This is an optimization exercise on Yosys and OpenROAD, whose aim is small area, a short achievable clock period and few clock cycles per item, not a production implementation.
RTL that was checked went through simulation tests only; none was proved equivalent to the original.
Not every run is shown, and edits may drop behaviour that the tests do not exercise.
Only the layout flow was run in runs 11 to 19; the RTL was not checked for function there.

==> design.v <==
module multiplier(
  output [63:0] prod,
  output busy,
  input [31:0] mc,
  input [31:0] mp,
  input clk,
  input rst,
  input start);
reg [31:0] M, S;
reg [30:0] C;
reg [23:0] Q;
reg [11:0] Ls, Lc;
reg t, cl, busy_r;
reg [1:0] cnt;
reg [5:0] d_one, d_two, d_neg;
wire fin = busy_r & (cnt == 2'd1);
wire it = start | busy_r;
wire dkeep = ~rst & (start | (busy_r & ~fin));   
function [17:0] dec;
  input [12:0] b;
  integer k;
  reg [5:0] o, w, n;
  begin
    for (k = 0; k < 6; k = k + 1) begin
      o[k] = b[2*k+1] ^ b[2*k];
      w[k] = (b[2*k+2] ^ b[2*k+1]) & ~(b[2*k+1] ^ b[2*k]);
      n[k] = b[2*k+2];
    end
    dec = {n, w, o};
  end
endfunction
wire [17:0] dec0 = dec({{mp[7:0], 4'd0}, 1'b0});
wire [17:0] decn = dec(busy_r ? Q[12:0] : {mp[19:7]});
wire [31:0] Me = busy_r ? M : mc;
wire [5:0] oe = busy_r ? d_one : dec0[5:0];
wire [5:0] we = busy_r ? d_two : dec0[11:6];
wire [5:0] ne = busy_r ? d_neg : dec0[17:12];
wire [31:0] Se = S & {32{busy_r}};
wire [30:0] Ce = C & {31{busy_r}};
wire te = t | ~busy_r;
wire [32:0] Mx = {Me[31], Me};
wire [33:0] Mx2 = {Mx, 1'b0};
wire [32:0] Mr = {M[31], M};
wire [33:0] Mr2 = {Mr, 1'b0};
wire [32:0] x0 = ({33{d_one[0]}} & Mr) | ({33{d_two[0]}} & Mr2[32:0]);
wire [32:0] p0 = x0 ^ {33{d_neg[0]}};
wire [33:0] pp0 = {~p0[32], p0};
wire [32:0] x1 = ({33{d_one[1]}} & Mr) | ({33{d_two[1]}} & Mr2[32:0]);
wire [32:0] p1 = x1 ^ {33{d_neg[1]}};
wire [33:0] pp1 = {~p1[32], p1};
wire [32:0] x2 = ({33{oe[2]}} & Mx) | ({33{we[2]}} & Mx2[32:0]);
wire [32:0] p2 = x2 ^ {33{ne[2]}};
wire [33:0] pp2 = {~p2[32], p2};
wire [32:0] x3 = ({33{oe[3]}} & Mx) | ({33{we[3]}} & Mx2[32:0]);
wire [32:0] p3 = x3 ^ {33{ne[3]}};
wire [33:0] pp3 = {~p3[32], p3};
wire [32:0] x4 = ({33{oe[4]}} & Mx) | ({33{we[4]}} & Mx2[32:0]);
wire [32:0] p4 = x4 ^ {33{ne[4]}};
wire [33:0] pp4 = {~p4[32], p4};
wire [32:0] x5 = ({33{oe[5]}} & Mx) | ({33{we[5]}} & Mx2[32:0]);
wire [32:0] p5 = x5 ^ {33{ne[5]}};
wire [33:0] pp5 = {~p5[32], p5};
wire hs1, hc1;
mul_ha u1 (.a(Se[0]), .b(ne[0]), .s(hs1), .co(hc1));
wire fs2, fc2;
mul_fa u2 (.a(Ce[0]), .b(Se[1]), .c(hc1), .s(fs2), .co(fc2));
wire fs3, fc3;
mul_fa u3 (.a(Ce[1]), .b(Se[2]), .c(ne[1]), .s(fs3), .co(fc3));
wire fs4, fc4;
mul_fa u4 (.a(pp0[2]), .b(pp1[0]), .c(fs3), .s(fs4), .co(fc4));
wire fs5, fc5;
mul_fa u5 (.a(Ce[2]), .b(Se[3]), .c(pp0[3]), .s(fs5), .co(fc5));
wire fs6, fc6;
mul_fa u6 (.a(pp1[1]), .b(fc3), .c(fs5), .s(fs6), .co(fc6));
wire fs7, fc7;
mul_fa u7 (.a(Ce[3]), .b(Se[4]), .c(ne[2]), .s(fs7), .co(fc7));
wire fs8, fc8;
mul_fa u8 (.a(pp0[4]), .b(pp1[2]), .c(fs7), .s(fs8), .co(fc8));
wire fs9, fc9;
mul_fa u9 (.a(fc5), .b(pp2[0]), .c(fs8), .s(fs9), .co(fc9));
wire fs10, fc10;
mul_fa u10 (.a(Ce[4]), .b(Se[5]), .c(pp0[5]), .s(fs10), .co(fc10));
wire fs11, fc11;
mul_fa u11 (.a(pp1[3]), .b(fc7), .c(fs10), .s(fs11), .co(fc11));
wire fs12, fc12;
mul_fa u12 (.a(fc8), .b(pp2[1]), .c(fs11), .s(fs12), .co(fc12));
wire fs13, fc13;
mul_fa u13 (.a(Ce[5]), .b(Se[6]), .c(ne[3]), .s(fs13), .co(fc13));
wire fs14, fc14;
mul_fa u14 (.a(pp0[6]), .b(pp1[4]), .c(fs13), .s(fs14), .co(fc14));
wire fs15, fc15;
mul_fa u15 (.a(fc10), .b(pp2[2]), .c(pp3[0]), .s(fs15), .co(fc15));
wire fs16, fc16;
mul_fa u16 (.a(fs14), .b(fc11), .c(fs15), .s(fs16), .co(fc16));
wire fs17, fc17;
mul_fa u17 (.a(Ce[6]), .b(Se[7]), .c(pp0[7]), .s(fs17), .co(fc17));
wire fs18, fc18;
mul_fa u18 (.a(pp1[5]), .b(fc13), .c(fs17), .s(fs18), .co(fc18));
wire fs19, fc19;
mul_fa u19 (.a(fc14), .b(pp2[3]), .c(pp3[1]), .s(fs19), .co(fc19));
wire fs20, fc20;
mul_fa u20 (.a(fs18), .b(fc15), .c(fs19), .s(fs20), .co(fc20));
wire fs21, fc21;
mul_fa u21 (.a(Ce[7]), .b(Se[8]), .c(ne[4]), .s(fs21), .co(fc21));
wire fs22, fc22;
mul_fa u22 (.a(pp0[8]), .b(pp1[6]), .c(fs21), .s(fs22), .co(fc22));
wire fs23, fc23;
mul_fa u23 (.a(fc17), .b(pp2[4]), .c(pp3[2]), .s(fs23), .co(fc23));
wire fs24, fc24;
mul_fa u24 (.a(pp4[0]), .b(fs22), .c(fc18), .s(fs24), .co(fc24));
wire fs25, fc25;
mul_fa u25 (.a(fc19), .b(fs23), .c(fs24), .s(fs25), .co(fc25));
wire fs26, fc26;
mul_fa u26 (.a(Ce[8]), .b(Se[9]), .c(pp0[9]), .s(fs26), .co(fc26));
wire fs27, fc27;
mul_fa u27 (.a(pp1[7]), .b(fc21), .c(fs26), .s(fs27), .co(fc27));
wire fs28, fc28;
mul_fa u28 (.a(fc22), .b(pp2[5]), .c(pp3[3]), .s(fs28), .co(fc28));
wire fs29, fc29;
mul_fa u29 (.a(pp4[1]), .b(fs27), .c(fc23), .s(fs29), .co(fc29));
wire fs30, fc30;
mul_fa u30 (.a(fs28), .b(fc24), .c(fs29), .s(fs30), .co(fc30));
wire fs31, fc31;
mul_fa u31 (.a(Ce[9]), .b(Se[10]), .c(ne[5]), .s(fs31), .co(fc31));
wire fs32, fc32;
mul_fa u32 (.a(pp0[10]), .b(pp1[8]), .c(fs31), .s(fs32), .co(fc32));
wire fs33, fc33;
mul_fa u33 (.a(fc26), .b(pp2[6]), .c(pp3[4]), .s(fs33), .co(fc33));
wire fs34, fc34;
mul_fa u34 (.a(pp4[2]), .b(pp5[0]), .c(fs32), .s(fs34), .co(fc34));
wire fs35, fc35;
mul_fa u35 (.a(fc27), .b(fc28), .c(fs33), .s(fs35), .co(fc35));
wire fs36, fc36;
mul_fa u36 (.a(fs34), .b(fc29), .c(fs35), .s(fs36), .co(fc36));
wire fs37, fc37;
mul_fa u37 (.a(Ce[10]), .b(Se[11]), .c(pp0[11]), .s(fs37), .co(fc37));
wire fs38, fc38;
mul_fa u38 (.a(pp1[9]), .b(fc31), .c(fs37), .s(fs38), .co(fc38));
wire fs39, fc39;
mul_fa u39 (.a(fc32), .b(pp2[7]), .c(pp3[5]), .s(fs39), .co(fc39));
wire fs40, fc40;
mul_fa u40 (.a(pp4[3]), .b(pp5[1]), .c(fs38), .s(fs40), .co(fc40));
wire fs41, fc41;
mul_fa u41 (.a(fc33), .b(fc34), .c(fs39), .s(fs41), .co(fc41));
wire fs42, fc42;
mul_fa u42 (.a(fs40), .b(fc35), .c(fs41), .s(fs42), .co(fc42));
wire fs43, fc43;
mul_fa u43 (.a(Ce[11]), .b(Se[12]), .c(pp0[12]), .s(fs43), .co(fc43));
wire fs44, fc44;
mul_fa u44 (.a(pp1[10]), .b(fc37), .c(fs43), .s(fs44), .co(fc44));
wire fs45, fc45;
mul_fa u45 (.a(pp2[8]), .b(pp3[6]), .c(pp4[4]), .s(fs45), .co(fc45));
wire fs46, fc46;
mul_fa u46 (.a(pp5[2]), .b(fc38), .c(fs44), .s(fs46), .co(fc46));
wire fs47, fc47;
mul_fa u47 (.a(fc39), .b(fs45), .c(fc40), .s(fs47), .co(fc47));
wire fs48, fc48;
mul_fa u48 (.a(fs46), .b(fc41), .c(fs47), .s(fs48), .co(fc48));
wire fs49, fc49;
mul_fa u49 (.a(Ce[12]), .b(Se[13]), .c(pp0[13]), .s(fs49), .co(fc49));
wire fs50, fc50;
mul_fa u50 (.a(pp1[11]), .b(fc43), .c(fs49), .s(fs50), .co(fc50));
wire fs51, fc51;
mul_fa u51 (.a(pp2[9]), .b(pp3[7]), .c(pp4[5]), .s(fs51), .co(fc51));
wire fs52, fc52;
mul_fa u52 (.a(pp5[3]), .b(fc44), .c(fs50), .s(fs52), .co(fc52));
wire fs53, fc53;
mul_fa u53 (.a(fc45), .b(fs51), .c(fc46), .s(fs53), .co(fc53));
wire fs54, fc54;
mul_fa u54 (.a(fs52), .b(fc47), .c(fs53), .s(fs54), .co(fc54));
wire fs55, fc55;
mul_fa u55 (.a(Ce[13]), .b(Se[14]), .c(pp0[14]), .s(fs55), .co(fc55));
wire fs56, fc56;
mul_fa u56 (.a(pp1[12]), .b(fc49), .c(fs55), .s(fs56), .co(fc56));
wire fs57, fc57;
mul_fa u57 (.a(pp2[10]), .b(pp3[8]), .c(pp4[6]), .s(fs57), .co(fc57));
wire fs58, fc58;
mul_fa u58 (.a(pp5[4]), .b(fc50), .c(fs56), .s(fs58), .co(fc58));
wire fs59, fc59;
mul_fa u59 (.a(fc51), .b(fs57), .c(fc52), .s(fs59), .co(fc59));
wire fs60, fc60;
mul_fa u60 (.a(fs58), .b(fc53), .c(fs59), .s(fs60), .co(fc60));
wire fs61, fc61;
mul_fa u61 (.a(Ce[14]), .b(Se[15]), .c(pp0[15]), .s(fs61), .co(fc61));
wire fs62, fc62;
mul_fa u62 (.a(pp1[13]), .b(fc55), .c(fs61), .s(fs62), .co(fc62));
wire fs63, fc63;
mul_fa u63 (.a(pp2[11]), .b(pp3[9]), .c(pp4[7]), .s(fs63), .co(fc63));
wire fs64, fc64;
mul_fa u64 (.a(pp5[5]), .b(fc56), .c(fs62), .s(fs64), .co(fc64));
wire fs65, fc65;
mul_fa u65 (.a(fc57), .b(fs63), .c(fc58), .s(fs65), .co(fc65));
wire fs66, fc66;
mul_fa u66 (.a(fs64), .b(fc59), .c(fs65), .s(fs66), .co(fc66));
wire fs67, fc67;
mul_fa u67 (.a(Ce[15]), .b(Se[16]), .c(pp0[16]), .s(fs67), .co(fc67));
wire fs68, fc68;
mul_fa u68 (.a(pp1[14]), .b(fc61), .c(fs67), .s(fs68), .co(fc68));
wire fs69, fc69;
mul_fa u69 (.a(pp2[12]), .b(pp3[10]), .c(pp4[8]), .s(fs69), .co(fc69));
wire fs70, fc70;
mul_fa u70 (.a(pp5[6]), .b(fc62), .c(fs68), .s(fs70), .co(fc70));
wire fs71, fc71;
mul_fa u71 (.a(fc63), .b(fs69), .c(fc64), .s(fs71), .co(fc71));
wire fs72, fc72;
mul_fa u72 (.a(fs70), .b(fc65), .c(fs71), .s(fs72), .co(fc72));
wire fs73, fc73;
mul_fa u73 (.a(Ce[16]), .b(Se[17]), .c(pp0[17]), .s(fs73), .co(fc73));
wire fs74, fc74;
mul_fa u74 (.a(pp1[15]), .b(fc67), .c(fs73), .s(fs74), .co(fc74));
wire fs75, fc75;
mul_fa u75 (.a(pp2[13]), .b(pp3[11]), .c(pp4[9]), .s(fs75), .co(fc75));
wire fs76, fc76;
mul_fa u76 (.a(pp5[7]), .b(fc68), .c(fs74), .s(fs76), .co(fc76));
wire fs77, fc77;
mul_fa u77 (.a(fc69), .b(fs75), .c(fc70), .s(fs77), .co(fc77));
wire fs78, fc78;
mul_fa u78 (.a(fs76), .b(fc71), .c(fs77), .s(fs78), .co(fc78));
wire fs79, fc79;
mul_fa u79 (.a(Ce[17]), .b(Se[18]), .c(pp0[18]), .s(fs79), .co(fc79));
wire fs80, fc80;
mul_fa u80 (.a(pp1[16]), .b(fc73), .c(fs79), .s(fs80), .co(fc80));
wire fs81, fc81;
mul_fa u81 (.a(pp2[14]), .b(pp3[12]), .c(pp4[10]), .s(fs81), .co(fc81));
wire fs82, fc82;
mul_fa u82 (.a(pp5[8]), .b(fc74), .c(fs80), .s(fs82), .co(fc82));
wire fs83, fc83;
mul_fa u83 (.a(fc75), .b(fs81), .c(fc76), .s(fs83), .co(fc83));
wire fs84, fc84;
mul_fa u84 (.a(fs82), .b(fc77), .c(fs83), .s(fs84), .co(fc84));
wire fs85, fc85;
mul_fa u85 (.a(Ce[18]), .b(Se[19]), .c(pp0[19]), .s(fs85), .co(fc85));
wire fs86, fc86;
mul_fa u86 (.a(pp1[17]), .b(fc79), .c(fs85), .s(fs86), .co(fc86));
wire fs87, fc87;
mul_fa u87 (.a(pp2[15]), .b(pp3[13]), .c(pp4[11]), .s(fs87), .co(fc87));
wire fs88, fc88;
mul_fa u88 (.a(pp5[9]), .b(fc80), .c(fs86), .s(fs88), .co(fc88));
wire fs89, fc89;
mul_fa u89 (.a(fc81), .b(fs87), .c(fc82), .s(fs89), .co(fc89));
wire fs90, fc90;
mul_fa u90 (.a(fs88), .b(fc83), .c(fs89), .s(fs90), .co(fc90));
wire fs91, fc91;
mul_fa u91 (.a(Ce[19]), .b(Se[20]), .c(pp0[20]), .s(fs91), .co(fc91));
wire fs92, fc92;
mul_fa u92 (.a(pp1[18]), .b(fc85), .c(fs91), .s(fs92), .co(fc92));
wire fs93, fc93;
mul_fa u93 (.a(pp2[16]), .b(pp3[14]), .c(pp4[12]), .s(fs93), .co(fc93));
wire fs94, fc94;
mul_fa u94 (.a(pp5[10]), .b(fc86), .c(fs92), .s(fs94), .co(fc94));
wire fs95, fc95;
mul_fa u95 (.a(fc87), .b(fs93), .c(fc88), .s(fs95), .co(fc95));
wire fs96, fc96;
mul_fa u96 (.a(fs94), .b(fc89), .c(fs95), .s(fs96), .co(fc96));
wire fs97, fc97;
mul_fa u97 (.a(Ce[20]), .b(Se[21]), .c(pp0[21]), .s(fs97), .co(fc97));
wire fs98, fc98;
mul_fa u98 (.a(pp1[19]), .b(fc91), .c(fs97), .s(fs98), .co(fc98));
wire fs99, fc99;
mul_fa u99 (.a(pp2[17]), .b(pp3[15]), .c(pp4[13]), .s(fs99), .co(fc99));
wire fs100, fc100;
mul_fa u100 (.a(pp5[11]), .b(fc92), .c(fs98), .s(fs100), .co(fc100));
wire fs101, fc101;
mul_fa u101 (.a(fc93), .b(fs99), .c(fc94), .s(fs101), .co(fc101));
wire fs102, fc102;
mul_fa u102 (.a(fs100), .b(fc95), .c(fs101), .s(fs102), .co(fc102));
wire fs103, fc103;
mul_fa u103 (.a(Ce[21]), .b(Se[22]), .c(pp0[22]), .s(fs103), .co(fc103));
wire fs104, fc104;
mul_fa u104 (.a(pp1[20]), .b(fc97), .c(fs103), .s(fs104), .co(fc104));
wire fs105, fc105;
mul_fa u105 (.a(pp2[18]), .b(pp3[16]), .c(pp4[14]), .s(fs105), .co(fc105));
wire fs106, fc106;
mul_fa u106 (.a(pp5[12]), .b(fc98), .c(fs104), .s(fs106), .co(fc106));
wire fs107, fc107;
mul_fa u107 (.a(fc99), .b(fs105), .c(fc100), .s(fs107), .co(fc107));
wire fs108, fc108;
mul_fa u108 (.a(fs106), .b(fc101), .c(fs107), .s(fs108), .co(fc108));
wire fs109, fc109;
mul_fa u109 (.a(Ce[22]), .b(Se[23]), .c(pp0[23]), .s(fs109), .co(fc109));
wire fs110, fc110;
mul_fa u110 (.a(pp1[21]), .b(fc103), .c(fs109), .s(fs110), .co(fc110));
wire fs111, fc111;
mul_fa u111 (.a(pp2[19]), .b(pp3[17]), .c(pp4[15]), .s(fs111), .co(fc111));
wire fs112, fc112;
mul_fa u112 (.a(pp5[13]), .b(fc104), .c(fs110), .s(fs112), .co(fc112));
wire fs113, fc113;
mul_fa u113 (.a(fc105), .b(fs111), .c(fc106), .s(fs113), .co(fc113));
wire fs114, fc114;
mul_fa u114 (.a(fs112), .b(fc107), .c(fs113), .s(fs114), .co(fc114));
wire fs115, fc115;
mul_fa u115 (.a(Ce[23]), .b(Se[24]), .c(pp0[24]), .s(fs115), .co(fc115));
wire fs116, fc116;
mul_fa u116 (.a(pp1[22]), .b(fc109), .c(fs115), .s(fs116), .co(fc116));
wire fs117, fc117;
mul_fa u117 (.a(pp2[20]), .b(pp3[18]), .c(pp4[16]), .s(fs117), .co(fc117));
wire fs118, fc118;
mul_fa u118 (.a(pp5[14]), .b(fc110), .c(fs116), .s(fs118), .co(fc118));
wire fs119, fc119;
mul_fa u119 (.a(fc111), .b(fs117), .c(fc112), .s(fs119), .co(fc119));
wire fs120, fc120;
mul_fa u120 (.a(fs118), .b(fc113), .c(fs119), .s(fs120), .co(fc120));
wire fs121, fc121;
mul_fa u121 (.a(Ce[24]), .b(Se[25]), .c(pp0[25]), .s(fs121), .co(fc121));
wire fs122, fc122;
mul_fa u122 (.a(pp1[23]), .b(fc115), .c(fs121), .s(fs122), .co(fc122));
wire fs123, fc123;
mul_fa u123 (.a(pp2[21]), .b(pp3[19]), .c(pp4[17]), .s(fs123), .co(fc123));
wire fs124, fc124;
mul_fa u124 (.a(pp5[15]), .b(fc116), .c(fs122), .s(fs124), .co(fc124));
wire fs125, fc125;
mul_fa u125 (.a(fc117), .b(fs123), .c(fc118), .s(fs125), .co(fc125));
wire fs126, fc126;
mul_fa u126 (.a(fs124), .b(fc119), .c(fs125), .s(fs126), .co(fc126));
wire fs127, fc127;
mul_fa u127 (.a(Ce[25]), .b(Se[26]), .c(pp0[26]), .s(fs127), .co(fc127));
wire fs128, fc128;
mul_fa u128 (.a(pp1[24]), .b(fc121), .c(fs127), .s(fs128), .co(fc128));
wire fs129, fc129;
mul_fa u129 (.a(pp2[22]), .b(pp3[20]), .c(pp4[18]), .s(fs129), .co(fc129));
wire fs130, fc130;
mul_fa u130 (.a(pp5[16]), .b(fc122), .c(fs128), .s(fs130), .co(fc130));
wire fs131, fc131;
mul_fa u131 (.a(fc123), .b(fs129), .c(fc124), .s(fs131), .co(fc131));
wire fs132, fc132;
mul_fa u132 (.a(fs130), .b(fc125), .c(fs131), .s(fs132), .co(fc132));
wire fs133, fc133;
mul_fa u133 (.a(Ce[26]), .b(Se[27]), .c(pp0[27]), .s(fs133), .co(fc133));
wire fs134, fc134;
mul_fa u134 (.a(pp1[25]), .b(fc127), .c(fs133), .s(fs134), .co(fc134));
wire fs135, fc135;
mul_fa u135 (.a(pp2[23]), .b(pp3[21]), .c(pp4[19]), .s(fs135), .co(fc135));
wire fs136, fc136;
mul_fa u136 (.a(pp5[17]), .b(fc128), .c(fs134), .s(fs136), .co(fc136));
wire fs137, fc137;
mul_fa u137 (.a(fc129), .b(fs135), .c(fc130), .s(fs137), .co(fc137));
wire fs138, fc138;
mul_fa u138 (.a(fs136), .b(fc131), .c(fs137), .s(fs138), .co(fc138));
wire fs139, fc139;
mul_fa u139 (.a(Ce[27]), .b(Se[28]), .c(pp0[28]), .s(fs139), .co(fc139));
wire fs140, fc140;
mul_fa u140 (.a(pp1[26]), .b(fc133), .c(fs139), .s(fs140), .co(fc140));
wire fs141, fc141;
mul_fa u141 (.a(pp2[24]), .b(pp3[22]), .c(pp4[20]), .s(fs141), .co(fc141));
wire fs142, fc142;
mul_fa u142 (.a(pp5[18]), .b(fc134), .c(fs140), .s(fs142), .co(fc142));
wire fs143, fc143;
mul_fa u143 (.a(fc135), .b(fs141), .c(fc136), .s(fs143), .co(fc143));
wire fs144, fc144;
mul_fa u144 (.a(fs142), .b(fc137), .c(fs143), .s(fs144), .co(fc144));
wire fs145, fc145;
mul_fa u145 (.a(Ce[28]), .b(Se[29]), .c(pp0[29]), .s(fs145), .co(fc145));
wire fs146, fc146;
mul_fa u146 (.a(pp1[27]), .b(fc139), .c(fs145), .s(fs146), .co(fc146));
wire fs147, fc147;
mul_fa u147 (.a(pp2[25]), .b(pp3[23]), .c(pp4[21]), .s(fs147), .co(fc147));
wire fs148, fc148;
mul_fa u148 (.a(pp5[19]), .b(fc140), .c(fs146), .s(fs148), .co(fc148));
wire fs149, fc149;
mul_fa u149 (.a(fc141), .b(fs147), .c(fc142), .s(fs149), .co(fc149));
wire fs150, fc150;
mul_fa u150 (.a(fs148), .b(fc143), .c(fs149), .s(fs150), .co(fc150));
wire fs151, fc151;
mul_fa u151 (.a(Ce[29]), .b(Se[30]), .c(pp0[30]), .s(fs151), .co(fc151));
wire fs152, fc152;
mul_fa u152 (.a(pp1[28]), .b(fc145), .c(fs151), .s(fs152), .co(fc152));
wire fs153, fc153;
mul_fa u153 (.a(pp2[26]), .b(pp3[24]), .c(pp4[22]), .s(fs153), .co(fc153));
wire fs154, fc154;
mul_fa u154 (.a(pp5[20]), .b(fc146), .c(fs152), .s(fs154), .co(fc154));
wire fs155, fc155;
mul_fa u155 (.a(fc147), .b(fs153), .c(fc148), .s(fs155), .co(fc155));
wire fs156, fc156;
mul_fa u156 (.a(fs154), .b(fc149), .c(fs155), .s(fs156), .co(fc156));
wire fs157, fc157;
mul_fa u157 (.a(Ce[30]), .b(Se[31]), .c(pp0[31]), .s(fs157), .co(fc157));
wire fs158, fc158;
mul_fa u158 (.a(pp1[29]), .b(fc151), .c(fs157), .s(fs158), .co(fc158));
wire fs159, fc159;
mul_fa u159 (.a(pp2[27]), .b(pp3[25]), .c(pp4[23]), .s(fs159), .co(fc159));
wire fs160, fc160;
mul_fa u160 (.a(pp5[21]), .b(fc152), .c(fs158), .s(fs160), .co(fc160));
wire fs161, fc161;
mul_fa u161 (.a(fc153), .b(fs159), .c(fc154), .s(fs161), .co(fc161));
wire fs162, fc162;
mul_fa u162 (.a(fs160), .b(fc155), .c(fs161), .s(fs162), .co(fc162));
wire fs163, fc163;
mul_fa u163 (.a(~te), .b(pp0[32]), .c(pp1[30]), .s(fs163), .co(fc163));
wire fs164, fc164;
mul_fa u164 (.a(fc157), .b(fs163), .c(pp2[28]), .s(fs164), .co(fc164));
wire fs165, fc165;
mul_fa u165 (.a(pp3[26]), .b(pp4[24]), .c(pp5[22]), .s(fs165), .co(fc165));
wire fs166, fc166;
mul_fa u166 (.a(fc158), .b(fc159), .c(fs164), .s(fs166), .co(fc166));
wire fs167, fc167;
mul_fa u167 (.a(fs165), .b(fc160), .c(fs166), .s(fs167), .co(fc167));
wire hs168, hc168;
mul_ha u168 (.a(fc161), .b(fs167), .s(hs168), .co(hc168));
wire fs169, fc169;
mul_fa u169 (.a(te), .b(pp0[33]), .c(pp1[31]), .s(fs169), .co(fc169));
wire fs170, fc170;
mul_fa u170 (.a(fc163), .b(fs169), .c(pp2[29]), .s(fs170), .co(fc170));
wire fs171, fc171;
mul_fa u171 (.a(pp3[27]), .b(pp4[25]), .c(pp5[23]), .s(fs171), .co(fc171));
wire fs172, fc172;
mul_fa u172 (.a(fc164), .b(fc165), .c(fs170), .s(fs172), .co(fc172));
wire fs173, fc173;
mul_fa u173 (.a(fs171), .b(fc166), .c(fs172), .s(fs173), .co(fc173));
wire hs174, hc174;
mul_ha u174 (.a(fc167), .b(fs173), .s(hs174), .co(hc174));
wire fs175, fc175;
mul_fa u175 (.a(1'b1), .b(pp1[32]), .c(fc169), .s(fs175), .co(fc175));
wire fs176, fc176;
mul_fa u176 (.a(pp2[30]), .b(pp3[28]), .c(pp4[26]), .s(fs176), .co(fc176));
wire fs177, fc177;
mul_fa u177 (.a(pp5[24]), .b(fs175), .c(fc170), .s(fs177), .co(fc177));
wire fs178, fc178;
mul_fa u178 (.a(fc171), .b(fs176), .c(fc172), .s(fs178), .co(fc178));
wire fs179, fc179;
mul_fa u179 (.a(fs177), .b(fc173), .c(fs178), .s(fs179), .co(fc179));
wire fs180, fc180;
mul_fa u180 (.a(pp1[33]), .b(pp2[31]), .c(pp3[29]), .s(fs180), .co(fc180));
wire fs181, fc181;
mul_fa u181 (.a(pp4[27]), .b(pp5[25]), .c(fc175), .s(fs181), .co(fc181));
wire fs182, fc182;
mul_fa u182 (.a(fc176), .b(fs180), .c(fs181), .s(fs182), .co(fc182));
wire fs183, fc183;
mul_fa u183 (.a(fc177), .b(fs182), .c(fc178), .s(fs183), .co(fc183));
wire fs184, fc184;
mul_fa u184 (.a(1'b1), .b(pp2[32]), .c(pp3[30]), .s(fs184), .co(fc184));
wire fs185, fc185;
mul_fa u185 (.a(pp4[28]), .b(pp5[26]), .c(fc180), .s(fs185), .co(fc185));
wire fs186, fc186;
mul_fa u186 (.a(fs184), .b(fc181), .c(fs185), .s(fs186), .co(fc186));
wire hs187, hc187;
mul_ha u187 (.a(fc182), .b(fs186), .s(hs187), .co(hc187));
wire fs188, fc188;
mul_fa u188 (.a(pp2[33]), .b(pp3[31]), .c(pp4[29]), .s(fs188), .co(fc188));
wire fs189, fc189;
mul_fa u189 (.a(pp5[27]), .b(fc184), .c(fs188), .s(fs189), .co(fc189));
wire fs190, fc190;
mul_fa u190 (.a(fc185), .b(fs189), .c(fc186), .s(fs190), .co(fc190));
wire fs191, fc191;
mul_fa u191 (.a(1'b1), .b(pp3[32]), .c(pp4[30]), .s(fs191), .co(fc191));
wire fs192, fc192;
mul_fa u192 (.a(pp5[28]), .b(fc188), .c(fs191), .s(fs192), .co(fc192));
wire hs193, hc193;
mul_ha u193 (.a(fc189), .b(fs192), .s(hs193), .co(hc193));
wire fs194, fc194;
mul_fa u194 (.a(pp3[33]), .b(pp4[31]), .c(pp5[29]), .s(fs194), .co(fc194));
wire fs195, fc195;
mul_fa u195 (.a(fc191), .b(fs194), .c(fc192), .s(fs195), .co(fc195));
wire fs196, fc196;
mul_fa u196 (.a(1'b1), .b(pp4[32]), .c(pp5[30]), .s(fs196), .co(fc196));
wire hs197, hc197;
mul_ha u197 (.a(fc194), .b(fs196), .s(hs197), .co(hc197));
wire fs198, fc198;
mul_fa u198 (.a(pp4[33]), .b(pp5[31]), .c(fc196), .s(fs198), .co(fc198));
wire hs199, hc199;
mul_ha u199 (.a(1'b1), .b(pp5[32]), .s(hs199), .co(hc199));
wire [44:0] R0 = {1'b0, pp5[33], hs199, hc197, hs197, hc193, hs193, hc187, hs187, fc179, hc174, hc168, fc162, fc156, fc150, fc144, fc138, fc132, fc126, fc120, fc114, fc108, fc102, fc96, fc90, fc84, fc78, fc72, fc66, fc60, fc54, fc48, fc42, fc36, fc30, fc25, fc20, fc16, fc12, fc9, fc6, fc4, fc2, pp0[1], hs1};
wire [44:0] R1 = {1'b0, hc199, fc198, fs198, fc195, fs195, fc190, fs190, fc183, fs183, fs179, hs174, hs168, fs162, fs156, fs150, fs144, fs138, fs132, fs126, fs120, fs114, fs108, fs102, fs96, fs90, fs84, fs78, fs72, fs66, fs60, fs54, fs48, fs42, fs36, fs30, fs25, fs20, fs16, fs12, fs9, fs6, fs4, fs2, pp0[0]};
wire [43:0] fa_p = {S, Ls};
wire [44:0] pg0_g = {1'b0, C, Lc, cl};
wire [44:0] pg0_p = {fa_p, 1'b0};
wire [44:0] pg1_g, pg1_p;
assign pg1_g[0] = pg0_g[0];
assign pg1_p[0] = pg0_p[0];
assign pg1_g[1] = pg0_g[1] | (pg0_p[1] & pg0_g[0]);
assign pg1_p[1] = pg0_p[1] & pg0_p[0];
assign pg1_g[2] = pg0_g[2];
assign pg1_p[2] = pg0_p[2];
assign pg1_g[3] = pg0_g[3] | (pg0_p[3] & pg0_g[2]);
assign pg1_p[3] = pg0_p[3] & pg0_p[2];
assign pg1_g[4] = pg0_g[4];
assign pg1_p[4] = pg0_p[4];
assign pg1_g[5] = pg0_g[5] | (pg0_p[5] & pg0_g[4]);
assign pg1_p[5] = pg0_p[5] & pg0_p[4];
assign pg1_g[6] = pg0_g[6];
assign pg1_p[6] = pg0_p[6];
assign pg1_g[7] = pg0_g[7] | (pg0_p[7] & pg0_g[6]);
assign pg1_p[7] = pg0_p[7] & pg0_p[6];
assign pg1_g[8] = pg0_g[8];
assign pg1_p[8] = pg0_p[8];
assign pg1_g[9] = pg0_g[9] | (pg0_p[9] & pg0_g[8]);
assign pg1_p[9] = pg0_p[9] & pg0_p[8];
assign pg1_g[10] = pg0_g[10];
assign pg1_p[10] = pg0_p[10];
assign pg1_g[11] = pg0_g[11] | (pg0_p[11] & pg0_g[10]);
assign pg1_p[11] = pg0_p[11] & pg0_p[10];
assign pg1_g[12] = pg0_g[12];
assign pg1_p[12] = pg0_p[12];
assign pg1_g[13] = pg0_g[13] | (pg0_p[13] & pg0_g[12]);
assign pg1_p[13] = pg0_p[13] & pg0_p[12];
assign pg1_g[14] = pg0_g[14];
assign pg1_p[14] = pg0_p[14];
assign pg1_g[15] = pg0_g[15] | (pg0_p[15] & pg0_g[14]);
assign pg1_p[15] = pg0_p[15] & pg0_p[14];
assign pg1_g[16] = pg0_g[16];
assign pg1_p[16] = pg0_p[16];
assign pg1_g[17] = pg0_g[17] | (pg0_p[17] & pg0_g[16]);
assign pg1_p[17] = pg0_p[17] & pg0_p[16];
assign pg1_g[18] = pg0_g[18];
assign pg1_p[18] = pg0_p[18];
assign pg1_g[19] = pg0_g[19] | (pg0_p[19] & pg0_g[18]);
assign pg1_p[19] = pg0_p[19] & pg0_p[18];
assign pg1_g[20] = pg0_g[20];
assign pg1_p[20] = pg0_p[20];
assign pg1_g[21] = pg0_g[21] | (pg0_p[21] & pg0_g[20]);
assign pg1_p[21] = pg0_p[21] & pg0_p[20];
assign pg1_g[22] = pg0_g[22];
assign pg1_p[22] = pg0_p[22];
assign pg1_g[23] = pg0_g[23] | (pg0_p[23] & pg0_g[22]);
assign pg1_p[23] = pg0_p[23] & pg0_p[22];
assign pg1_g[24] = pg0_g[24];
assign pg1_p[24] = pg0_p[24];
assign pg1_g[25] = pg0_g[25] | (pg0_p[25] & pg0_g[24]);
assign pg1_p[25] = pg0_p[25] & pg0_p[24];
assign pg1_g[26] = pg0_g[26];
assign pg1_p[26] = pg0_p[26];
assign pg1_g[27] = pg0_g[27] | (pg0_p[27] & pg0_g[26]);
assign pg1_p[27] = pg0_p[27] & pg0_p[26];
assign pg1_g[28] = pg0_g[28];
assign pg1_p[28] = pg0_p[28];
assign pg1_g[29] = pg0_g[29] | (pg0_p[29] & pg0_g[28]);
assign pg1_p[29] = pg0_p[29] & pg0_p[28];
assign pg1_g[30] = pg0_g[30];
assign pg1_p[30] = pg0_p[30];
assign pg1_g[31] = pg0_g[31] | (pg0_p[31] & pg0_g[30]);
assign pg1_p[31] = pg0_p[31] & pg0_p[30];
assign pg1_g[32] = pg0_g[32];
assign pg1_p[32] = pg0_p[32];
assign pg1_g[33] = pg0_g[33] | (pg0_p[33] & pg0_g[32]);
assign pg1_p[33] = pg0_p[33] & pg0_p[32];
assign pg1_g[34] = pg0_g[34];
assign pg1_p[34] = pg0_p[34];
assign pg1_g[35] = pg0_g[35] | (pg0_p[35] & pg0_g[34]);
assign pg1_p[35] = pg0_p[35] & pg0_p[34];
assign pg1_g[36] = pg0_g[36];
assign pg1_p[36] = pg0_p[36];
assign pg1_g[37] = pg0_g[37] | (pg0_p[37] & pg0_g[36]);
assign pg1_p[37] = pg0_p[37] & pg0_p[36];
assign pg1_g[38] = pg0_g[38];
assign pg1_p[38] = pg0_p[38];
assign pg1_g[39] = pg0_g[39] | (pg0_p[39] & pg0_g[38]);
assign pg1_p[39] = pg0_p[39] & pg0_p[38];
assign pg1_g[40] = pg0_g[40];
assign pg1_p[40] = pg0_p[40];
assign pg1_g[41] = pg0_g[41] | (pg0_p[41] & pg0_g[40]);
assign pg1_p[41] = pg0_p[41] & pg0_p[40];
assign pg1_g[42] = pg0_g[42];
assign pg1_p[42] = pg0_p[42];
assign pg1_g[43] = pg0_g[43] | (pg0_p[43] & pg0_g[42]);
assign pg1_p[43] = pg0_p[43] & pg0_p[42];
assign pg1_g[44] = pg0_g[44];
assign pg1_p[44] = pg0_p[44];
wire [44:0] pg2_g, pg2_p;
assign pg2_g[0] = pg1_g[0];
assign pg2_p[0] = pg1_p[0];
assign pg2_g[1] = pg1_g[1];
assign pg2_p[1] = pg1_p[1];
assign pg2_g[2] = pg1_g[2] | (pg1_p[2] & pg1_g[1]);
assign pg2_p[2] = pg1_p[2] & pg1_p[1];
assign pg2_g[3] = pg1_g[3] | (pg1_p[3] & pg1_g[1]);
assign pg2_p[3] = pg1_p[3] & pg1_p[1];
assign pg2_g[4] = pg1_g[4];
assign pg2_p[4] = pg1_p[4];
assign pg2_g[5] = pg1_g[5];
assign pg2_p[5] = pg1_p[5];
assign pg2_g[6] = pg1_g[6] | (pg1_p[6] & pg1_g[5]);
assign pg2_p[6] = pg1_p[6] & pg1_p[5];
assign pg2_g[7] = pg1_g[7] | (pg1_p[7] & pg1_g[5]);
assign pg2_p[7] = pg1_p[7] & pg1_p[5];
assign pg2_g[8] = pg1_g[8];
assign pg2_p[8] = pg1_p[8];
assign pg2_g[9] = pg1_g[9];
assign pg2_p[9] = pg1_p[9];
assign pg2_g[10] = pg1_g[10] | (pg1_p[10] & pg1_g[9]);
assign pg2_p[10] = pg1_p[10] & pg1_p[9];
assign pg2_g[11] = pg1_g[11] | (pg1_p[11] & pg1_g[9]);
assign pg2_p[11] = pg1_p[11] & pg1_p[9];
assign pg2_g[12] = pg1_g[12];
assign pg2_p[12] = pg1_p[12];
assign pg2_g[13] = pg1_g[13];
assign pg2_p[13] = pg1_p[13];
assign pg2_g[14] = pg1_g[14] | (pg1_p[14] & pg1_g[13]);
assign pg2_p[14] = pg1_p[14] & pg1_p[13];
assign pg2_g[15] = pg1_g[15] | (pg1_p[15] & pg1_g[13]);
assign pg2_p[15] = pg1_p[15] & pg1_p[13];
assign pg2_g[16] = pg1_g[16];
assign pg2_p[16] = pg1_p[16];
assign pg2_g[17] = pg1_g[17];
assign pg2_p[17] = pg1_p[17];
assign pg2_g[18] = pg1_g[18] | (pg1_p[18] & pg1_g[17]);
assign pg2_p[18] = pg1_p[18] & pg1_p[17];
assign pg2_g[19] = pg1_g[19] | (pg1_p[19] & pg1_g[17]);
assign pg2_p[19] = pg1_p[19] & pg1_p[17];
assign pg2_g[20] = pg1_g[20];
assign pg2_p[20] = pg1_p[20];
assign pg2_g[21] = pg1_g[21];
assign pg2_p[21] = pg1_p[21];
assign pg2_g[22] = pg1_g[22] | (pg1_p[22] & pg1_g[21]);
assign pg2_p[22] = pg1_p[22] & pg1_p[21];
assign pg2_g[23] = pg1_g[23] | (pg1_p[23] & pg1_g[21]);
assign pg2_p[23] = pg1_p[23] & pg1_p[21];
assign pg2_g[24] = pg1_g[24];
assign pg2_p[24] = pg1_p[24];
assign pg2_g[25] = pg1_g[25];
assign pg2_p[25] = pg1_p[25];
assign pg2_g[26] = pg1_g[26] | (pg1_p[26] & pg1_g[25]);
assign pg2_p[26] = pg1_p[26] & pg1_p[25];
assign pg2_g[27] = pg1_g[27] | (pg1_p[27] & pg1_g[25]);
assign pg2_p[27] = pg1_p[27] & pg1_p[25];
assign pg2_g[28] = pg1_g[28];
assign pg2_p[28] = pg1_p[28];
assign pg2_g[29] = pg1_g[29];
assign pg2_p[29] = pg1_p[29];
assign pg2_g[30] = pg1_g[30] | (pg1_p[30] & pg1_g[29]);
assign pg2_p[30] = pg1_p[30] & pg1_p[29];
assign pg2_g[31] = pg1_g[31] | (pg1_p[31] & pg1_g[29]);
assign pg2_p[31] = pg1_p[31] & pg1_p[29];
assign pg2_g[32] = pg1_g[32];
assign pg2_p[32] = pg1_p[32];
assign pg2_g[33] = pg1_g[33];
assign pg2_p[33] = pg1_p[33];
assign pg2_g[34] = pg1_g[34] | (pg1_p[34] & pg1_g[33]);
assign pg2_p[34] = pg1_p[34] & pg1_p[33];
assign pg2_g[35] = pg1_g[35] | (pg1_p[35] & pg1_g[33]);
assign pg2_p[35] = pg1_p[35] & pg1_p[33];
assign pg2_g[36] = pg1_g[36];
assign pg2_p[36] = pg1_p[36];
assign pg2_g[37] = pg1_g[37];
assign pg2_p[37] = pg1_p[37];
assign pg2_g[38] = pg1_g[38] | (pg1_p[38] & pg1_g[37]);
assign pg2_p[38] = pg1_p[38] & pg1_p[37];
assign pg2_g[39] = pg1_g[39] | (pg1_p[39] & pg1_g[37]);
assign pg2_p[39] = pg1_p[39] & pg1_p[37];
assign pg2_g[40] = pg1_g[40];
assign pg2_p[40] = pg1_p[40];
assign pg2_g[41] = pg1_g[41];
assign pg2_p[41] = pg1_p[41];
assign pg2_g[42] = pg1_g[42] | (pg1_p[42] & pg1_g[41]);
assign pg2_p[42] = pg1_p[42] & pg1_p[41];
assign pg2_g[43] = pg1_g[43] | (pg1_p[43] & pg1_g[41]);
assign pg2_p[43] = pg1_p[43] & pg1_p[41];
assign pg2_g[44] = pg1_g[44];
assign pg2_p[44] = pg1_p[44];
wire [44:0] pg3_g, pg3_p;
assign pg3_g[0] = pg2_g[0];
assign pg3_p[0] = pg2_p[0];
assign pg3_g[1] = pg2_g[1];
assign pg3_p[1] = pg2_p[1];
assign pg3_g[2] = pg2_g[2];
assign pg3_p[2] = pg2_p[2];
assign pg3_g[3] = pg2_g[3];
assign pg3_p[3] = pg2_p[3];
assign pg3_g[4] = pg2_g[4] | (pg2_p[4] & pg2_g[3]);
assign pg3_p[4] = pg2_p[4] & pg2_p[3];
assign pg3_g[5] = pg2_g[5] | (pg2_p[5] & pg2_g[3]);
assign pg3_p[5] = pg2_p[5] & pg2_p[3];
assign pg3_g[6] = pg2_g[6] | (pg2_p[6] & pg2_g[3]);
assign pg3_p[6] = pg2_p[6] & pg2_p[3];
assign pg3_g[7] = pg2_g[7] | (pg2_p[7] & pg2_g[3]);
assign pg3_p[7] = pg2_p[7] & pg2_p[3];
assign pg3_g[8] = pg2_g[8];
assign pg3_p[8] = pg2_p[8];
assign pg3_g[9] = pg2_g[9];
assign pg3_p[9] = pg2_p[9];
assign pg3_g[10] = pg2_g[10];
assign pg3_p[10] = pg2_p[10];
assign pg3_g[11] = pg2_g[11];
assign pg3_p[11] = pg2_p[11];
assign pg3_g[12] = pg2_g[12] | (pg2_p[12] & pg2_g[11]);
assign pg3_p[12] = pg2_p[12] & pg2_p[11];
assign pg3_g[13] = pg2_g[13] | (pg2_p[13] & pg2_g[11]);
assign pg3_p[13] = pg2_p[13] & pg2_p[11];
assign pg3_g[14] = pg2_g[14] | (pg2_p[14] & pg2_g[11]);
assign pg3_p[14] = pg2_p[14] & pg2_p[11];
assign pg3_g[15] = pg2_g[15] | (pg2_p[15] & pg2_g[11]);
assign pg3_p[15] = pg2_p[15] & pg2_p[11];
assign pg3_g[16] = pg2_g[16];
assign pg3_p[16] = pg2_p[16];
assign pg3_g[17] = pg2_g[17];
assign pg3_p[17] = pg2_p[17];
assign pg3_g[18] = pg2_g[18];
assign pg3_p[18] = pg2_p[18];
assign pg3_g[19] = pg2_g[19];
assign pg3_p[19] = pg2_p[19];
assign pg3_g[20] = pg2_g[20] | (pg2_p[20] & pg2_g[19]);
assign pg3_p[20] = pg2_p[20] & pg2_p[19];
assign pg3_g[21] = pg2_g[21] | (pg2_p[21] & pg2_g[19]);
assign pg3_p[21] = pg2_p[21] & pg2_p[19];
assign pg3_g[22] = pg2_g[22] | (pg2_p[22] & pg2_g[19]);
assign pg3_p[22] = pg2_p[22] & pg2_p[19];
assign pg3_g[23] = pg2_g[23] | (pg2_p[23] & pg2_g[19]);
assign pg3_p[23] = pg2_p[23] & pg2_p[19];
assign pg3_g[24] = pg2_g[24];
assign pg3_p[24] = pg2_p[24];
assign pg3_g[25] = pg2_g[25];
assign pg3_p[25] = pg2_p[25];
assign pg3_g[26] = pg2_g[26];
assign pg3_p[26] = pg2_p[26];
assign pg3_g[27] = pg2_g[27];
assign pg3_p[27] = pg2_p[27];
assign pg3_g[28] = pg2_g[28] | (pg2_p[28] & pg2_g[27]);
assign pg3_p[28] = pg2_p[28] & pg2_p[27];
assign pg3_g[29] = pg2_g[29] | (pg2_p[29] & pg2_g[27]);
assign pg3_p[29] = pg2_p[29] & pg2_p[27];
assign pg3_g[30] = pg2_g[30] | (pg2_p[30] & pg2_g[27]);
assign pg3_p[30] = pg2_p[30] & pg2_p[27];
assign pg3_g[31] = pg2_g[31] | (pg2_p[31] & pg2_g[27]);
assign pg3_p[31] = pg2_p[31] & pg2_p[27];
assign pg3_g[32] = pg2_g[32];
assign pg3_p[32] = pg2_p[32];
assign pg3_g[33] = pg2_g[33];
assign pg3_p[33] = pg2_p[33];
assign pg3_g[34] = pg2_g[34];
assign pg3_p[34] = pg2_p[34];
assign pg3_g[35] = pg2_g[35];
assign pg3_p[35] = pg2_p[35];
assign pg3_g[36] = pg2_g[36] | (pg2_p[36] & pg2_g[35]);
assign pg3_p[36] = pg2_p[36] & pg2_p[35];
assign pg3_g[37] = pg2_g[37] | (pg2_p[37] & pg2_g[35]);
assign pg3_p[37] = pg2_p[37] & pg2_p[35];
assign pg3_g[38] = pg2_g[38] | (pg2_p[38] & pg2_g[35]);
assign pg3_p[38] = pg2_p[38] & pg2_p[35];
assign pg3_g[39] = pg2_g[39] | (pg2_p[39] & pg2_g[35]);
assign pg3_p[39] = pg2_p[39] & pg2_p[35];
assign pg3_g[40] = pg2_g[40];
assign pg3_p[40] = pg2_p[40];
assign pg3_g[41] = pg2_g[41];
assign pg3_p[41] = pg2_p[41];
assign pg3_g[42] = pg2_g[42];
assign pg3_p[42] = pg2_p[42];
assign pg3_g[43] = pg2_g[43];
assign pg3_p[43] = pg2_p[43];
assign pg3_g[44] = pg2_g[44] | (pg2_p[44] & pg2_g[43]);
assign pg3_p[44] = pg2_p[44] & pg2_p[43];
wire [44:0] pg4_g, pg4_p;
assign pg4_g[0] = pg3_g[0];
assign pg4_p[0] = pg3_p[0];
assign pg4_g[1] = pg3_g[1];
assign pg4_p[1] = pg3_p[1];
assign pg4_g[2] = pg3_g[2];
assign pg4_p[2] = pg3_p[2];
assign pg4_g[3] = pg3_g[3];
assign pg4_p[3] = pg3_p[3];
assign pg4_g[4] = pg3_g[4];
assign pg4_p[4] = pg3_p[4];
assign pg4_g[5] = pg3_g[5];
assign pg4_p[5] = pg3_p[5];
assign pg4_g[6] = pg3_g[6];
assign pg4_p[6] = pg3_p[6];
assign pg4_g[7] = pg3_g[7];
assign pg4_p[7] = pg3_p[7];
assign pg4_g[8] = pg3_g[8] | (pg3_p[8] & pg3_g[7]);
assign pg4_p[8] = pg3_p[8] & pg3_p[7];
assign pg4_g[9] = pg3_g[9] | (pg3_p[9] & pg3_g[7]);
assign pg4_p[9] = pg3_p[9] & pg3_p[7];
assign pg4_g[10] = pg3_g[10] | (pg3_p[10] & pg3_g[7]);
assign pg4_p[10] = pg3_p[10] & pg3_p[7];
assign pg4_g[11] = pg3_g[11] | (pg3_p[11] & pg3_g[7]);
assign pg4_p[11] = pg3_p[11] & pg3_p[7];
assign pg4_g[12] = pg3_g[12] | (pg3_p[12] & pg3_g[7]);
assign pg4_p[12] = pg3_p[12] & pg3_p[7];
assign pg4_g[13] = pg3_g[13] | (pg3_p[13] & pg3_g[7]);
assign pg4_p[13] = pg3_p[13] & pg3_p[7];
assign pg4_g[14] = pg3_g[14] | (pg3_p[14] & pg3_g[7]);
assign pg4_p[14] = pg3_p[14] & pg3_p[7];
assign pg4_g[15] = pg3_g[15] | (pg3_p[15] & pg3_g[7]);
assign pg4_p[15] = pg3_p[15] & pg3_p[7];
assign pg4_g[16] = pg3_g[16];
assign pg4_p[16] = pg3_p[16];
assign pg4_g[17] = pg3_g[17];
assign pg4_p[17] = pg3_p[17];
assign pg4_g[18] = pg3_g[18];
assign pg4_p[18] = pg3_p[18];
assign pg4_g[19] = pg3_g[19];
assign pg4_p[19] = pg3_p[19];
assign pg4_g[20] = pg3_g[20];
assign pg4_p[20] = pg3_p[20];
assign pg4_g[21] = pg3_g[21];
assign pg4_p[21] = pg3_p[21];
assign pg4_g[22] = pg3_g[22];
assign pg4_p[22] = pg3_p[22];
assign pg4_g[23] = pg3_g[23];
assign pg4_p[23] = pg3_p[23];
assign pg4_g[24] = pg3_g[24] | (pg3_p[24] & pg3_g[23]);
assign pg4_p[24] = pg3_p[24] & pg3_p[23];
assign pg4_g[25] = pg3_g[25] | (pg3_p[25] & pg3_g[23]);
assign pg4_p[25] = pg3_p[25] & pg3_p[23];
assign pg4_g[26] = pg3_g[26] | (pg3_p[26] & pg3_g[23]);
assign pg4_p[26] = pg3_p[26] & pg3_p[23];
assign pg4_g[27] = pg3_g[27] | (pg3_p[27] & pg3_g[23]);
assign pg4_p[27] = pg3_p[27] & pg3_p[23];
assign pg4_g[28] = pg3_g[28] | (pg3_p[28] & pg3_g[23]);
assign pg4_p[28] = pg3_p[28] & pg3_p[23];
assign pg4_g[29] = pg3_g[29] | (pg3_p[29] & pg3_g[23]);
assign pg4_p[29] = pg3_p[29] & pg3_p[23];
assign pg4_g[30] = pg3_g[30] | (pg3_p[30] & pg3_g[23]);
assign pg4_p[30] = pg3_p[30] & pg3_p[23];
assign pg4_g[31] = pg3_g[31] | (pg3_p[31] & pg3_g[23]);
assign pg4_p[31] = pg3_p[31] & pg3_p[23];
assign pg4_g[32] = pg3_g[32];
assign pg4_p[32] = pg3_p[32];
assign pg4_g[33] = pg3_g[33];
assign pg4_p[33] = pg3_p[33];
assign pg4_g[34] = pg3_g[34];
assign pg4_p[34] = pg3_p[34];
assign pg4_g[35] = pg3_g[35];
assign pg4_p[35] = pg3_p[35];
assign pg4_g[36] = pg3_g[36];
assign pg4_p[36] = pg3_p[36];
assign pg4_g[37] = pg3_g[37];
assign pg4_p[37] = pg3_p[37];
assign pg4_g[38] = pg3_g[38];
assign pg4_p[38] = pg3_p[38];
assign pg4_g[39] = pg3_g[39];
assign pg4_p[39] = pg3_p[39];
assign pg4_g[40] = pg3_g[40] | (pg3_p[40] & pg3_g[39]);
assign pg4_p[40] = pg3_p[40] & pg3_p[39];
assign pg4_g[41] = pg3_g[41] | (pg3_p[41] & pg3_g[39]);
assign pg4_p[41] = pg3_p[41] & pg3_p[39];
assign pg4_g[42] = pg3_g[42] | (pg3_p[42] & pg3_g[39]);
assign pg4_p[42] = pg3_p[42] & pg3_p[39];
assign pg4_g[43] = pg3_g[43] | (pg3_p[43] & pg3_g[39]);
assign pg4_p[43] = pg3_p[43] & pg3_p[39];
assign pg4_g[44] = pg3_g[44] | (pg3_p[44] & pg3_g[39]);
assign pg4_p[44] = pg3_p[44] & pg3_p[39];
wire [44:0] pg5_g, pg5_p;
assign pg5_g[0] = pg4_g[0];
assign pg5_p[0] = pg4_p[0];
assign pg5_g[1] = pg4_g[1];
assign pg5_p[1] = pg4_p[1];
assign pg5_g[2] = pg4_g[2];
assign pg5_p[2] = pg4_p[2];
assign pg5_g[3] = pg4_g[3];
assign pg5_p[3] = pg4_p[3];
assign pg5_g[4] = pg4_g[4];
assign pg5_p[4] = pg4_p[4];
assign pg5_g[5] = pg4_g[5];
assign pg5_p[5] = pg4_p[5];
assign pg5_g[6] = pg4_g[6];
assign pg5_p[6] = pg4_p[6];
assign pg5_g[7] = pg4_g[7];
assign pg5_p[7] = pg4_p[7];
assign pg5_g[8] = pg4_g[8];
assign pg5_p[8] = pg4_p[8];
assign pg5_g[9] = pg4_g[9];
assign pg5_p[9] = pg4_p[9];
assign pg5_g[10] = pg4_g[10];
assign pg5_p[10] = pg4_p[10];
assign pg5_g[11] = pg4_g[11];
assign pg5_p[11] = pg4_p[11];
assign pg5_g[12] = pg4_g[12];
assign pg5_p[12] = pg4_p[12];
assign pg5_g[13] = pg4_g[13];
assign pg5_p[13] = pg4_p[13];
assign pg5_g[14] = pg4_g[14];
assign pg5_p[14] = pg4_p[14];
assign pg5_g[15] = pg4_g[15];
assign pg5_p[15] = pg4_p[15];
assign pg5_g[16] = pg4_g[16] | (pg4_p[16] & pg4_g[15]);
assign pg5_p[16] = pg4_p[16] & pg4_p[15];
assign pg5_g[17] = pg4_g[17] | (pg4_p[17] & pg4_g[15]);
assign pg5_p[17] = pg4_p[17] & pg4_p[15];
assign pg5_g[18] = pg4_g[18] | (pg4_p[18] & pg4_g[15]);
assign pg5_p[18] = pg4_p[18] & pg4_p[15];
assign pg5_g[19] = pg4_g[19] | (pg4_p[19] & pg4_g[15]);
assign pg5_p[19] = pg4_p[19] & pg4_p[15];
assign pg5_g[20] = pg4_g[20] | (pg4_p[20] & pg4_g[15]);
assign pg5_p[20] = pg4_p[20] & pg4_p[15];
assign pg5_g[21] = pg4_g[21] | (pg4_p[21] & pg4_g[15]);
assign pg5_p[21] = pg4_p[21] & pg4_p[15];
assign pg5_g[22] = pg4_g[22] | (pg4_p[22] & pg4_g[15]);
assign pg5_p[22] = pg4_p[22] & pg4_p[15];
assign pg5_g[23] = pg4_g[23] | (pg4_p[23] & pg4_g[15]);
assign pg5_p[23] = pg4_p[23] & pg4_p[15];
assign pg5_g[24] = pg4_g[24] | (pg4_p[24] & pg4_g[15]);
assign pg5_p[24] = pg4_p[24] & pg4_p[15];
assign pg5_g[25] = pg4_g[25] | (pg4_p[25] & pg4_g[15]);
assign pg5_p[25] = pg4_p[25] & pg4_p[15];
assign pg5_g[26] = pg4_g[26] | (pg4_p[26] & pg4_g[15]);
assign pg5_p[26] = pg4_p[26] & pg4_p[15];
assign pg5_g[27] = pg4_g[27] | (pg4_p[27] & pg4_g[15]);
assign pg5_p[27] = pg4_p[27] & pg4_p[15];
assign pg5_g[28] = pg4_g[28] | (pg4_p[28] & pg4_g[15]);
assign pg5_p[28] = pg4_p[28] & pg4_p[15];
assign pg5_g[29] = pg4_g[29] | (pg4_p[29] & pg4_g[15]);
assign pg5_p[29] = pg4_p[29] & pg4_p[15];
assign pg5_g[30] = pg4_g[30] | (pg4_p[30] & pg4_g[15]);
assign pg5_p[30] = pg4_p[30] & pg4_p[15];
assign pg5_g[31] = pg4_g[31] | (pg4_p[31] & pg4_g[15]);
assign pg5_p[31] = pg4_p[31] & pg4_p[15];
assign pg5_g[32] = pg4_g[32];
assign pg5_p[32] = pg4_p[32];
assign pg5_g[33] = pg4_g[33];
assign pg5_p[33] = pg4_p[33];
assign pg5_g[34] = pg4_g[34];
assign pg5_p[34] = pg4_p[34];
assign pg5_g[35] = pg4_g[35];
assign pg5_p[35] = pg4_p[35];
assign pg5_g[36] = pg4_g[36];
assign pg5_p[36] = pg4_p[36];
assign pg5_g[37] = pg4_g[37];
assign pg5_p[37] = pg4_p[37];
assign pg5_g[38] = pg4_g[38];
assign pg5_p[38] = pg4_p[38];
assign pg5_g[39] = pg4_g[39];
assign pg5_p[39] = pg4_p[39];
assign pg5_g[40] = pg4_g[40];
assign pg5_p[40] = pg4_p[40];
assign pg5_g[41] = pg4_g[41];
assign pg5_p[41] = pg4_p[41];
assign pg5_g[42] = pg4_g[42];
assign pg5_p[42] = pg4_p[42];
assign pg5_g[43] = pg4_g[43];
assign pg5_p[43] = pg4_p[43];
assign pg5_g[44] = pg4_g[44];
assign pg5_p[44] = pg4_p[44];
wire [44:0] pg6_g, pg6_p;
assign pg6_g[0] = pg5_g[0];
assign pg6_p[0] = pg5_p[0];
assign pg6_g[1] = pg5_g[1];
assign pg6_p[1] = pg5_p[1];
assign pg6_g[2] = pg5_g[2];
assign pg6_p[2] = pg5_p[2];
assign pg6_g[3] = pg5_g[3];
assign pg6_p[3] = pg5_p[3];
assign pg6_g[4] = pg5_g[4];
assign pg6_p[4] = pg5_p[4];
assign pg6_g[5] = pg5_g[5];
assign pg6_p[5] = pg5_p[5];
assign pg6_g[6] = pg5_g[6];
assign pg6_p[6] = pg5_p[6];
assign pg6_g[7] = pg5_g[7];
assign pg6_p[7] = pg5_p[7];
assign pg6_g[8] = pg5_g[8];
assign pg6_p[8] = pg5_p[8];
assign pg6_g[9] = pg5_g[9];
assign pg6_p[9] = pg5_p[9];
assign pg6_g[10] = pg5_g[10];
assign pg6_p[10] = pg5_p[10];
assign pg6_g[11] = pg5_g[11];
assign pg6_p[11] = pg5_p[11];
assign pg6_g[12] = pg5_g[12];
assign pg6_p[12] = pg5_p[12];
assign pg6_g[13] = pg5_g[13];
assign pg6_p[13] = pg5_p[13];
assign pg6_g[14] = pg5_g[14];
assign pg6_p[14] = pg5_p[14];
assign pg6_g[15] = pg5_g[15];
assign pg6_p[15] = pg5_p[15];
assign pg6_g[16] = pg5_g[16];
assign pg6_p[16] = pg5_p[16];
assign pg6_g[17] = pg5_g[17];
assign pg6_p[17] = pg5_p[17];
assign pg6_g[18] = pg5_g[18];
assign pg6_p[18] = pg5_p[18];
assign pg6_g[19] = pg5_g[19];
assign pg6_p[19] = pg5_p[19];
assign pg6_g[20] = pg5_g[20];
assign pg6_p[20] = pg5_p[20];
assign pg6_g[21] = pg5_g[21];
assign pg6_p[21] = pg5_p[21];
assign pg6_g[22] = pg5_g[22];
assign pg6_p[22] = pg5_p[22];
assign pg6_g[23] = pg5_g[23];
assign pg6_p[23] = pg5_p[23];
assign pg6_g[24] = pg5_g[24];
assign pg6_p[24] = pg5_p[24];
assign pg6_g[25] = pg5_g[25];
assign pg6_p[25] = pg5_p[25];
assign pg6_g[26] = pg5_g[26];
assign pg6_p[26] = pg5_p[26];
assign pg6_g[27] = pg5_g[27];
assign pg6_p[27] = pg5_p[27];
assign pg6_g[28] = pg5_g[28];
assign pg6_p[28] = pg5_p[28];
assign pg6_g[29] = pg5_g[29];
assign pg6_p[29] = pg5_p[29];
assign pg6_g[30] = pg5_g[30];
assign pg6_p[30] = pg5_p[30];
assign pg6_g[31] = pg5_g[31];
assign pg6_p[31] = pg5_p[31];
assign pg6_g[32] = pg5_g[32] | (pg5_p[32] & pg5_g[31]);
assign pg6_p[32] = pg5_p[32] & pg5_p[31];
assign pg6_g[33] = pg5_g[33] | (pg5_p[33] & pg5_g[31]);
assign pg6_p[33] = pg5_p[33] & pg5_p[31];
assign pg6_g[34] = pg5_g[34] | (pg5_p[34] & pg5_g[31]);
assign pg6_p[34] = pg5_p[34] & pg5_p[31];
assign pg6_g[35] = pg5_g[35] | (pg5_p[35] & pg5_g[31]);
assign pg6_p[35] = pg5_p[35] & pg5_p[31];
assign pg6_g[36] = pg5_g[36] | (pg5_p[36] & pg5_g[31]);
assign pg6_p[36] = pg5_p[36] & pg5_p[31];
assign pg6_g[37] = pg5_g[37] | (pg5_p[37] & pg5_g[31]);
assign pg6_p[37] = pg5_p[37] & pg5_p[31];
assign pg6_g[38] = pg5_g[38] | (pg5_p[38] & pg5_g[31]);
assign pg6_p[38] = pg5_p[38] & pg5_p[31];
assign pg6_g[39] = pg5_g[39] | (pg5_p[39] & pg5_g[31]);
assign pg6_p[39] = pg5_p[39] & pg5_p[31];
assign pg6_g[40] = pg5_g[40] | (pg5_p[40] & pg5_g[31]);
assign pg6_p[40] = pg5_p[40] & pg5_p[31];
assign pg6_g[41] = pg5_g[41] | (pg5_p[41] & pg5_g[31]);
assign pg6_p[41] = pg5_p[41] & pg5_p[31];
assign pg6_g[42] = pg5_g[42] | (pg5_p[42] & pg5_g[31]);
assign pg6_p[42] = pg5_p[42] & pg5_p[31];
assign pg6_g[43] = pg5_g[43] | (pg5_p[43] & pg5_g[31]);
assign pg6_p[43] = pg5_p[43] & pg5_p[31];
assign pg6_g[44] = pg5_g[44] | (pg5_p[44] & pg5_g[31]);
assign pg6_p[44] = pg5_p[44] & pg5_p[31];
wire [43:0] F = fa_p ^ pg6_g[43:0];
wire csh = pg6_g[12];   
wire [44:0] Tp = R0 ^ R1;
wire [44:0] Tg = R0 & R1;
always @(posedge clk) begin
  if (rst) busy_r <= 1'b0;
  else if (start) busy_r <= 1'b1;
  else if (fin) busy_r <= 1'b0;
  cnt <= start ? 2'd0 : cnt + 2'd1;
  M <= Me;
  if (start) Q <= {11'd0, {mp[31:19]}};
  else if (busy_r) Q <= {F[11:0], Q[23:12]};
  d_one <= decn[5:0] & {6{dkeep}};
  d_two <= decn[11:6] & {6{dkeep}};
  d_neg <= decn[17:12] & {6{dkeep}};
  if (it) begin
    S <= Tp[43:12];
    C <= Tg[42:12];
    t <= Tp[44] | Tg[43];
    Ls <= Tp[11:0];
    Lc <= Tg[11:0];
    cl <= csh & busy_r;
  end
end
assign busy = busy_r;
wire [67:0] Pfull = {F, Q[23:0]};
assign prod = Pfull[67:4];
endmodule
module mul_fa(input a, input b, input c, output s, output co);
  assign s = a ^ b ^ c;
  assign co = (a & b) | (c & (a ^ b));
endmodule
module mul_ha(input a, input b, output s, output co);
  assign s = a ^ b;
  assign co = a & b;
endmodule
==> flow/run.sh <==
#!/bin/bash
# Layout flow: the standard flow (standard synthesis and ORFS steps), except
# that the port buffers inserted before global placement are buf_2 cells
# instead of the delay-cell buffers ORFS picks by default. Every input and
# output port still gets its own buffer.
set -euo pipefail
export BUFFER_PORTS_ARGS="-buffer_cell sky130_fd_sc_hd__buf_2"
bash standard.sh finish > standard_flow.log 2>&1
==> standard.sh <==
#!/bin/bash
# synth_recipe.tcl (not shown) runs the flow's synth.tcl, then flattens the netlist and writes it again
# the make line also repeats each setting of config.mk as NAME=value (left out here)
make -C /OpenROAD-flow-scripts/flow DESIGN_CONFIG=/design/flow/config.mk WORK_HOME=/design/flow/orfs CLKGATE_MAP_FILE= SYNTH_SCRIPT=/design/flow/synth_recipe.tcl "${@:-finish}"
==> config.mk <==
export PLATFORM = sky130hd
export DESIGN_NAME = multiplier
export DESIGN_NICKNAME = multiplier
export VERILOG_FILES = /design/flow/design.v
export SDC_FILE = /design/flow/constraint.sdc
export NUM_CORES = 4
export LEC_CHECK = 0
export CAP_MARGIN = 20
export CORE_MARGIN = 2
export CORE_UTILIZATION = 55
export SETUP_SLACK_MARGIN = 0.05
export SLEW_MARGIN = 20
export SYNTH_HIERARCHICAL = 1
export SYNTH_MINIMUM_KEEP_SIZE = 0
==> constraint.sdc <==
create_clock -name core_clock -period 4.0 [get_ports {clk}]
set_input_delay 0.8000 -clock core_clock [delete_from_list [all_inputs] [get_ports {clk}]]
set_output_delay 0.8000 -clock core_clock [all_outputs]
set_load 0.01 [all_outputs]
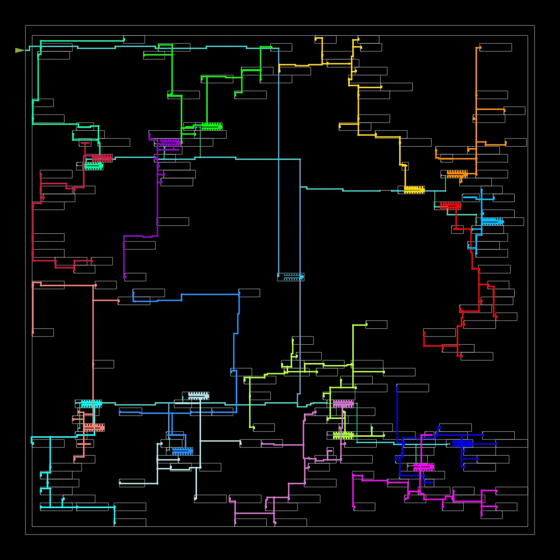
(run_1/cts_layout.png)
H-tree lvl count: 4
Seq Cell Count: 166
CTS buffer count: 17
Root Buffer: clkbuf_16

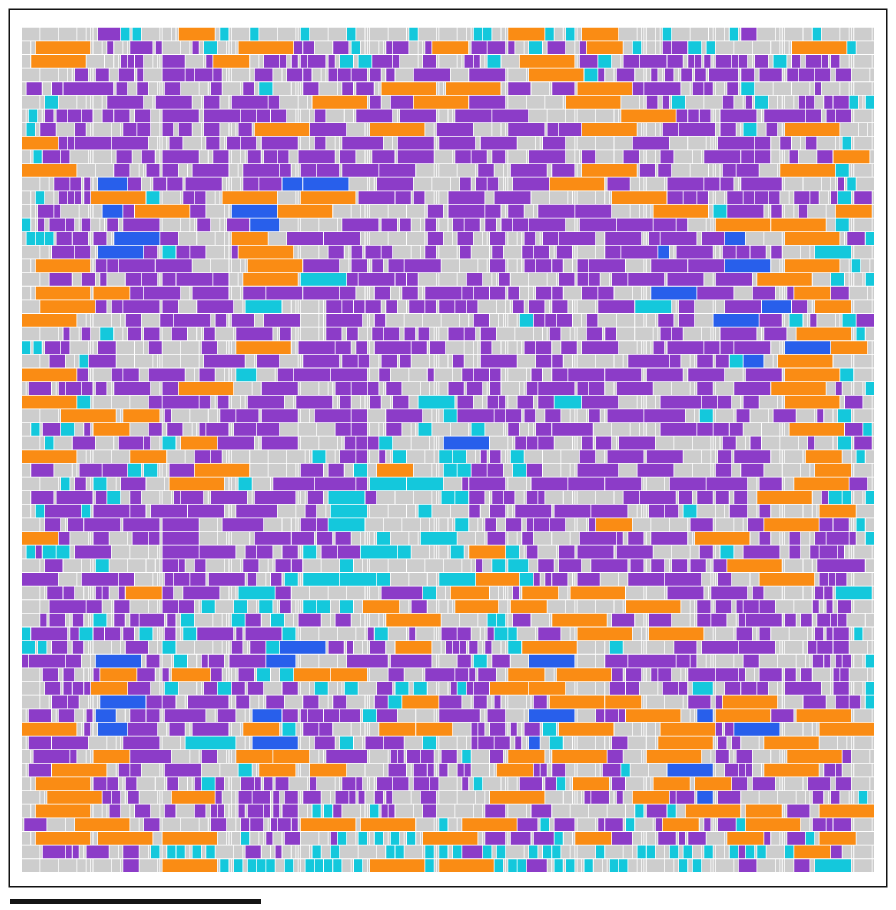
(run_1/cell_classes.png)
The bar under the picture is 50 um long. Fill, decap, tap and diode cells in grey.
orange -> flops  # cells 166
blue -> clock drivers and dummy loads  # cells 32
cyan -> other buffers and delay cells  # cells 267
purple -> all other logic  # cells 1153

==> results.json, run 1 <==
{
  "dr.pass1.iters": 5,
  "final_core_utilization_pct": 64.8,
  "synth_compound_area_share_pct": 13.3,
  "pre_cts_slack_ns": -0.286,
  "rows": 62,
  "drc": 0,
  "grt_pass1_vias": 12000,
  "cts_hold_buffers": 0,
  "grt_pass1_wl_mm": 70.3,
  "synth_edf_count": 102,
  "port_buffers": 131,
  "routed_wl_mm": 45.5,
  "die_y_um": 175,
  "grt_max_degree": 104,
  "dpl_cell_area_um2": 17700,
  "fin_skew_ns": 0.0165,
  "cts_sinks": 166,
  "final_common_cell": "xnor2_1",
  "syn_to_final_growth_pct": 15.9,
  "slowest_delay_ns": 0.53,
  "worst_pin_slew_ns": 0.645,
  "synth-simple-area-share_pct": 7.11,
  "clkTransAtPathRegs_ns": 0.08,
  "postSynthAreaPerCell_um2": 11.0,
  "seq_area_frac_synth_pct": 27.1,
  "rsz0062_at_grt": "yes",
  "nNetsFinal": 1922,
  "vias_per_cell": 5.83,
  "synth.largest_area_cell": "fa_1",
  "critical_path.startpoint": "busy_r",
  "worstSetupPathType": "reg -> reg",
  "async_flop_share_pct": 0,
  "outcome": "timing/DRC/antenna clean",
  "synth_mux_area_share_pct": 4.15,
  "dr_wl_met3_mm": 2.77,
  "worst_slack_ns": 0.122,
  "dieWidth_um": 175,
  "wirelength_met1_mm": 20.0,
  "insertion_delay_ns": 0.46,
  "netlist_top_cells_area": "fa_1, edfxtp_1, xnor2_1",
  "dp_cells": 1960,
  "max_freq_ghz": 0.258,
  "hold_viol": 0,
  "crit_path_frequent_cell": "fa_1",
  "grtUsageTotal_pct": 30.6,
  "grt-ovfl-total": 0,
  "hpwlAfterDp_mm": 35.4,
  "ys_types": 66,
  "final_cell_mix": "xnor2_1, fa_1, buf_2, o22ai_1, buf_4",
  "slew_headroom_pct": 57.0
}
Testbench counts for the RTL of run 1, summed over its fixed seeds: cycles 9,600, items 3,200.
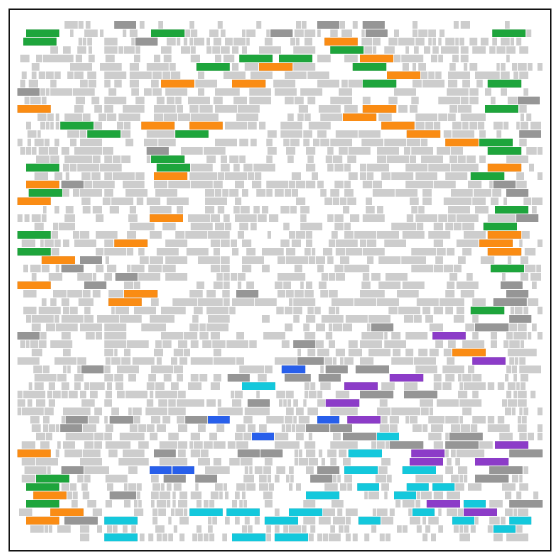
(run_1/registers.png)
orange -> S  # flops 32, where widely spread
green -> C  # flops 31
purple -> Ls  # flops 12, where bottom right
cyan -> Q  # flops 24
blue -> d_two  # flops 6, where bottom middle

-- run 1: stage by stage --
step | hold slack (ns) | setup TNS, ns
finish | 0.413 | 0
global route | 0.446 | 0
CTS | 0.416 | -0.00219
detailed placement | 0.404 | -6.50
global placement | 0.401 | -5.54
floorplan | 0.390 | -0.0294
-- run 1: cell usage after synthesis (all sizes together), types with 2 or more instances --
master and n:
nor2 65, o2111ai 3, o21ai 13, dfxtp 64, nand2 31, a221oi 4
mux2i 53, buf 85, nand3 10, clkbuf 59, a2bb2oi 2, xnor2 230
o21bai 3, ha 58, or3 2, and3b 2, nor3b 3, o211ai 3
a21oi 48, mux2 12, xor2 18, a211oi 21, fa 192, a31oi 2
o31ai 2, a22oi 62, inv 59, or3b 4, edfxtp 102, nand4 6
nand2b 2, nor2b 6, o22ai 124, a21o 11, nor3 9, nand3b 6
and2 65, or2 4, a21boi 2
-- run 1: routing by layer --
layer  vias to the layer above  track usage (%)
li1                       5339                -
met3                        52             5.46
met5                         -                0
met4                         0             7.05
met2                       374             49.9
met1                      5906             42.8
-- run 1: worst max-delay path, delay by kind of cell (launching register included) --
family / cells / cell delay [ns]
adder cells (fa/ha/maj): 5 / 2.18
flip-flops: 1 / 0.46
multiplexers: 1 / 0.37
XOR/XNOR: 1 / 0.24
buffers and inverters: 1 / 0.18
AO/OA/AOI/OAI: 1 / 0.16
-- run 1: cell type report --
type / count / area (um^2) / share of cell area [%]
well taps: 384 / 480 / 2.58
multi-input cells: 1094 / 11000 / 59.1
flip-flops and latches: 166 / 4360 / 23.4
clock inverters: 15 / 184 / 0.989
inverters: 59 / 221 / 1.19
repair buffers: 267 / 1950 / 10.5
clock buffers: 17 / 425 / 2.29
-- run 1: state kept, by name, indices dropped and copies added, names as in the netlist --
register	flops
M	32
S	32
C	31
Q	24
Lc	12
Ls	12
d_neg	6
d_one	6
d_two	6
cnt	2
busy_r	1
cl	1
t	1
-- run 1: worst max path at each step --
stage	to	slack, ns	depth (start not counted)
after floorplan	S[0]	-0.02	9
after global placement	S[22]	-0.26	10
after detailed placement	S[22]	-0.29	10
after CTS	S[22]	-0.002	9
after global routing	S[10]	0.03	9
final	S[22]	0.12	9
==> inputs of run 2 (changes only) <==
--- a/config.mk
+++ b/config.mk
@@ -9,5 +9,5 @@
 export CORE_MARGIN = 2
 export CORE_UTILIZATION = 55
-export SETUP_SLACK_MARGIN = 0.05
+export SETUP_SLACK_MARGIN = 0.1
 export SLEW_MARGIN = 20
 export SYNTH_HIERARCHICAL = 1
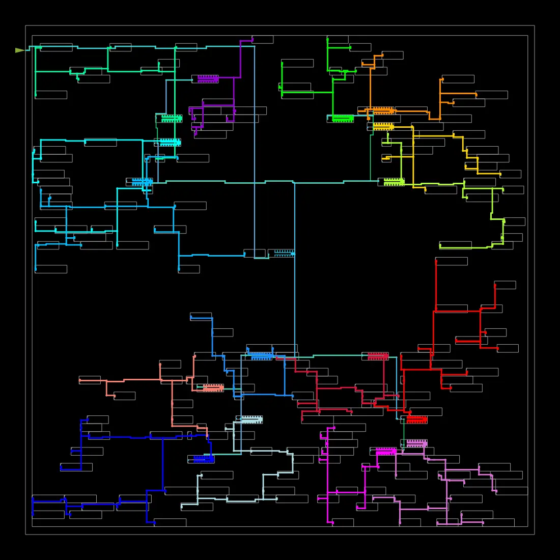
(run_2/cts_layout.png)
clock sink count: 166

==> results.json, run 2 <==
{
  "outcome": "timing/DRC/antenna clean",
  "yosys_warnings": 7,
  "busiest_layer": "met2",
  "cts_tree": "yes",
  "worstSetupPathType": "reg -> reg",
  "finalNonFillerCells": 2015,
  "max_freq_ghz": 0.260,
  "postSynthAreaPerCell_um2": 11.0,
  "rows": 62,
  "numCtsBuffers": 17,
  "use_met2_pct": 47.8,
  "cp_slowest_cell": "fa_1",
  "syn_to_final_growth_pct": 15.8,
  "dpl_cell_area_um2": 17700,
  "nNetsFinal": 1934,
  "ys_types": 66,
  "synth_top_cell_area_share_pct": 24.0,
  "worst_pin_slew_ns": 0.619,
  "final_cell_mix": "xnor2_1, fa_1, buf_2, buf_4, o22ai_1",
  "grt-ovfl-total": 0,
  "seq_area_frac_synth_pct": 27.1,
  "ctsRootBufferMaster": "clkbuf_16",
  "period_minus_slack_ns": 3.85,
  "grt_max_degree": 59,
  "clkTransAtPathRegs_ns": 0.08,
  "cts_hold_buffers": 0,
  "cts_max_level": 4,
  "die_area_um2": 30600,
  "vias_per_cell": 5.86,
  "async_flop_share_pct": 0,
  "routed_wl_mm": 45.2,
  "drive_gt1_share_pct": 24.8,
  "pin_count": 132,
  "synth_area_um2": 16000,
  "avgRoutedWirePerCell_um": 22.4,
  "slowest_delay_ns": 0.53,
  "ant_nets": 0,
  "rsz0062_at_grt": "yes",
  "die_y_um": 175,
  "critical_path.startpoint": "d_one[0]",
  "grtUsageTotal_pct": 30.2,
  "synth_edf_count": 102,
  "crit_end": "S[0]",
  "hold_viol": 0,
  "critPathLaunchType": "flip-flop",
  "yosysMostFrequentCell": "xnor2_1",
  "fin_skew_ns": 0.0159,
  "use_met1_pct": 42.6,
  "slew_viol_final": 0,
  "dp_cells": 1958,
  "synth.largest_area_cell": "fa_1",
  "antenna_found_initial": 1,
  "globalRouteMet3Util_pct": 4.57,
  "drt_iter0_drc": 923,
  "crit_path_frequent_cell": "fa_1",
  "top_layer": "met4",
  "synth_common_cells": "xnor2_1, fa_1, o22ai_1",
  "slew_headroom_pct": 58.7,
  "dr_wl_met3_mm": 2.57,
  "hpwlAfterDp_mm": 35.6,
  "insertion_delay_ns": 0.45,
  "dr.pass1.iters": 5,
  "wirelength_met1_mm": 19.9,
  "grt_pass1_wl_mm": 69.6,
  "holdWs_ns": 0.422,
  "netlist_top_cells_area": "fa_1, edfxtp_1, xnor2_1",
  "drc": 0,
  "fin_crit_sh_pct": 96.3,
  "vias": 11800,
  "core_area_um2": 28700,
  "final_common_cell": "xnor2_1",
  "ys.flop_type": "edfxtp_1",
  "top_regs": "M: 32 flops, S: 32 flops, C: 31 flops",
  "grt_pass1_vias": 11900,
  "dieWidth_um": 175,
  "port_buffers": 131
}
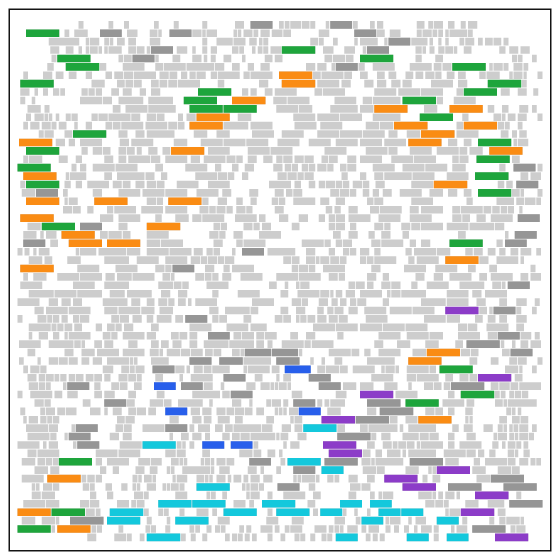
(run_2/registers.png)
orange -> S  # flops 32
purple -> Ls  # flops 12, where bottom right
cyan -> Q  # flops 24
blue -> d_two  # flops 6, where bottom middle
green -> C  # flops 31, where widely spread
not coloured = 61

==> run 2: per-module statistics from Yosys (local to each module, per instance) <==
module,flops+latches,cells,times used
multiplier,166,1260,1
mul_fa,0,1,192
mul_ha,0,1,7
==> run 2: critical path, delay by kind of cell, from the launching register on <==
| family | cells | cell delay [ns] |
|---|---|---|
| XOR/XNOR | 1 | 0.17 |
| buffers and inverters | 1 | 0.16 |
| AO/OA/AOI/OAI | 1 | 0.20 |
| flip-flops | 1 | 0.38 |
| adder cells (fa/ha/maj) | 6 | 2.67 |
==> run 2: layout make-up <==
| cell class | instances | area, um^2 |
|---|---|---|
| well taps | 384 | 480 |
| clock inverters | 13 | 110 |
| clock buffers | 19 | 433 |
| repair buffers | 279 | 1980 |
| multi-input cells | 1094 | 11000 |
| diodes | 1 | 2.50 |
| fillers | 2391 | 10100 |
| flip-flops and latches | 166 | 4360 |
| inverters | 59 | 221 |
==> run 2: worst min-delay path by stage <==
stage                      start     end  cells past startpoint
after floorplan           cnt[0]  cnt[0]                      1
after global placement    cnt[0]  cnt[0]                      1
after detailed placement  cnt[0]  cnt[0]                      1
after CTS                 cnt[0]  cnt[0]                      1
after global routing      cnt[0]  cnt[0]                      1
final                     cnt[0]  cnt[0]                      1
==> run 2: cells by family (layout without fill, tap and decap cells) <==
family,count (synthesis),count (layout),share of synthesized area [%]
AO/OA/AOI/OAI,308,308,13.3
adder cells (fa/ha/maj),250,250,28.5
XOR/XNOR,248,248,13.5
AND/OR/NAND/NOR,218,218,7.11
buffers and inverters,203,370,6.37
flip-flops,166,166,27.1
multiplexers,65,65,4.15
other,1,6,0.0234
==> run 2: metrics by stage <==
| step | setup slack [ns] | util (%) | TNS (ns) |
|---|---|---|---|
| after floorplan | -0.0178 | - | -0.0466 |
| after global placement | -0.211 | 61.6 | -7.79 |
| after detailed placement | -0.250 | 61.6 | -8.64 |
| after CTS | 0.102 | 63.7 | 0 |
| after global routing | 0.0391 | 64.7 | 0 |
| final | 0.148 | 64.7 | 0 |
==> run 2: repair_timing <==
action	4_1_cts	5_1_grt
pin swaps	2	20
resized for setup	3	33
setup buffers	3	21
setup endpoints to repair	22	65
==> inputs of run 3 (changes only) <==
--- a/config.mk
+++ b/config.mk
@@ -9,4 +9,5 @@
 export CORE_MARGIN = 2
 export CORE_UTILIZATION = 55
+export CTS_BUF_LIST = sky130_fd_sc_hd__clkbuf_8
 export SETUP_SLACK_MARGIN = 0.1
 export SLEW_MARGIN = 20
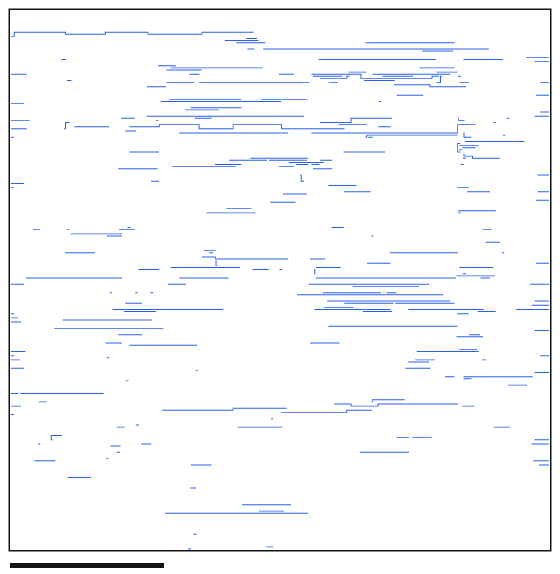
(run_3/met3.png)
The bar under the picture is 50 um long.
nets with wire on the layer = 180
main direction = horizontal

==> results.json, run 3 <==
{
  "outcome": "timing/DRC/antenna clean",
  "grt_pass1_wl_mm": 69.7,
  "worst_pin_slew_ns": 0.607,
  "clkTransAtPathRegs_ns": 0.11,
  "drt_iter0_drc": 902,
  "vias_per_cell": 5.85,
  "async_flop_share_pct": 0,
  "cts_hold_buffers": 0,
  "fin_skew_ns": 0.0232,
  "setup_tns_ns": 0,
  "grt_pass1_vias": 11900,
  "rows": 62,
  "cts_tree": "yes",
  "vias": 11800,
  "dieWidth_um": 175,
  "numCtsBuffers": 17,
  "slew_headroom_pct": 59.5,
  "seqCellArea_um2": 4360,
  "synth_fa_ha_area_share_pct": 28.5,
  "worstSetupPathType": "reg -> reg",
  "dpl_cell_area_um2": 17700,
  "hold_viol": 0,
  "dr.pass1.iters": 8,
  "pin_count": 132,
  "final_cell_mix": "xnor2_1, fa_1, buf_2, buf_4, o22ai_1",
  "synth_top_cell_area_share_pct": 24.0,
  "ys.flop_type": "edfxtp_1",
  "postSynthAreaPerCell_um2": 11.0,
  "nNetsFinal": 1935,
  "top_regs": "M: 32 flops, S: 32 flops, C: 31 flops",
  "finalNonFillerCells": 2016,
  "synth_xor_xnor_area_share_pct": 13.5,
  "avgRoutedWirePerCell_um": 22.3,
  "synth_top_family_by_area": "adder cells",
  "synth.largest_area_cell": "fa_1",
  "insertion_delay_ns": 0.50,
  "antenna_found_initial": 1,
  "seq_area_frac_synth_pct": 27.1,
  "synth_mux_area_share_pct": 4.15,
  "cts_max_level": 4,
  "ant_nets": 0,
  "syn_to_final_growth_pct": 14.8,
  "synth_edf_count": 102,
  "final_common_cell": "xnor2_1",
  "synth-simple-area-share_pct": 7.11,
  "slew_viol_final": 0,
  "netlist_top_cells_area": "fa_1, edfxtp_1, xnor2_1",
  "cp_slowest_cell": "fa_1",
  "port_buffers": 131,
  "synth_area_um2": 16000,
  "die_area_um2": 30600,
  "drive_gt1_share_pct": 25.1,
  "fin_crit_sh_pct": 96.1,
  "grt_max_degree": 59,
  "multi_input_area_um2": 11000,
  "drc": 0,
  "ctsRootBufferMaster": "clkbuf_8",
  "grt-ovfl-total": 0,
  "hpwlAfterDp_mm": 35.6,
  "n_fill_cell": 2406,
  "slowest_delay_ns": 0.52,
  "yosys_warnings": 7,
  "dp_cells": 1958,
  "grtUsageTotal_pct": 30.2
}
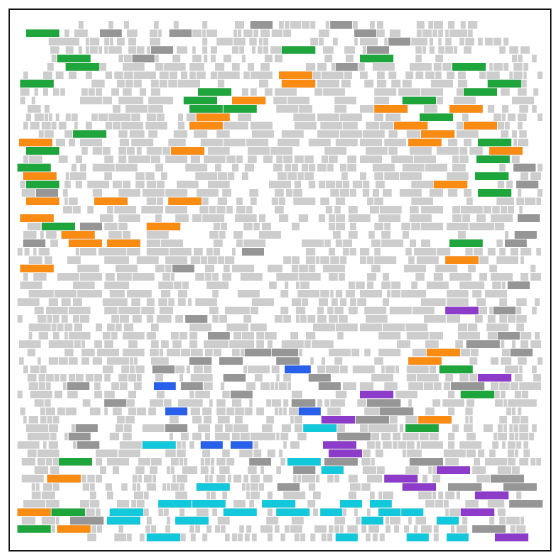
(run_3/registers.png)
green -> C  # flops 31, where widely spread
purple -> Ls  # flops 12, where bottom right
cyan -> Q  # flops 24
orange -> S  # flops 32
blue -> d_two  # flops 6, where bottom middle

run 3: changes by cell type in the layout (fill, tap and decap cells not counted), sizes merged:
cell    previous run  this run
clkbuf            19        17
buf              279       280
inv               68        70
run 3: metal layers:
layer | up-vias | GRT usage [%] | routed length [um]
met2 | 407 | 47.9 | 21300
met4 | 0 | 11.0 | 1370
met5 | - | 0 | 0
met3 | 65 | 4.07 | 2540
li1 | 5368 | - | -
met1 | 5961 | 42.8 | 19700
run 3: critical path, delay by kind of cell, from the launching register on:
kind,cells,cell delay (ns)
adder cells (fa/ha/maj),6,2.66
flip-flops,1,0.39
AO/OA/AOI/OAI,1,0.19
buffers and inverters,1,0.18
XOR/XNOR,1,0.17
run 3: Yosys stat by module, one instance, submodules excluded:
module	times used	flip-flops and latches	cells
multiplier	1	166	1260
mul_fa	192	0	1
mul_ha	7	0	1
run 3: timing repair:
| item | in CTS | in global routing |
|---|---|---|
| setup endpoints to repair | 32 | 71 |
| pin swaps | 2 | 23 |
| gates resized for setup | 7 | 34 |
| endpoints found under the hold margin | 0 | 0 |
| setup buffers | 3 | 22 |
run 3: cell type report:
| type | count | area share, % |
|---|---|---|
| Tap cell | 384 | 2.61 |
| Clock buffer | 17 | 1.27 |
| Antenna cell | 1 | 0.0136 |
| Inverter | 59 | 1.20 |
| Sequential cell | 166 | 23.7 |
| Multi-Input combinational cell | 1094 | 59.7 |
| Timing Repair Buffer | 280 | 10.9 |
| Clock inverter | 15 | 0.639 |
run 3: worst paths after layout:
path                                from      to  slack, ns  depth (start not counted)
worst min register to register    cnt[0]  cnt[0]       0.42                          1
worst max-delay path            d_two[0]    S[0]       0.16                          9
worst min-delay path              cnt[0]  cnt[0]       0.42                          1
worst max register to register  d_two[0]    S[0]       0.16                          9
run 3: metrics by stage:
stage | hold slack [ns] | setup slack [ns]
after floorplan | 0.390 | -0.0178
after global placement | 0.401 | -0.211
after detailed placement | 0.412 | -0.250
after CTS | 0.426 | 0.0932
after global routing | 0.459 | 0.00140
final | 0.424 | 0.158
==> inputs of run 4 (changes only) <==
--- a/config.mk
+++ b/config.mk
@@ -14,2 +14,3 @@
 export SYNTH_HIERARCHICAL = 1
 export SYNTH_MINIMUM_KEEP_SIZE = 0
+export TNS_END_PERCENT = 40
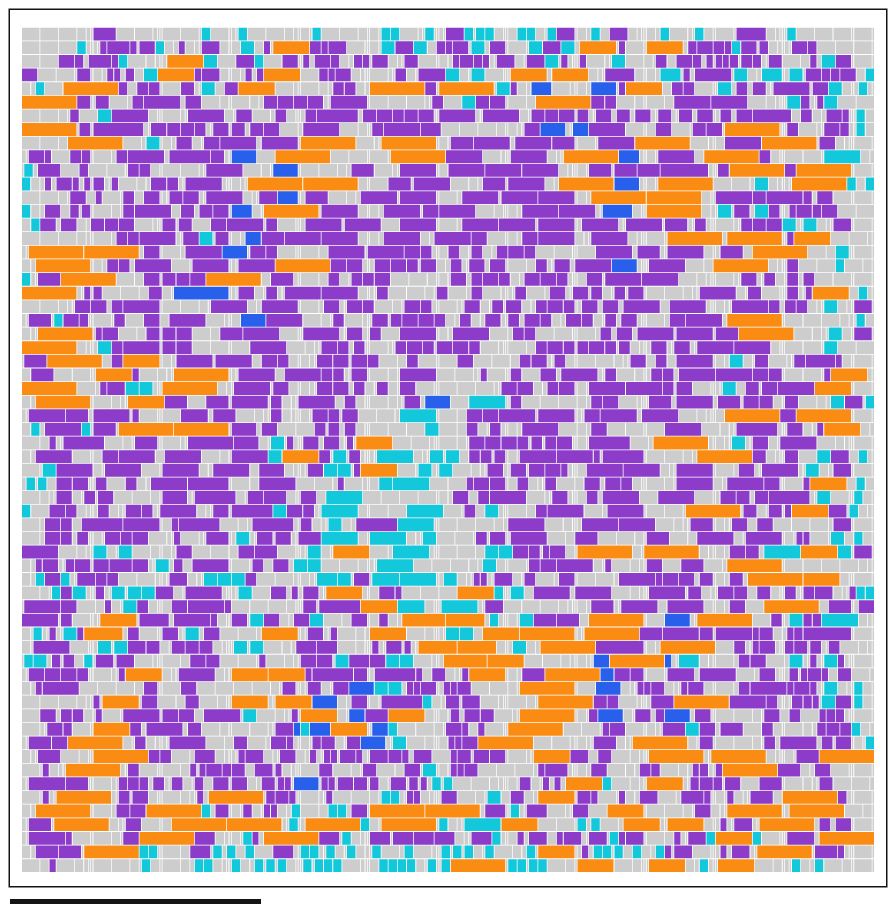
(run_4/cell_classes.png)
The bar under the picture is 50 um long. Fill, decap, tap and diode cells in grey.
purple -> all other logic  # cells 1153
blue -> clock drivers and dummy loads  # cells 32
cyan -> other buffers and delay cells  # cells 267
orange -> flops  # cells 166

==> results.json, run 4 <==
{
  "outcome": "timing/DRC/antenna clean",
  "drive_gt1_share_pct": 24.4,
  "numCtsBuffers": 17,
  "hp-start": "cnt[0]",
  "maxCapViolCount": 0,
  "die_area_um2": 30600,
  "final_cell_mix": "xnor2_1, fa_1, buf_2, o22ai_1, buf_4",
  "grt_pass1_vias": 11600,
  "setup_violations": 0,
  "antenna_found_initial": 0,
  "final_cell_area_um2": 18400,
  "clkTransAtPathRegs_ns": 0.10,
  "r2r-end": "S[0]",
  "async_flop_share_pct": 0,
  "grtUsageTotal_pct": 30.0,
  "min_to": "cnt[0]",
  "place.gp.congestion": 0.909,
  "worstSetupPathType": "reg -> reg",
  "min_path_type": "reg -> reg",
  "netlist_top_cells_area": "fa_1, edfxtp_1, xnor2_1",
  "insertion_delay_ns": 0.50,
  "top_regs": "M: 32 flops, S: 32 flops, C: 31 flops",
  "rsz0062_at_grt": "yes",
  "worstReg2RegStart": "d_two[0]",
  "yosysMostFrequentCell": "xnor2_1",
  "grt_pass1_wl_mm": 68.9,
  "critPathLaunchType": "flip-flop",
  "setup.worst_path.end_class": "flip-flop",
  "initial_core_util_pct": 55.9,
  "dpl_cell_area_um2": 17700,
  "crit_required_ns": 4.24,
  "ant_nets": 0,
  "cp.arrival_ns": 4.07,
  "hpwlAfterDp_mm": 34.9,
  "seq_area_frac_synth_pct": 27.1,
  "drc": 0,
  "grt_max_degree": 57,
  "ctsRootBufferMaster": "clkbuf_8",
  "die_y_um": 175,
  "synth_edf_count": 102,
  "critical_path.startpoint": "d_two[0]",
  "port_buffers": 131,
  "antennaDiodeCount": 0,
  "final_common_cell": "xnor2_1",
  "critPathMaxFanout": 6,
  "synth_common_cells": "xnor2_1, fa_1, o22ai_1",
  "holdWs_ns": 0.420,
  "synth_area_um2": 16000,
  "pin_count": 132,
  "vias": 11700,
  "drt_iter0_drc": 935,
  "ys.flop_type": "edfxtp_1",
  "hold_viol": 0,
  "period_minus_slack_ns": 3.84,
  "postSynthAreaPerCell_um2": 11.0,
  "synth_top_cell_area_share_pct": 24.0,
  "fin_crit_sh_pct": 96.0,
  "worst_pin_slew_ns": 0.572,
  "vias_per_cell": 5.83,
  "yosys_warnings": 7,
  "slew_viol_final": 0,
  "post-cts-setup-buffer-count": 4,
  "ys_ff_latch": 166,
  "rows": 62,
  "cts_tree": "yes",
  "clock_path_buffers": 2,
  "routed_wl_mm": 44.5,
  "avgRoutedWirePerCell_um": 22.2,
  "syn_to_final_growth_pct": 14.7,
  "nNetsFinal": 1922,
  "grt-ovfl-total": 0,
  "dr.pass1.iters": 5,
  "postSynthCellCount": 1459,
  "regToRegSetupSlack_ns": 0.16,
  "n_fill_cell": 2385,
  "slew_headroom_pct": 61.8,
  "cts-resized-gates": 6,
  "hold_depth": 1,
  "final_core_utilization_pct": 64.1,
  "fin_skew_ns": 0.0263,
  "rr_worst_depth": 9,
  "dieWidth_um": 175,
  "cts_hold_buffers": 0,
  "cts_max_level": 4,
  "cts_sinks": 166,
  "synth.largest_area_cell": "fa_1"
}
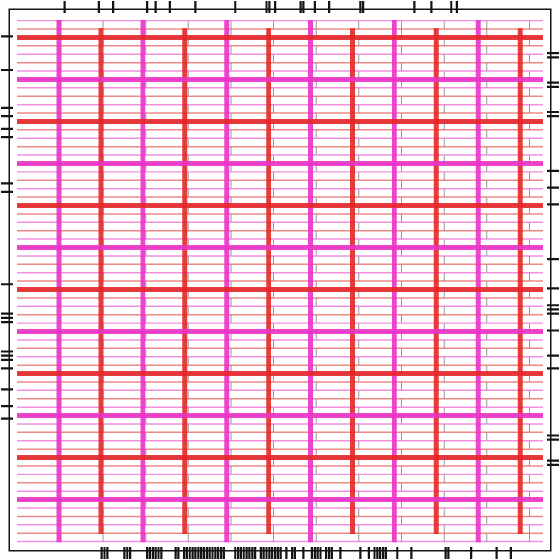
(run_4/pdn.png)
Pins as bars on the die edge. Tap cells in grey.
red -> VDD
magenta -> VSS
tap cells = 384
met4 straps = 12

## run 4: cell count changes in the layout (fill, tap and decap cells not counted), sizes merged
cell and delta:
buf -13, diode -1, clkinvlp -1, bufinv +1
## run 4: critical path, cell delays in order (launching register included)
cell,delay [ns]
dfxtp_2,0.40
buf_4,0.21
a22oi_1,0.10
xnor2_1,0.23
fa_1,0.51
fa_1,0.52
fa_1,0.40
fa_1,0.52
fa_1,0.42
ha_1,0.27
## run 4: cell families (layout without fill, tap and decap cells)
group / count (synthesis) / after routing / share of synthesized area [%]
DFF: 166 / 166 / 27.1
adders and majority gates: 250 / 250 / 28.5
AOI/OAI and AO/OA: 308 / 308 / 13.3
xor gates and xnor gates: 248 / 248 / 13.5
other: 1 / 5 / 0.0234
buffers and inverters: 203 / 358 / 6.37
muxes: 65 / 65 / 4.15
and+or+nand+nor: 218 / 218 / 7.11
## run 4: layout make-up
type / instances / area, um^2 / area share (%)
repair buffers: 267 / 1930 / 10.5
clock inverters: 15 / 161 / 0.877
flip-flops and latches: 166 / 4360 / 23.7
well taps: 384 / 480 / 2.61
inverters: 59 / 221 / 1.20
multi-input cells: 1094 / 11000 / 59.9
clock buffers: 17 / 234 / 1.27
## run 4: how the worst max path moves through the flow
stage / endpoint / slack, ns
3_3_place_gp: S[11] / -0.19
5_1_grt: prod[50] / 0.04
2_1_floorplan: S[0] / -0.02
3_5_place_dp: S[11] / -0.22
4_1_cts: S[11] / 0.08
6_report: S[0] / 0.16
## run 4: per-layer routing
metal | global-route usage (%) | up-vias | wire (um)
met4 | 8.68 | 0 | 979
met1 | 42.7 | 5894 | 19600
li1 | - | 5328 | -
met5 | 0 | - | 0
met3 | 4.98 | 50 | 2700
met2 | 47.7 | 400 | 21200
## run 4: Yosys stat by module (local to each module, per instance)
module,cell area [um^2],cells inside
multiplier,12100,1260
mul_fa,20.0,1
mul_ha,12.5,1
## run 4: metrics by stage
stage                     setup slack, ns  std cells  setup TNS [ns]
final                               0.161       2002               0
after global routing               0.0420       2002               0
after CTS                          0.0844       1985               0
after detailed placement           -0.217       1949           -5.98
after global placement             -0.191       1949           -5.12
after floorplan                   -0.0178       1463         -0.0466
==> inputs of run 5 (changes only) <==
--- a/config.mk
+++ b/config.mk
@@ -14,3 +14,3 @@
 export SYNTH_HIERARCHICAL = 1
 export SYNTH_MINIMUM_KEEP_SIZE = 0
-export TNS_END_PERCENT = 40
+export TNS_END_PERCENT = 10
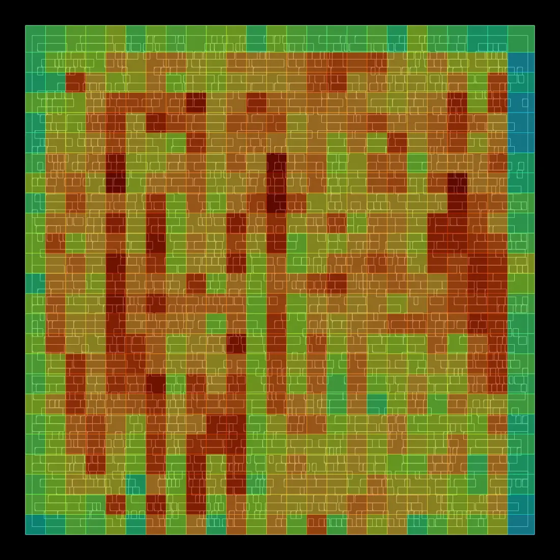
(run_5/final_congestion.png)
Final Util: 64.4%
M1 GR Usage: 41.2%

==> results.json, run 5 <==
{
  "outcome": "timing/DRC/antenna clean",
  "r2r-end": "Ls[11]",
  "rows": 62,
  "die_area_um2": 30600,
  "nClkBuffers": 17,
  "tap_cells": 384,
  "cts_max_level": 4,
  "crit_end": "Ls[11]",
  "grt_max_degree": 53,
  "worst_slack_ns": 0.0703,
  "netlist_top_cells_area": "fa_1, edfxtp_1, xnor2_1",
  "antenna_found_initial": 0,
  "critPathMaxFanout": 24,
  "numCtsBuffers": 17,
  "syn_to_final_growth_pct": 15.1,
  "final_cell_mix": "xnor2_1, fa_1, buf_2, buf_4, o22ai_1",
  "final_cell_area_um2": 18500,
  "postSynthAreaPerCell_um2": 11.0,
  "critical_path.startpoint": "busy_r",
  "routed_wl_mm": 46.5,
  "grt_pass1_vias": 12000,
  "yosys_warnings": 7,
  "min_path_type": "reg -> reg",
  "grt_pass1_wl_mm": 70.9,
  "vias": 11800,
  "final_common_cell": "xnor2_1",
  "synth_top_cell_area_share_pct": 24.0,
  "seq_area_frac_synth_pct": 27.1,
  "fin_crit_sh_pct": 98.2,
  "seq_share_pct": 23.6,
  "cp.arrival_ns": 4.21,
  "nNetsFinal": 1930,
  "rr_worst_depth": 9,
  "async_flop_share_pct": 0,
  "vias_per_cell": 5.86,
  "drive_gt1_share_pct": 25.5,
  "yosysMostFrequentCell": "xnor2_1",
  "clock_path_buffers": 2,
  "synth.largest_area_cell": "fa_1",
  "clk_share_pct": 2.22,
  "insertion_delay_ns": 0.52,
  "grtUsageTotal_pct": 31.1,
  "largest_cell_class": "multi-input combinational cells",
  "setup_violations": 0,
  "fin_skew_ns": 0.0181,
  "worst_pin_slew_ns": 0.769,
  "ys.flop_type": "edfxtp_1",
  "dp_cells": 1953,
  "ys_ff_latch": 166,
  "drt_iter0_drc": 948,
  "initial_core_util_pct": 55.9,
  "critPathLaunchType": "flip-flop",
  "cts_hold_buffers": 0,
  "rsz0062_at_grt": "yes",
  "design.seq.count": 166,
  "dpl_cell_area_um2": 17600
}
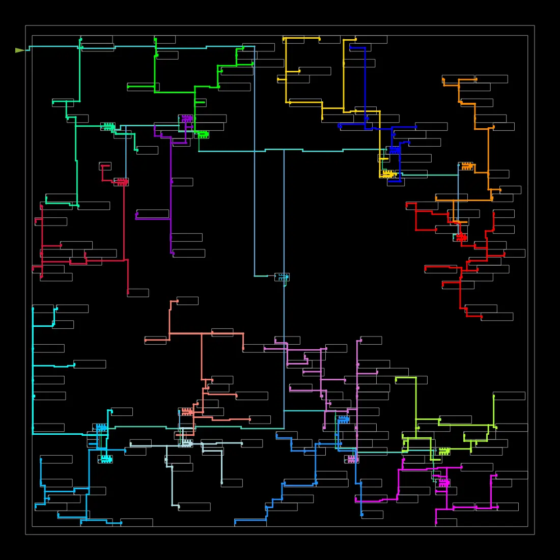
(run_5/cts_layout.png)
Root Buffer: clkbuf_8

-- run 5: cell counts after synthesis --
No cell type changed its count.
-- run 5: cells by family after synthesis --
group / count (synthesis) / share of synthesized area [%]
buffers and inverters: 203 / 6.37
AND/OR/NAND/NOR: 218 / 7.11
XOR/XNOR: 248 / 13.5
other: 1 / 0.0234
AO/OA/AOI/OAI: 308 / 13.3
multiplexers: 65 / 4.15
flip-flops: 166 / 27.1
adder cells (fa/ha/maj): 250 / 28.5
-- run 5: through the flow --
step                util (%)  hold WS (ns)  setup TNS (ns)
floorplan                  -         0.390         -0.0325
global placement        61.4         0.401          -37.19
detailed placement      61.5         0.409          -14.25
CTS                     63.2         0.425               0
global route            64.4         0.468         -0.0520
finish                  64.4         0.425               0
-- run 5: worst min-delay path by stage --
stage	from	to	slack [ns]
global placement	cnt[0]	cnt[0]	0.40
global route	cnt[0]	cnt[0]	0.47
detailed placement	cnt[0]	cnt[0]	0.41
finish	cnt[0]	cnt[0]	0.42
CTS	cnt[0]	cnt[0]	0.43
floorplan	cnt[0]	cnt[0]	0.39
-- run 5: critical path, stage by stage, from the launching register on --
cell and delay [ns]:
dfxtp_4 0.45, buf_12 0.21, mux2i_4 0.27, inv_2 0.11, fa_1 0.52, fa_2 0.49, fa_2 0.38, fa_2 0.55
fa_2 0.43, ha_1 0.28
-- run 5: modules after synthesis, one instance, submodules excluded --
module / copies in the design / flops+latches / area (um^2) / cells inside
mul_ha: 7 / 0 / 12.5 / 1
mul_fa: 192 / 0 / 20.0 / 1
multiplier: 1 / 166 / 12100 / 1260
-- run 5: layer usage --
| layer | track usage, % | routed length [um] | vias to the layer above |
|---|---|---|---|
| li1 | - | - | 5365 |
| met1 | 41.2 | 19300 | 5931 |
| met2 | 50.7 | 22600 | 413 |
| met3 | 7.01 | 3150 | 72 |
| met4 | 10.9 | 1540 | 0 |
| met5 | 0 | 0 | - |
-- run 5: timing repair --
| action | CTS | global route |
|---|---|---|
| resized for setup | 8 | 47 |
| gates cloned | 0 | 1 |
| pin swaps | 4 | 29 |
| endpoints found under the setup margin | 51 | 53 |
| buffers inserted | 5 | 19 |
==> inputs of run 6 (changes only) <==
--- a/config.mk
+++ b/config.mk
@@ -10,7 +10,6 @@
 export CORE_UTILIZATION = 55
 export CTS_BUF_LIST = sky130_fd_sc_hd__clkbuf_8
-export SETUP_SLACK_MARGIN = 0.1
+export SETUP_SLACK_MARGIN = 0.15
 export SLEW_MARGIN = 20
 export SYNTH_HIERARCHICAL = 1
 export SYNTH_MINIMUM_KEEP_SIZE = 0
-export TNS_END_PERCENT = 10
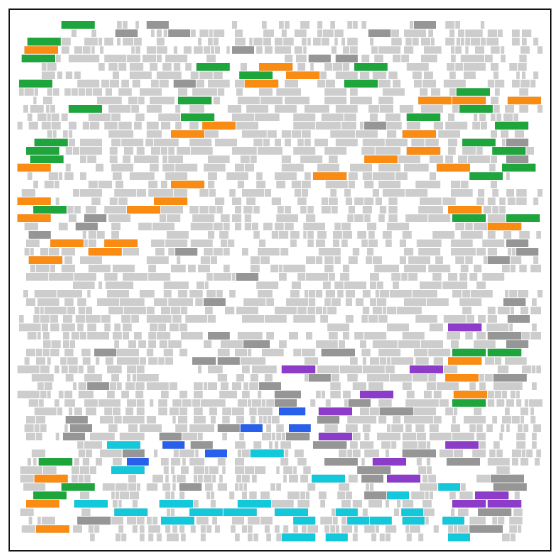
(run_6/registers.png)
FF/Latch Area: 4360 um^2
sequential share of cell area: 23.4%
Final Util: 64.9%

==> results.json, run 6 <==
{
  "outcome": "timing/DRC/antenna clean",
  "cts_max_level": 4,
  "dieWidth_um": 175,
  "yosysMostFrequentCell": "xnor2_1",
  "maxCapViolCount": 0,
  "drc": 0,
  "synth_edf_count": 102,
  "final_cell_area_um2": 18600,
  "synth_common_cells": "xnor2_1, fa_1, o22ai_1",
  "grt_pass1_vias": 12100,
  "slew_headroom_pct": 57.7,
  "fin_crit_sh_pct": 95.4,
  "drive_gt1_share_pct": 27.6,
  "pin_count": 132,
  "insertion_delay_ns": 0.48,
  "core_area_um2": 28700,
  "multi_input_area_um2": 11200,
  "grt-ovfl-total": 0,
  "cp_slowest_cell": "edfxtp_1",
  "die_y_um": 175,
  "min_path_type": "reg -> reg",
  "place.gp.congestion": 0.905,
  "critPathMaxFanout": 5,
  "period_minus_slack_ns": 3.81,
  "dr.pass1.iters": 7,
  "setup_violations": 0,
  "cp_top_family": "compound AO/OA/AOI/OAI gates",
  "vias_per_cell": 5.86,
  "worst_pin_slew_ns": 0.634,
  "routed_wl_mm": 45.4,
  "rsz0062_at_grt": "yes",
  "vias": 11800,
  "final_common_cell": "xnor2_1",
  "seq_area_frac_synth_pct": 27.1,
  "crit_buf_inv": 3,
  "setup_tns_ns": 0,
  "fin_skew_ns": 0.0204,
  "async_flop_share_pct": 0,
  "worstSetupPathType": "reg -> out",
  "setup.worst_path.end_class": "output port",
  "final_cell_mix": "xnor2_1, fa_1, buf_2, buf_4, o22ai_1",
  "cts_sinks": 166,
  "clock_path_buffers": 2,
  "critPathLaunchType": "flip-flop",
  "hold_viol": 0,
  "port_buffers": 131,
  "slew_viol_final": 0,
  "cp.arrival_ns": 3.01,
  "nNetsFinal": 1932,
  "ys_ff_latch": 166,
  "clkTransAtPathRegs_ns": 0.10,
  "rows": 62,
  "netlist_top_cells_area": "fa_1, edfxtp_1, xnor2_1",
  "antenna_found_initial": 1,
  "n_fill_cell": 2437,
  "initial_core_util_pct": 55.9,
  "ys.flop_type": "edfxtp_1",
  "dpl_cell_area_um2": 17700,
  "numCtsBuffers": 17,
  "top_regs": "M: 32 flops, S: 32 flops, C: 31 flops",
  "synth_top_cell_area_share_pct": 24.0,
  "hpwlAfterDp_mm": 35.6,
  "regToRegSetupSlack_ns": 0.19,
  "synth.largest_area_cell": "fa_1",
  "syn_to_final_growth_pct": 16.0,
  "crit_required_ns": 3.20,
  "grt_max_degree": 65,
  "ant_nets": 0,
  "cts_hold_buffers": 0,
  "grt_pass1_wl_mm": 70.7,
  "synth_area_um2": 16000,
  "postSynthAreaPerCell_um2": 11.0,
  "ctsRootBufferMaster": "clkbuf_8",
  "ys_types": 66,
  "crit_chain": "a21oi_2, o21ai_2, a221oi_2, buf_4, a211oi_2, o2111ai_1, buf_4, nand3b_1, a21oi_2, xnor2_1, buf_2",
  "cts_tree": "yes",
  "max_freq_ghz": 0.262,
  "die_area_um2": 30600,
  "drt_iter0_drc": 922,
  "postSynthCellCount": 1459,
  "slowest_delay_ns": 0.54,
  "yosys_warnings": 7
}
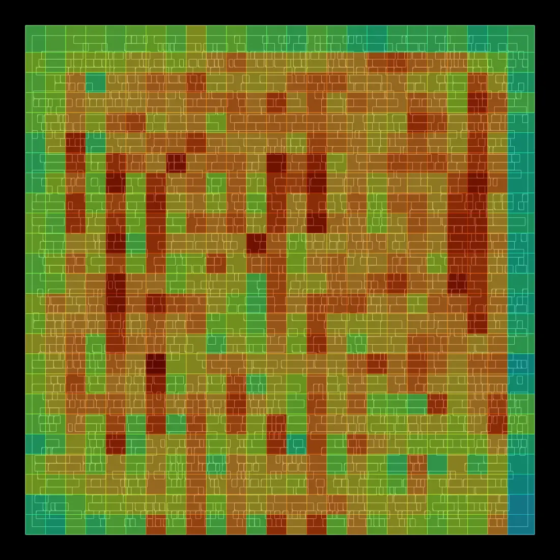
(run_6/final_congestion.png)
Tot GR Track Use: 30.7%
GRT met2 Usage: 50.7%
M3 GR Usage: 5.24%
routed len/inst: 22.6 um
gr busiest metal: met2

[run 6: cell type report]
type,count,share of cell area (%)
Multi-Input combinational cell,1094,60.1
Sequential cell,166,23.4
Timing Repair Buffer,277,10.6
Tap cell,384,2.58
Clock buffer,18,1.33
Inverter,59,1.19
Clock inverter,14,0.813
Antenna cell,1,0.0134
[run 6: timing repair]
| item | 4_1_cts | 5_1_grt |
|---|---|---|
| setup endpoints to repair | 55 | 38 |
| resized for setup | 15 | 50 |
| pin swaps | 5 | 32 |
| buffers inserted | 12 | 11 |
[run 6: logic make-up after synthesis]
group                      after synthesis  synth area share [%]
buffers and inverters                  203                  6.37
AOI/OAI and AO/OA                      308                  13.3
other                                    1                0.0234
muxes                                   65                  4.15
DFF                                    166                  27.1
and+or+nand+nor                        218                  7.11
adders and majority gates              250                  28.5
xor gates and xnor gates               248                  13.5
[run 6: through the flow]
step	cells	setup WS (ns)	hold slack (ns)
floorplan	1463	-0.0178	0.390
global placement	1957	-0.144	0.399
detailed placement	1957	-0.199	0.408
CTS	2001	0.140	0.426
global route	2013	0.0583	0.443
finish	2013	0.185	0.428
[run 6: per-module statistics from Yosys (local to each module, per instance)]
module / times used / cells inside / flip-flops and latches
multiplier: 1 / 1260 / 166
mul_fa: 192 / 1 / 0
mul_ha: 7 / 1 / 0
[run 6: path summary, 6_finish.rpt]
path,from,end,depth (start not counted)
setup / recovery,S[8],prod[62],11
hold / removal,cnt[0],cnt[0],1
setup reg to reg,d_two[0],S[12],9
hold reg to reg,cnt[0],cnt[0],1
[run 6: layer usage]
layer  wire (um)  up-vias  part of all wire (%)  global-route usage [%]
met5           0        -                     0                       0
met4        1040        0                   2.3                    7.47
met3        3250       50                   7.2                    5.24
met2       22000      437                    48                    50.7
met1       19100     5945                    42                    42.6
li1            -     5365                     -                       -
==> inputs of run 7 (changes only) <==
--- a/config.mk
+++ b/config.mk
@@ -9,5 +9,4 @@
 export CORE_MARGIN = 2
 export CORE_UTILIZATION = 55
-export CTS_BUF_LIST = sky130_fd_sc_hd__clkbuf_8
 export SETUP_SLACK_MARGIN = 0.15
 export SLEW_MARGIN = 20
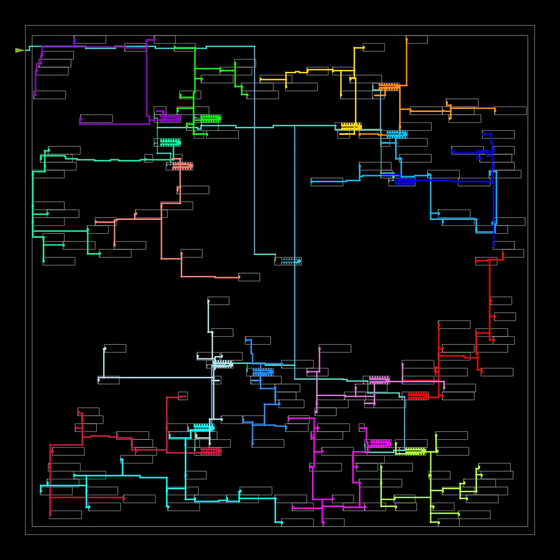
(run_7/cts_layout.png)
Root Buffer: clkbuf_16

==> results.json, run 7 <==
{
  "setup_tns_ns": 0,
  "regToRegSetupSlack_ns": 0.20,
  "grt_pass1_wl_mm": 70.9,
  "yosys_warnings": 7,
  "min_to": "cnt[0]",
  "die_area_um2": 30600,
  "grt-ovfl-total": 0,
  "dr.pass1.iters": 7,
  "synth_top_cell_area_share_pct": 24.0,
  "numCtsBuffers": 17,
  "hp-start": "cnt[0]",
  "antenna_found_initial": 1,
  "insertion_delay_ns": 0.44,
  "crit_required_ns": 4.18,
  "drc": 0,
  "synth_top_family_by_area": "adder cells",
  "synth-simple-area-share_pct": 7.11,
  "async_flop_share_pct": 0,
  "period_minus_slack_ns": 3.80,
  "initial_core_util_pct": 55.9,
  "outcome": "timing/DRC/antenna clean",
  "ant_nets": 0,
  "pin_count": 132,
  "dieWidth_um": 175,
  "rows": 62,
  "dp_cells": 1957,
  "holdWs_ns": 0.424,
  "r2r-end": "S[1]",
  "worst_slack_ns": 0.202,
  "postSynthCellCount": 1459,
  "drt_iter0_drc": 807,
  "fin_crit_sh_pct": 95.0,
  "max_freq_ghz": 0.263,
  "core_area_um2": 28700,
  "ys_ff_latch": 166,
  "netlist_top_cells_area": "fa_1, edfxtp_1, xnor2_1",
  "critPathLaunchType": "flip-flop",
  "grt_max_degree": 65,
  "worstSetupPathType": "reg -> reg",
  "slew_headroom_pct": 57.2,
  "worst_pin_slew_ns": 0.642,
  "pre_cts_slack_ns": -0.199,
  "hold_viol": 0,
  "critPathMaxFanout": 11,
  "clkTransAtPathRegs_ns": 0.07,
  "place.gp.congestion": 0.905,
  "hold_depth": 1,
  "seqCellArea_um2": 4360,
  "final_cell_area_um2": 18800,
  "setup_violations": 0,
  "multi_input_area_um2": 11200,
  "min_path_type": "reg -> reg",
  "synth_fa_ha_area_share_pct": 28.5,
  "syn_to_final_growth_pct": 17.1,
  "setup.worst_path.end_class": "flip-flop",
  "synth_compound_area_share_pct": 13.3,
  "final_core_utilization_pct": 65.4,
  "cp.arrival_ns": 3.98,
  "avgRoutedWirePerCell_um": 22.7,
  "ys_types": 66,
  "rsz0062_at_grt": "yes",
  "rr_worst_depth": 9,
  "n_fill_cell": 2406,
  "worstReg2RegStart": "d_one[0]",
  "grtUsageTotal_pct": 30.9,
  "port_buffers": 131,
  "routed_wl_mm": 45.7
}
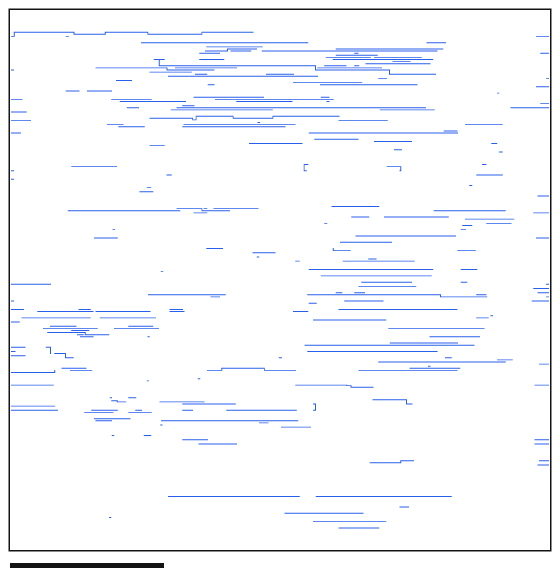
(run_7/met3.png)
The bar under the picture is 50 um long.
wire length on this layer = 2930 um
longest straight run = 80.5 um
nets with wire on the layer = 167
main direction = horizontal

[run 7: how the worst max path moves through the flow]
stage | end | start | depth (start not counted)
6_report | S[1] | d_one[0] | 9
5_1_grt | prod[57] | S[8] | 9
4_1_cts | S[22] | busy_r | 8
3_5_place_dp | S[2] | mp[3] | 11
3_3_place_gp | S[10] | mp[3] | 12
2_1_floorplan | S[0] | mp[7] | 9
[run 7: per-module statistics from Yosys (local to each module, per instance)]
module / area (um^2) / cells inside
mul_fa: 20.0 / 1
mul_ha: 12.5 / 1
multiplier: 12100 / 1260
[run 7: layer usage]
| layer | global-route usage [%] | share of wire, % | vias up | wire [um] |
|---|---|---|---|---|
| met3 | 5.07 | 6.4 | 50 | 2930 |
| met5 | 0 | 0 | - | 0 |
| li1 | - | - | 5355 | - |
| met1 | 42.5 | 43 | 5955 | 19500 |
| met2 | 50.9 | 48 | 404 | 22100 |
| met4 | 8.61 | 2.4 | 0 | 1080 |
[run 7: layout make-up]
class / count / area share (%)
Timing Repair Buffer: 275 / 10.5
Antenna cell: 1 / 0.0133
Clock inverter: 14 / 0.806
Clock buffer: 18 / 2.34
Sequential cell: 166 / 23.2
Inverter: 59 / 1.18
Tap cell: 384 / 2.56
Multi-Input combinational cell: 1094 / 59.4
[run 7: logic make-up (layout without fill, tap and decap cells)]
logic type | after synthesis | in the layout
AO/OA/AOI/OAI | 308 | 308
XOR/XNOR | 248 | 248
other | 1 | 6
AND/OR/NAND/NOR | 218 | 218
multiplexers | 65 | 65
adder cells (fa/ha/maj) | 250 | 250
buffers and inverters | 203 | 366
flip-flops | 166 | 166
[run 7: repair_timing]
action                                  CTS  global route
pin swaps                                 4            23
endpoints found under the setup margin   53            64
gates resized for setup                  12            49
buffers inserted                          6            15
==> inputs of run 8 (changes only) <==
--- a/config.mk
+++ b/config.mk
@@ -8,6 +8,6 @@
 export CAP_MARGIN = 20
 export CORE_MARGIN = 2
-export CORE_UTILIZATION = 55
-export SETUP_SLACK_MARGIN = 0.15
+export CORE_UTILIZATION = 50
+export SETUP_SLACK_MARGIN = 0.1
 export SLEW_MARGIN = 20
 export SYNTH_HIERARCHICAL = 1
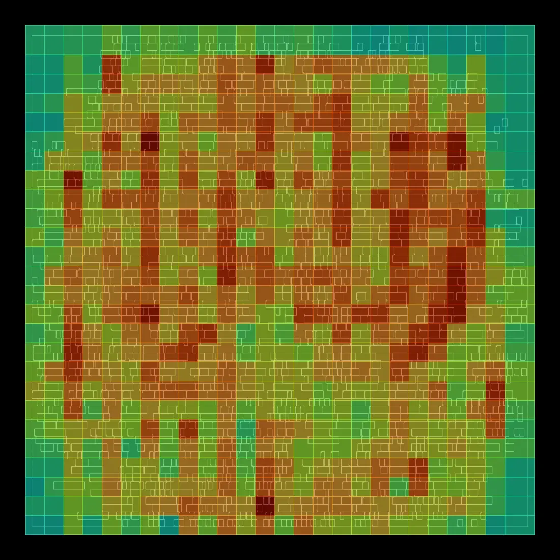
(run_8/final_congestion.png)
Final Util: 59.4%
routed len/inst: 22.5 um

==> results.json, run 8 <==
{
  "outcome": "timing/DRC/antenna clean",
  "min_path_type": "reg -> reg",
  "r2r-end": "S[3]",
  "worst_pin_slew_ns": 0.626,
  "ctsRootBufferMaster": "clkbuf_16",
  "postSynthCellCount": 1459,
  "crit_required_ns": 4.21,
  "pre_cts_slack_ns": -0.161,
  "critical_path.startpoint": "d_one[0]",
  "cp_num_cells": 9,
  "ys_ff_latch": 166,
  "routed_wl_mm": 45.6,
  "grt-ovfl-total": 0,
  "async_flop_share_pct": 0,
  "critPathMaxFanout": 18,
  "yosys_warnings": 7,
  "clkTransAtPathRegs_ns": 0.07,
  "drc": 0,
  "dr.pass1.iters": 5,
  "period_minus_slack_ns": 3.85,
  "setup_violations": 0,
  "port_buffers": 131,
  "rr_worst_depth": 9,
  "regToRegSetupSlack_ns": 0.15,
  "synth_fa_ha_area_share_pct": 28.5,
  "grt_max_degree": 60,
  "grt_pass1_wl_mm": 70.6,
  "initial_core_util_pct": 50.8,
  "syn_to_final_growth_pct": 16.8,
  "cp.arrival_ns": 4.06,
  "antenna_found_initial": 0,
  "setup.worst_path.end_class": "flip-flop",
  "core_area_um2": 31600,
  "ys_types": 66,
  "worst_slack_ns": 0.150,
  "hold_viol": 0,
  "crit_end": "S[3]",
  "fin_crit_sh_pct": 96.2,
  "worstReg2RegStart": "d_one[0]"
}
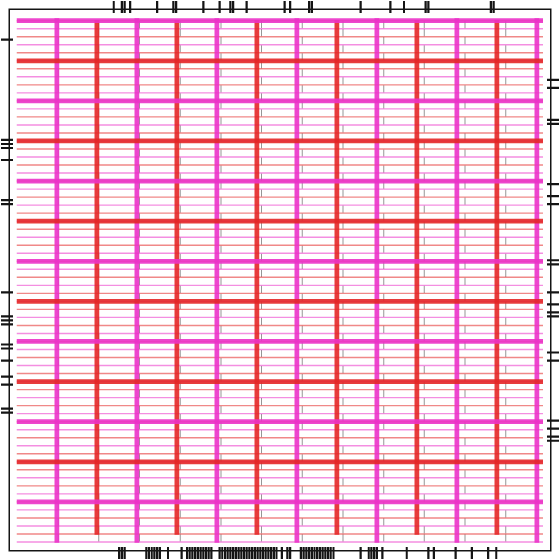
(run_8/pdn.png)
Pins as bars on the die edge. Tap cells in grey.
red -> VDD
magenta -> VSS
tap cells = 402
met4 straps = 13
met5 straps = 13

==> run 8: logic make-up (layout without fill, tap and decap cells) <==
kind of cell	after synthesis	count (layout)
other	1	5
buffers and inverters	203	361
muxes	65	65
xor gates and xnor gates	248	248
adders and majority gates	250	250
and+or+nand+nor	218	218
DFF	166	166
AOI/OAI and AO/OA	308	308
==> run 8: metrics by stage <==
| step | TNS, ns | hold WS (ns) | area, um^2 | utilization [%] |
|---|---|---|---|---|
| after detailed placement | -3.84 | 0.412 | 17800 | 56.3 |
| after floorplan | -0.0466 | 0.390 | 16300 | - |
| after global placement | -3.16 | 0.400 | 17800 | 56.3 |
| after CTS | 0 | 0.422 | 18500 | 58.8 |
| after global routing | 0 | 0.445 | 18700 | 59.4 |
| final | 0 | 0.423 | 18700 | 59.4 |
==> run 8: routing by layer <==
layer | vias up | part of all wire, % | track usage (%)
met3 | 55 | 7.5 | 6.61
met5 | - | 0 | 0
met2 | 421 | 48 | 45.7
met1 | 5841 | 42 | 37.9
li1 | 5341 | - | -
met4 | 0 | 2.5 | 8.80
==> run 8: timing repair <==
item	CTS	global route
gates resized for setup	6	27
pin swaps	4	8
setup buffers	7	9
gates cloned	0	1
endpoints found under the setup margin	17	45
==> run 8: worst min-delay path by stage <==
stage                start     end  slack (ns)  depth (start not counted)
global placement    cnt[0]  cnt[0]        0.40                          1
CTS                 cnt[0]  cnt[0]        0.42                          1
detailed placement  cnt[0]  cnt[0]        0.41                          1
floorplan           cnt[0]  cnt[0]        0.39                          1
global route        cnt[0]  cnt[0]        0.44                          1
finish              cnt[0]  cnt[0]        0.42                          1
==> run 8: layout make-up <==
class | count | area, um^2 | share of cell area, %
timing repair buffer | 270 | 1970 | 10.5
multi-input combinational | 1094 | 11000 | 58.8
sequential | 166 | 4350 | 23.2
tap | 402 | 503 | 2.68
clock buffer | 19 | 453 | 2.42
clock inverter | 13 | 216 | 1.16
inverter | 59 | 221 | 1.18
==> run 8: modules after synthesis, one instance, submodules excluded <==
module      cells  flops+latches  copies in the design  area [um^2]
multiplier   1260            166                     1        12100
mul_ha          1              0                     7         12.5
mul_fa          1              0                   192         20.0
==> inputs of run 9 (changes only) <==
--- a/config.mk
+++ b/config.mk
@@ -8,5 +8,5 @@
 export CAP_MARGIN = 20
 export CORE_MARGIN = 2
-export CORE_UTILIZATION = 50
+export CORE_UTILIZATION = 60
 export SETUP_SLACK_MARGIN = 0.1
 export SLEW_MARGIN = 20
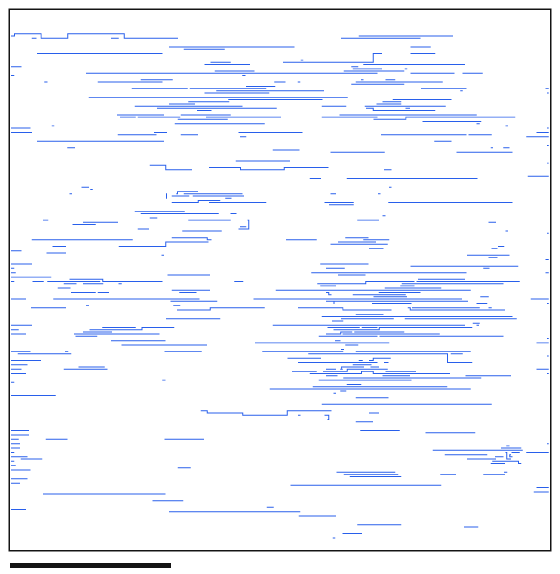
(run_9/met3.png)
The bar under the picture is 50 um long.
wire length on this layer = 4340 um
share of all routed wire = 9.5%
main direction = horizontal

==> results.json, run 9 <==
{
  "outcome": "timing/DRC/antenna clean",
  "core_area_um2": 26100,
  "cts_sinks": 166,
  "synth_edf_count": 102,
  "drive_gt1_share_pct": 25.7,
  "ys_ff_latch": 166,
  "seq_area_frac_synth_pct": 27.1,
  "syn_to_final_growth_pct": 17.0,
  "cts_tree": "yes",
  "multi_input_area_um2": 11100,
  "setup.worst_path.end_class": "flip-flop",
  "hold_depth": 1,
  "crit_buf_inv": 1,
  "rsz0062_at_grt": "yes",
  "hpwlAfterDp_mm": 34.9,
  "antenna_found_initial": 1,
  "grt-ovfl-total": 0,
  "cts_max_level": 4,
  "yosys_warnings": 7,
  "ctsRootBufferMaster": "clkbuf_16",
  "pin_count": 132,
  "slew_headroom_pct": 63.5,
  "async_flop_share_pct": 0,
  "netlist_top_cells_area": "fa_1, edfxtp_1, xnor2_1",
  "die_y_um": 168,
  "period_minus_slack_ns": 3.88,
  "initial_core_util_pct": 61.4,
  "fin_crit_sh_pct": 96.9,
  "globalRouteMet3Util_pct": 8.46,
  "synth.largest_area_cell": "fa_1",
  "postSynthCellCount": 1459,
  "setup_violations": 0,
  "vias_per_cell": 6.09,
  "grt_pass1_vias": 12100,
  "routed_wl_mm": 45.9,
  "final_common_cell": "xnor2_1",
  "dr.pass1.iters": 16,
  "hold_viol": 0,
  "min_path_type": "reg -> reg",
  "ys.flop_type": "edfxtp_1",
  "drc": 0,
  "place.gp.congestion": 0.912,
  "cts_hold_buffers": 0,
  "ys_types": 66,
  "crit_chain": "buf_6, a22oi_2, xnor2_1, fa_1, fa_2, fa_1, fa_1, fa_1, ha_1",
  "grt_pass1_wl_mm": 70.4,
  "port_buffers": 131,
  "top_regs": "M: 32 flops, S: 32 flops, C: 31 flops",
  "critPathMaxFanout": 6,
  "clkTransAtPathRegs_ns": 0.07,
  "critPathLaunchType": "flip-flop",
  "setup_tns_ns": 0,
  "dieWidth_um": 168,
  "vias": 12000,
  "final_cell_mix": "xnor2_1, fa_1, buf_2, buf_4, o22ai_1",
  "worst_pin_slew_ns": 0.542,
  "rr_worst_depth": 9,
  "fin_skew_ns": 0.0183,
  "slew_viol_final": 0,
  "insertion_delay_ns": 0.45,
  "busiest_layer": "met2",
  "seqCellArea_um2": 4350,
  "grt_max_degree": 55,
  "numCtsBuffers": 17,
  "cp.arrival_ns": 4.06,
  "ant_nets": 0,
  "crit_required_ns": 4.18,
  "cp_num_cells": 9,
  "postSynthAreaPerCell_um2": 11.0
}
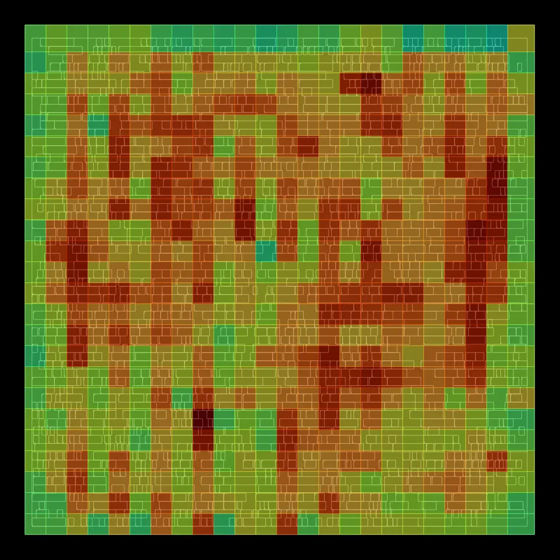
(run_9/final_congestion.png)
Tot GR Track Use: 33.5%
routed len/inst: 23.3 um
M1 GR Usage: 46.3%
GRT met2 Usage: 52.1%

==> run 9: path summary, 6_finish.rpt <==
path              startpoint      to  slack (ns)
setup / recovery    d_one[0]    S[2]        0.12
setup reg to reg    d_one[0]    S[2]        0.12
hold reg to reg       cnt[0]  cnt[0]        0.42
hold / removal        cnt[0]  cnt[0]        0.42
==> run 9: layout make-up <==
class,instances,area share [%]
timing repair buffer,285,10.9
multi-input combinational,1094,59.1
clock inverter,14,0.940
inverter,59,1.18
clock buffer,18,2.40
antenna,1,0.0133
sequential,166,23.2
tap,335,2.23
==> run 9: worst reg2reg max path, cell delays in order (launching register included) <==
cell and delay, ns:
dfxtp_2 0.38, buf_6 0.17, a22oi_2 0.10, xnor2_1 0.16, fa_1 0.58, fa_2 0.49
fa_1 0.41, fa_1 0.56, fa_1 0.48, ha_1 0.31
==> run 9: cells by family after synthesis <==
kind of cell	after synthesis	synth area share, %
fa+ha+maj	250	28.5
buf+inv	203	6.37
flops	166	27.1
xor+xnor	248	13.5
mux	65	4.15
simple gates	218	7.11
compound gates	308	13.3
other cells	1	0.0234
==> run 9: stage by stage <==
step	hold slack [ns]	util (%)	instance area, um^2	worst slack (ns)
after floorplan	0.390	-	16300	-0.0178
after global placement	0.400	67.5	17600	-0.549
after detailed placement	0.411	67.5	17600	-0.570
after CTS	0.423	70.4	18400	0.0705
after global routing	0.466	71.8	18800	0.0496
final	0.420	71.8	18800	0.122
==> run 9: what timing repair did <==
| item | CTS | global route |
|---|---|---|
| resized for setup | 11 | 34 |
| pin swaps | 6 | 20 |
| endpoints found under the setup margin | 65 | 41 |
| setup buffers | 10 | 22 |
==> run 9: Yosys stat by module (local to each module, per instance) <==
module	cell area (um^2)	flip-flops and latches	cells
mul_ha	12.5	0	1
mul_fa	20.0	0	1
multiplier	12100	166	1260
==> run 9: routing by layer <==
layer / vias up / part of all wire (%)
met4: 0 / 2.9
met3: 76 / 9.5
li1: 5379 / -
met1: 5958 / 41
met2: 589 / 46
met5: - / 0
==> inputs of run 10 (changes only) <==
--- a/config.mk
+++ b/config.mk
@@ -8,5 +8,5 @@
 export CAP_MARGIN = 20
 export CORE_MARGIN = 2
-export CORE_UTILIZATION = 60
+export CORE_UTILIZATION = 40
 export SETUP_SLACK_MARGIN = 0.1
 export SLEW_MARGIN = 20
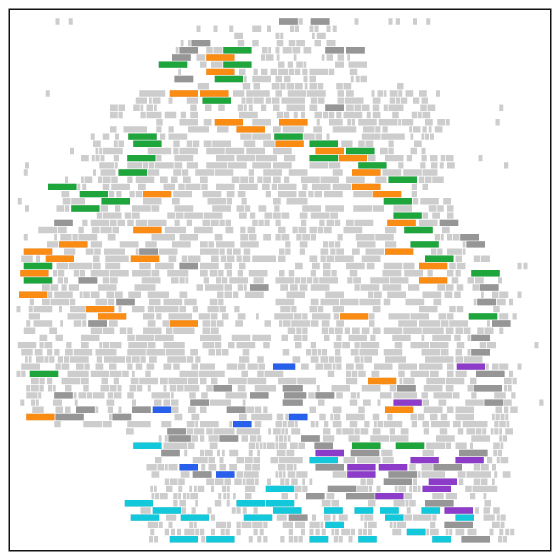
(run_10/registers.png)
cyan -> Q  # flops 24
green -> C  # flops 31
purple -> Ls  # flops 12, where bottom right
orange -> S  # flops 32
blue -> d_two  # flops 6, where bottom middle
not coloured = 61

==> results.json, run 10 <==
{
  "outcome": "timing/DRC/antenna clean",
  "fin_crit_sh_pct": 97.2,
  "grt_max_degree": 104,
  "maxCapViolCount": 0,
  "crit_path_frequent_cell": "fa_1",
  "numCtsBuffers": 17,
  "drive_gt1_share_pct": 25.6,
  "die_y_um": 204,
  "grt-ovfl-total": 0,
  "routed_wl_mm": 46.8,
  "grt_pass1_wl_mm": 72.3,
  "ant_nets": 0,
  "final_core_utilization_pct": 47.9,
  "hold_viol": 0,
  "synth_top_cell_area_share_pct": 24.0,
  "antenna_found_initial": 1,
  "dpl_cell_area_um2": 17900,
  "postSynthCellCount": 1459,
  "cts_tree": "yes",
  "postSynthAreaPerCell_um2": 11.0,
  "multi_input_area_um2": 11100,
  "worst_slack_ns": 0.111,
  "fin_skew_ns": 0.0146,
  "drt_iter0_drc": 923,
  "crit_chain": "buf_12, a22oi_1, xnor2_1, fa_1, fa_1, fa_1, fa_1, fa_1, ha_1",
  "critPathMaxFanout": 20,
  "initial_core_util_pct": 40.5,
  "yosys_warnings": 7,
  "setup_violations": 0,
  "syn_to_final_growth_pct": 18.4,
  "synth_area_um2": 16000,
  "top_regs": "M: 32 flops, S: 32 flops, C: 31 flops",
  "min_path_type": "reg -> reg",
  "cts_max_level": 4,
  "drc": 0,
  "final_cell_area_um2": 19000,
  "cp_top_family": "adder cells",
  "cp.arrival_ns": 4.11,
  "ys_ff_latch": 166,
  "worst_pin_slew_ns": 0.628,
  "ys.flop_type": "edfxtp_1",
  "netlist_top_cells_area": "fa_1, edfxtp_1, xnor2_1",
  "period_minus_slack_ns": 3.89,
  "pre_cts_slack_ns": -0.562,
  "setup.worst_path.end_class": "flip-flop",
  "vias": 11800,
  "insertion_delay_ns": 0.47,
  "final_cell_mix": "xnor2_1, fa_1, buf_2, o22ai_1, buf_4",
  "grt_pass1_vias": 12200,
  "slew_headroom_pct": 58.2,
  "final_common_cell": "xnor2_1",
  "rsz0062_at_grt": "yes",
  "ctsRootBufferMaster": "clkbuf_16",
  "slew_viol_final": 0,
  "slowest_delay_ns": 0.51,
  "vias_per_cell": 5.51,
  "seqCellArea_um2": 4360,
  "pin_count": 132,
  "async_flop_share_pct": 0,
  "clock_path_buffers": 2,
  "synth_common_cells": "xnor2_1, fa_1, o22ai_1",
  "avgRoutedWirePerCell_um": 21.8,
  "rows": 73,
  "place.gp.congestion": 0.880,
  "dieWidth_um": 204,
  "synth.largest_area_cell": "fa_1",
  "dr.pass1.iters": 5,
  "core_area_um2": 39600,
  "clkTransAtPathRegs_ns": 0.08,
  "critPathLaunchType": "flip-flop",
  "die_area_um2": 41700,
  "crit_required_ns": 4.22,
  "cp_slowest_cell": "fa_1",
  "max_freq_ghz": 0.257,
  "grtUsageTotal_pct": 23.0,
  "hpwlAfterDp_mm": 36.6,
  "crit_buf_inv": 1,
  "seq_area_frac_synth_pct": 27.1,
  "holdWs_ns": 0.436,
  "n_fill_cell": 3633,
  "cts_hold_buffers": 0,
  "ys_types": 66,
  "nNetsFinal": 1926,
  "worstSetupPathType": "reg -> reg",
  "setup_tns_ns": 0,
  "cts_sinks": 166,
  "port_buffers": 131,
  "synth_edf_count": 102,
  "yosysMostFrequentCell": "xnor2_1"
}
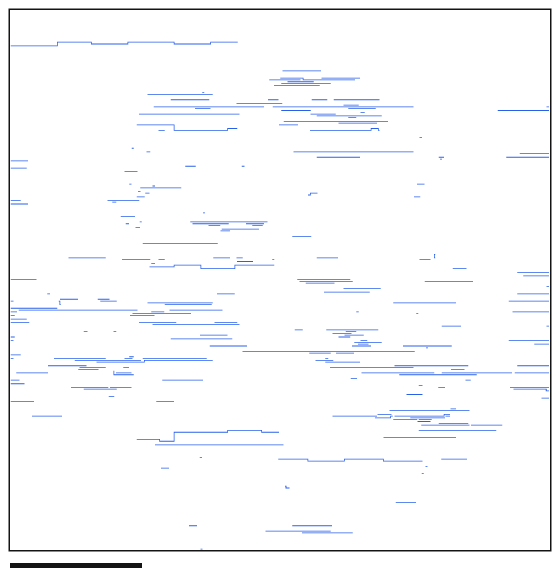
(run_10/met3.png)
The bar under the picture is 50 um long.
share of all routed wire = 5.7%
nets with wire on the layer = 164
wire length on this layer = 2680 um

## run 10: cell counts after synthesis
No cell type changed its count.
## run 10: through the flow
stage / std cells
finish: 2148
floorplan: 1463
global placement: 2092
CTS: 2133
detailed placement: 2092
global route: 2148
## run 10: final cells by class
cell class              count  share of cell area [%]
multi-input cells        1094                    58.6
flip-flops and latches    166                    22.9
repair buffers            271                    10.6
well taps                 525                    3.46
clock buffers              18                    2.26
inverters                  59                    1.17
clock inverters            14                   0.922
diodes                      1                  0.0132
## run 10: cell families after synthesis
logic type	synth area share, %
other	0.0234
AND/OR/NAND/NOR	7.11
AO/OA/AOI/OAI	13.3
buffers and inverters	6.37
multiplexers	4.15
XOR/XNOR	13.5
adder cells (fa/ha/maj)	28.5
flip-flops	27.1
## run 10: worst reg2reg max path: cells and delay by family (launching register included)
kind            cells  cell delay [ns]
fa+ha+maj           6             2.60
flops               1             0.39
compound gates      1             0.30
xor+xnor            1             0.19
buf+inv             1             0.16
## run 10: worst paths after layout
kind / from / to / slack (ns) / cells past startpoint
hold / removal: cnt[0] / cnt[0] / 0.44 / 1
setup reg to reg: d_one[0] / S[8] / 0.11 / 9
setup / recovery: d_one[0] / S[8] / 0.11 / 9
hold reg to reg: cnt[0] / cnt[0] / 0.44 / 1
## run 10: per-layer routing
| layer | track usage, % | part of all wire [%] | vias up |
|---|---|---|---|
| met4 | 6.70 | 2.4 | 0 |
| li1 | - | - | 5355 |
| met5 | 0 | 0 | - |
| met3 | 3.76 | 5.7 | 58 |
| met1 | 30.8 | 43 | 6022 |
| met2 | 38.4 | 49 | 396 |
## run 10: timing repair
action / in CTS / in global routing
cloned: 0 / 1
pin swaps: 7 / 26
endpoints found under the hold margin: 0 / 0
setup endpoints to repair: 53 / 36
setup buffers: 9 / 13
resized for setup: 18 / 44
## run 10: per-module statistics from Yosys (local to each module, per instance)
| module | times used | cells |
|---|---|---|
| multiplier | 1 | 1260 |
| mul_fa | 192 | 1 |
| mul_ha | 7 | 1 |
==> inputs of run 11 (changes only) <==
--- a/design.v
+++ b/design.v
@@ -9,5 +9,5 @@
 reg [31:0] M, S;
 reg [30:0] C;
-reg [23:0] Q;
+reg [19:0] Q;
 reg [11:0] Ls, Lc;
 reg t, cl, busy_r;
@@ -1020,9 +1020,9 @@
   cnt <= start ? 2'd0 : cnt + 2'd1;
   M <= Me;
-  if (start) Q <= {11'd0, {mp[31:19]}};
-  else if (busy_r) Q <= {F[11:0], Q[23:12]};
-  d_one <= decn[5:0] & {6{dkeep}};
-  d_two <= decn[11:6] & {6{dkeep}};
-  d_neg <= decn[17:12] & {6{dkeep}};
+  if (start) Q <= {7'd0, {mp[31:19]}};
+  else if (busy_r) Q <= {F[11:0], Q[19:12]};
+  d_one <= decn[5:0] & {{4{1'b1}}, {2{dkeep}}};
+  d_two <= decn[11:6] & {{4{1'b1}}, {2{dkeep}}};
+  d_neg <= decn[17:12] & {{4{1'b1}}, {2{dkeep}}};
   if (it) begin
     S <= Tp[43:12];
@@ -1035,6 +1035,5 @@
 end
 assign busy = busy_r;
-wire [67:0] Pfull = {F, Q[23:0]};
-assign prod = Pfull[67:4];
+assign prod = {F, Q[19:0]};   
 endmodule
 module mul_fa(input a, input b, input c, output s, output co);
--- a/config.mk
+++ b/config.mk
@@ -8,5 +8,5 @@
 export CAP_MARGIN = 20
 export CORE_MARGIN = 2
-export CORE_UTILIZATION = 40
+export CORE_UTILIZATION = 55
 export SETUP_SLACK_MARGIN = 0.1
 export SLEW_MARGIN = 20
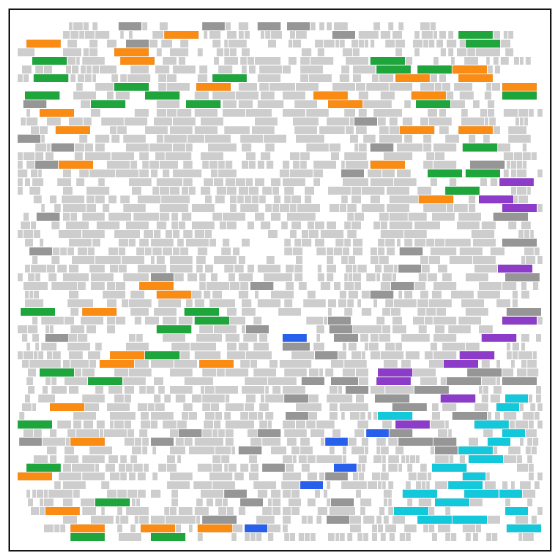
(run_11/registers.png)
sequential share of cell area: 23.1%
Final Util: 68.6%
FF/Latch Area: 4280 um^2

==> results.json, run 11 <==
{
  "final_cell_area_um2": 18500,
  "routed_wl_mm": 45.4,
  "synth_compound_area_share_pct": 12.5,
  "initial_core_util_pct": 56.0,
  "synth.largest_area_cell": "fa_1",
  "ant_nets": 0,
  "core_area_um2": 27000,
  "async_flop_share_pct": 0,
  "die_y_um": 170,
  "seq_area_frac_synth_pct": 28.2,
  "dieWidth_um": 170,
  "synth_mux_area_share_pct": 4.50,
  "rows": 60,
  "place.gp.congestion": 0.899,
  "synth_edf_count": 102,
  "cts_max_level": 4,
  "outcome": "timing/DRC/antenna clean",
  "pin_count": 132,
  "yosys_warnings": 7,
  "synth_fa_ha_area_share_pct": 30.3,
  "synth_xor_xnor_area_share_pct": 14.3,
  "clock_path_buffers": 2,
  "drt_iter0_drc": 1102,
  "antennaDiodeCount": 0,
  "grt_max_degree": 54,
  "fin_skew_ns": 0.0206,
  "final_cell_mix": "xnor2_1, fa_1, buf_2, o22ai_1, buf_4",
  "die_area_um2": 28800,
  "ys.flop_type": "edfxtp_1",
  "cts_sinks": 162,
  "fin_crit_sh_pct": 97.8,
  "numCtsBuffers": 17,
  "holdWs_ns": 0.422,
  "setup.worst_path.end_class": "flip-flop",
  "worstSetupPathType": "reg -> reg",
  "vias_per_cell": 6.07,
  "antenna_found_initial": 0,
  "cts_tree": "yes",
  "port_buffers": 131,
  "hold_viol": 0,
  "yosysMostFrequentCell": "xnor2_1"
}
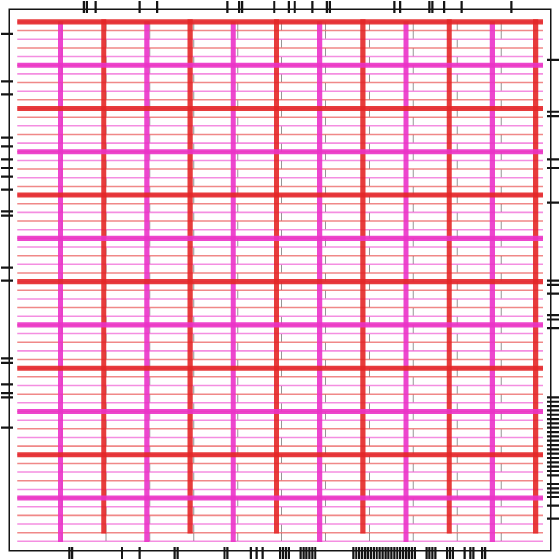
(run_11/pdn.png)
Pins as bars on the die edge. Tap cells in grey.
magenta -> VSS
red -> VDD
met1 rails = 61
tap cells = 341

run 11: changes by cell type in the layout (fill, tap and decap cells not counted), sizes merged, moves of 3 or more:
cell and change:
dfxtp -4, clkinv +5, a211oi -12, o21ai +3
nor3 -3, a21o -5, o2111ai -3, inv -10
xor2 -3, mux2 +3, nand4 -3, nor2 -12
run 11: repair_timing:
item / in CTS / in global routing
endpoints found under the hold margin: 0 / 0
cloned: 1 / 3
pin swaps: 7 / 45
hold buffers: 0 / 0
setup endpoints to repair: 29 / 46
setup buffers: 10 / 8
gates resized for setup: 18 / 69
run 11: kinds of logic after synthesis:
logic type | count (synthesis)
buffers and inverters | 129
AND/OR/NAND/NOR | 198
other | 1
multiplexers | 66
XOR/XNOR | 246
adder cells (fa/ha/maj) | 250
AO/OA/AOI/OAI | 289
flip-flops | 162
run 11: worst max-delay path, stage by stage, from the launching register on:
cell and delay [ns]:
dfxtp_4 0.38, buf_12 0.16, buf_6 0.12, a22oi_2 0.19
xnor2_2 0.11, fa_1 0.56, fa_1 0.45, fa_2 0.36
fa_1 0.47, fa_1 0.60, ha_1 0.26
run 11: modules after synthesis, one instance, submodules excluded:
module,cell area (um^2),flip-flops and latches,cells inside
mul_ha,12.5,0,1
multiplier,11200,162,1142
mul_fa,20.0,0,1
run 11: routing by layer:
metal	global-route usage [%]	wire, um	vias up
li1	-	-	5156
met1	44.4	18600	5825
met2	53.4	21700	529
met3	5.64	3660	93
met4	7.69	1380	0
met5	0	0	-
run 11: area by class of cell:
cell class                      instances  area (um^2)
Multi-Input combinational cell       1055        11000
Fill cell                            2097         8470
Sequential cell                       162         4280
Timing Repair Buffer                  271         2000
Tap cell                              341          427
Clock buffer                           17          425
Clock inverter                         15          201
Inverter                               51          191
run 11: stage by stage:
stage	cells	setup TNS (ns)	worst slack [ns]
finish	1912	0	0.0885
global route	1912	-0.00594	-0.00594
CTS	1901	0	0.0786
detailed placement	1858	-15.83	-0.454
global placement	1858	-29.76	-0.666
floorplan	1345	-0.0294	-0.0178
run 11: worst paths after layout:
check	startpoint	slack, ns	endpoint	depth (start not counted)
setup reg to reg	d_one[0]	0.09	S[15]	10
setup / recovery	d_one[0]	0.09	S[15]	10
hold / removal	cnt[0]	0.42	cnt[0]	1
hold reg to reg	cnt[0]	0.42	cnt[0]	1
==> inputs of run 12 (changes only) <==
--- a/config.mk
+++ b/config.mk
@@ -6,7 +6,9 @@
 export NUM_CORES = 4
 export LEC_CHECK = 0
+export ABC_AREA = 1
 export CAP_MARGIN = 20
 export CORE_MARGIN = 2
 export CORE_UTILIZATION = 55
+export CTS_BUF_LIST = sky130_fd_sc_hd__clkbuf_8
 export SETUP_SLACK_MARGIN = 0.1
 export SLEW_MARGIN = 20
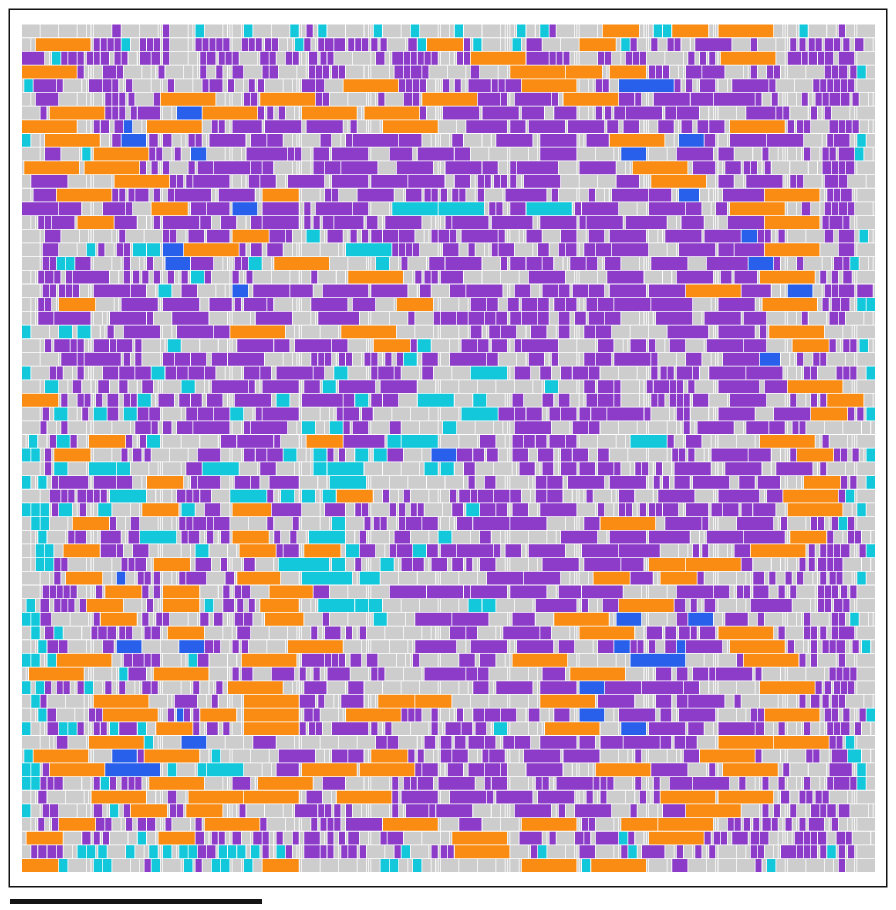
(run_12/cell_classes.png)
The bar under the picture is 50 um long. Fill, decap, tap and diode cells in grey.
blue -> clock drivers and dummy loads  # cells 32
orange -> flops  # cells 162
cyan -> other buffers and delay cells  # cells 215
purple -> all other logic  # cells 1560

==> results.json, run 12 <==
{
  "outcome": "timing/DRC/antenna clean",
  "setup_tns_ns": 0,
  "numCtsBuffers": 17,
  "maxCapViolCount": 0,
  "dp_cells": 2316,
  "antenna_found_initial": 1,
  "cts_max_level": 4,
  "drt_iter0_drc": 1038,
  "die_y_um": 174,
  "ant_nets": 0,
  "cts_tree": "yes",
  "grtUsageTotal_pct": 30.4,
  "critPathMaxFanout": 9,
  "die_area_um2": 30300,
  "final_common_cell": "nand2_1",
  "grt_pass1_vias": 12700,
  "seq_area_frac_synth_pct": 26.8,
  "pre_cts_slack_ns": -0.118,
  "rsz0062_at_grt": "yes",
  "core_area_um2": 28600,
  "hp-start": "cnt[0]",
  "final_cell_area_um2": 18300,
  "postSynthAreaPerCell_um2": 8.85,
  "worst_slack_ns": 0.122,
  "port_buffers": 131,
  "rr_worst_depth": 10,
  "min_path_type": "reg -> reg",
  "finalNonFillerCells": 2353,
  "worstSetupPathType": "reg -> reg",
  "hold_depth": 1,
  "top_regs": "M: 32 flops, S: 32 flops, C: 31 flops",
  "r2r-end": "S[7]",
  "antennaDiodeCount": 0,
  "regToRegSetupSlack_ns": 0.12,
  "postSynthCellCount": 1799,
  "setup_violations": 0,
  "final_core_utilization_pct": 64.1,
  "initial_core_util_pct": 55.6,
  "dr.pass1.iters": 6,
  "max_freq_ghz": 0.258,
  "pin_count": 132,
  "synth_top_cell_area_share_pct": 24.1,
  "cp.arrival_ns": 4.14,
  "place.gp.congestion": 0.896,
  "ys.flop_type": "edfxtp_1",
  "cts_hold_buffers": 0,
  "hold_viol": 0,
  "holdWs_ns": 0.425,
  "async_flop_share_pct": 0,
  "vias_per_cell": 5.41,
  "clkTransAtPathRegs_ns": 0.10,
  "synth_area_um2": 15900,
  "dieWidth_um": 174,
  "grt-ovfl-total": 0,
  "synth_edf_count": 102,
  "avgRoutedWirePerCell_um": 19.0,
  "fin_crit_sh_pct": 96.9,
  "grt_pass1_wl_mm": 70.5,
  "setup.worst_path.end_class": "flip-flop",
  "grt_max_degree": 90,
  "final_cell_mix": "nand2_1, inv_1, xor2_1, fa_1, o22ai_1",
  "vias": 12700,
  "ys_ff_latch": 162,
  "ys_types": 42,
  "ctsRootBufferMaster": "clkbuf_8",
  "min_to": "cnt[0]",
  "yosys_warnings": 7,
  "yosysMostFrequentCell": "nand2_1",
  "fin_skew_ns": 0.0181,
  "drive_gt1_share_pct": 18.7,
  "synth.largest_area_cell": "fa_1",
  "cts_sinks": 162,
  "n_fill_cell": 2447,
  "rows": 62,
  "crit_required_ns": 4.26,
  "drc": 0,
  "clock_path_buffers": 2,
  "slew_viol_final": 0,
  "routed_wl_mm": 44.8,
  "period_minus_slack_ns": 3.88,
  "worstReg2RegStart": "d_one[0]"
}
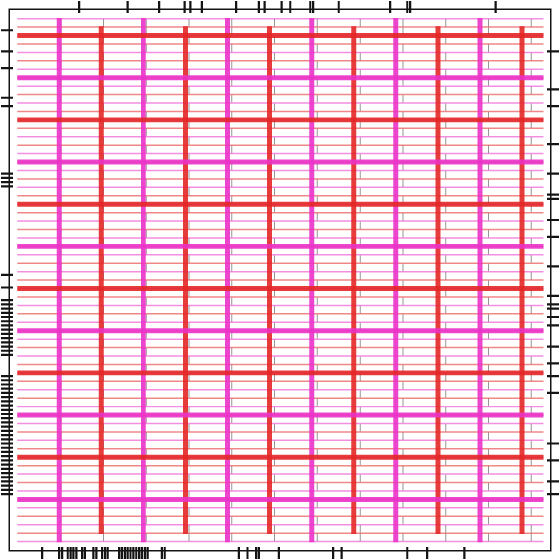
(run_12/pdn.png)
Pins as bars on the die edge. Tap cells in grey.
red -> VDD
magenta -> VSS
tap cells = 384
met5 straps = 12
met4 straps = 12
signal pins = 132
rows = 62

run 12: changes by cell type after synthesis, moves of 26 or more:
| cell | before | now |
|---|---|---|
| inv_1 | 51 | 209 |
| o22ai_1 | 124 | 152 |
| mux2i_1 | 51 | 3 |
| inv_2 | 0 | 37 |
| clkbuf_1 | 61 | 20 |
| xor2_1 | 15 | 207 |
| a22oi_1 | 63 | 1 |
| nand2_1 | 33 | 475 |
| and2_1 | 67 | 1 |
| buf_2 | 15 | 41 |
| xnor2_1 | 231 | 11 |
run 12: kinds of logic (layout without fill, tap and decap cells):
kind of cell,Yosys count,after routing,synth area share (%)
AND/OR/NAND/NOR,591,591,14.6
adder cells (fa/ha/maj),250,250,28.7
other,1,5,0.0235
XOR/XNOR,218,218,12.0
buffers and inverters,328,494,8.41
AO/OA/AOI/OAI,246,246,9.30
flip-flops,162,162,26.8
multiplexers,3,3,0.189
run 12: final cells by class:
cell class / count / area, um^2 / share of cell area, %
Multi-Input combinational cell: 1313 / 10600 / 57.9
Sequential cell: 162 / 4280 / 23.3
Timing Repair Buffer: 215 / 1580 / 8.63
Inverter: 247 / 950 / 5.18
Tap cell: 384 / 480 / 2.62
Clock buffer: 18 / 248 / 1.35
Clock inverter: 14 / 178 / 0.969
run 12: routing by layer:
| metal | GRT usage, % | up-vias | part of all wire, % |
|---|---|---|---|
| met5 | 0 | - | 0 |
| met1 | 43.4 | 6155 | 44 |
| met4 | 7.11 | 0 | 2.0 |
| met2 | 47.8 | 484 | 46 |
| li1 | - | 6018 | - |
| met3 | 6.76 | 61 | 7.8 |
run 12: worst max-delay path by stage:
stage	start	cells past startpoint	slack, ns	endpoint
CTS	d_one[0]	10	0.12	S[3]
detailed placement	mp[2]	12	-0.12	S[8]
floorplan	mp[7]	11	0.04	Ls[11]
global placement	mp[4]	12	-0.09	S[22]
global route	d_one[0]	11	0.05	S[22]
finish	d_one[0]	10	0.12	S[7]
run 12: repair_timing:
item,CTS,global route
setup buffers,1,0
cloned,0,4
pin swaps,3,19
gates resized for setup,5,61
endpoints found under the setup margin,23,37
run 12: critical path, cell delays in order (launching register included):
cell	delay, ns
dfxtp_4	0.39
inv_8	0.06
clkbuf_16	0.17
o22ai_2	0.18
xor2_1	0.21
fa_1	0.46
fa_1	0.51
fa_1	0.40
fa_1	0.51
fa_1	0.45
ha_1	0.28
==> inputs of run 13 (changes only) <==
--- a/design.v
+++ b/design.v
@@ -9,9 +9,9 @@
 reg [31:0] M, S;
 reg [30:0] C;
-reg [19:0] Q;
+reg [23:0] Q;
 reg [11:0] Ls, Lc;
 reg t, cl, busy_r;
 reg [1:0] cnt;
-reg [5:0] d_one, d_two, d_neg;
+reg [1:0] r_one, r_two, r_neg;   
 wire fin = busy_r & (cnt == 2'd1);
 wire it = start | busy_r;
@@ -30,10 +30,13 @@
   end
 endfunction
-wire [17:0] dec0 = dec({{mp[7:0], 4'd0}, 1'b0});
-wire [17:0] decn = dec(busy_r ? Q[12:0] : {mp[19:7]});
+wire [17:0] dhi = dec({busy_r ? Q[8:0] : {mp[7:0], 1'd0}, 4'd0});
+wire [17:0] dlo = dec({8'd0, busy_r ? Q[12:8] : {mp[11:7]}});
+wire [5:0] d_one = {dhi[5:2], r_one};
+wire [5:0] d_two = {dhi[11:8], r_two};
+wire [5:0] d_neg = {dhi[17:14], r_neg};
 wire [31:0] Me = busy_r ? M : mc;
-wire [5:0] oe = busy_r ? d_one : dec0[5:0];
-wire [5:0] we = busy_r ? d_two : dec0[11:6];
-wire [5:0] ne = busy_r ? d_neg : dec0[17:12];
+wire [5:0] oe = d_one;
+wire [5:0] we = d_two;
+wire [5:0] ne = d_neg;
 wire [31:0] Se = S & {32{busy_r}};
 wire [30:0] Ce = C & {31{busy_r}};
@@ -1020,9 +1023,9 @@
   cnt <= start ? 2'd0 : cnt + 2'd1;
   M <= Me;
-  if (start) Q <= {7'd0, {mp[31:19]}};
-  else if (busy_r) Q <= {F[11:0], Q[19:12]};
-  d_one <= decn[5:0] & {{4{1'b1}}, {2{dkeep}}};
-  d_two <= decn[11:6] & {{4{1'b1}}, {2{dkeep}}};
-  d_neg <= decn[17:12] & {{4{1'b1}}, {2{dkeep}}};
+  if (start) Q <= {3'd0, {mp[31:11]}};
+  else if (busy_r) Q <= {F[11:0], Q[23:12]};
+  r_one <= dlo[1:0] & {2{dkeep}};
+  r_two <= dlo[7:6] & {2{dkeep}};
+  r_neg <= dlo[13:12] & {2{dkeep}};
   if (it) begin
     S <= Tp[43:12];
@@ -1035,5 +1038,6 @@
 end
 assign busy = busy_r;
-assign prod = {F, Q[19:0]};   
+wire [67:0] Pfull = {F, Q[23:0]};
+assign prod = Pfull[67:4];
 endmodule
 module mul_fa(input a, input b, input c, output s, output co);
--- a/config.mk
+++ b/config.mk
@@ -6,9 +6,7 @@
 export NUM_CORES = 4
 export LEC_CHECK = 0
-export ABC_AREA = 1
 export CAP_MARGIN = 20
 export CORE_MARGIN = 2
-export CORE_UTILIZATION = 55
-export CTS_BUF_LIST = sky130_fd_sc_hd__clkbuf_8
+export CORE_UTILIZATION = 50
 export SETUP_SLACK_MARGIN = 0.1
 export SLEW_MARGIN = 20
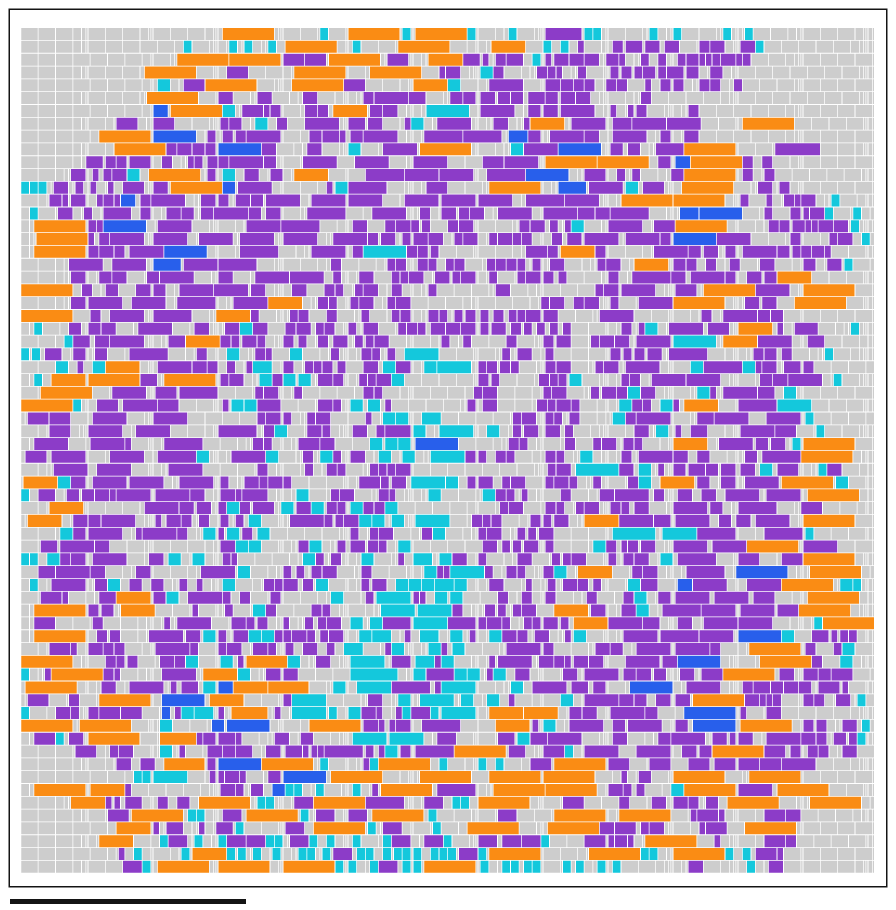
(run_13/cell_classes.png)
The bar under the picture is 50 um long. Fill, decap, tap and diode cells in grey.
purple -> all other logic  # cells 1254
orange -> flops  # cells 154
blue -> clock drivers and dummy loads  # cells 32
cyan -> other buffers and delay cells  # cells 315

==> results.json, run 13 <==
{
  "outcome": "timing/DRC/antenna clean",
  "yosysMostFrequentCell": "fa_1",
  "critPathMaxFanout": 7,
  "grtUsageTotal_pct": 30.9,
  "fin_skew_ns": 0.0132,
  "routed_wl_mm": 53.4,
  "fin_crit_sh_pct": 97.3,
  "final_common_cell": "fa_1",
  "pin_count": 132,
  "grt_max_degree": 73,
  "final_cell_mix": "fa_1, buf_4, buf_2, xnor2_1, o22ai_1",
  "die_area_um2": 34600,
  "yosys_warnings": 7,
  "slew_viol_final": 0,
  "worstSetupPathType": "reg -> reg",
  "final_cell_area_um2": 19500,
  "grt-ovfl-total": 0,
  "final_core_utilization_pct": 59.9,
  "drive_gt1_share_pct": 26.4,
  "n_fill_cell": 2850,
  "vias_per_cell": 6.28,
  "die_y_um": 186,
  "numCtsBuffers": 17,
  "multi_input_area_um2": 11400,
  "dieWidth_um": 186,
  "cts_sinks": 154,
  "min_to": "cnt[0]",
  "rsz0062_at_grt": "yes",
  "synth_edf_count": 110,
  "top_regs": "M: 32 flops, S: 32 flops, C: 31 flops",
  "grt_pass1_vias": 13500,
  "setup_tns_ns": 0,
  "dr.pass1.iters": 7,
  "crit_required_ns": 4.20,
  "synth_area_um2": 16600,
  "cp.arrival_ns": 4.09,
  "cts_tree": "yes",
  "min_path_type": "reg -> reg",
  "dp_cells": 2145,
  "regToRegSetupSlack_ns": 0.11,
  "port_buffers": 131,
  "antenna_found_initial": 0,
  "worstReg2RegStart": "busy_r",
  "ant_nets": 0,
  "period_minus_slack_ns": 3.89,
  "finalNonFillerCells": 2197,
  "hold_depth": 1,
  "cts_max_level": 4,
  "place.gp.congestion": 0.960,
  "max_freq_ghz": 0.257,
  "antennaDiodeCount": 0,
  "ctsRootBufferMaster": "clkbuf_16",
  "initial_core_util_pct": 50.9,
  "synth_top_cell_area_share_pct": 23.2,
  "grt_pass1_wl_mm": 80.0,
  "hp-start": "cnt[0]",
  "ys_ff_latch": 154,
  "ys.flop_type": "edfxtp_1",
  "postSynthAreaPerCell_um2": 10.3
}
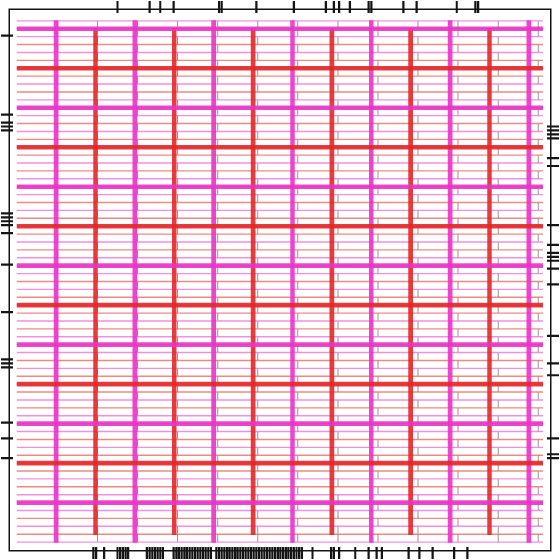
(run_13/pdn.png)
Pins as bars on the die edge. Tap cells in grey.
magenta -> VSS
red -> VDD
tap cells = 442
signal pins = 132

run 13: cells by family after synthesis:
family	share of synthesized area, %
xor gates and xnor gates	7.77
adders and majority gates	27.6
other	0.0226
buffers and inverters	7.59
muxes	4.29
DFF	25.3
and+or+nand+nor	5.55
AOI/OAI and AO/OA	21.9
run 13: what timing repair did:
item                                    4_1_cts  5_1_grt
endpoints found under the setup margin       37       41
buffers inserted                              2       13
gates cloned                                  0        5
pin swaps                                     0       13
hold buffers                                  0        0
gates resized for setup                       3       44
run 13: worst max-delay path: cells and delay by family (launching register included):
kind | cells | cell delay (ns)
adder cells (fa/ha/maj) | 6 | 2.64
buffers and inverters | 3 | 0.40
flip-flops | 1 | 0.40
AND/OR/NAND/NOR | 1 | 0.17
run 13: layout make-up:
class / count / area share [%]
Timing Repair Buffer: 315 / 12.7
Inverter: 60 / 1.16
Sequential cell: 154 / 21.5
Multi-Input combinational cell: 1194 / 58.7
Clock buffer: 17 / 2.18
Tap cell: 442 / 2.84
Clock inverter: 15 / 0.957
run 13: how the worst max path moves through the flow:
stage	startpoint	end	slack [ns]
3_5_place_dp	mp[2]	Ls[11]	-0.15
2_1_floorplan	busy_r	Ls[11]	0.06
4_1_cts	S[0]	prod[58]	0.12
3_3_place_gp	mp[1]	S[20]	-0.14
6_report	busy_r	S[0]	0.11
5_1_grt	busy_r	S[22]	0.06
run 13: layer usage:
layer	share of wire, %	track usage (%)	vias to the layer above
met3	8.6	4.58	69
met5	0	0	-
li1	-	-	6128
met1	42	44.2	6889
met4	2.2	7.43	0
met2	47	49.7	718
run 13: metrics by stage:
| stage | hold WS (ns) | setup slack (ns) |
|---|---|---|
| after floorplan | 0.390 | 0.0646 |
| after detailed placement | 0.408 | -0.146 |
| after CTS | 0.418 | 0.122 |
| after global routing | 0.429 | 0.0603 |
| after global placement | 0.401 | -0.142 |
| final | 0.418 | 0.110 |
run 13: per-module statistics from Yosys, one instance, submodules excluded:
module	copies in the design	area, um^2	cells inside	flip-flops and latches
multiplier	1	12600	1413	154
mul_ha	7	12.5	1	0
mul_fa	192	20.0	1	0
==> inputs of run 14 (changes only) <==
--- a/design.v
+++ b/design.v
@@ -13,30 +13,33 @@
 reg t, cl, busy_r;
 reg [1:0] cnt;
-reg [1:0] r_one, r_two, r_neg;   
+reg [5:0] d_one, d_two, d_neg;
 wire fin = busy_r & (cnt == 2'd1);
 wire it = start | busy_r;
-wire dkeep = ~rst & (start | (busy_r & ~fin));   
-function [17:0] dec;
-  input [12:0] b;
-  integer k;
-  reg [5:0] o, w, n;
-  begin
-    for (k = 0; k < 6; k = k + 1) begin
-      o[k] = b[2*k+1] ^ b[2*k];
-      w[k] = (b[2*k+2] ^ b[2*k+1]) & ~(b[2*k+1] ^ b[2*k]);
-      n[k] = b[2*k+2];
-    end
-    dec = {n, w, o};
-  end
-endfunction
-wire [17:0] dhi = dec({busy_r ? Q[8:0] : {mp[7:0], 1'd0}, 4'd0});
-wire [17:0] dlo = dec({8'd0, busy_r ? Q[12:8] : {mp[11:7]}});
-wire [5:0] d_one = {dhi[5:2], r_one};
-wire [5:0] d_two = {dhi[11:8], r_two};
-wire [5:0] d_neg = {dhi[17:14], r_neg};
+wire [12:0] dec0_b = {{mp[7:0], 4'd0}, 1'b0};
+wire [5:0] dec0_o, dec0_w, dec0_n;
+assign dec0_o[0] = 1'b0;
+assign dec0_w[0] = 1'b0;
+assign dec0_o[1] = 1'b0;
+assign dec0_w[1] = 1'b0;
+mul_dec ud1 (.b(dec0_b[6:4]), .o(dec0_o[2]), .w(dec0_w[2]));
+mul_dec ud2 (.b(dec0_b[8:6]), .o(dec0_o[3]), .w(dec0_w[3]));
+mul_dec ud3 (.b(dec0_b[10:8]), .o(dec0_o[4]), .w(dec0_w[4]));
+mul_dec ud4 (.b(dec0_b[12:10]), .o(dec0_o[5]), .w(dec0_w[5]));
+assign dec0_n = {dec0_b[12], dec0_b[10], dec0_b[8], dec0_b[6], dec0_b[4], dec0_b[2]};
+wire [17:0] dec0 = {dec0_n, dec0_w, dec0_o};
+wire [12:0] decn_b = busy_r ? Q[12:0] : {mp[19:7]};
+wire [5:0] decn_o, decn_w, decn_n;
+mul_dec ud5 (.b(decn_b[2:0]), .o(decn_o[0]), .w(decn_w[0]));
+mul_dec ud6 (.b(decn_b[4:2]), .o(decn_o[1]), .w(decn_w[1]));
+mul_dec ud7 (.b(decn_b[6:4]), .o(decn_o[2]), .w(decn_w[2]));
+mul_dec ud8 (.b(decn_b[8:6]), .o(decn_o[3]), .w(decn_w[3]));
+mul_dec ud9 (.b(decn_b[10:8]), .o(decn_o[4]), .w(decn_w[4]));
+mul_dec ud10 (.b(decn_b[12:10]), .o(decn_o[5]), .w(decn_w[5]));
+assign decn_n = {decn_b[12], decn_b[10], decn_b[8], decn_b[6], decn_b[4], decn_b[2]};
+wire [17:0] decn = {decn_n, decn_w, decn_o};
 wire [31:0] Me = busy_r ? M : mc;
-wire [5:0] oe = d_one;
-wire [5:0] we = d_two;
-wire [5:0] ne = d_neg;
+wire [5:0] oe = busy_r ? d_one : dec0[5:0];
+wire [5:0] we = busy_r ? d_two : dec0[11:6];
+wire [5:0] ne = busy_r ? d_neg : dec0[17:12];
 wire [31:0] Se = S & {32{busy_r}};
 wire [30:0] Ce = C & {31{busy_r}};
@@ -44,11 +47,9 @@
 wire [32:0] Mx = {Me[31], Me};
 wire [33:0] Mx2 = {Mx, 1'b0};
-wire [32:0] Mr = {M[31], M};
-wire [33:0] Mr2 = {Mr, 1'b0};
-wire [32:0] x0 = ({33{d_one[0]}} & Mr) | ({33{d_two[0]}} & Mr2[32:0]);
-wire [32:0] p0 = x0 ^ {33{d_neg[0]}};
+wire [32:0] x0 = ({33{oe[0]}} & Mx) | ({33{we[0]}} & Mx2[32:0]);
+wire [32:0] p0 = x0 ^ {33{ne[0]}};
 wire [33:0] pp0 = {~p0[32], p0};
-wire [32:0] x1 = ({33{d_one[1]}} & Mr) | ({33{d_two[1]}} & Mr2[32:0]);
-wire [32:0] p1 = x1 ^ {33{d_neg[1]}};
+wire [32:0] x1 = ({33{oe[1]}} & Mx) | ({33{we[1]}} & Mx2[32:0]);
+wire [32:0] p1 = x1 ^ {33{ne[1]}};
 wire [33:0] pp1 = {~p1[32], p1};
 wire [32:0] x2 = ({33{oe[2]}} & Mx) | ({33{we[2]}} & Mx2[32:0]);
@@ -81,5 +82,5 @@
 mul_fa u8 (.a(pp0[4]), .b(pp1[2]), .c(fs7), .s(fs8), .co(fc8));
 wire fs9, fc9;
-mul_fa u9 (.a(fc5), .b(pp2[0]), .c(fs8), .s(fs9), .co(fc9));
+mul_fa u9 (.a(fc5), .b(fs8), .c(pp2[0]), .s(fs9), .co(fc9));
 wire fs10, fc10;
 mul_fa u10 (.a(Ce[4]), .b(Se[5]), .c(pp0[5]), .s(fs10), .co(fc10));
@@ -93,7 +94,7 @@
 mul_fa u14 (.a(pp0[6]), .b(pp1[4]), .c(fs13), .s(fs14), .co(fc14));
 wire fs15, fc15;
-mul_fa u15 (.a(fc10), .b(pp2[2]), .c(pp3[0]), .s(fs15), .co(fc15));
+mul_fa u15 (.a(fc10), .b(fs14), .c(pp2[2]), .s(fs15), .co(fc15));
 wire fs16, fc16;
-mul_fa u16 (.a(fs14), .b(fc11), .c(fs15), .s(fs16), .co(fc16));
+mul_fa u16 (.a(pp3[0]), .b(fc11), .c(fs15), .s(fs16), .co(fc16));
 wire fs17, fc17;
 mul_fa u17 (.a(Ce[6]), .b(Se[7]), .c(pp0[7]), .s(fs17), .co(fc17));
@@ -109,7 +110,7 @@
 mul_fa u22 (.a(pp0[8]), .b(pp1[6]), .c(fs21), .s(fs22), .co(fc22));
 wire fs23, fc23;
-mul_fa u23 (.a(fc17), .b(pp2[4]), .c(pp3[2]), .s(fs23), .co(fc23));
+mul_fa u23 (.a(fc17), .b(fs22), .c(pp2[4]), .s(fs23), .co(fc23));
 wire fs24, fc24;
-mul_fa u24 (.a(pp4[0]), .b(fs22), .c(fc18), .s(fs24), .co(fc24));
+mul_fa u24 (.a(pp3[2]), .b(pp4[0]), .c(fc18), .s(fs24), .co(fc24));
 wire fs25, fc25;
 mul_fa u25 (.a(fc19), .b(fs23), .c(fs24), .s(fs25), .co(fc25));
@@ -123,5 +124,5 @@
 mul_fa u29 (.a(pp4[1]), .b(fs27), .c(fc23), .s(fs29), .co(fc29));
 wire fs30, fc30;
-mul_fa u30 (.a(fs28), .b(fc24), .c(fs29), .s(fs30), .co(fc30));
+mul_fa u30 (.a(fc24), .b(fs28), .c(fs29), .s(fs30), .co(fc30));
 wire fs31, fc31;
 mul_fa u31 (.a(Ce[9]), .b(Se[10]), .c(ne[5]), .s(fs31), .co(fc31));
@@ -129,7 +130,7 @@
 mul_fa u32 (.a(pp0[10]), .b(pp1[8]), .c(fs31), .s(fs32), .co(fc32));
 wire fs33, fc33;
-mul_fa u33 (.a(fc26), .b(pp2[6]), .c(pp3[4]), .s(fs33), .co(fc33));
+mul_fa u33 (.a(fc26), .b(fs32), .c(pp2[6]), .s(fs33), .co(fc33));
 wire fs34, fc34;
-mul_fa u34 (.a(pp4[2]), .b(pp5[0]), .c(fs32), .s(fs34), .co(fc34));
+mul_fa u34 (.a(pp3[4]), .b(pp4[2]), .c(pp5[0]), .s(fs34), .co(fc34));
 wire fs35, fc35;
 mul_fa u35 (.a(fc27), .b(fc28), .c(fs33), .s(fs35), .co(fc35));
@@ -397,7 +398,7 @@
 mul_fa u166 (.a(fc158), .b(fc159), .c(fs164), .s(fs166), .co(fc166));
 wire fs167, fc167;
-mul_fa u167 (.a(fs165), .b(fc160), .c(fs166), .s(fs167), .co(fc167));
+mul_fa u167 (.a(fs165), .b(fc160), .c(fc161), .s(fs167), .co(fc167));
 wire hs168, hc168;
-mul_ha u168 (.a(fc161), .b(fs167), .s(hs168), .co(hc168));
+mul_ha u168 (.a(fs166), .b(fs167), .s(hs168), .co(hc168));
 wire fs169, fc169;
 mul_fa u169 (.a(te), .b(pp0[33]), .c(pp1[31]), .s(fs169), .co(fc169));
@@ -419,11 +420,11 @@
 mul_fa u177 (.a(pp5[24]), .b(fs175), .c(fc170), .s(fs177), .co(fc177));
 wire fs178, fc178;
-mul_fa u178 (.a(fc171), .b(fs176), .c(fc172), .s(fs178), .co(fc178));
+mul_fa u178 (.a(fc171), .b(fs176), .c(fs177), .s(fs178), .co(fc178));
 wire fs179, fc179;
-mul_fa u179 (.a(fs177), .b(fc173), .c(fs178), .s(fs179), .co(fc179));
+mul_fa u179 (.a(fc172), .b(fs178), .c(fc173), .s(fs179), .co(fc179));
 wire fs180, fc180;
-mul_fa u180 (.a(pp1[33]), .b(pp2[31]), .c(pp3[29]), .s(fs180), .co(fc180));
+mul_fa u180 (.a(pp1[33]), .b(fc175), .c(pp2[31]), .s(fs180), .co(fc180));
 wire fs181, fc181;
-mul_fa u181 (.a(pp4[27]), .b(pp5[25]), .c(fc175), .s(fs181), .co(fc181));
+mul_fa u181 (.a(pp3[29]), .b(pp4[27]), .c(pp5[25]), .s(fs181), .co(fc181));
 wire fs182, fc182;
 mul_fa u182 (.a(fc176), .b(fs180), .c(fs181), .s(fs182), .co(fc182));
@@ -435,5 +436,5 @@
 mul_fa u185 (.a(pp4[28]), .b(pp5[26]), .c(fc180), .s(fs185), .co(fc185));
 wire fs186, fc186;
-mul_fa u186 (.a(fs184), .b(fc181), .c(fs185), .s(fs186), .co(fc186));
+mul_fa u186 (.a(fc181), .b(fs184), .c(fs185), .s(fs186), .co(fc186));
 wire hs187, hc187;
 mul_ha u187 (.a(fc182), .b(fs186), .s(hs187), .co(hc187));
@@ -1023,9 +1024,9 @@
   cnt <= start ? 2'd0 : cnt + 2'd1;
   M <= Me;
-  if (start) Q <= {3'd0, {mp[31:11]}};
+  if (start) Q <= {11'd0, {mp[31:19]}};
   else if (busy_r) Q <= {F[11:0], Q[23:12]};
-  r_one <= dlo[1:0] & {2{dkeep}};
-  r_two <= dlo[7:6] & {2{dkeep}};
-  r_neg <= dlo[13:12] & {2{dkeep}};
+  d_one <= decn[5:0];
+  d_two <= decn[11:6];
+  d_neg <= decn[17:12];
   if (it) begin
     S <= Tp[43:12];
@@ -1041,4 +1042,8 @@
 assign prod = Pfull[67:4];
 endmodule
+module mul_dec(input [2:0] b, output o, output w);
+  assign o = b[1] ^ b[0];
+  assign w = b[2] ? ~(b[1] | b[0]) : (b[1] & b[0]);
+endmodule
 module mul_fa(input a, input b, input c, output s, output co);
   assign s = a ^ b ^ c;
--- a/config.mk
+++ b/config.mk
@@ -8,5 +8,5 @@
 export CAP_MARGIN = 20
 export CORE_MARGIN = 2
-export CORE_UTILIZATION = 50
+export CORE_UTILIZATION = 40
 export SETUP_SLACK_MARGIN = 0.1
 export SLEW_MARGIN = 20
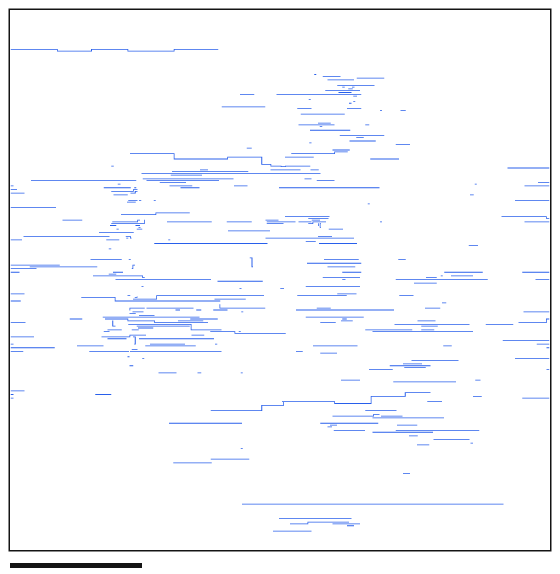
(run_14/met3.png)
The bar under the picture is 50 um long.
main direction = horizontal
wire length on this layer = 3030 um
share of all routed wire = 6.3%

==> results.json, run 14 <==
{
  "pin_count": 132,
  "numCtsBuffers": 17,
  "postSynthAreaPerCell_um2": 11.3,
  "dr.pass1.iters": 5,
  "grt_max_degree": 103,
  "regToRegSetupSlack_ns": -0.04,
  "post-cts-setup-buffer-count": 37,
  "min_path_type": "reg -> reg",
  "finalNonFillerCells": 2155,
  "ys_ff_latch": 166,
  "cp_top_family": "adder cells",
  "slew_viol_final": 0,
  "yosys_warnings": 7,
  "crit_buf_inv": 2,
  "grt_pass1_vias": 12200,
  "period_minus_slack_ns": 4.04,
  "cp.arrival_ns": 4.26,
  "place.gp.congestion": 0.881,
  "fin_skew_ns": 0.0181,
  "initial_core_util_pct": 40.5,
  "cts_tree": "yes",
  "worstReg2RegStart": "busy_r",
  "worst_slack_ns": -0.0425,
  "synth_area_um2": 16000,
  "fin_crit_sh_pct": 101,
  "ctsRootBufferMaster": "clkbuf_16",
  "grt-ovfl-total": 0,
  "setup_violations": 4,
  "crit_required_ns": 4.21,
  "grt_pass1_wl_mm": 72.5,
  "violations": "setup timing",
  "n_fill_cell": 3485,
  "ant_nets": 0,
  "dp_cells": 2063,
  "antennaDiodeCount": 0,
  "worstSetupPathType": "reg -> reg",
  "dieWidth_um": 204,
  "drive_gt1_share_pct": 36.3,
  "routed_wl_mm": 48.0,
  "max_freq_ghz": 0.247,
  "die_area_um2": 41700,
  "cts_sinks": 166,
  "final_common_cell": "xnor2_1",
  "final_cell_mix": "xnor2_1, buf_2, buf_4, fa_1, o22ai_1",
  "ys.flop_type": "edfxtp_1",
  "hold_depth": 1,
  "grtUsageTotal_pct": 23.2,
  "vias_per_cell": 5.50,
  "cts_max_level": 4,
  "outcome": "failed layout checks",
  "yosysMostFrequentCell": "xnor2_1",
  "top_regs": "M: 32 flops, S: 32 flops, C: 31 flops",
  "hp-start": "cnt[0]"
}
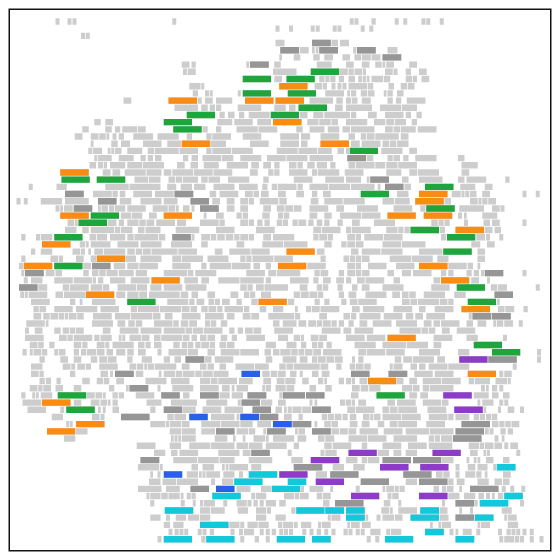
(run_14/registers.png)
Final Util: 50.9%
sequential share of cell area: 21.5%
FF/Latch Area: 4350 um^2

-- run 14: changes by cell type after synthesis, sizes merged, moves of 8 or more --
cell,change
xnor2,+88
ha,+20
mux2i,+11
clkbuf,-67
dfxtp,+20
mux2,+12
edfxtp,-8
a21oi,-96
nand2,-14
o21ai,-90
o221ai,-93
inv,+16
nor2,+10
-- run 14: stage by stage --
| step | setup slack [ns] | setup TNS [ns] | hold WS, ns | util, % |
|---|---|---|---|---|
| 3_3_place_gp | -0.356 | -12.36 | 0.400 | 45.4 |
| 3_5_place_dp | -0.480 | -16.02 | 0.404 | 45.4 |
| 6_report | -0.0425 | -0.0600 | 0.415 | 50.9 |
| 4_1_cts | -0.0516 | -0.0860 | 0.416 | 49.6 |
| 5_1_grt | -0.108 | -0.869 | 0.422 | 50.9 |
| 2_1_floorplan | -0.120 | -1.81 | 0.390 | - |
-- run 14: layout make-up --
| cell class | count | share of cell area (%) |
|---|---|---|
| multi-input combinational | 1042 | 57.8 |
| clock inverter | 15 | 0.929 |
| tap | 525 | 3.25 |
| clock buffer | 17 | 2.11 |
| inverter | 76 | 1.49 |
| timing repair buffer | 314 | 12.9 |
| sequential | 166 | 21.5 |
-- run 14: per-module statistics from Yosys (local to each module, per instance) --
module	cells inside	copies in the design
multiplier	1173	1
mul_dec	5	10
mul_fa	1	192
mul_ha	1	7
-- run 14: how the worst max path moves through the flow --
stage	end	cells after the start	start
after global placement	S[2]	12	mp[1]
after detailed placement	S[2]	12	mp[1]
after global routing	S[14]	11	busy_r
after floorplan	S[20]	14	busy_r
final	S[14]	11	busy_r
after CTS	S[15]	10	busy_r
-- run 14: per-layer routing --
metal  global-route usage, %  part of all wire, %  up-vias
met1                    30.8                   42     6007
met5                       0                    0        -
met2                    38.9                   49      457
li1                        -                    -     5300
met4                    7.04                  2.8        0
met3                    3.84                  6.3       88
-- run 14: kinds of logic (layout without fill, tap and decap cells) --
logic type	Yosys count	after routing	share of synthesized area, %
adders and majority gates	270	270	30.0
buffers and inverters	219	422	6.75
DFF	166	166	27.1
and+or+nand+nor	177	177	6.03
muxes	91	91	6.19
other	2	7	0.0468
AOI/OAI and AO/OA	266	266	11.2
xor gates and xnor gates	231	231	12.6
==> run 15: too many edits to list; what changed since run 14 <==
design.v: 1055 -> 1047 lines; modules unchanged: 2
  multiplier: edited, 1043 -> 1039 lines
  removed: mul_dec
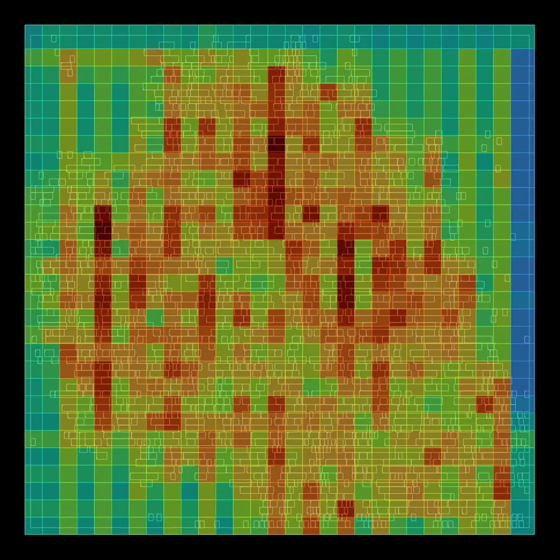
(run_15/final_congestion.png)
GRT met2 Usage: 37.3%
M1 GR Usage: 29.9%
M3 GR Usage: 3.96%

==> results.json, run 15 <==
{
  "outcome": "failed layout checks",
  "violations": "setup timing",
  "worst_slack_ns": -0.0000759,
  "worstSetupPathType": "reg -> reg",
  "cts_tree": "yes",
  "routed_wl_mm": 44.9,
  "initial_core_util_pct": 40.6,
  "cts_max_level": 4,
  "hold_viol": 0,
  "top_layer": "met4",
  "grt-ovfl-total": 0,
  "drive_gt1_share_pct": 29.3,
  "ys_ff_latch": 166,
  "wirelength_met1_mm": 19.9,
  "worst_pin_slew_ns": 0.611,
  "rows": 72,
  "min_to": "cnt[0]",
  "slew_headroom_pct": 59.3,
  "cts_sinks": 166,
  "period_minus_slack_ns": 4.00,
  "cp.arrival_ns": 4.23,
  "grtUsageTotal_pct": 22.2,
  "netlist_top_cells_area": "fa_1, edfxtp_1, xnor2_1",
  "cts_hold_buffers": 0,
  "top_regs": "M: 32 flops, S: 32 flops, C: 31 flops",
  "dieWidth_um": 203,
  "vias": 11400,
  "synth_edf_count": 102,
  "fin_crit_sh_pct": 100,
  "hold_depth": 1,
  "dr_wl_met3_mm": 2.18,
  "regToRegSetupSlack_ns": -0.00008,
  "die_area_um2": 41100,
  "synth_top_cell_area_share_pct": 24.4,
  "synth_area_um2": 15800,
  "critPathLaunchType": "flip-flop",
  "maxCapViolCount": 0,
  "postSynthAreaPerCell_um2": 11.1,
  "insertion_delay_ns": 0.46,
  "syn_to_final_growth_pct": 20.4,
  "fin_skew_ns": 0.0172,
  "antennaDiodeCount": 0,
  "rsz0062_at_grt": "yes",
  "hpwlAfterDp_mm": 34.5,
  "pre_cts_slack_ns": -0.262,
  "clkTransAtPathRegs_ns": 0.08,
  "crit_required_ns": 4.23,
  "min_path_type": "reg -> reg",
  "final_cell_mix": "xnor2_1, fa_1, buf_2, o22ai_1, buf_4",
  "worstReg2RegStart": "d_one[0]",
  "ctsRootBufferMaster": "clkbuf_16",
  "rr_worst_depth": 10,
  "pin_count": 132,
  "setup_violations": 1,
  "setup.worst_path.end_class": "flip-flop",
  "grt_max_degree": 39,
  "place.gp.congestion": 0.902,
  "max_freq_ghz": 0.250,
  "grt_pass1_wl_mm": 69.7,
  "ys_types": 56,
  "hp-start": "cnt[0]",
  "grt_pass1_vias": 11900,
  "wl_met2_mm": 22.0,
  "dr.pass1.iters": 5,
  "core_area_um2": 38800,
  "ys.flop_type": "edfxtp_1",
  "ant_nets": 0,
  "slew_viol_final": 0,
  "yosysMostFrequentCell": "xnor2_1",
  "final_core_utilization_pct": 48.9,
  "critPathMaxFanout": 14,
  "n_fill_cell": 3499,
  "vias_per_cell": 5.41,
  "r2r-end": "S[20]",
  "yosys_warnings": 7,
  "busiest_layer": "met2",
  "final_common_cell": "xnor2_1",
  "numCtsBuffers": 17,
  "holdWs_ns": 0.434
}
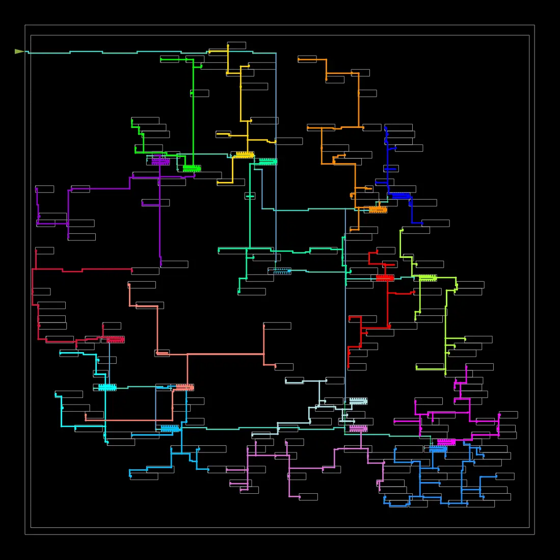
(run_15/cts_layout.png)

## run 15: per-module statistics from Yosys (local to each module, per instance)
module	copies in the design	cell area [um^2]	flip-flops and latches
multiplier	1	11900	166
mul_fa	192	20.0	0
mul_ha	7	12.5	0
## run 15: cell type report
type                       count  area, um^2  area share (%)
sequential                   166        4360            22.9
clock buffer                  17         425            2.24
tap                          518         648            3.41
timing repair buffer         270        1950            10.2
clock inverter                15         226            1.19
multi-input combinational   1063       11200            59.0
inverter                      50         188           0.988
## run 15: how the worst max path moves through the flow
stage	from	to	slack, ns	depth (start not counted)
after floorplan	busy_r	S[22]	-0.25	13
after global placement	mp[4]	S[22]	-0.25	11
after detailed placement	mp[5]	S[23]	-0.26	12
after CTS	cl	prod[50]	-0.05	13
after global routing	d_one[0]	S[20]	-0.07	10
final	d_one[0]	S[20]	-0.00008	10
## run 15: stage by stage
stage               instances  setup TNS [ns]  area [um^2]
finish                   2099      -0.0000759        19000
global route             2099          -0.388        19000
CTS                      2094         -0.0462        18500
detailed placement       2045           -9.39        17500
global placement         2045           -7.34        17500
floorplan                1424           -2.60        16000
## run 15: kinds of logic (layout without fill, tap and decap cells)
| kind of cell | count (synthesis) | in the layout | share of synthesized area (%) |
|---|---|---|---|
| AO/OA/AOI/OAI | 289 | 289 | 12.4 |
| XOR/XNOR | 248 | 248 | 13.8 |
| adder cells (fa/ha/maj) | 250 | 250 | 29.0 |
| buffers and inverters | 195 | 352 | 6.25 |
| flip-flops | 166 | 166 | 27.5 |
| multiplexers | 67 | 67 | 4.35 |
| other | 1 | 5 | 0.0238 |
| AND/OR/NAND/NOR | 204 | 204 | 6.75 |
## run 15: what timing repair did
action / in CTS / in global routing
gates cloned: 0 / 1
pin swaps: 30 / 34
buffers inserted: 17 / 4
gates resized for setup: 49 / 80
setup endpoints to repair: 83 / 64
## run 15: critical path, cell delays in order (launching register included)
cell and delay [ns]:
dfxtp_4 0.37, buf_12 0.15, a22oi_2 0.18, xnor2_1 0.16, fa_1 0.47, fa_2 0.39
fa_2 0.57, fa_2 0.46, fa_2 0.58, ha_4 0.23, ha_4 0.20
==> run 16: too many edits to list; what changed since run 15 <==
design.v: 1047 -> 1034 lines; modules unchanged: 0
  multiplier: edited, 1039 -> 1034 lines
  removed: mul_fa, mul_ha
==> run.sh (new file) <==
#!/bin/bash
# synth_recipe.tcl (not shown) runs the flow's synth.tcl, then flattens the netlist and writes it again
# the make line also repeats each setting of config.mk as NAME=value (left out here)
make -C /OpenROAD-flow-scripts/flow DESIGN_CONFIG=/design/flow/config.mk WORK_HOME=/design/flow/orfs CLKGATE_MAP_FILE= SYNTH_SCRIPT=/design/flow/synth_recipe.tcl finish
--- a/config.mk
+++ b/config.mk
@@ -9,6 +9,4 @@
 export CORE_MARGIN = 2
 export CORE_UTILIZATION = 40
-export SETUP_SLACK_MARGIN = 0.1
+export SETUP_SLACK_MARGIN = 0.4
 export SLEW_MARGIN = 20
-export SYNTH_HIERARCHICAL = 1
-export SYNTH_MINIMUM_KEEP_SIZE = 0
removed: flow/run.sh
removed: standard.sh
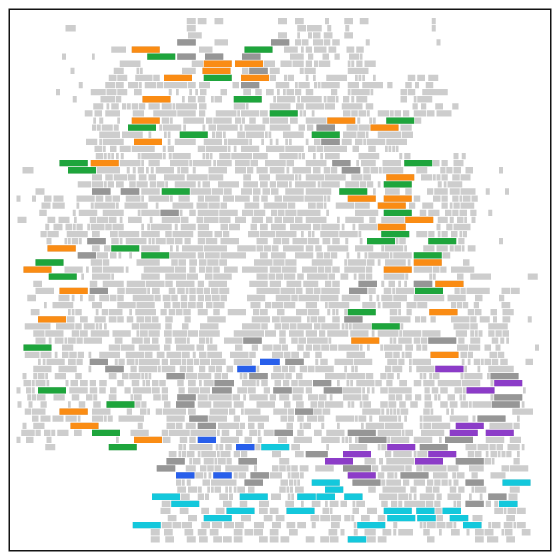
(run_16/registers.png)
cyan -> Q  # flops 24
purple -> Ls  # flops 12, where bottom right
blue -> d_two  # flops 6, where bottom middle
orange -> S  # flops 31
green -> C  # flops 32
not coloured = 60

==> results.json, run 16 <==
{
  "regToRegSetupSlack_ns": 0.30,
  "ant_nets": 0,
  "r2r-end": "C[22]",
  "die_area_um2": 42800,
  "cts_hold_buffers": 0,
  "ys.flop_type": "edfxtp_1",
  "dpl_cell_area_um2": 19600,
  "worstSetupPathType": "reg -> out",
  "worst_slack_ns": -0.245,
  "crit_buf_inv": 7,
  "finalNonFillerCells": 2438,
  "seqCellArea_um2": 4320,
  "ys_ff_latch": 165,
  "worst_pin_slew_ns": 0.773,
  "crit_required_ns": 3.20,
  "vias": 12900,
  "synth_edf_count": 101,
  "yosys_warnings": 1,
  "ys_types": 58,
  "hold_depth": 1,
  "use_met2_pct": 40.1,
  "synth_top_cell_area_share_pct": 23.7,
  "dr.pass1.iters": 5,
  "final_common_cell": "buf_4",
  "cts_sinks": 165,
  "grt_pass1_wl_mm": 76.1,
  "fin_crit_sh_pct": 106,
  "pre_cts_slack_ns": -0.508,
  "grt-ovfl-total": 0,
  "antennaDiodeCount": 0,
  "rsz0062_at_grt": "yes",
  "fin_skew_ns": 0.0193,
  "outcome": "failed layout checks",
  "netlist_top_cells_area": "fa_1, edfxtp_1, xnor2_1",
  "final_cell_mix": "buf_4, xnor2_1, inv_1, nand2_1, a22oi_1",
  "use_met1_pct": 30.4,
  "clkTransAtPathRegs_ns": 0.08,
  "cts_tree": "yes",
  "crit_chain": "ha_4, buf_6, o211ai_1, nor3_4, o21ai_2, o211a_4, a2111oi_4, buf_6, buf_6, buf_6, nor2_4, buf_6, o21ai_4, buf_6, xor2_2, buf_2",
  "crit_path_frequent_cell": "buf_6",
  "grtUsageTotal_pct": 23.8,
  "slew_headroom_pct": 48.4,
  "synth_area_um2": 16500,
  "setup_violations": 18,
  "hpwlAfterDp_mm": 36.6,
  "cp_slowest_cell": "edfxtp_1",
  "busiest_layer": "met2",
  "numCtsBuffers": 17,
  "rows": 74,
  "cp.arrival_ns": 3.44,
  "core_area_um2": 40700,
  "routed_wl_mm": 50.8,
  "vias_per_cell": 5.29,
  "min_to": "cnt[0]",
  "slew_viol_final": 0,
  "initial_core_util_pct": 40.4,
  "top_regs": "C: 32 flops, M: 32 flops, S: 31 flops",
  "critPathMaxFanout": 3,
  "n_fill_cell": 3408,
  "pin_count": 132,
  "yosysMostFrequentCell": "inv_1",
  "globalRouteMet3Util_pct": 4.16,
  "postSynthCellCount": 1612,
  "grt_max_degree": 67,
  "cts_max_level": 4,
  "postSynthAreaPerCell_um2": 10.2,
  "violations": "setup timing",
  "critPathLaunchType": "flip-flop",
  "min_path_type": "reg -> reg",
  "hp-start": "cnt[0]",
  "drive_gt1_share_pct": 39.3,
  "max_freq_ghz": 0.236,
  "dp_cells": 2339,
  "period_minus_slack_ns": 4.24,
  "worstReg2RegStart": "d_one[0]",
  "insertion_delay_ns": 0.48,
  "hold_viol": 0,
  "setup.worst_path.end_class": "output port",
  "multi_input_area_um2": 12000,
  "ctsRootBufferMaster": "clkbuf_16",
  "setup_tns_ns": -2.88,
  "rr_worst_depth": 10
}
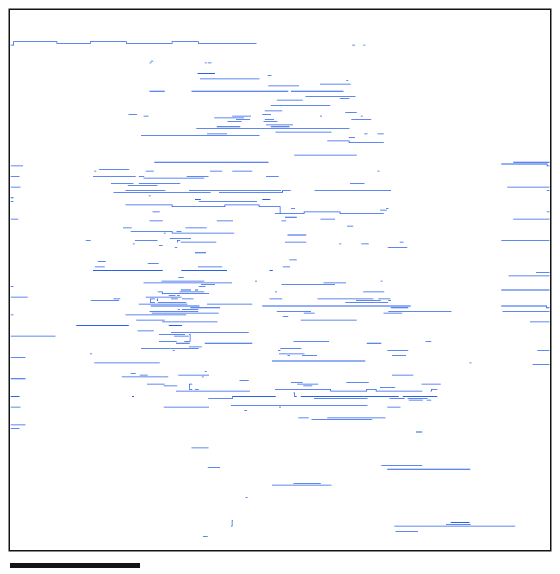
(run_16/met3.png)
The bar under the picture is 50 um long.
wire length on this layer = 2830 um
nets with wire on the layer = 170
main direction = horizontal
share of all routed wire = 5.6%
longest straight run = 58.4 um

run 16: changes by cell type after synthesis, sizes merged, moves of 34 or more:
cell   change
a22oi    +121
inv      +150
xnor2     -34
nand2    +111
o22ai    -125
and2      -67
mux2      +34
run 16: kinds of logic (layout without fill, tap and decap cells):
logic type,Yosys count,count (layout),synth area share [%]
buffers and inverters,351,644,9.58
adder cells (fa/ha/maj),247,247,27.7
AO/OA/AOI/OAI,282,282,12.4
multiplexers,68,69,4.49
flip-flops,165,165,26.2
AND/OR/NAND/NOR,259,259,6.95
XOR/XNOR,240,240,12.8
run 16: area by class of cell:
cell class	count	area share [%]
inverter	200	3.41
tap	532	2.97
sequential	165	19.3
clock buffer	17	1.90
multi-input combinational	1097	53.6
timing repair buffer	412	17.9
clock inverter	15	0.883
run 16: worst max path at each step:
| stage | from | end | slack (ns) | cells past startpoint |
|---|---|---|---|---|
| finish | Lc[6] | prod[55] | -0.24 | 16 |
| global route | Ls[6] | prod[61] | -0.43 | 15 |
| CTS | Lc[6] | prod[63] | -0.29 | 14 |
| detailed placement | mp[3] | C[3] | -0.51 | 15 |
| global placement | mp[3] | C[7] | -0.47 | 15 |
| floorplan | start | Lc[11] | -0.1 | 14 |
run 16: stage by stage:
| step | hold WS, ns | util [%] |
|---|---|---|
| 4_1_cts | 0.419 | 52.6 |
| 5_1_grt | 0.431 | 55.0 |
| 6_report | 0.415 | 55.0 |
| 3_3_place_gp | 0.400 | 48.2 |
| 2_1_floorplan | 0.390 | - |
| 3_5_place_dp | 0.406 | 48.2 |
run 16: timing repair:
action	in CTS	in global routing
gates resized for setup	374	214
setup buffers	29	27
cloned	7	4
endpoints found under the setup margin	98	90
pin swaps	119	200
run 16: per-layer routing:
layer | vias to the layer above | share of wire [%]
li1 | 5840 | -
met1 | 6499 | 41
met2 | 451 | 50
met3 | 104 | 5.6
met4 | 0 | 3.5
met5 | - | 0
==> run 17: too many edits to list; what changed since run 16 <==
design.v: 1034 -> 1036 lines; modules unchanged: 0
  multiplier: edited, 1034 -> 1036 lines
==> flow/run.sh (new file) <==
#!/bin/bash
# Layout flow: the standard flow (standard synthesis and ORFS steps), except
# that the port buffers inserted before global placement are buf_2 cells
# instead of the delay-cell buffers ORFS picks by default. Every input and
# output port still gets its own buffer.
set -euo pipefail
export BUFFER_PORTS_ARGS="-buffer_cell sky130_fd_sc_hd__buf_2"
bash standard.sh finish > standard_flow.log 2>&1
==> standard.sh (new file) <==
#!/bin/bash
# synth_recipe.tcl (not shown) runs the flow's synth.tcl, then flattens the netlist and writes it again
# the make line also repeats each setting of config.mk as NAME=value (left out here)
make -C /OpenROAD-flow-scripts/flow DESIGN_CONFIG=/design/flow/config.mk WORK_HOME=/design/flow/orfs CLKGATE_MAP_FILE= SYNTH_SCRIPT=/design/flow/synth_recipe.tcl "${@:-finish}"
removed: run.sh
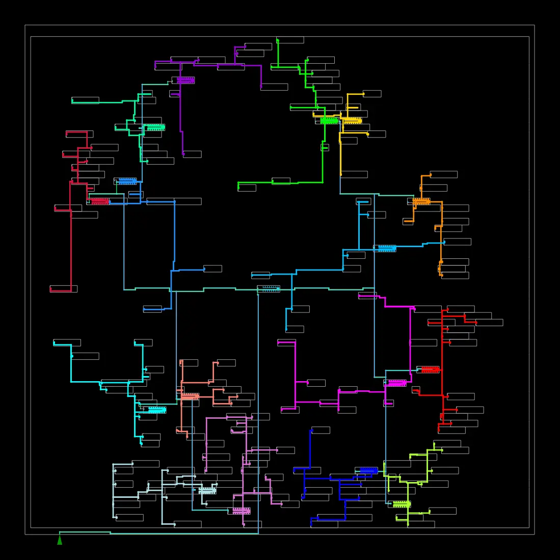
(run_17/cts_layout.png)
Seq Cell Count: 164
clock sink count: 164

==> results.json, run 17 <==
{
  "synth_compound_area_share_pct": 12.4,
  "vias": 12600,
  "synth-simple-area-share_pct": 5.89,
  "min_path_type": "reg -> reg",
  "ant_nets": 0,
  "worstSetupPathType": "in -> reg",
  "postSynthAreaPerCell_um2": 10.4,
  "ctsRootBufferMaster": "clkbuf_16",
  "worst_slack_ns": -0.0159,
  "crit_required_ns": 4.24,
  "ys.flop_type": "edfxtp_1",
  "hold_viol": 0,
  "wirelength_met1_mm": 20.9,
  "ys_types": 47,
  "violations": "setup timing",
  "yosysMostFrequentCell": "inv_1",
  "final_common_cell": "inv_1",
  "fin_crit_sh_pct": 100,
  "top_regs": "M: 32 flops, C: 31 flops, S: 31 flops",
  "dr.pass1.iters": 5,
  "ys_ff_latch": 164,
  "postSynthCellCount": 1572,
  "top_layer": "met4",
  "dpl_cell_area_um2": 18500,
  "final_cell_mix": "inv_1, a22oi_1, buf_4, buf_2, fa_1",
  "synth_xor_xnor_area_share_pct": 13.1,
  "max_freq_ghz": 0.249,
  "critPathMaxFanout": 5,
  "n_fill_cell": 3402,
  "globalRouteMet3Util_pct": 4.59,
  "synth_top_cell_area_share_pct": 23.1,
  "insertion_delay_ns": 0.49,
  "use_met1_pct": 30.5,
  "slew_viol_final": 0,
  "setup.worst_path.end_class": "flip-flop",
  "initial_core_util_pct": 40.8,
  "dr_wl_met3_mm": 3.09,
  "holdWs_ns": 0.427,
  "cts_tree": "yes",
  "synth_edf_count": 100,
  "grt_max_degree": 54,
  "drive_gt1_share_pct": 42.2,
  "cts_max_level": 4,
  "wl_met2_mm": 26.1,
  "worst_pin_slew_ns": 0.790,
  "clkTransAtPathRegs_ns": 0.08,
  "vias_per_cell": 5.38,
  "synth_top_family_by_area": "adder cells",
  "outcome": "failed layout checks",
  "setup_violations": 1,
  "die_area_um2": 42400,
  "yosys_warnings": 1,
  "numCtsBuffers": 17,
  "busiest_layer": "met2"
}
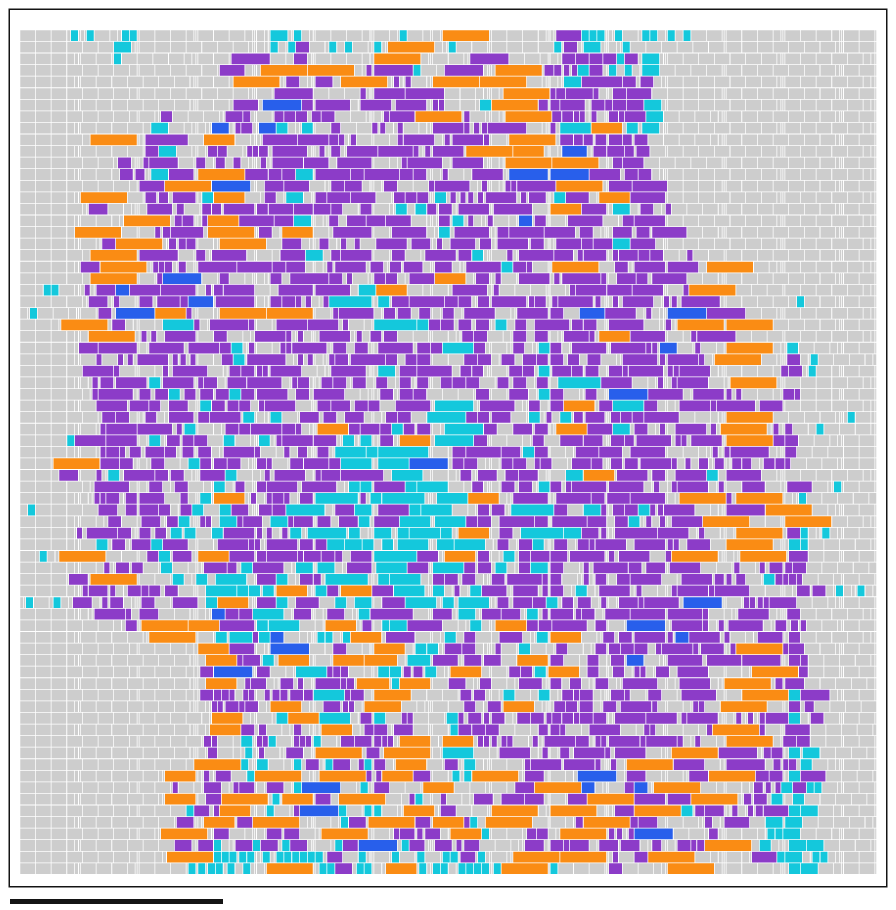
(run_17/cell_classes.png)
The bar under the picture is 50 um long. Fill, decap, tap and diode cells in grey.
Final Util: 54.0%
Core ar.: 40000 um^2
row cnt: 73
design area: 21600 um^2

==> run 17: cell count changes after synthesis, sizes merged, moves of 7 or more <==
cell    change
ha          +8
inv        +25
nor2b      +35
xor2       +75
fa          -7
nand2      -84
clkbuf      -8
nor2       -14
xnor2      -71
==> run 17: worst paths after layout <==
kind / startpoint / endpoint / slack (ns) / cells after the start
max: start / S[22] / -0.02 / 15
min: cnt[0] / cnt[0] / 0.43 / 1
max reg2reg: d_one[0] / S[12] / 0.04 / 13
min reg2reg: cnt[0] / cnt[0] / 0.43 / 1
==> run 17: logic make-up (layout without fill, tap and decap cells) <==
family                   after synthesis  after routing
AND/OR/NAND/NOR                      196            196
XOR/XNOR                             244            244
adder cells (fa/ha/maj)              248            248
other                                  0              1
AO/OA/AOI/OAI                        285            285
flip-flops                           164            164
buffers and inverters                365            604
multiplexers                          70             70
==> run 17: repair_timing <==
action / in CTS / in global routing
pin swaps: 96 / 106
endpoints found under the setup margin: 89 / 98
gates cloned: 8 / 6
setup buffers: 27 / 31
gates resized for setup: 277 / 132
==> run 17: cell type report <==
class,count,area [um^2],area share [%]
multi-input cells,1043,12000,55.7
flip-flops and latches,164,4290,19.9
repair buffers,347,3170,14.7
inverters,225,857,3.97
well taps,525,657,3.04
clock buffers,18,450,2.08
clock inverters,14,155,0.718
diodes,1,2.50,0.0116
==> run 17: worst max-delay path, cell delays in order <==
cell,delay [ns]
buf_16,0.12
nor2b_4,0.15
buf_6,0.11
a22oi_2,0.08
xor2_2,0.18
fa_1,0.54
inv_1,0.05
fa_1,0.49
inv_2,0.05
fa_2,0.33
fa_2,0.53
inv_2,0.04
fa_2,0.52
inv_2,0.04
ha_4,0.20
==> run 17: through the flow <==
step                cells  utilization (%)  setup slack (ns)  setup TNS, ns
finish               2337             54.0           -0.0159        -0.0159
global placement     2232             46.1            -0.622         -29.91
floorplan            1572                -            -0.513         -21.76
CTS                  2299             51.6          -0.00862        -0.0110
detailed placement   2232             46.1            -0.639         -32.44
global route         2337             54.0           -0.0977         -0.447
==> inputs of run 18 (changes only) <==
--- a/design.v
+++ b/design.v
@@ -30,12 +30,12 @@
 endfunction
 wire [17:0] dec0 = dec({{mp[7:0], 4'd0}, 1'b0});
-wire [17:0] decn = dec(start ? {mp[19:7]} : Q[12:0]);
-wire [31:0] Me = start ? mc : M;
-wire [5:0] oe = start ? dec0[5:0] : d_one;
-wire [5:0] we = start ? dec0[11:6] : d_two;
-wire [5:0] ne = start ? dec0[17:12] : d_neg;
-wire [31:0] Se = start ? 32'd0 : S;
-wire [30:0] Ce = start ? 31'd0 : C;
-wire te = start | t;
+wire [17:0] decn = dec(busy_r ? Q[12:0] : {mp[19:7]});
+wire [31:0] Me = busy_r ? M : mc;
+wire [5:0] oe = busy_r ? d_one : dec0[5:0];
+wire [5:0] we = busy_r ? d_two : dec0[11:6];
+wire [5:0] ne = busy_r ? d_neg : dec0[17:12];
+wire [31:0] Se = S & {32{busy_r}};
+wire [30:0] Ce = C & {31{busy_r}};
+wire te = t | ~busy_r;
 wire [32:0] Mx = {Me[31], Me};
 wire [33:0] Mx2 = {Mx, 1'b0};
@@ -1028,5 +1028,5 @@
     Ls <= Tp[11:0];
     Lc <= Tg[11:0];
-    cl <= csh & ~start;
+    cl <= csh & busy_r;
   end
 end
--- a/config.mk
+++ b/config.mk
@@ -9,4 +9,4 @@
 export CORE_MARGIN = 2
 export CORE_UTILIZATION = 40
-export SETUP_SLACK_MARGIN = 0.4
+export SETUP_SLACK_MARGIN = 0.0
 export SLEW_MARGIN = 20
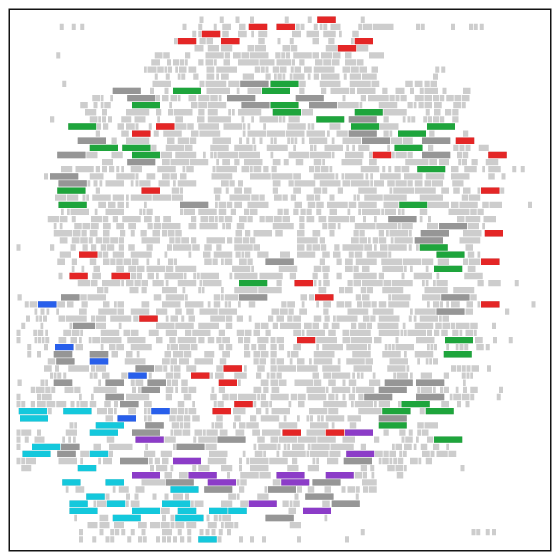
(run_18/registers.png)
red -> M  # flops 32, where widely spread
blue -> d_two  # flops 6
cyan -> Q  # flops 24, where bottom left
purple -> Ls  # flops 12, where bottom middle
green -> C  # flops 31

==> results.json, run 18 <==
{
  "outcome": "failed layout checks",
  "violations": "setup timing",
  "ys_types": 62,
  "rsz0062_at_grt": "yes",
  "setup_violations": 1,
  "min_path_type": "reg -> reg",
  "fin_skew_ns": 0.0143,
  "ctsRootBufferMaster": "clkbuf_16",
  "worst_pin_slew_ns": 0.638,
  "dieWidth_um": 206,
  "netlist_top_cells_area": "fa_1, edfxtp_1, xnor2_1",
  "cts_tree": "yes",
  "grt_pass1_vias": 12600,
  "routed_wl_mm": 47.4,
  "dr.pass1.iters": 5,
  "antennaDiodeCount": 0,
  "hold_viol": 0,
  "port_buffers": 131,
  "initial_core_util_pct": 40.3,
  "core_area_um2": 40600,
  "seqCellArea_um2": 4290,
  "rows": 74,
  "top_regs": "M: 32 flops, C: 31 flops, S: 31 flops",
  "place.gp.congestion": 0.897,
  "postSynthCellCount": 1617,
  "setup_tns_ns": -0.0128,
  "insertion_delay_ns": 0.47,
  "maxCapViolCount": 0,
  "grt-ovfl-total": 0,
  "drt_iter0_drc": 944,
  "period_minus_slack_ns": 4.01,
  "nNetsFinal": 2082,
  "postSynthAreaPerCell_um2": 10.1,
  "slew_headroom_pct": 57.5,
  "synth_top_cell_area_share_pct": 23.0,
  "pre_cts_slack_ns": -0.352,
  "antenna_found_initial": 0,
  "ant_nets": 0,
  "yosysMostFrequentCell": "inv_1",
  "final_common_cell": "inv_1",
  "hpwlAfterDp_mm": 37.1,
  "worstSetupPathType": "reg -> reg",
  "vias": 12300,
  "fin_crit_sh_pct": 100,
  "synth_common_cells": "inv_1, xnor2_1, fa_1",
  "worst_slack_ns": -0.0128,
  "slew_viol_final": 0,
  "final_cell_mix": "inv_1, xnor2_1, buf_2, fa_1, o22ai_1",
  "setup.worst_path.end_class": "flip-flop",
  "synth_area_um2": 16400,
  "max_freq_ghz": 0.249,
  "die_area_um2": 42600,
  "critPathLaunchType": "flip-flop",
  "n_fill_cell": 3771,
  "synth.largest_area_cell": "fa_1",
  "cts_hold_buffers": 0,
  "numCtsBuffers": 17,
  "multi_input_area_um2": 11000,
  "cts_sinks": 164,
  "async_flop_share_pct": 0,
  "seq_area_frac_synth_pct": 26.2,
  "yosys_warnings": 1,
  "grt_max_degree": 94,
  "die_y_um": 206,
  "drc": 0,
  "clkTransAtPathRegs_ns": 0.08,
  "pin_count": 132,
  "critPathMaxFanout": 6,
  "vias_per_cell": 5.31,
  "ys.flop_type": "edfxtp_1",
  "clock_path_buffers": 2,
  "syn_to_final_growth_pct": 18.7,
  "cp.arrival_ns": 4.23,
  "regToRegSetupSlack_ns": -0.01,
  "crit_required_ns": 4.22,
  "top_register": "M",
  "synth_edf_count": 100,
  "drive_gt1_share_pct": 28.7,
  "ys_ff_latch": 164,
  "largest_reg_flops": 32,
  "grt_pass1_wl_mm": 72.5,
  "cts_max_level": 4
}
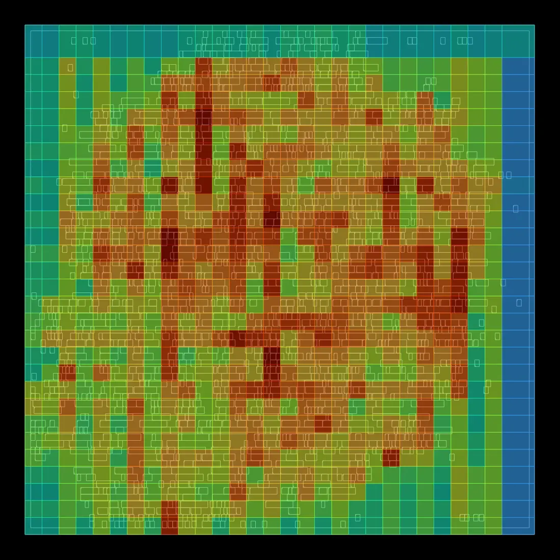
(run_18/final_congestion.png)
GRT met2 Usage: 37.1%
Tot GR Track Use: 22.7%
routed len/inst: 20.5 um

==> run 18: changes by cell type after synthesis, sizes merged, moves of 7 or more <==
cell,before,now
and2,0,47
a22oi,186,62
xor2,119,42
nor2b,56,0
inv,225,254
mux2,47,15
nand2,47,39
a21oi,35,42
xnor2,125,200
mux2i,23,58
o22ai,0,124
nor2,58,68
==> run 18: per-layer routing <==
layer	up-vias	share of wire (%)	track usage (%)
li1	5619	-	-
met4	0	2.0	5.92
met2	436	47	37.1
met1	6153	43	30.8
met5	-	0	0
met3	58	7.4	4.60
==> run 18: worst paths after layout <==
kind / from / cells after the start / end
min reg2reg: cnt[0] / 1 / cnt[0]
max reg2reg: busy_r / 14 / S[20]
min: cnt[0] / 1 / cnt[0]
max: busy_r / 14 / S[20]
==> run 18: cell type report <==
class	instances	share of cell area (%)
clock buffers	18	2.21
flip-flops and latches	164	22.0
well taps	532	3.42
multi-input cells	1058	56.4
clock inverters	14	0.675
inverters	254	4.91
repair buffers	272	10.4
==> run 18: through the flow <==
step | util (%) | std cells | cell area, um^2 | hold slack, ns
after global placement | 45.6 | 2267 | 18500 | 0.400
after CTS | 47.3 | 2309 | 19200 | 0.421
after detailed placement | 45.6 | 2267 | 18500 | 0.410
after global routing | 47.9 | 2312 | 19400 | 0.436
after floorplan | - | 1617 | 17100 | 0.390
final | 47.9 | 2312 | 19400 | 0.422
==> run 18: kinds of logic after synthesis <==
group | Yosys count | synth area share, %
AO/OA/AOI/OAI | 299 | 12.2
buffers and inverters | 395 | 10.7
AND/OR/NAND/NOR | 196 | 5.83
adder cells (fa/ha/maj) | 248 | 27.6
flip-flops | 164 | 26.2
multiplexers | 73 | 4.58
XOR/XNOR | 242 | 12.9
==> run 18: worst max-delay path, stage by stage, from the launching register on <==
cell     delay [ns]
dfxtp_4        0.38
buf_6          0.14
buf_4          0.13
and2_4         0.15
a22oi_2        0.17
xnor2_1        0.16
fa_1           0.46
fa_1           0.50
inv_1          0.05
fa_1           0.49
inv_2          0.04
fa_1           0.51
inv_2          0.05
ha_4           0.27
ha_2           0.26
==> run 18: what timing repair did <==
item                       in CTS  in global routing
pin swaps                       9                 22
cloned                          0                  3
buffers inserted               10                  1
resized for setup              14                 49
setup endpoints to repair      40                 45
## Run 19: large edit since run 18, in outline
design.v: 1036 -> 1107 lines; modules unchanged: 0
  multiplier: edited, 1036 -> 1099 lines
  mul_fa: new, 4 lines
  mul_ha: new, 4 lines
==> module mul_fa as of run 19 <==
module mul_fa(input a, input b, input c, output s, output co);
  assign s = a ^ b ^ c;
  assign co = (a & b) | (c & (a ^ b));
endmodule
==> module mul_ha as of run 19 <==
module mul_ha(input a, input b, output s, output co);
  assign s = a ^ b;
  assign co = a & b;
endmodule
--- a/config.mk
+++ b/config.mk
@@ -11,2 +11,4 @@
 export SETUP_SLACK_MARGIN = 0.0
 export SLEW_MARGIN = 20
+export SYNTH_HIERARCHICAL = 1
+export SYNTH_MINIMUM_KEEP_SIZE = 0
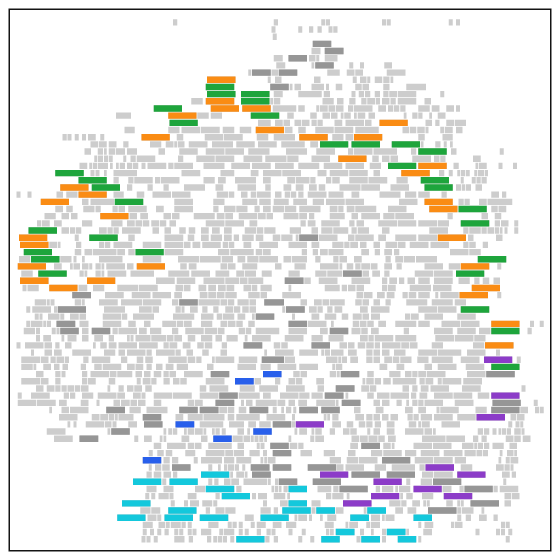
(run_19/registers.png)
FF/Latch Area: 4390 um^2
Final Util: 49.2%
sequential share of cell area: 22.4%

==> results.json, run 19 <==
{
  "outcome": "failed layout checks",
  "violations": "setup timing",
  "postSynthAreaPerCell_um2": 11.2,
  "drc": 0,
  "async_flop_share_pct": 0,
  "synth_area_um2": 16100,
  "yosys_warnings": 7,
  "multi_input_area_um2": 11500,
  "synth_compound_area_share_pct": 12.0,
  "grtUsageTotal_pct": 22.4,
  "numCtsBuffers": 17,
  "critPathMaxFanout": 8,
  "place.gp.congestion": 0.893,
  "crit_chain": "buf_6, or3b_4, a21oi_4, a21oi_4, buf_12, buf_12, o22ai_2, xnor2_1, fa_1, fa_2, fa_2, fa_1, ha_1",
  "slowest_delay_ns": 0.53,
  "n_fill_cell": 3593,
  "top_regs": "M: 32 flops, S: 32 flops, C: 31 flops",
  "synth_edf_count": 102,
  "cts_max_level": 4,
  "ant_nets": 0,
  "netlist_top_cells_area": "fa_1, edfxtp_1, xnor2_1",
  "antennaDiodeCount": 0,
  "maxCapViolCount": 0,
  "setup_violations": 4,
  "finalNonFillerCells": 2140,
  "avgRoutedWirePerCell_um": 21.4,
  "ctsRootBufferMaster": "clkbuf_16",
  "final_common_cell": "xnor2_1",
  "worst_slack_ns": -0.0225,
  "rsz0062_at_grt": "yes",
  "dieWidth_um": 205,
  "worstSetupPathType": "in -> reg",
  "setup.worst_path.end_class": "flip-flop",
  "ys_ff_latch": 168,
  "grt-ovfl-total": 0,
  "period_minus_slack_ns": 4.02,
  "yosysMostFrequentCell": "xnor2_1",
  "vias_per_cell": 5.40,
  "min_path_type": "reg -> reg",
  "routed_wl_mm": 45.9,
  "critPathLaunchType": "input pin",
  "hpwlAfterDp_mm": 36.3,
  "die_y_um": 205,
  "synth.largest_area_cell": "fa_1",
  "dp_cells": 2083
}
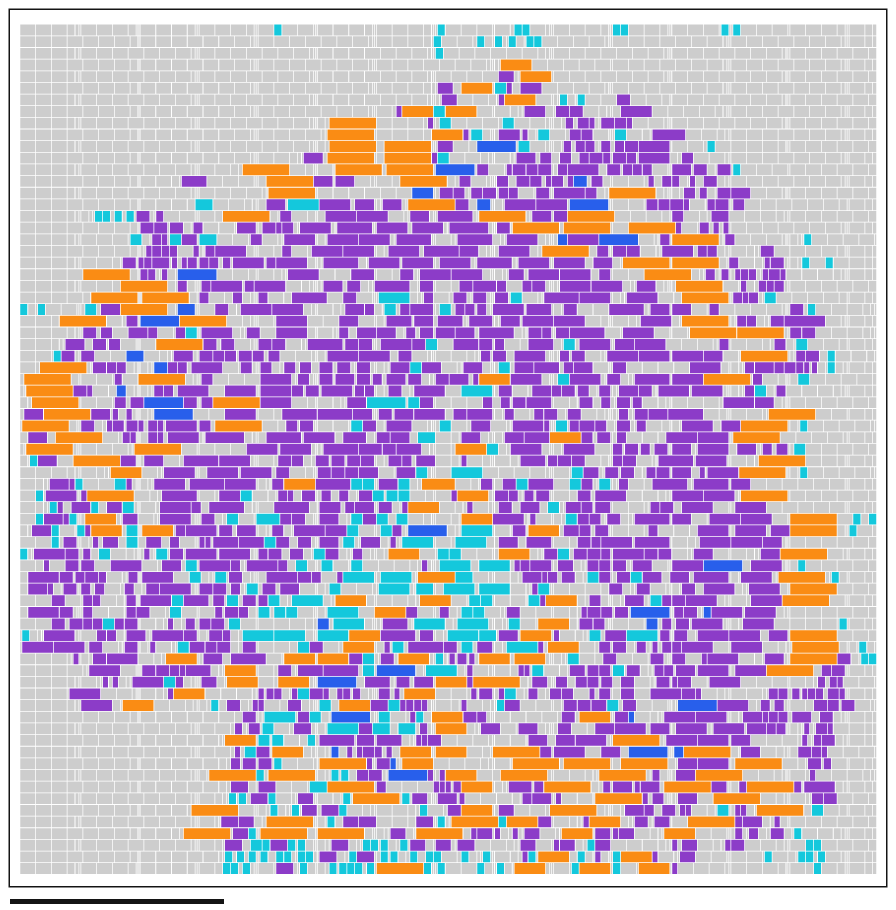
(run_19/cell_classes.png)
The bar under the picture is 50 um long. Fill, decap, tap and diode cells in grey.
purple -> all other logic  # cells 1134
blue -> clock drivers and dummy loads  # cells 32
cyan -> other buffers and delay cells  # cells 281
orange -> flops  # cells 168

run 19: cell count changes after synthesis, moves of 14 or more:
cell      delta
xor2_1      -31
xnor2_1     +31
inv_1      -189
nor2_1      -15
clkbuf_1    +18
nand2_1     -14
and2_1      -40
ha_1        +28
nor2b_1     +57
buf_2       -21
run 19: worst paths after layout:
kind                             start     end  slack, ns  cells past startpoint
worst max-delay path             mp[2]    S[2]      -0.02                     13
worst min register to register  cnt[0]  cnt[0]       0.43                      1
worst min-delay path            cnt[0]  cnt[0]       0.43                      1
worst max register to register   sel_r   S[18]       0.08                     10
run 19: critical path: cells and delay by family:
| kind | cells | cell delay (ns) |
|---|---|---|
| XOR/XNOR | 1 | 0.15 |
| buffers and inverters | 3 | 0.41 |
| AO/OA/AOI/OAI | 3 | 0.38 |
| AND/OR/NAND/NOR | 1 | 0.40 |
| adder cells (fa/ha/maj) | 5 | 2.10 |
run 19: through the flow:
| step | setup WS (ns) | area, um^2 |
|---|---|---|
| floorplan | -0.188 | 16500 |
| CTS | -0.0286 | 19000 |
| detailed placement | -0.533 | 18300 |
| finish | -0.0225 | 19600 |
| global placement | -0.831 | 18300 |
| global route | -0.105 | 19600 |
run 19: metal layers:
layer / up-vias / global-route usage, % / share of wire [%]
li1: 5298 / - / -
met2: 334 / 39.1 / 51
met4: 0 / 5.82 / 2.0
met5: - / 0 / 0
met1: 5877 / 29.3 / 43
met3: 52 / 2.96 / 4.5
run 19: cells by family after synthesis:
group,count (synthesis)
AO/OA/AOI/OAI,292
adder cells (fa/ha/maj),280
XOR/XNOR,242
buffers and inverters,209
AND/OR/NAND/NOR,179
flip-flops,168
multiplexers,72
other,1
run 19: layout make-up:
type                            instances  share of cell area, %
Sequential cell                       168                   22.4
Tap cell                              525                   3.36
Clock inverter                         11                  0.448
Inverter                               64                   1.23
Multi-Input combinational cell       1070                   58.9
Timing Repair Buffer                  281                   11.3
Clock buffer                           21                   2.31
run 19: what timing repair did:
item,in CTS,in global routing
buffers inserted,8,17
cloned,0,1
pin swaps,14,46
hold buffers,0,0
resized for setup,14,72
setup endpoints to repair,20,44

[re-timing with driven ports]
Ports are ideal in the flow. The routed layouts listed here were re-timed in OpenROAD. Step 1 sets driving cells, clkbuf_16 on the clock port and buf_2 on the other inputs (assumed; they add their load-dependent delay and slew). Step 2, shift: input delay + t, output delay - t, t = (earliest + latest rising clock arrival at the registers) / 2. This alone moves slack from input paths to output paths. Slacks: ideal / step 1 / step 2; pairs: ideal / step 1.
run	t (ns)	slack for setup (ns)	clock arrival spread, ns	cell pins on the clock port's net
run 1	0.502	0.122 / 0.122 / -0.216	0.018 / 0.017	1
run 2	0.495	0.148 / 0.148 / -0.236	0.016 / 0.016	1
run 3	0.532	0.158 / 0.158 / -0.259	0.023 / 0.023	1
run 4	0.532	0.161 / 0.130 / -0.220	0.027 / 0.027	1
run 5	0.556	0.070 / 0.070 / -0.328	0.019 / 0.018	1
run 6	0.522	0.185 / 0.138 / -0.223	0.021 / 0.020	1
run 7	0.488	0.202 / 0.174 / -0.215	0.015 / 0.014	1
run 8	0.510	0.150 / 0.142 / -0.229	0.010 / 0.010	1
run 9	0.492	0.122 / 0.122 / -0.333	0.019 / 0.018	1
run 10	0.513	0.111 / 0.058 / -0.291	0.015 / 0.016	1
run 11	0.489	0.088 / 0.088 / -0.268	0.021 / 0.021	1
run 12	0.552	0.122 / 0.122 / -0.127	0.019 / 0.019	1
run 13	0.500	0.110 / 0.110 / -0.121	0.014 / 0.014	1
run 14	0.504	-0.043 / -0.043 / -0.382	0.019 / 0.019	1
run 15	0.514	0.000 / -0.002 / -0.258	0.022 / 0.021	1
run 16	0.518	-0.245 / -0.297 / -0.280	0.019 / 0.019	1
run 17	0.528	-0.016 / -0.146 / -0.673	0.017 / 0.017	1
run 18	0.514	-0.013 / -0.013 / -0.343	0.015 / 0.015	1
run 19	0.496	-0.022 / -0.024 / -0.520	0.013 / 0.012	1
For run 17, which loses most, drivers alone change the setup slack by -0.130 ns; drivers and shift together by -0.657 ns.
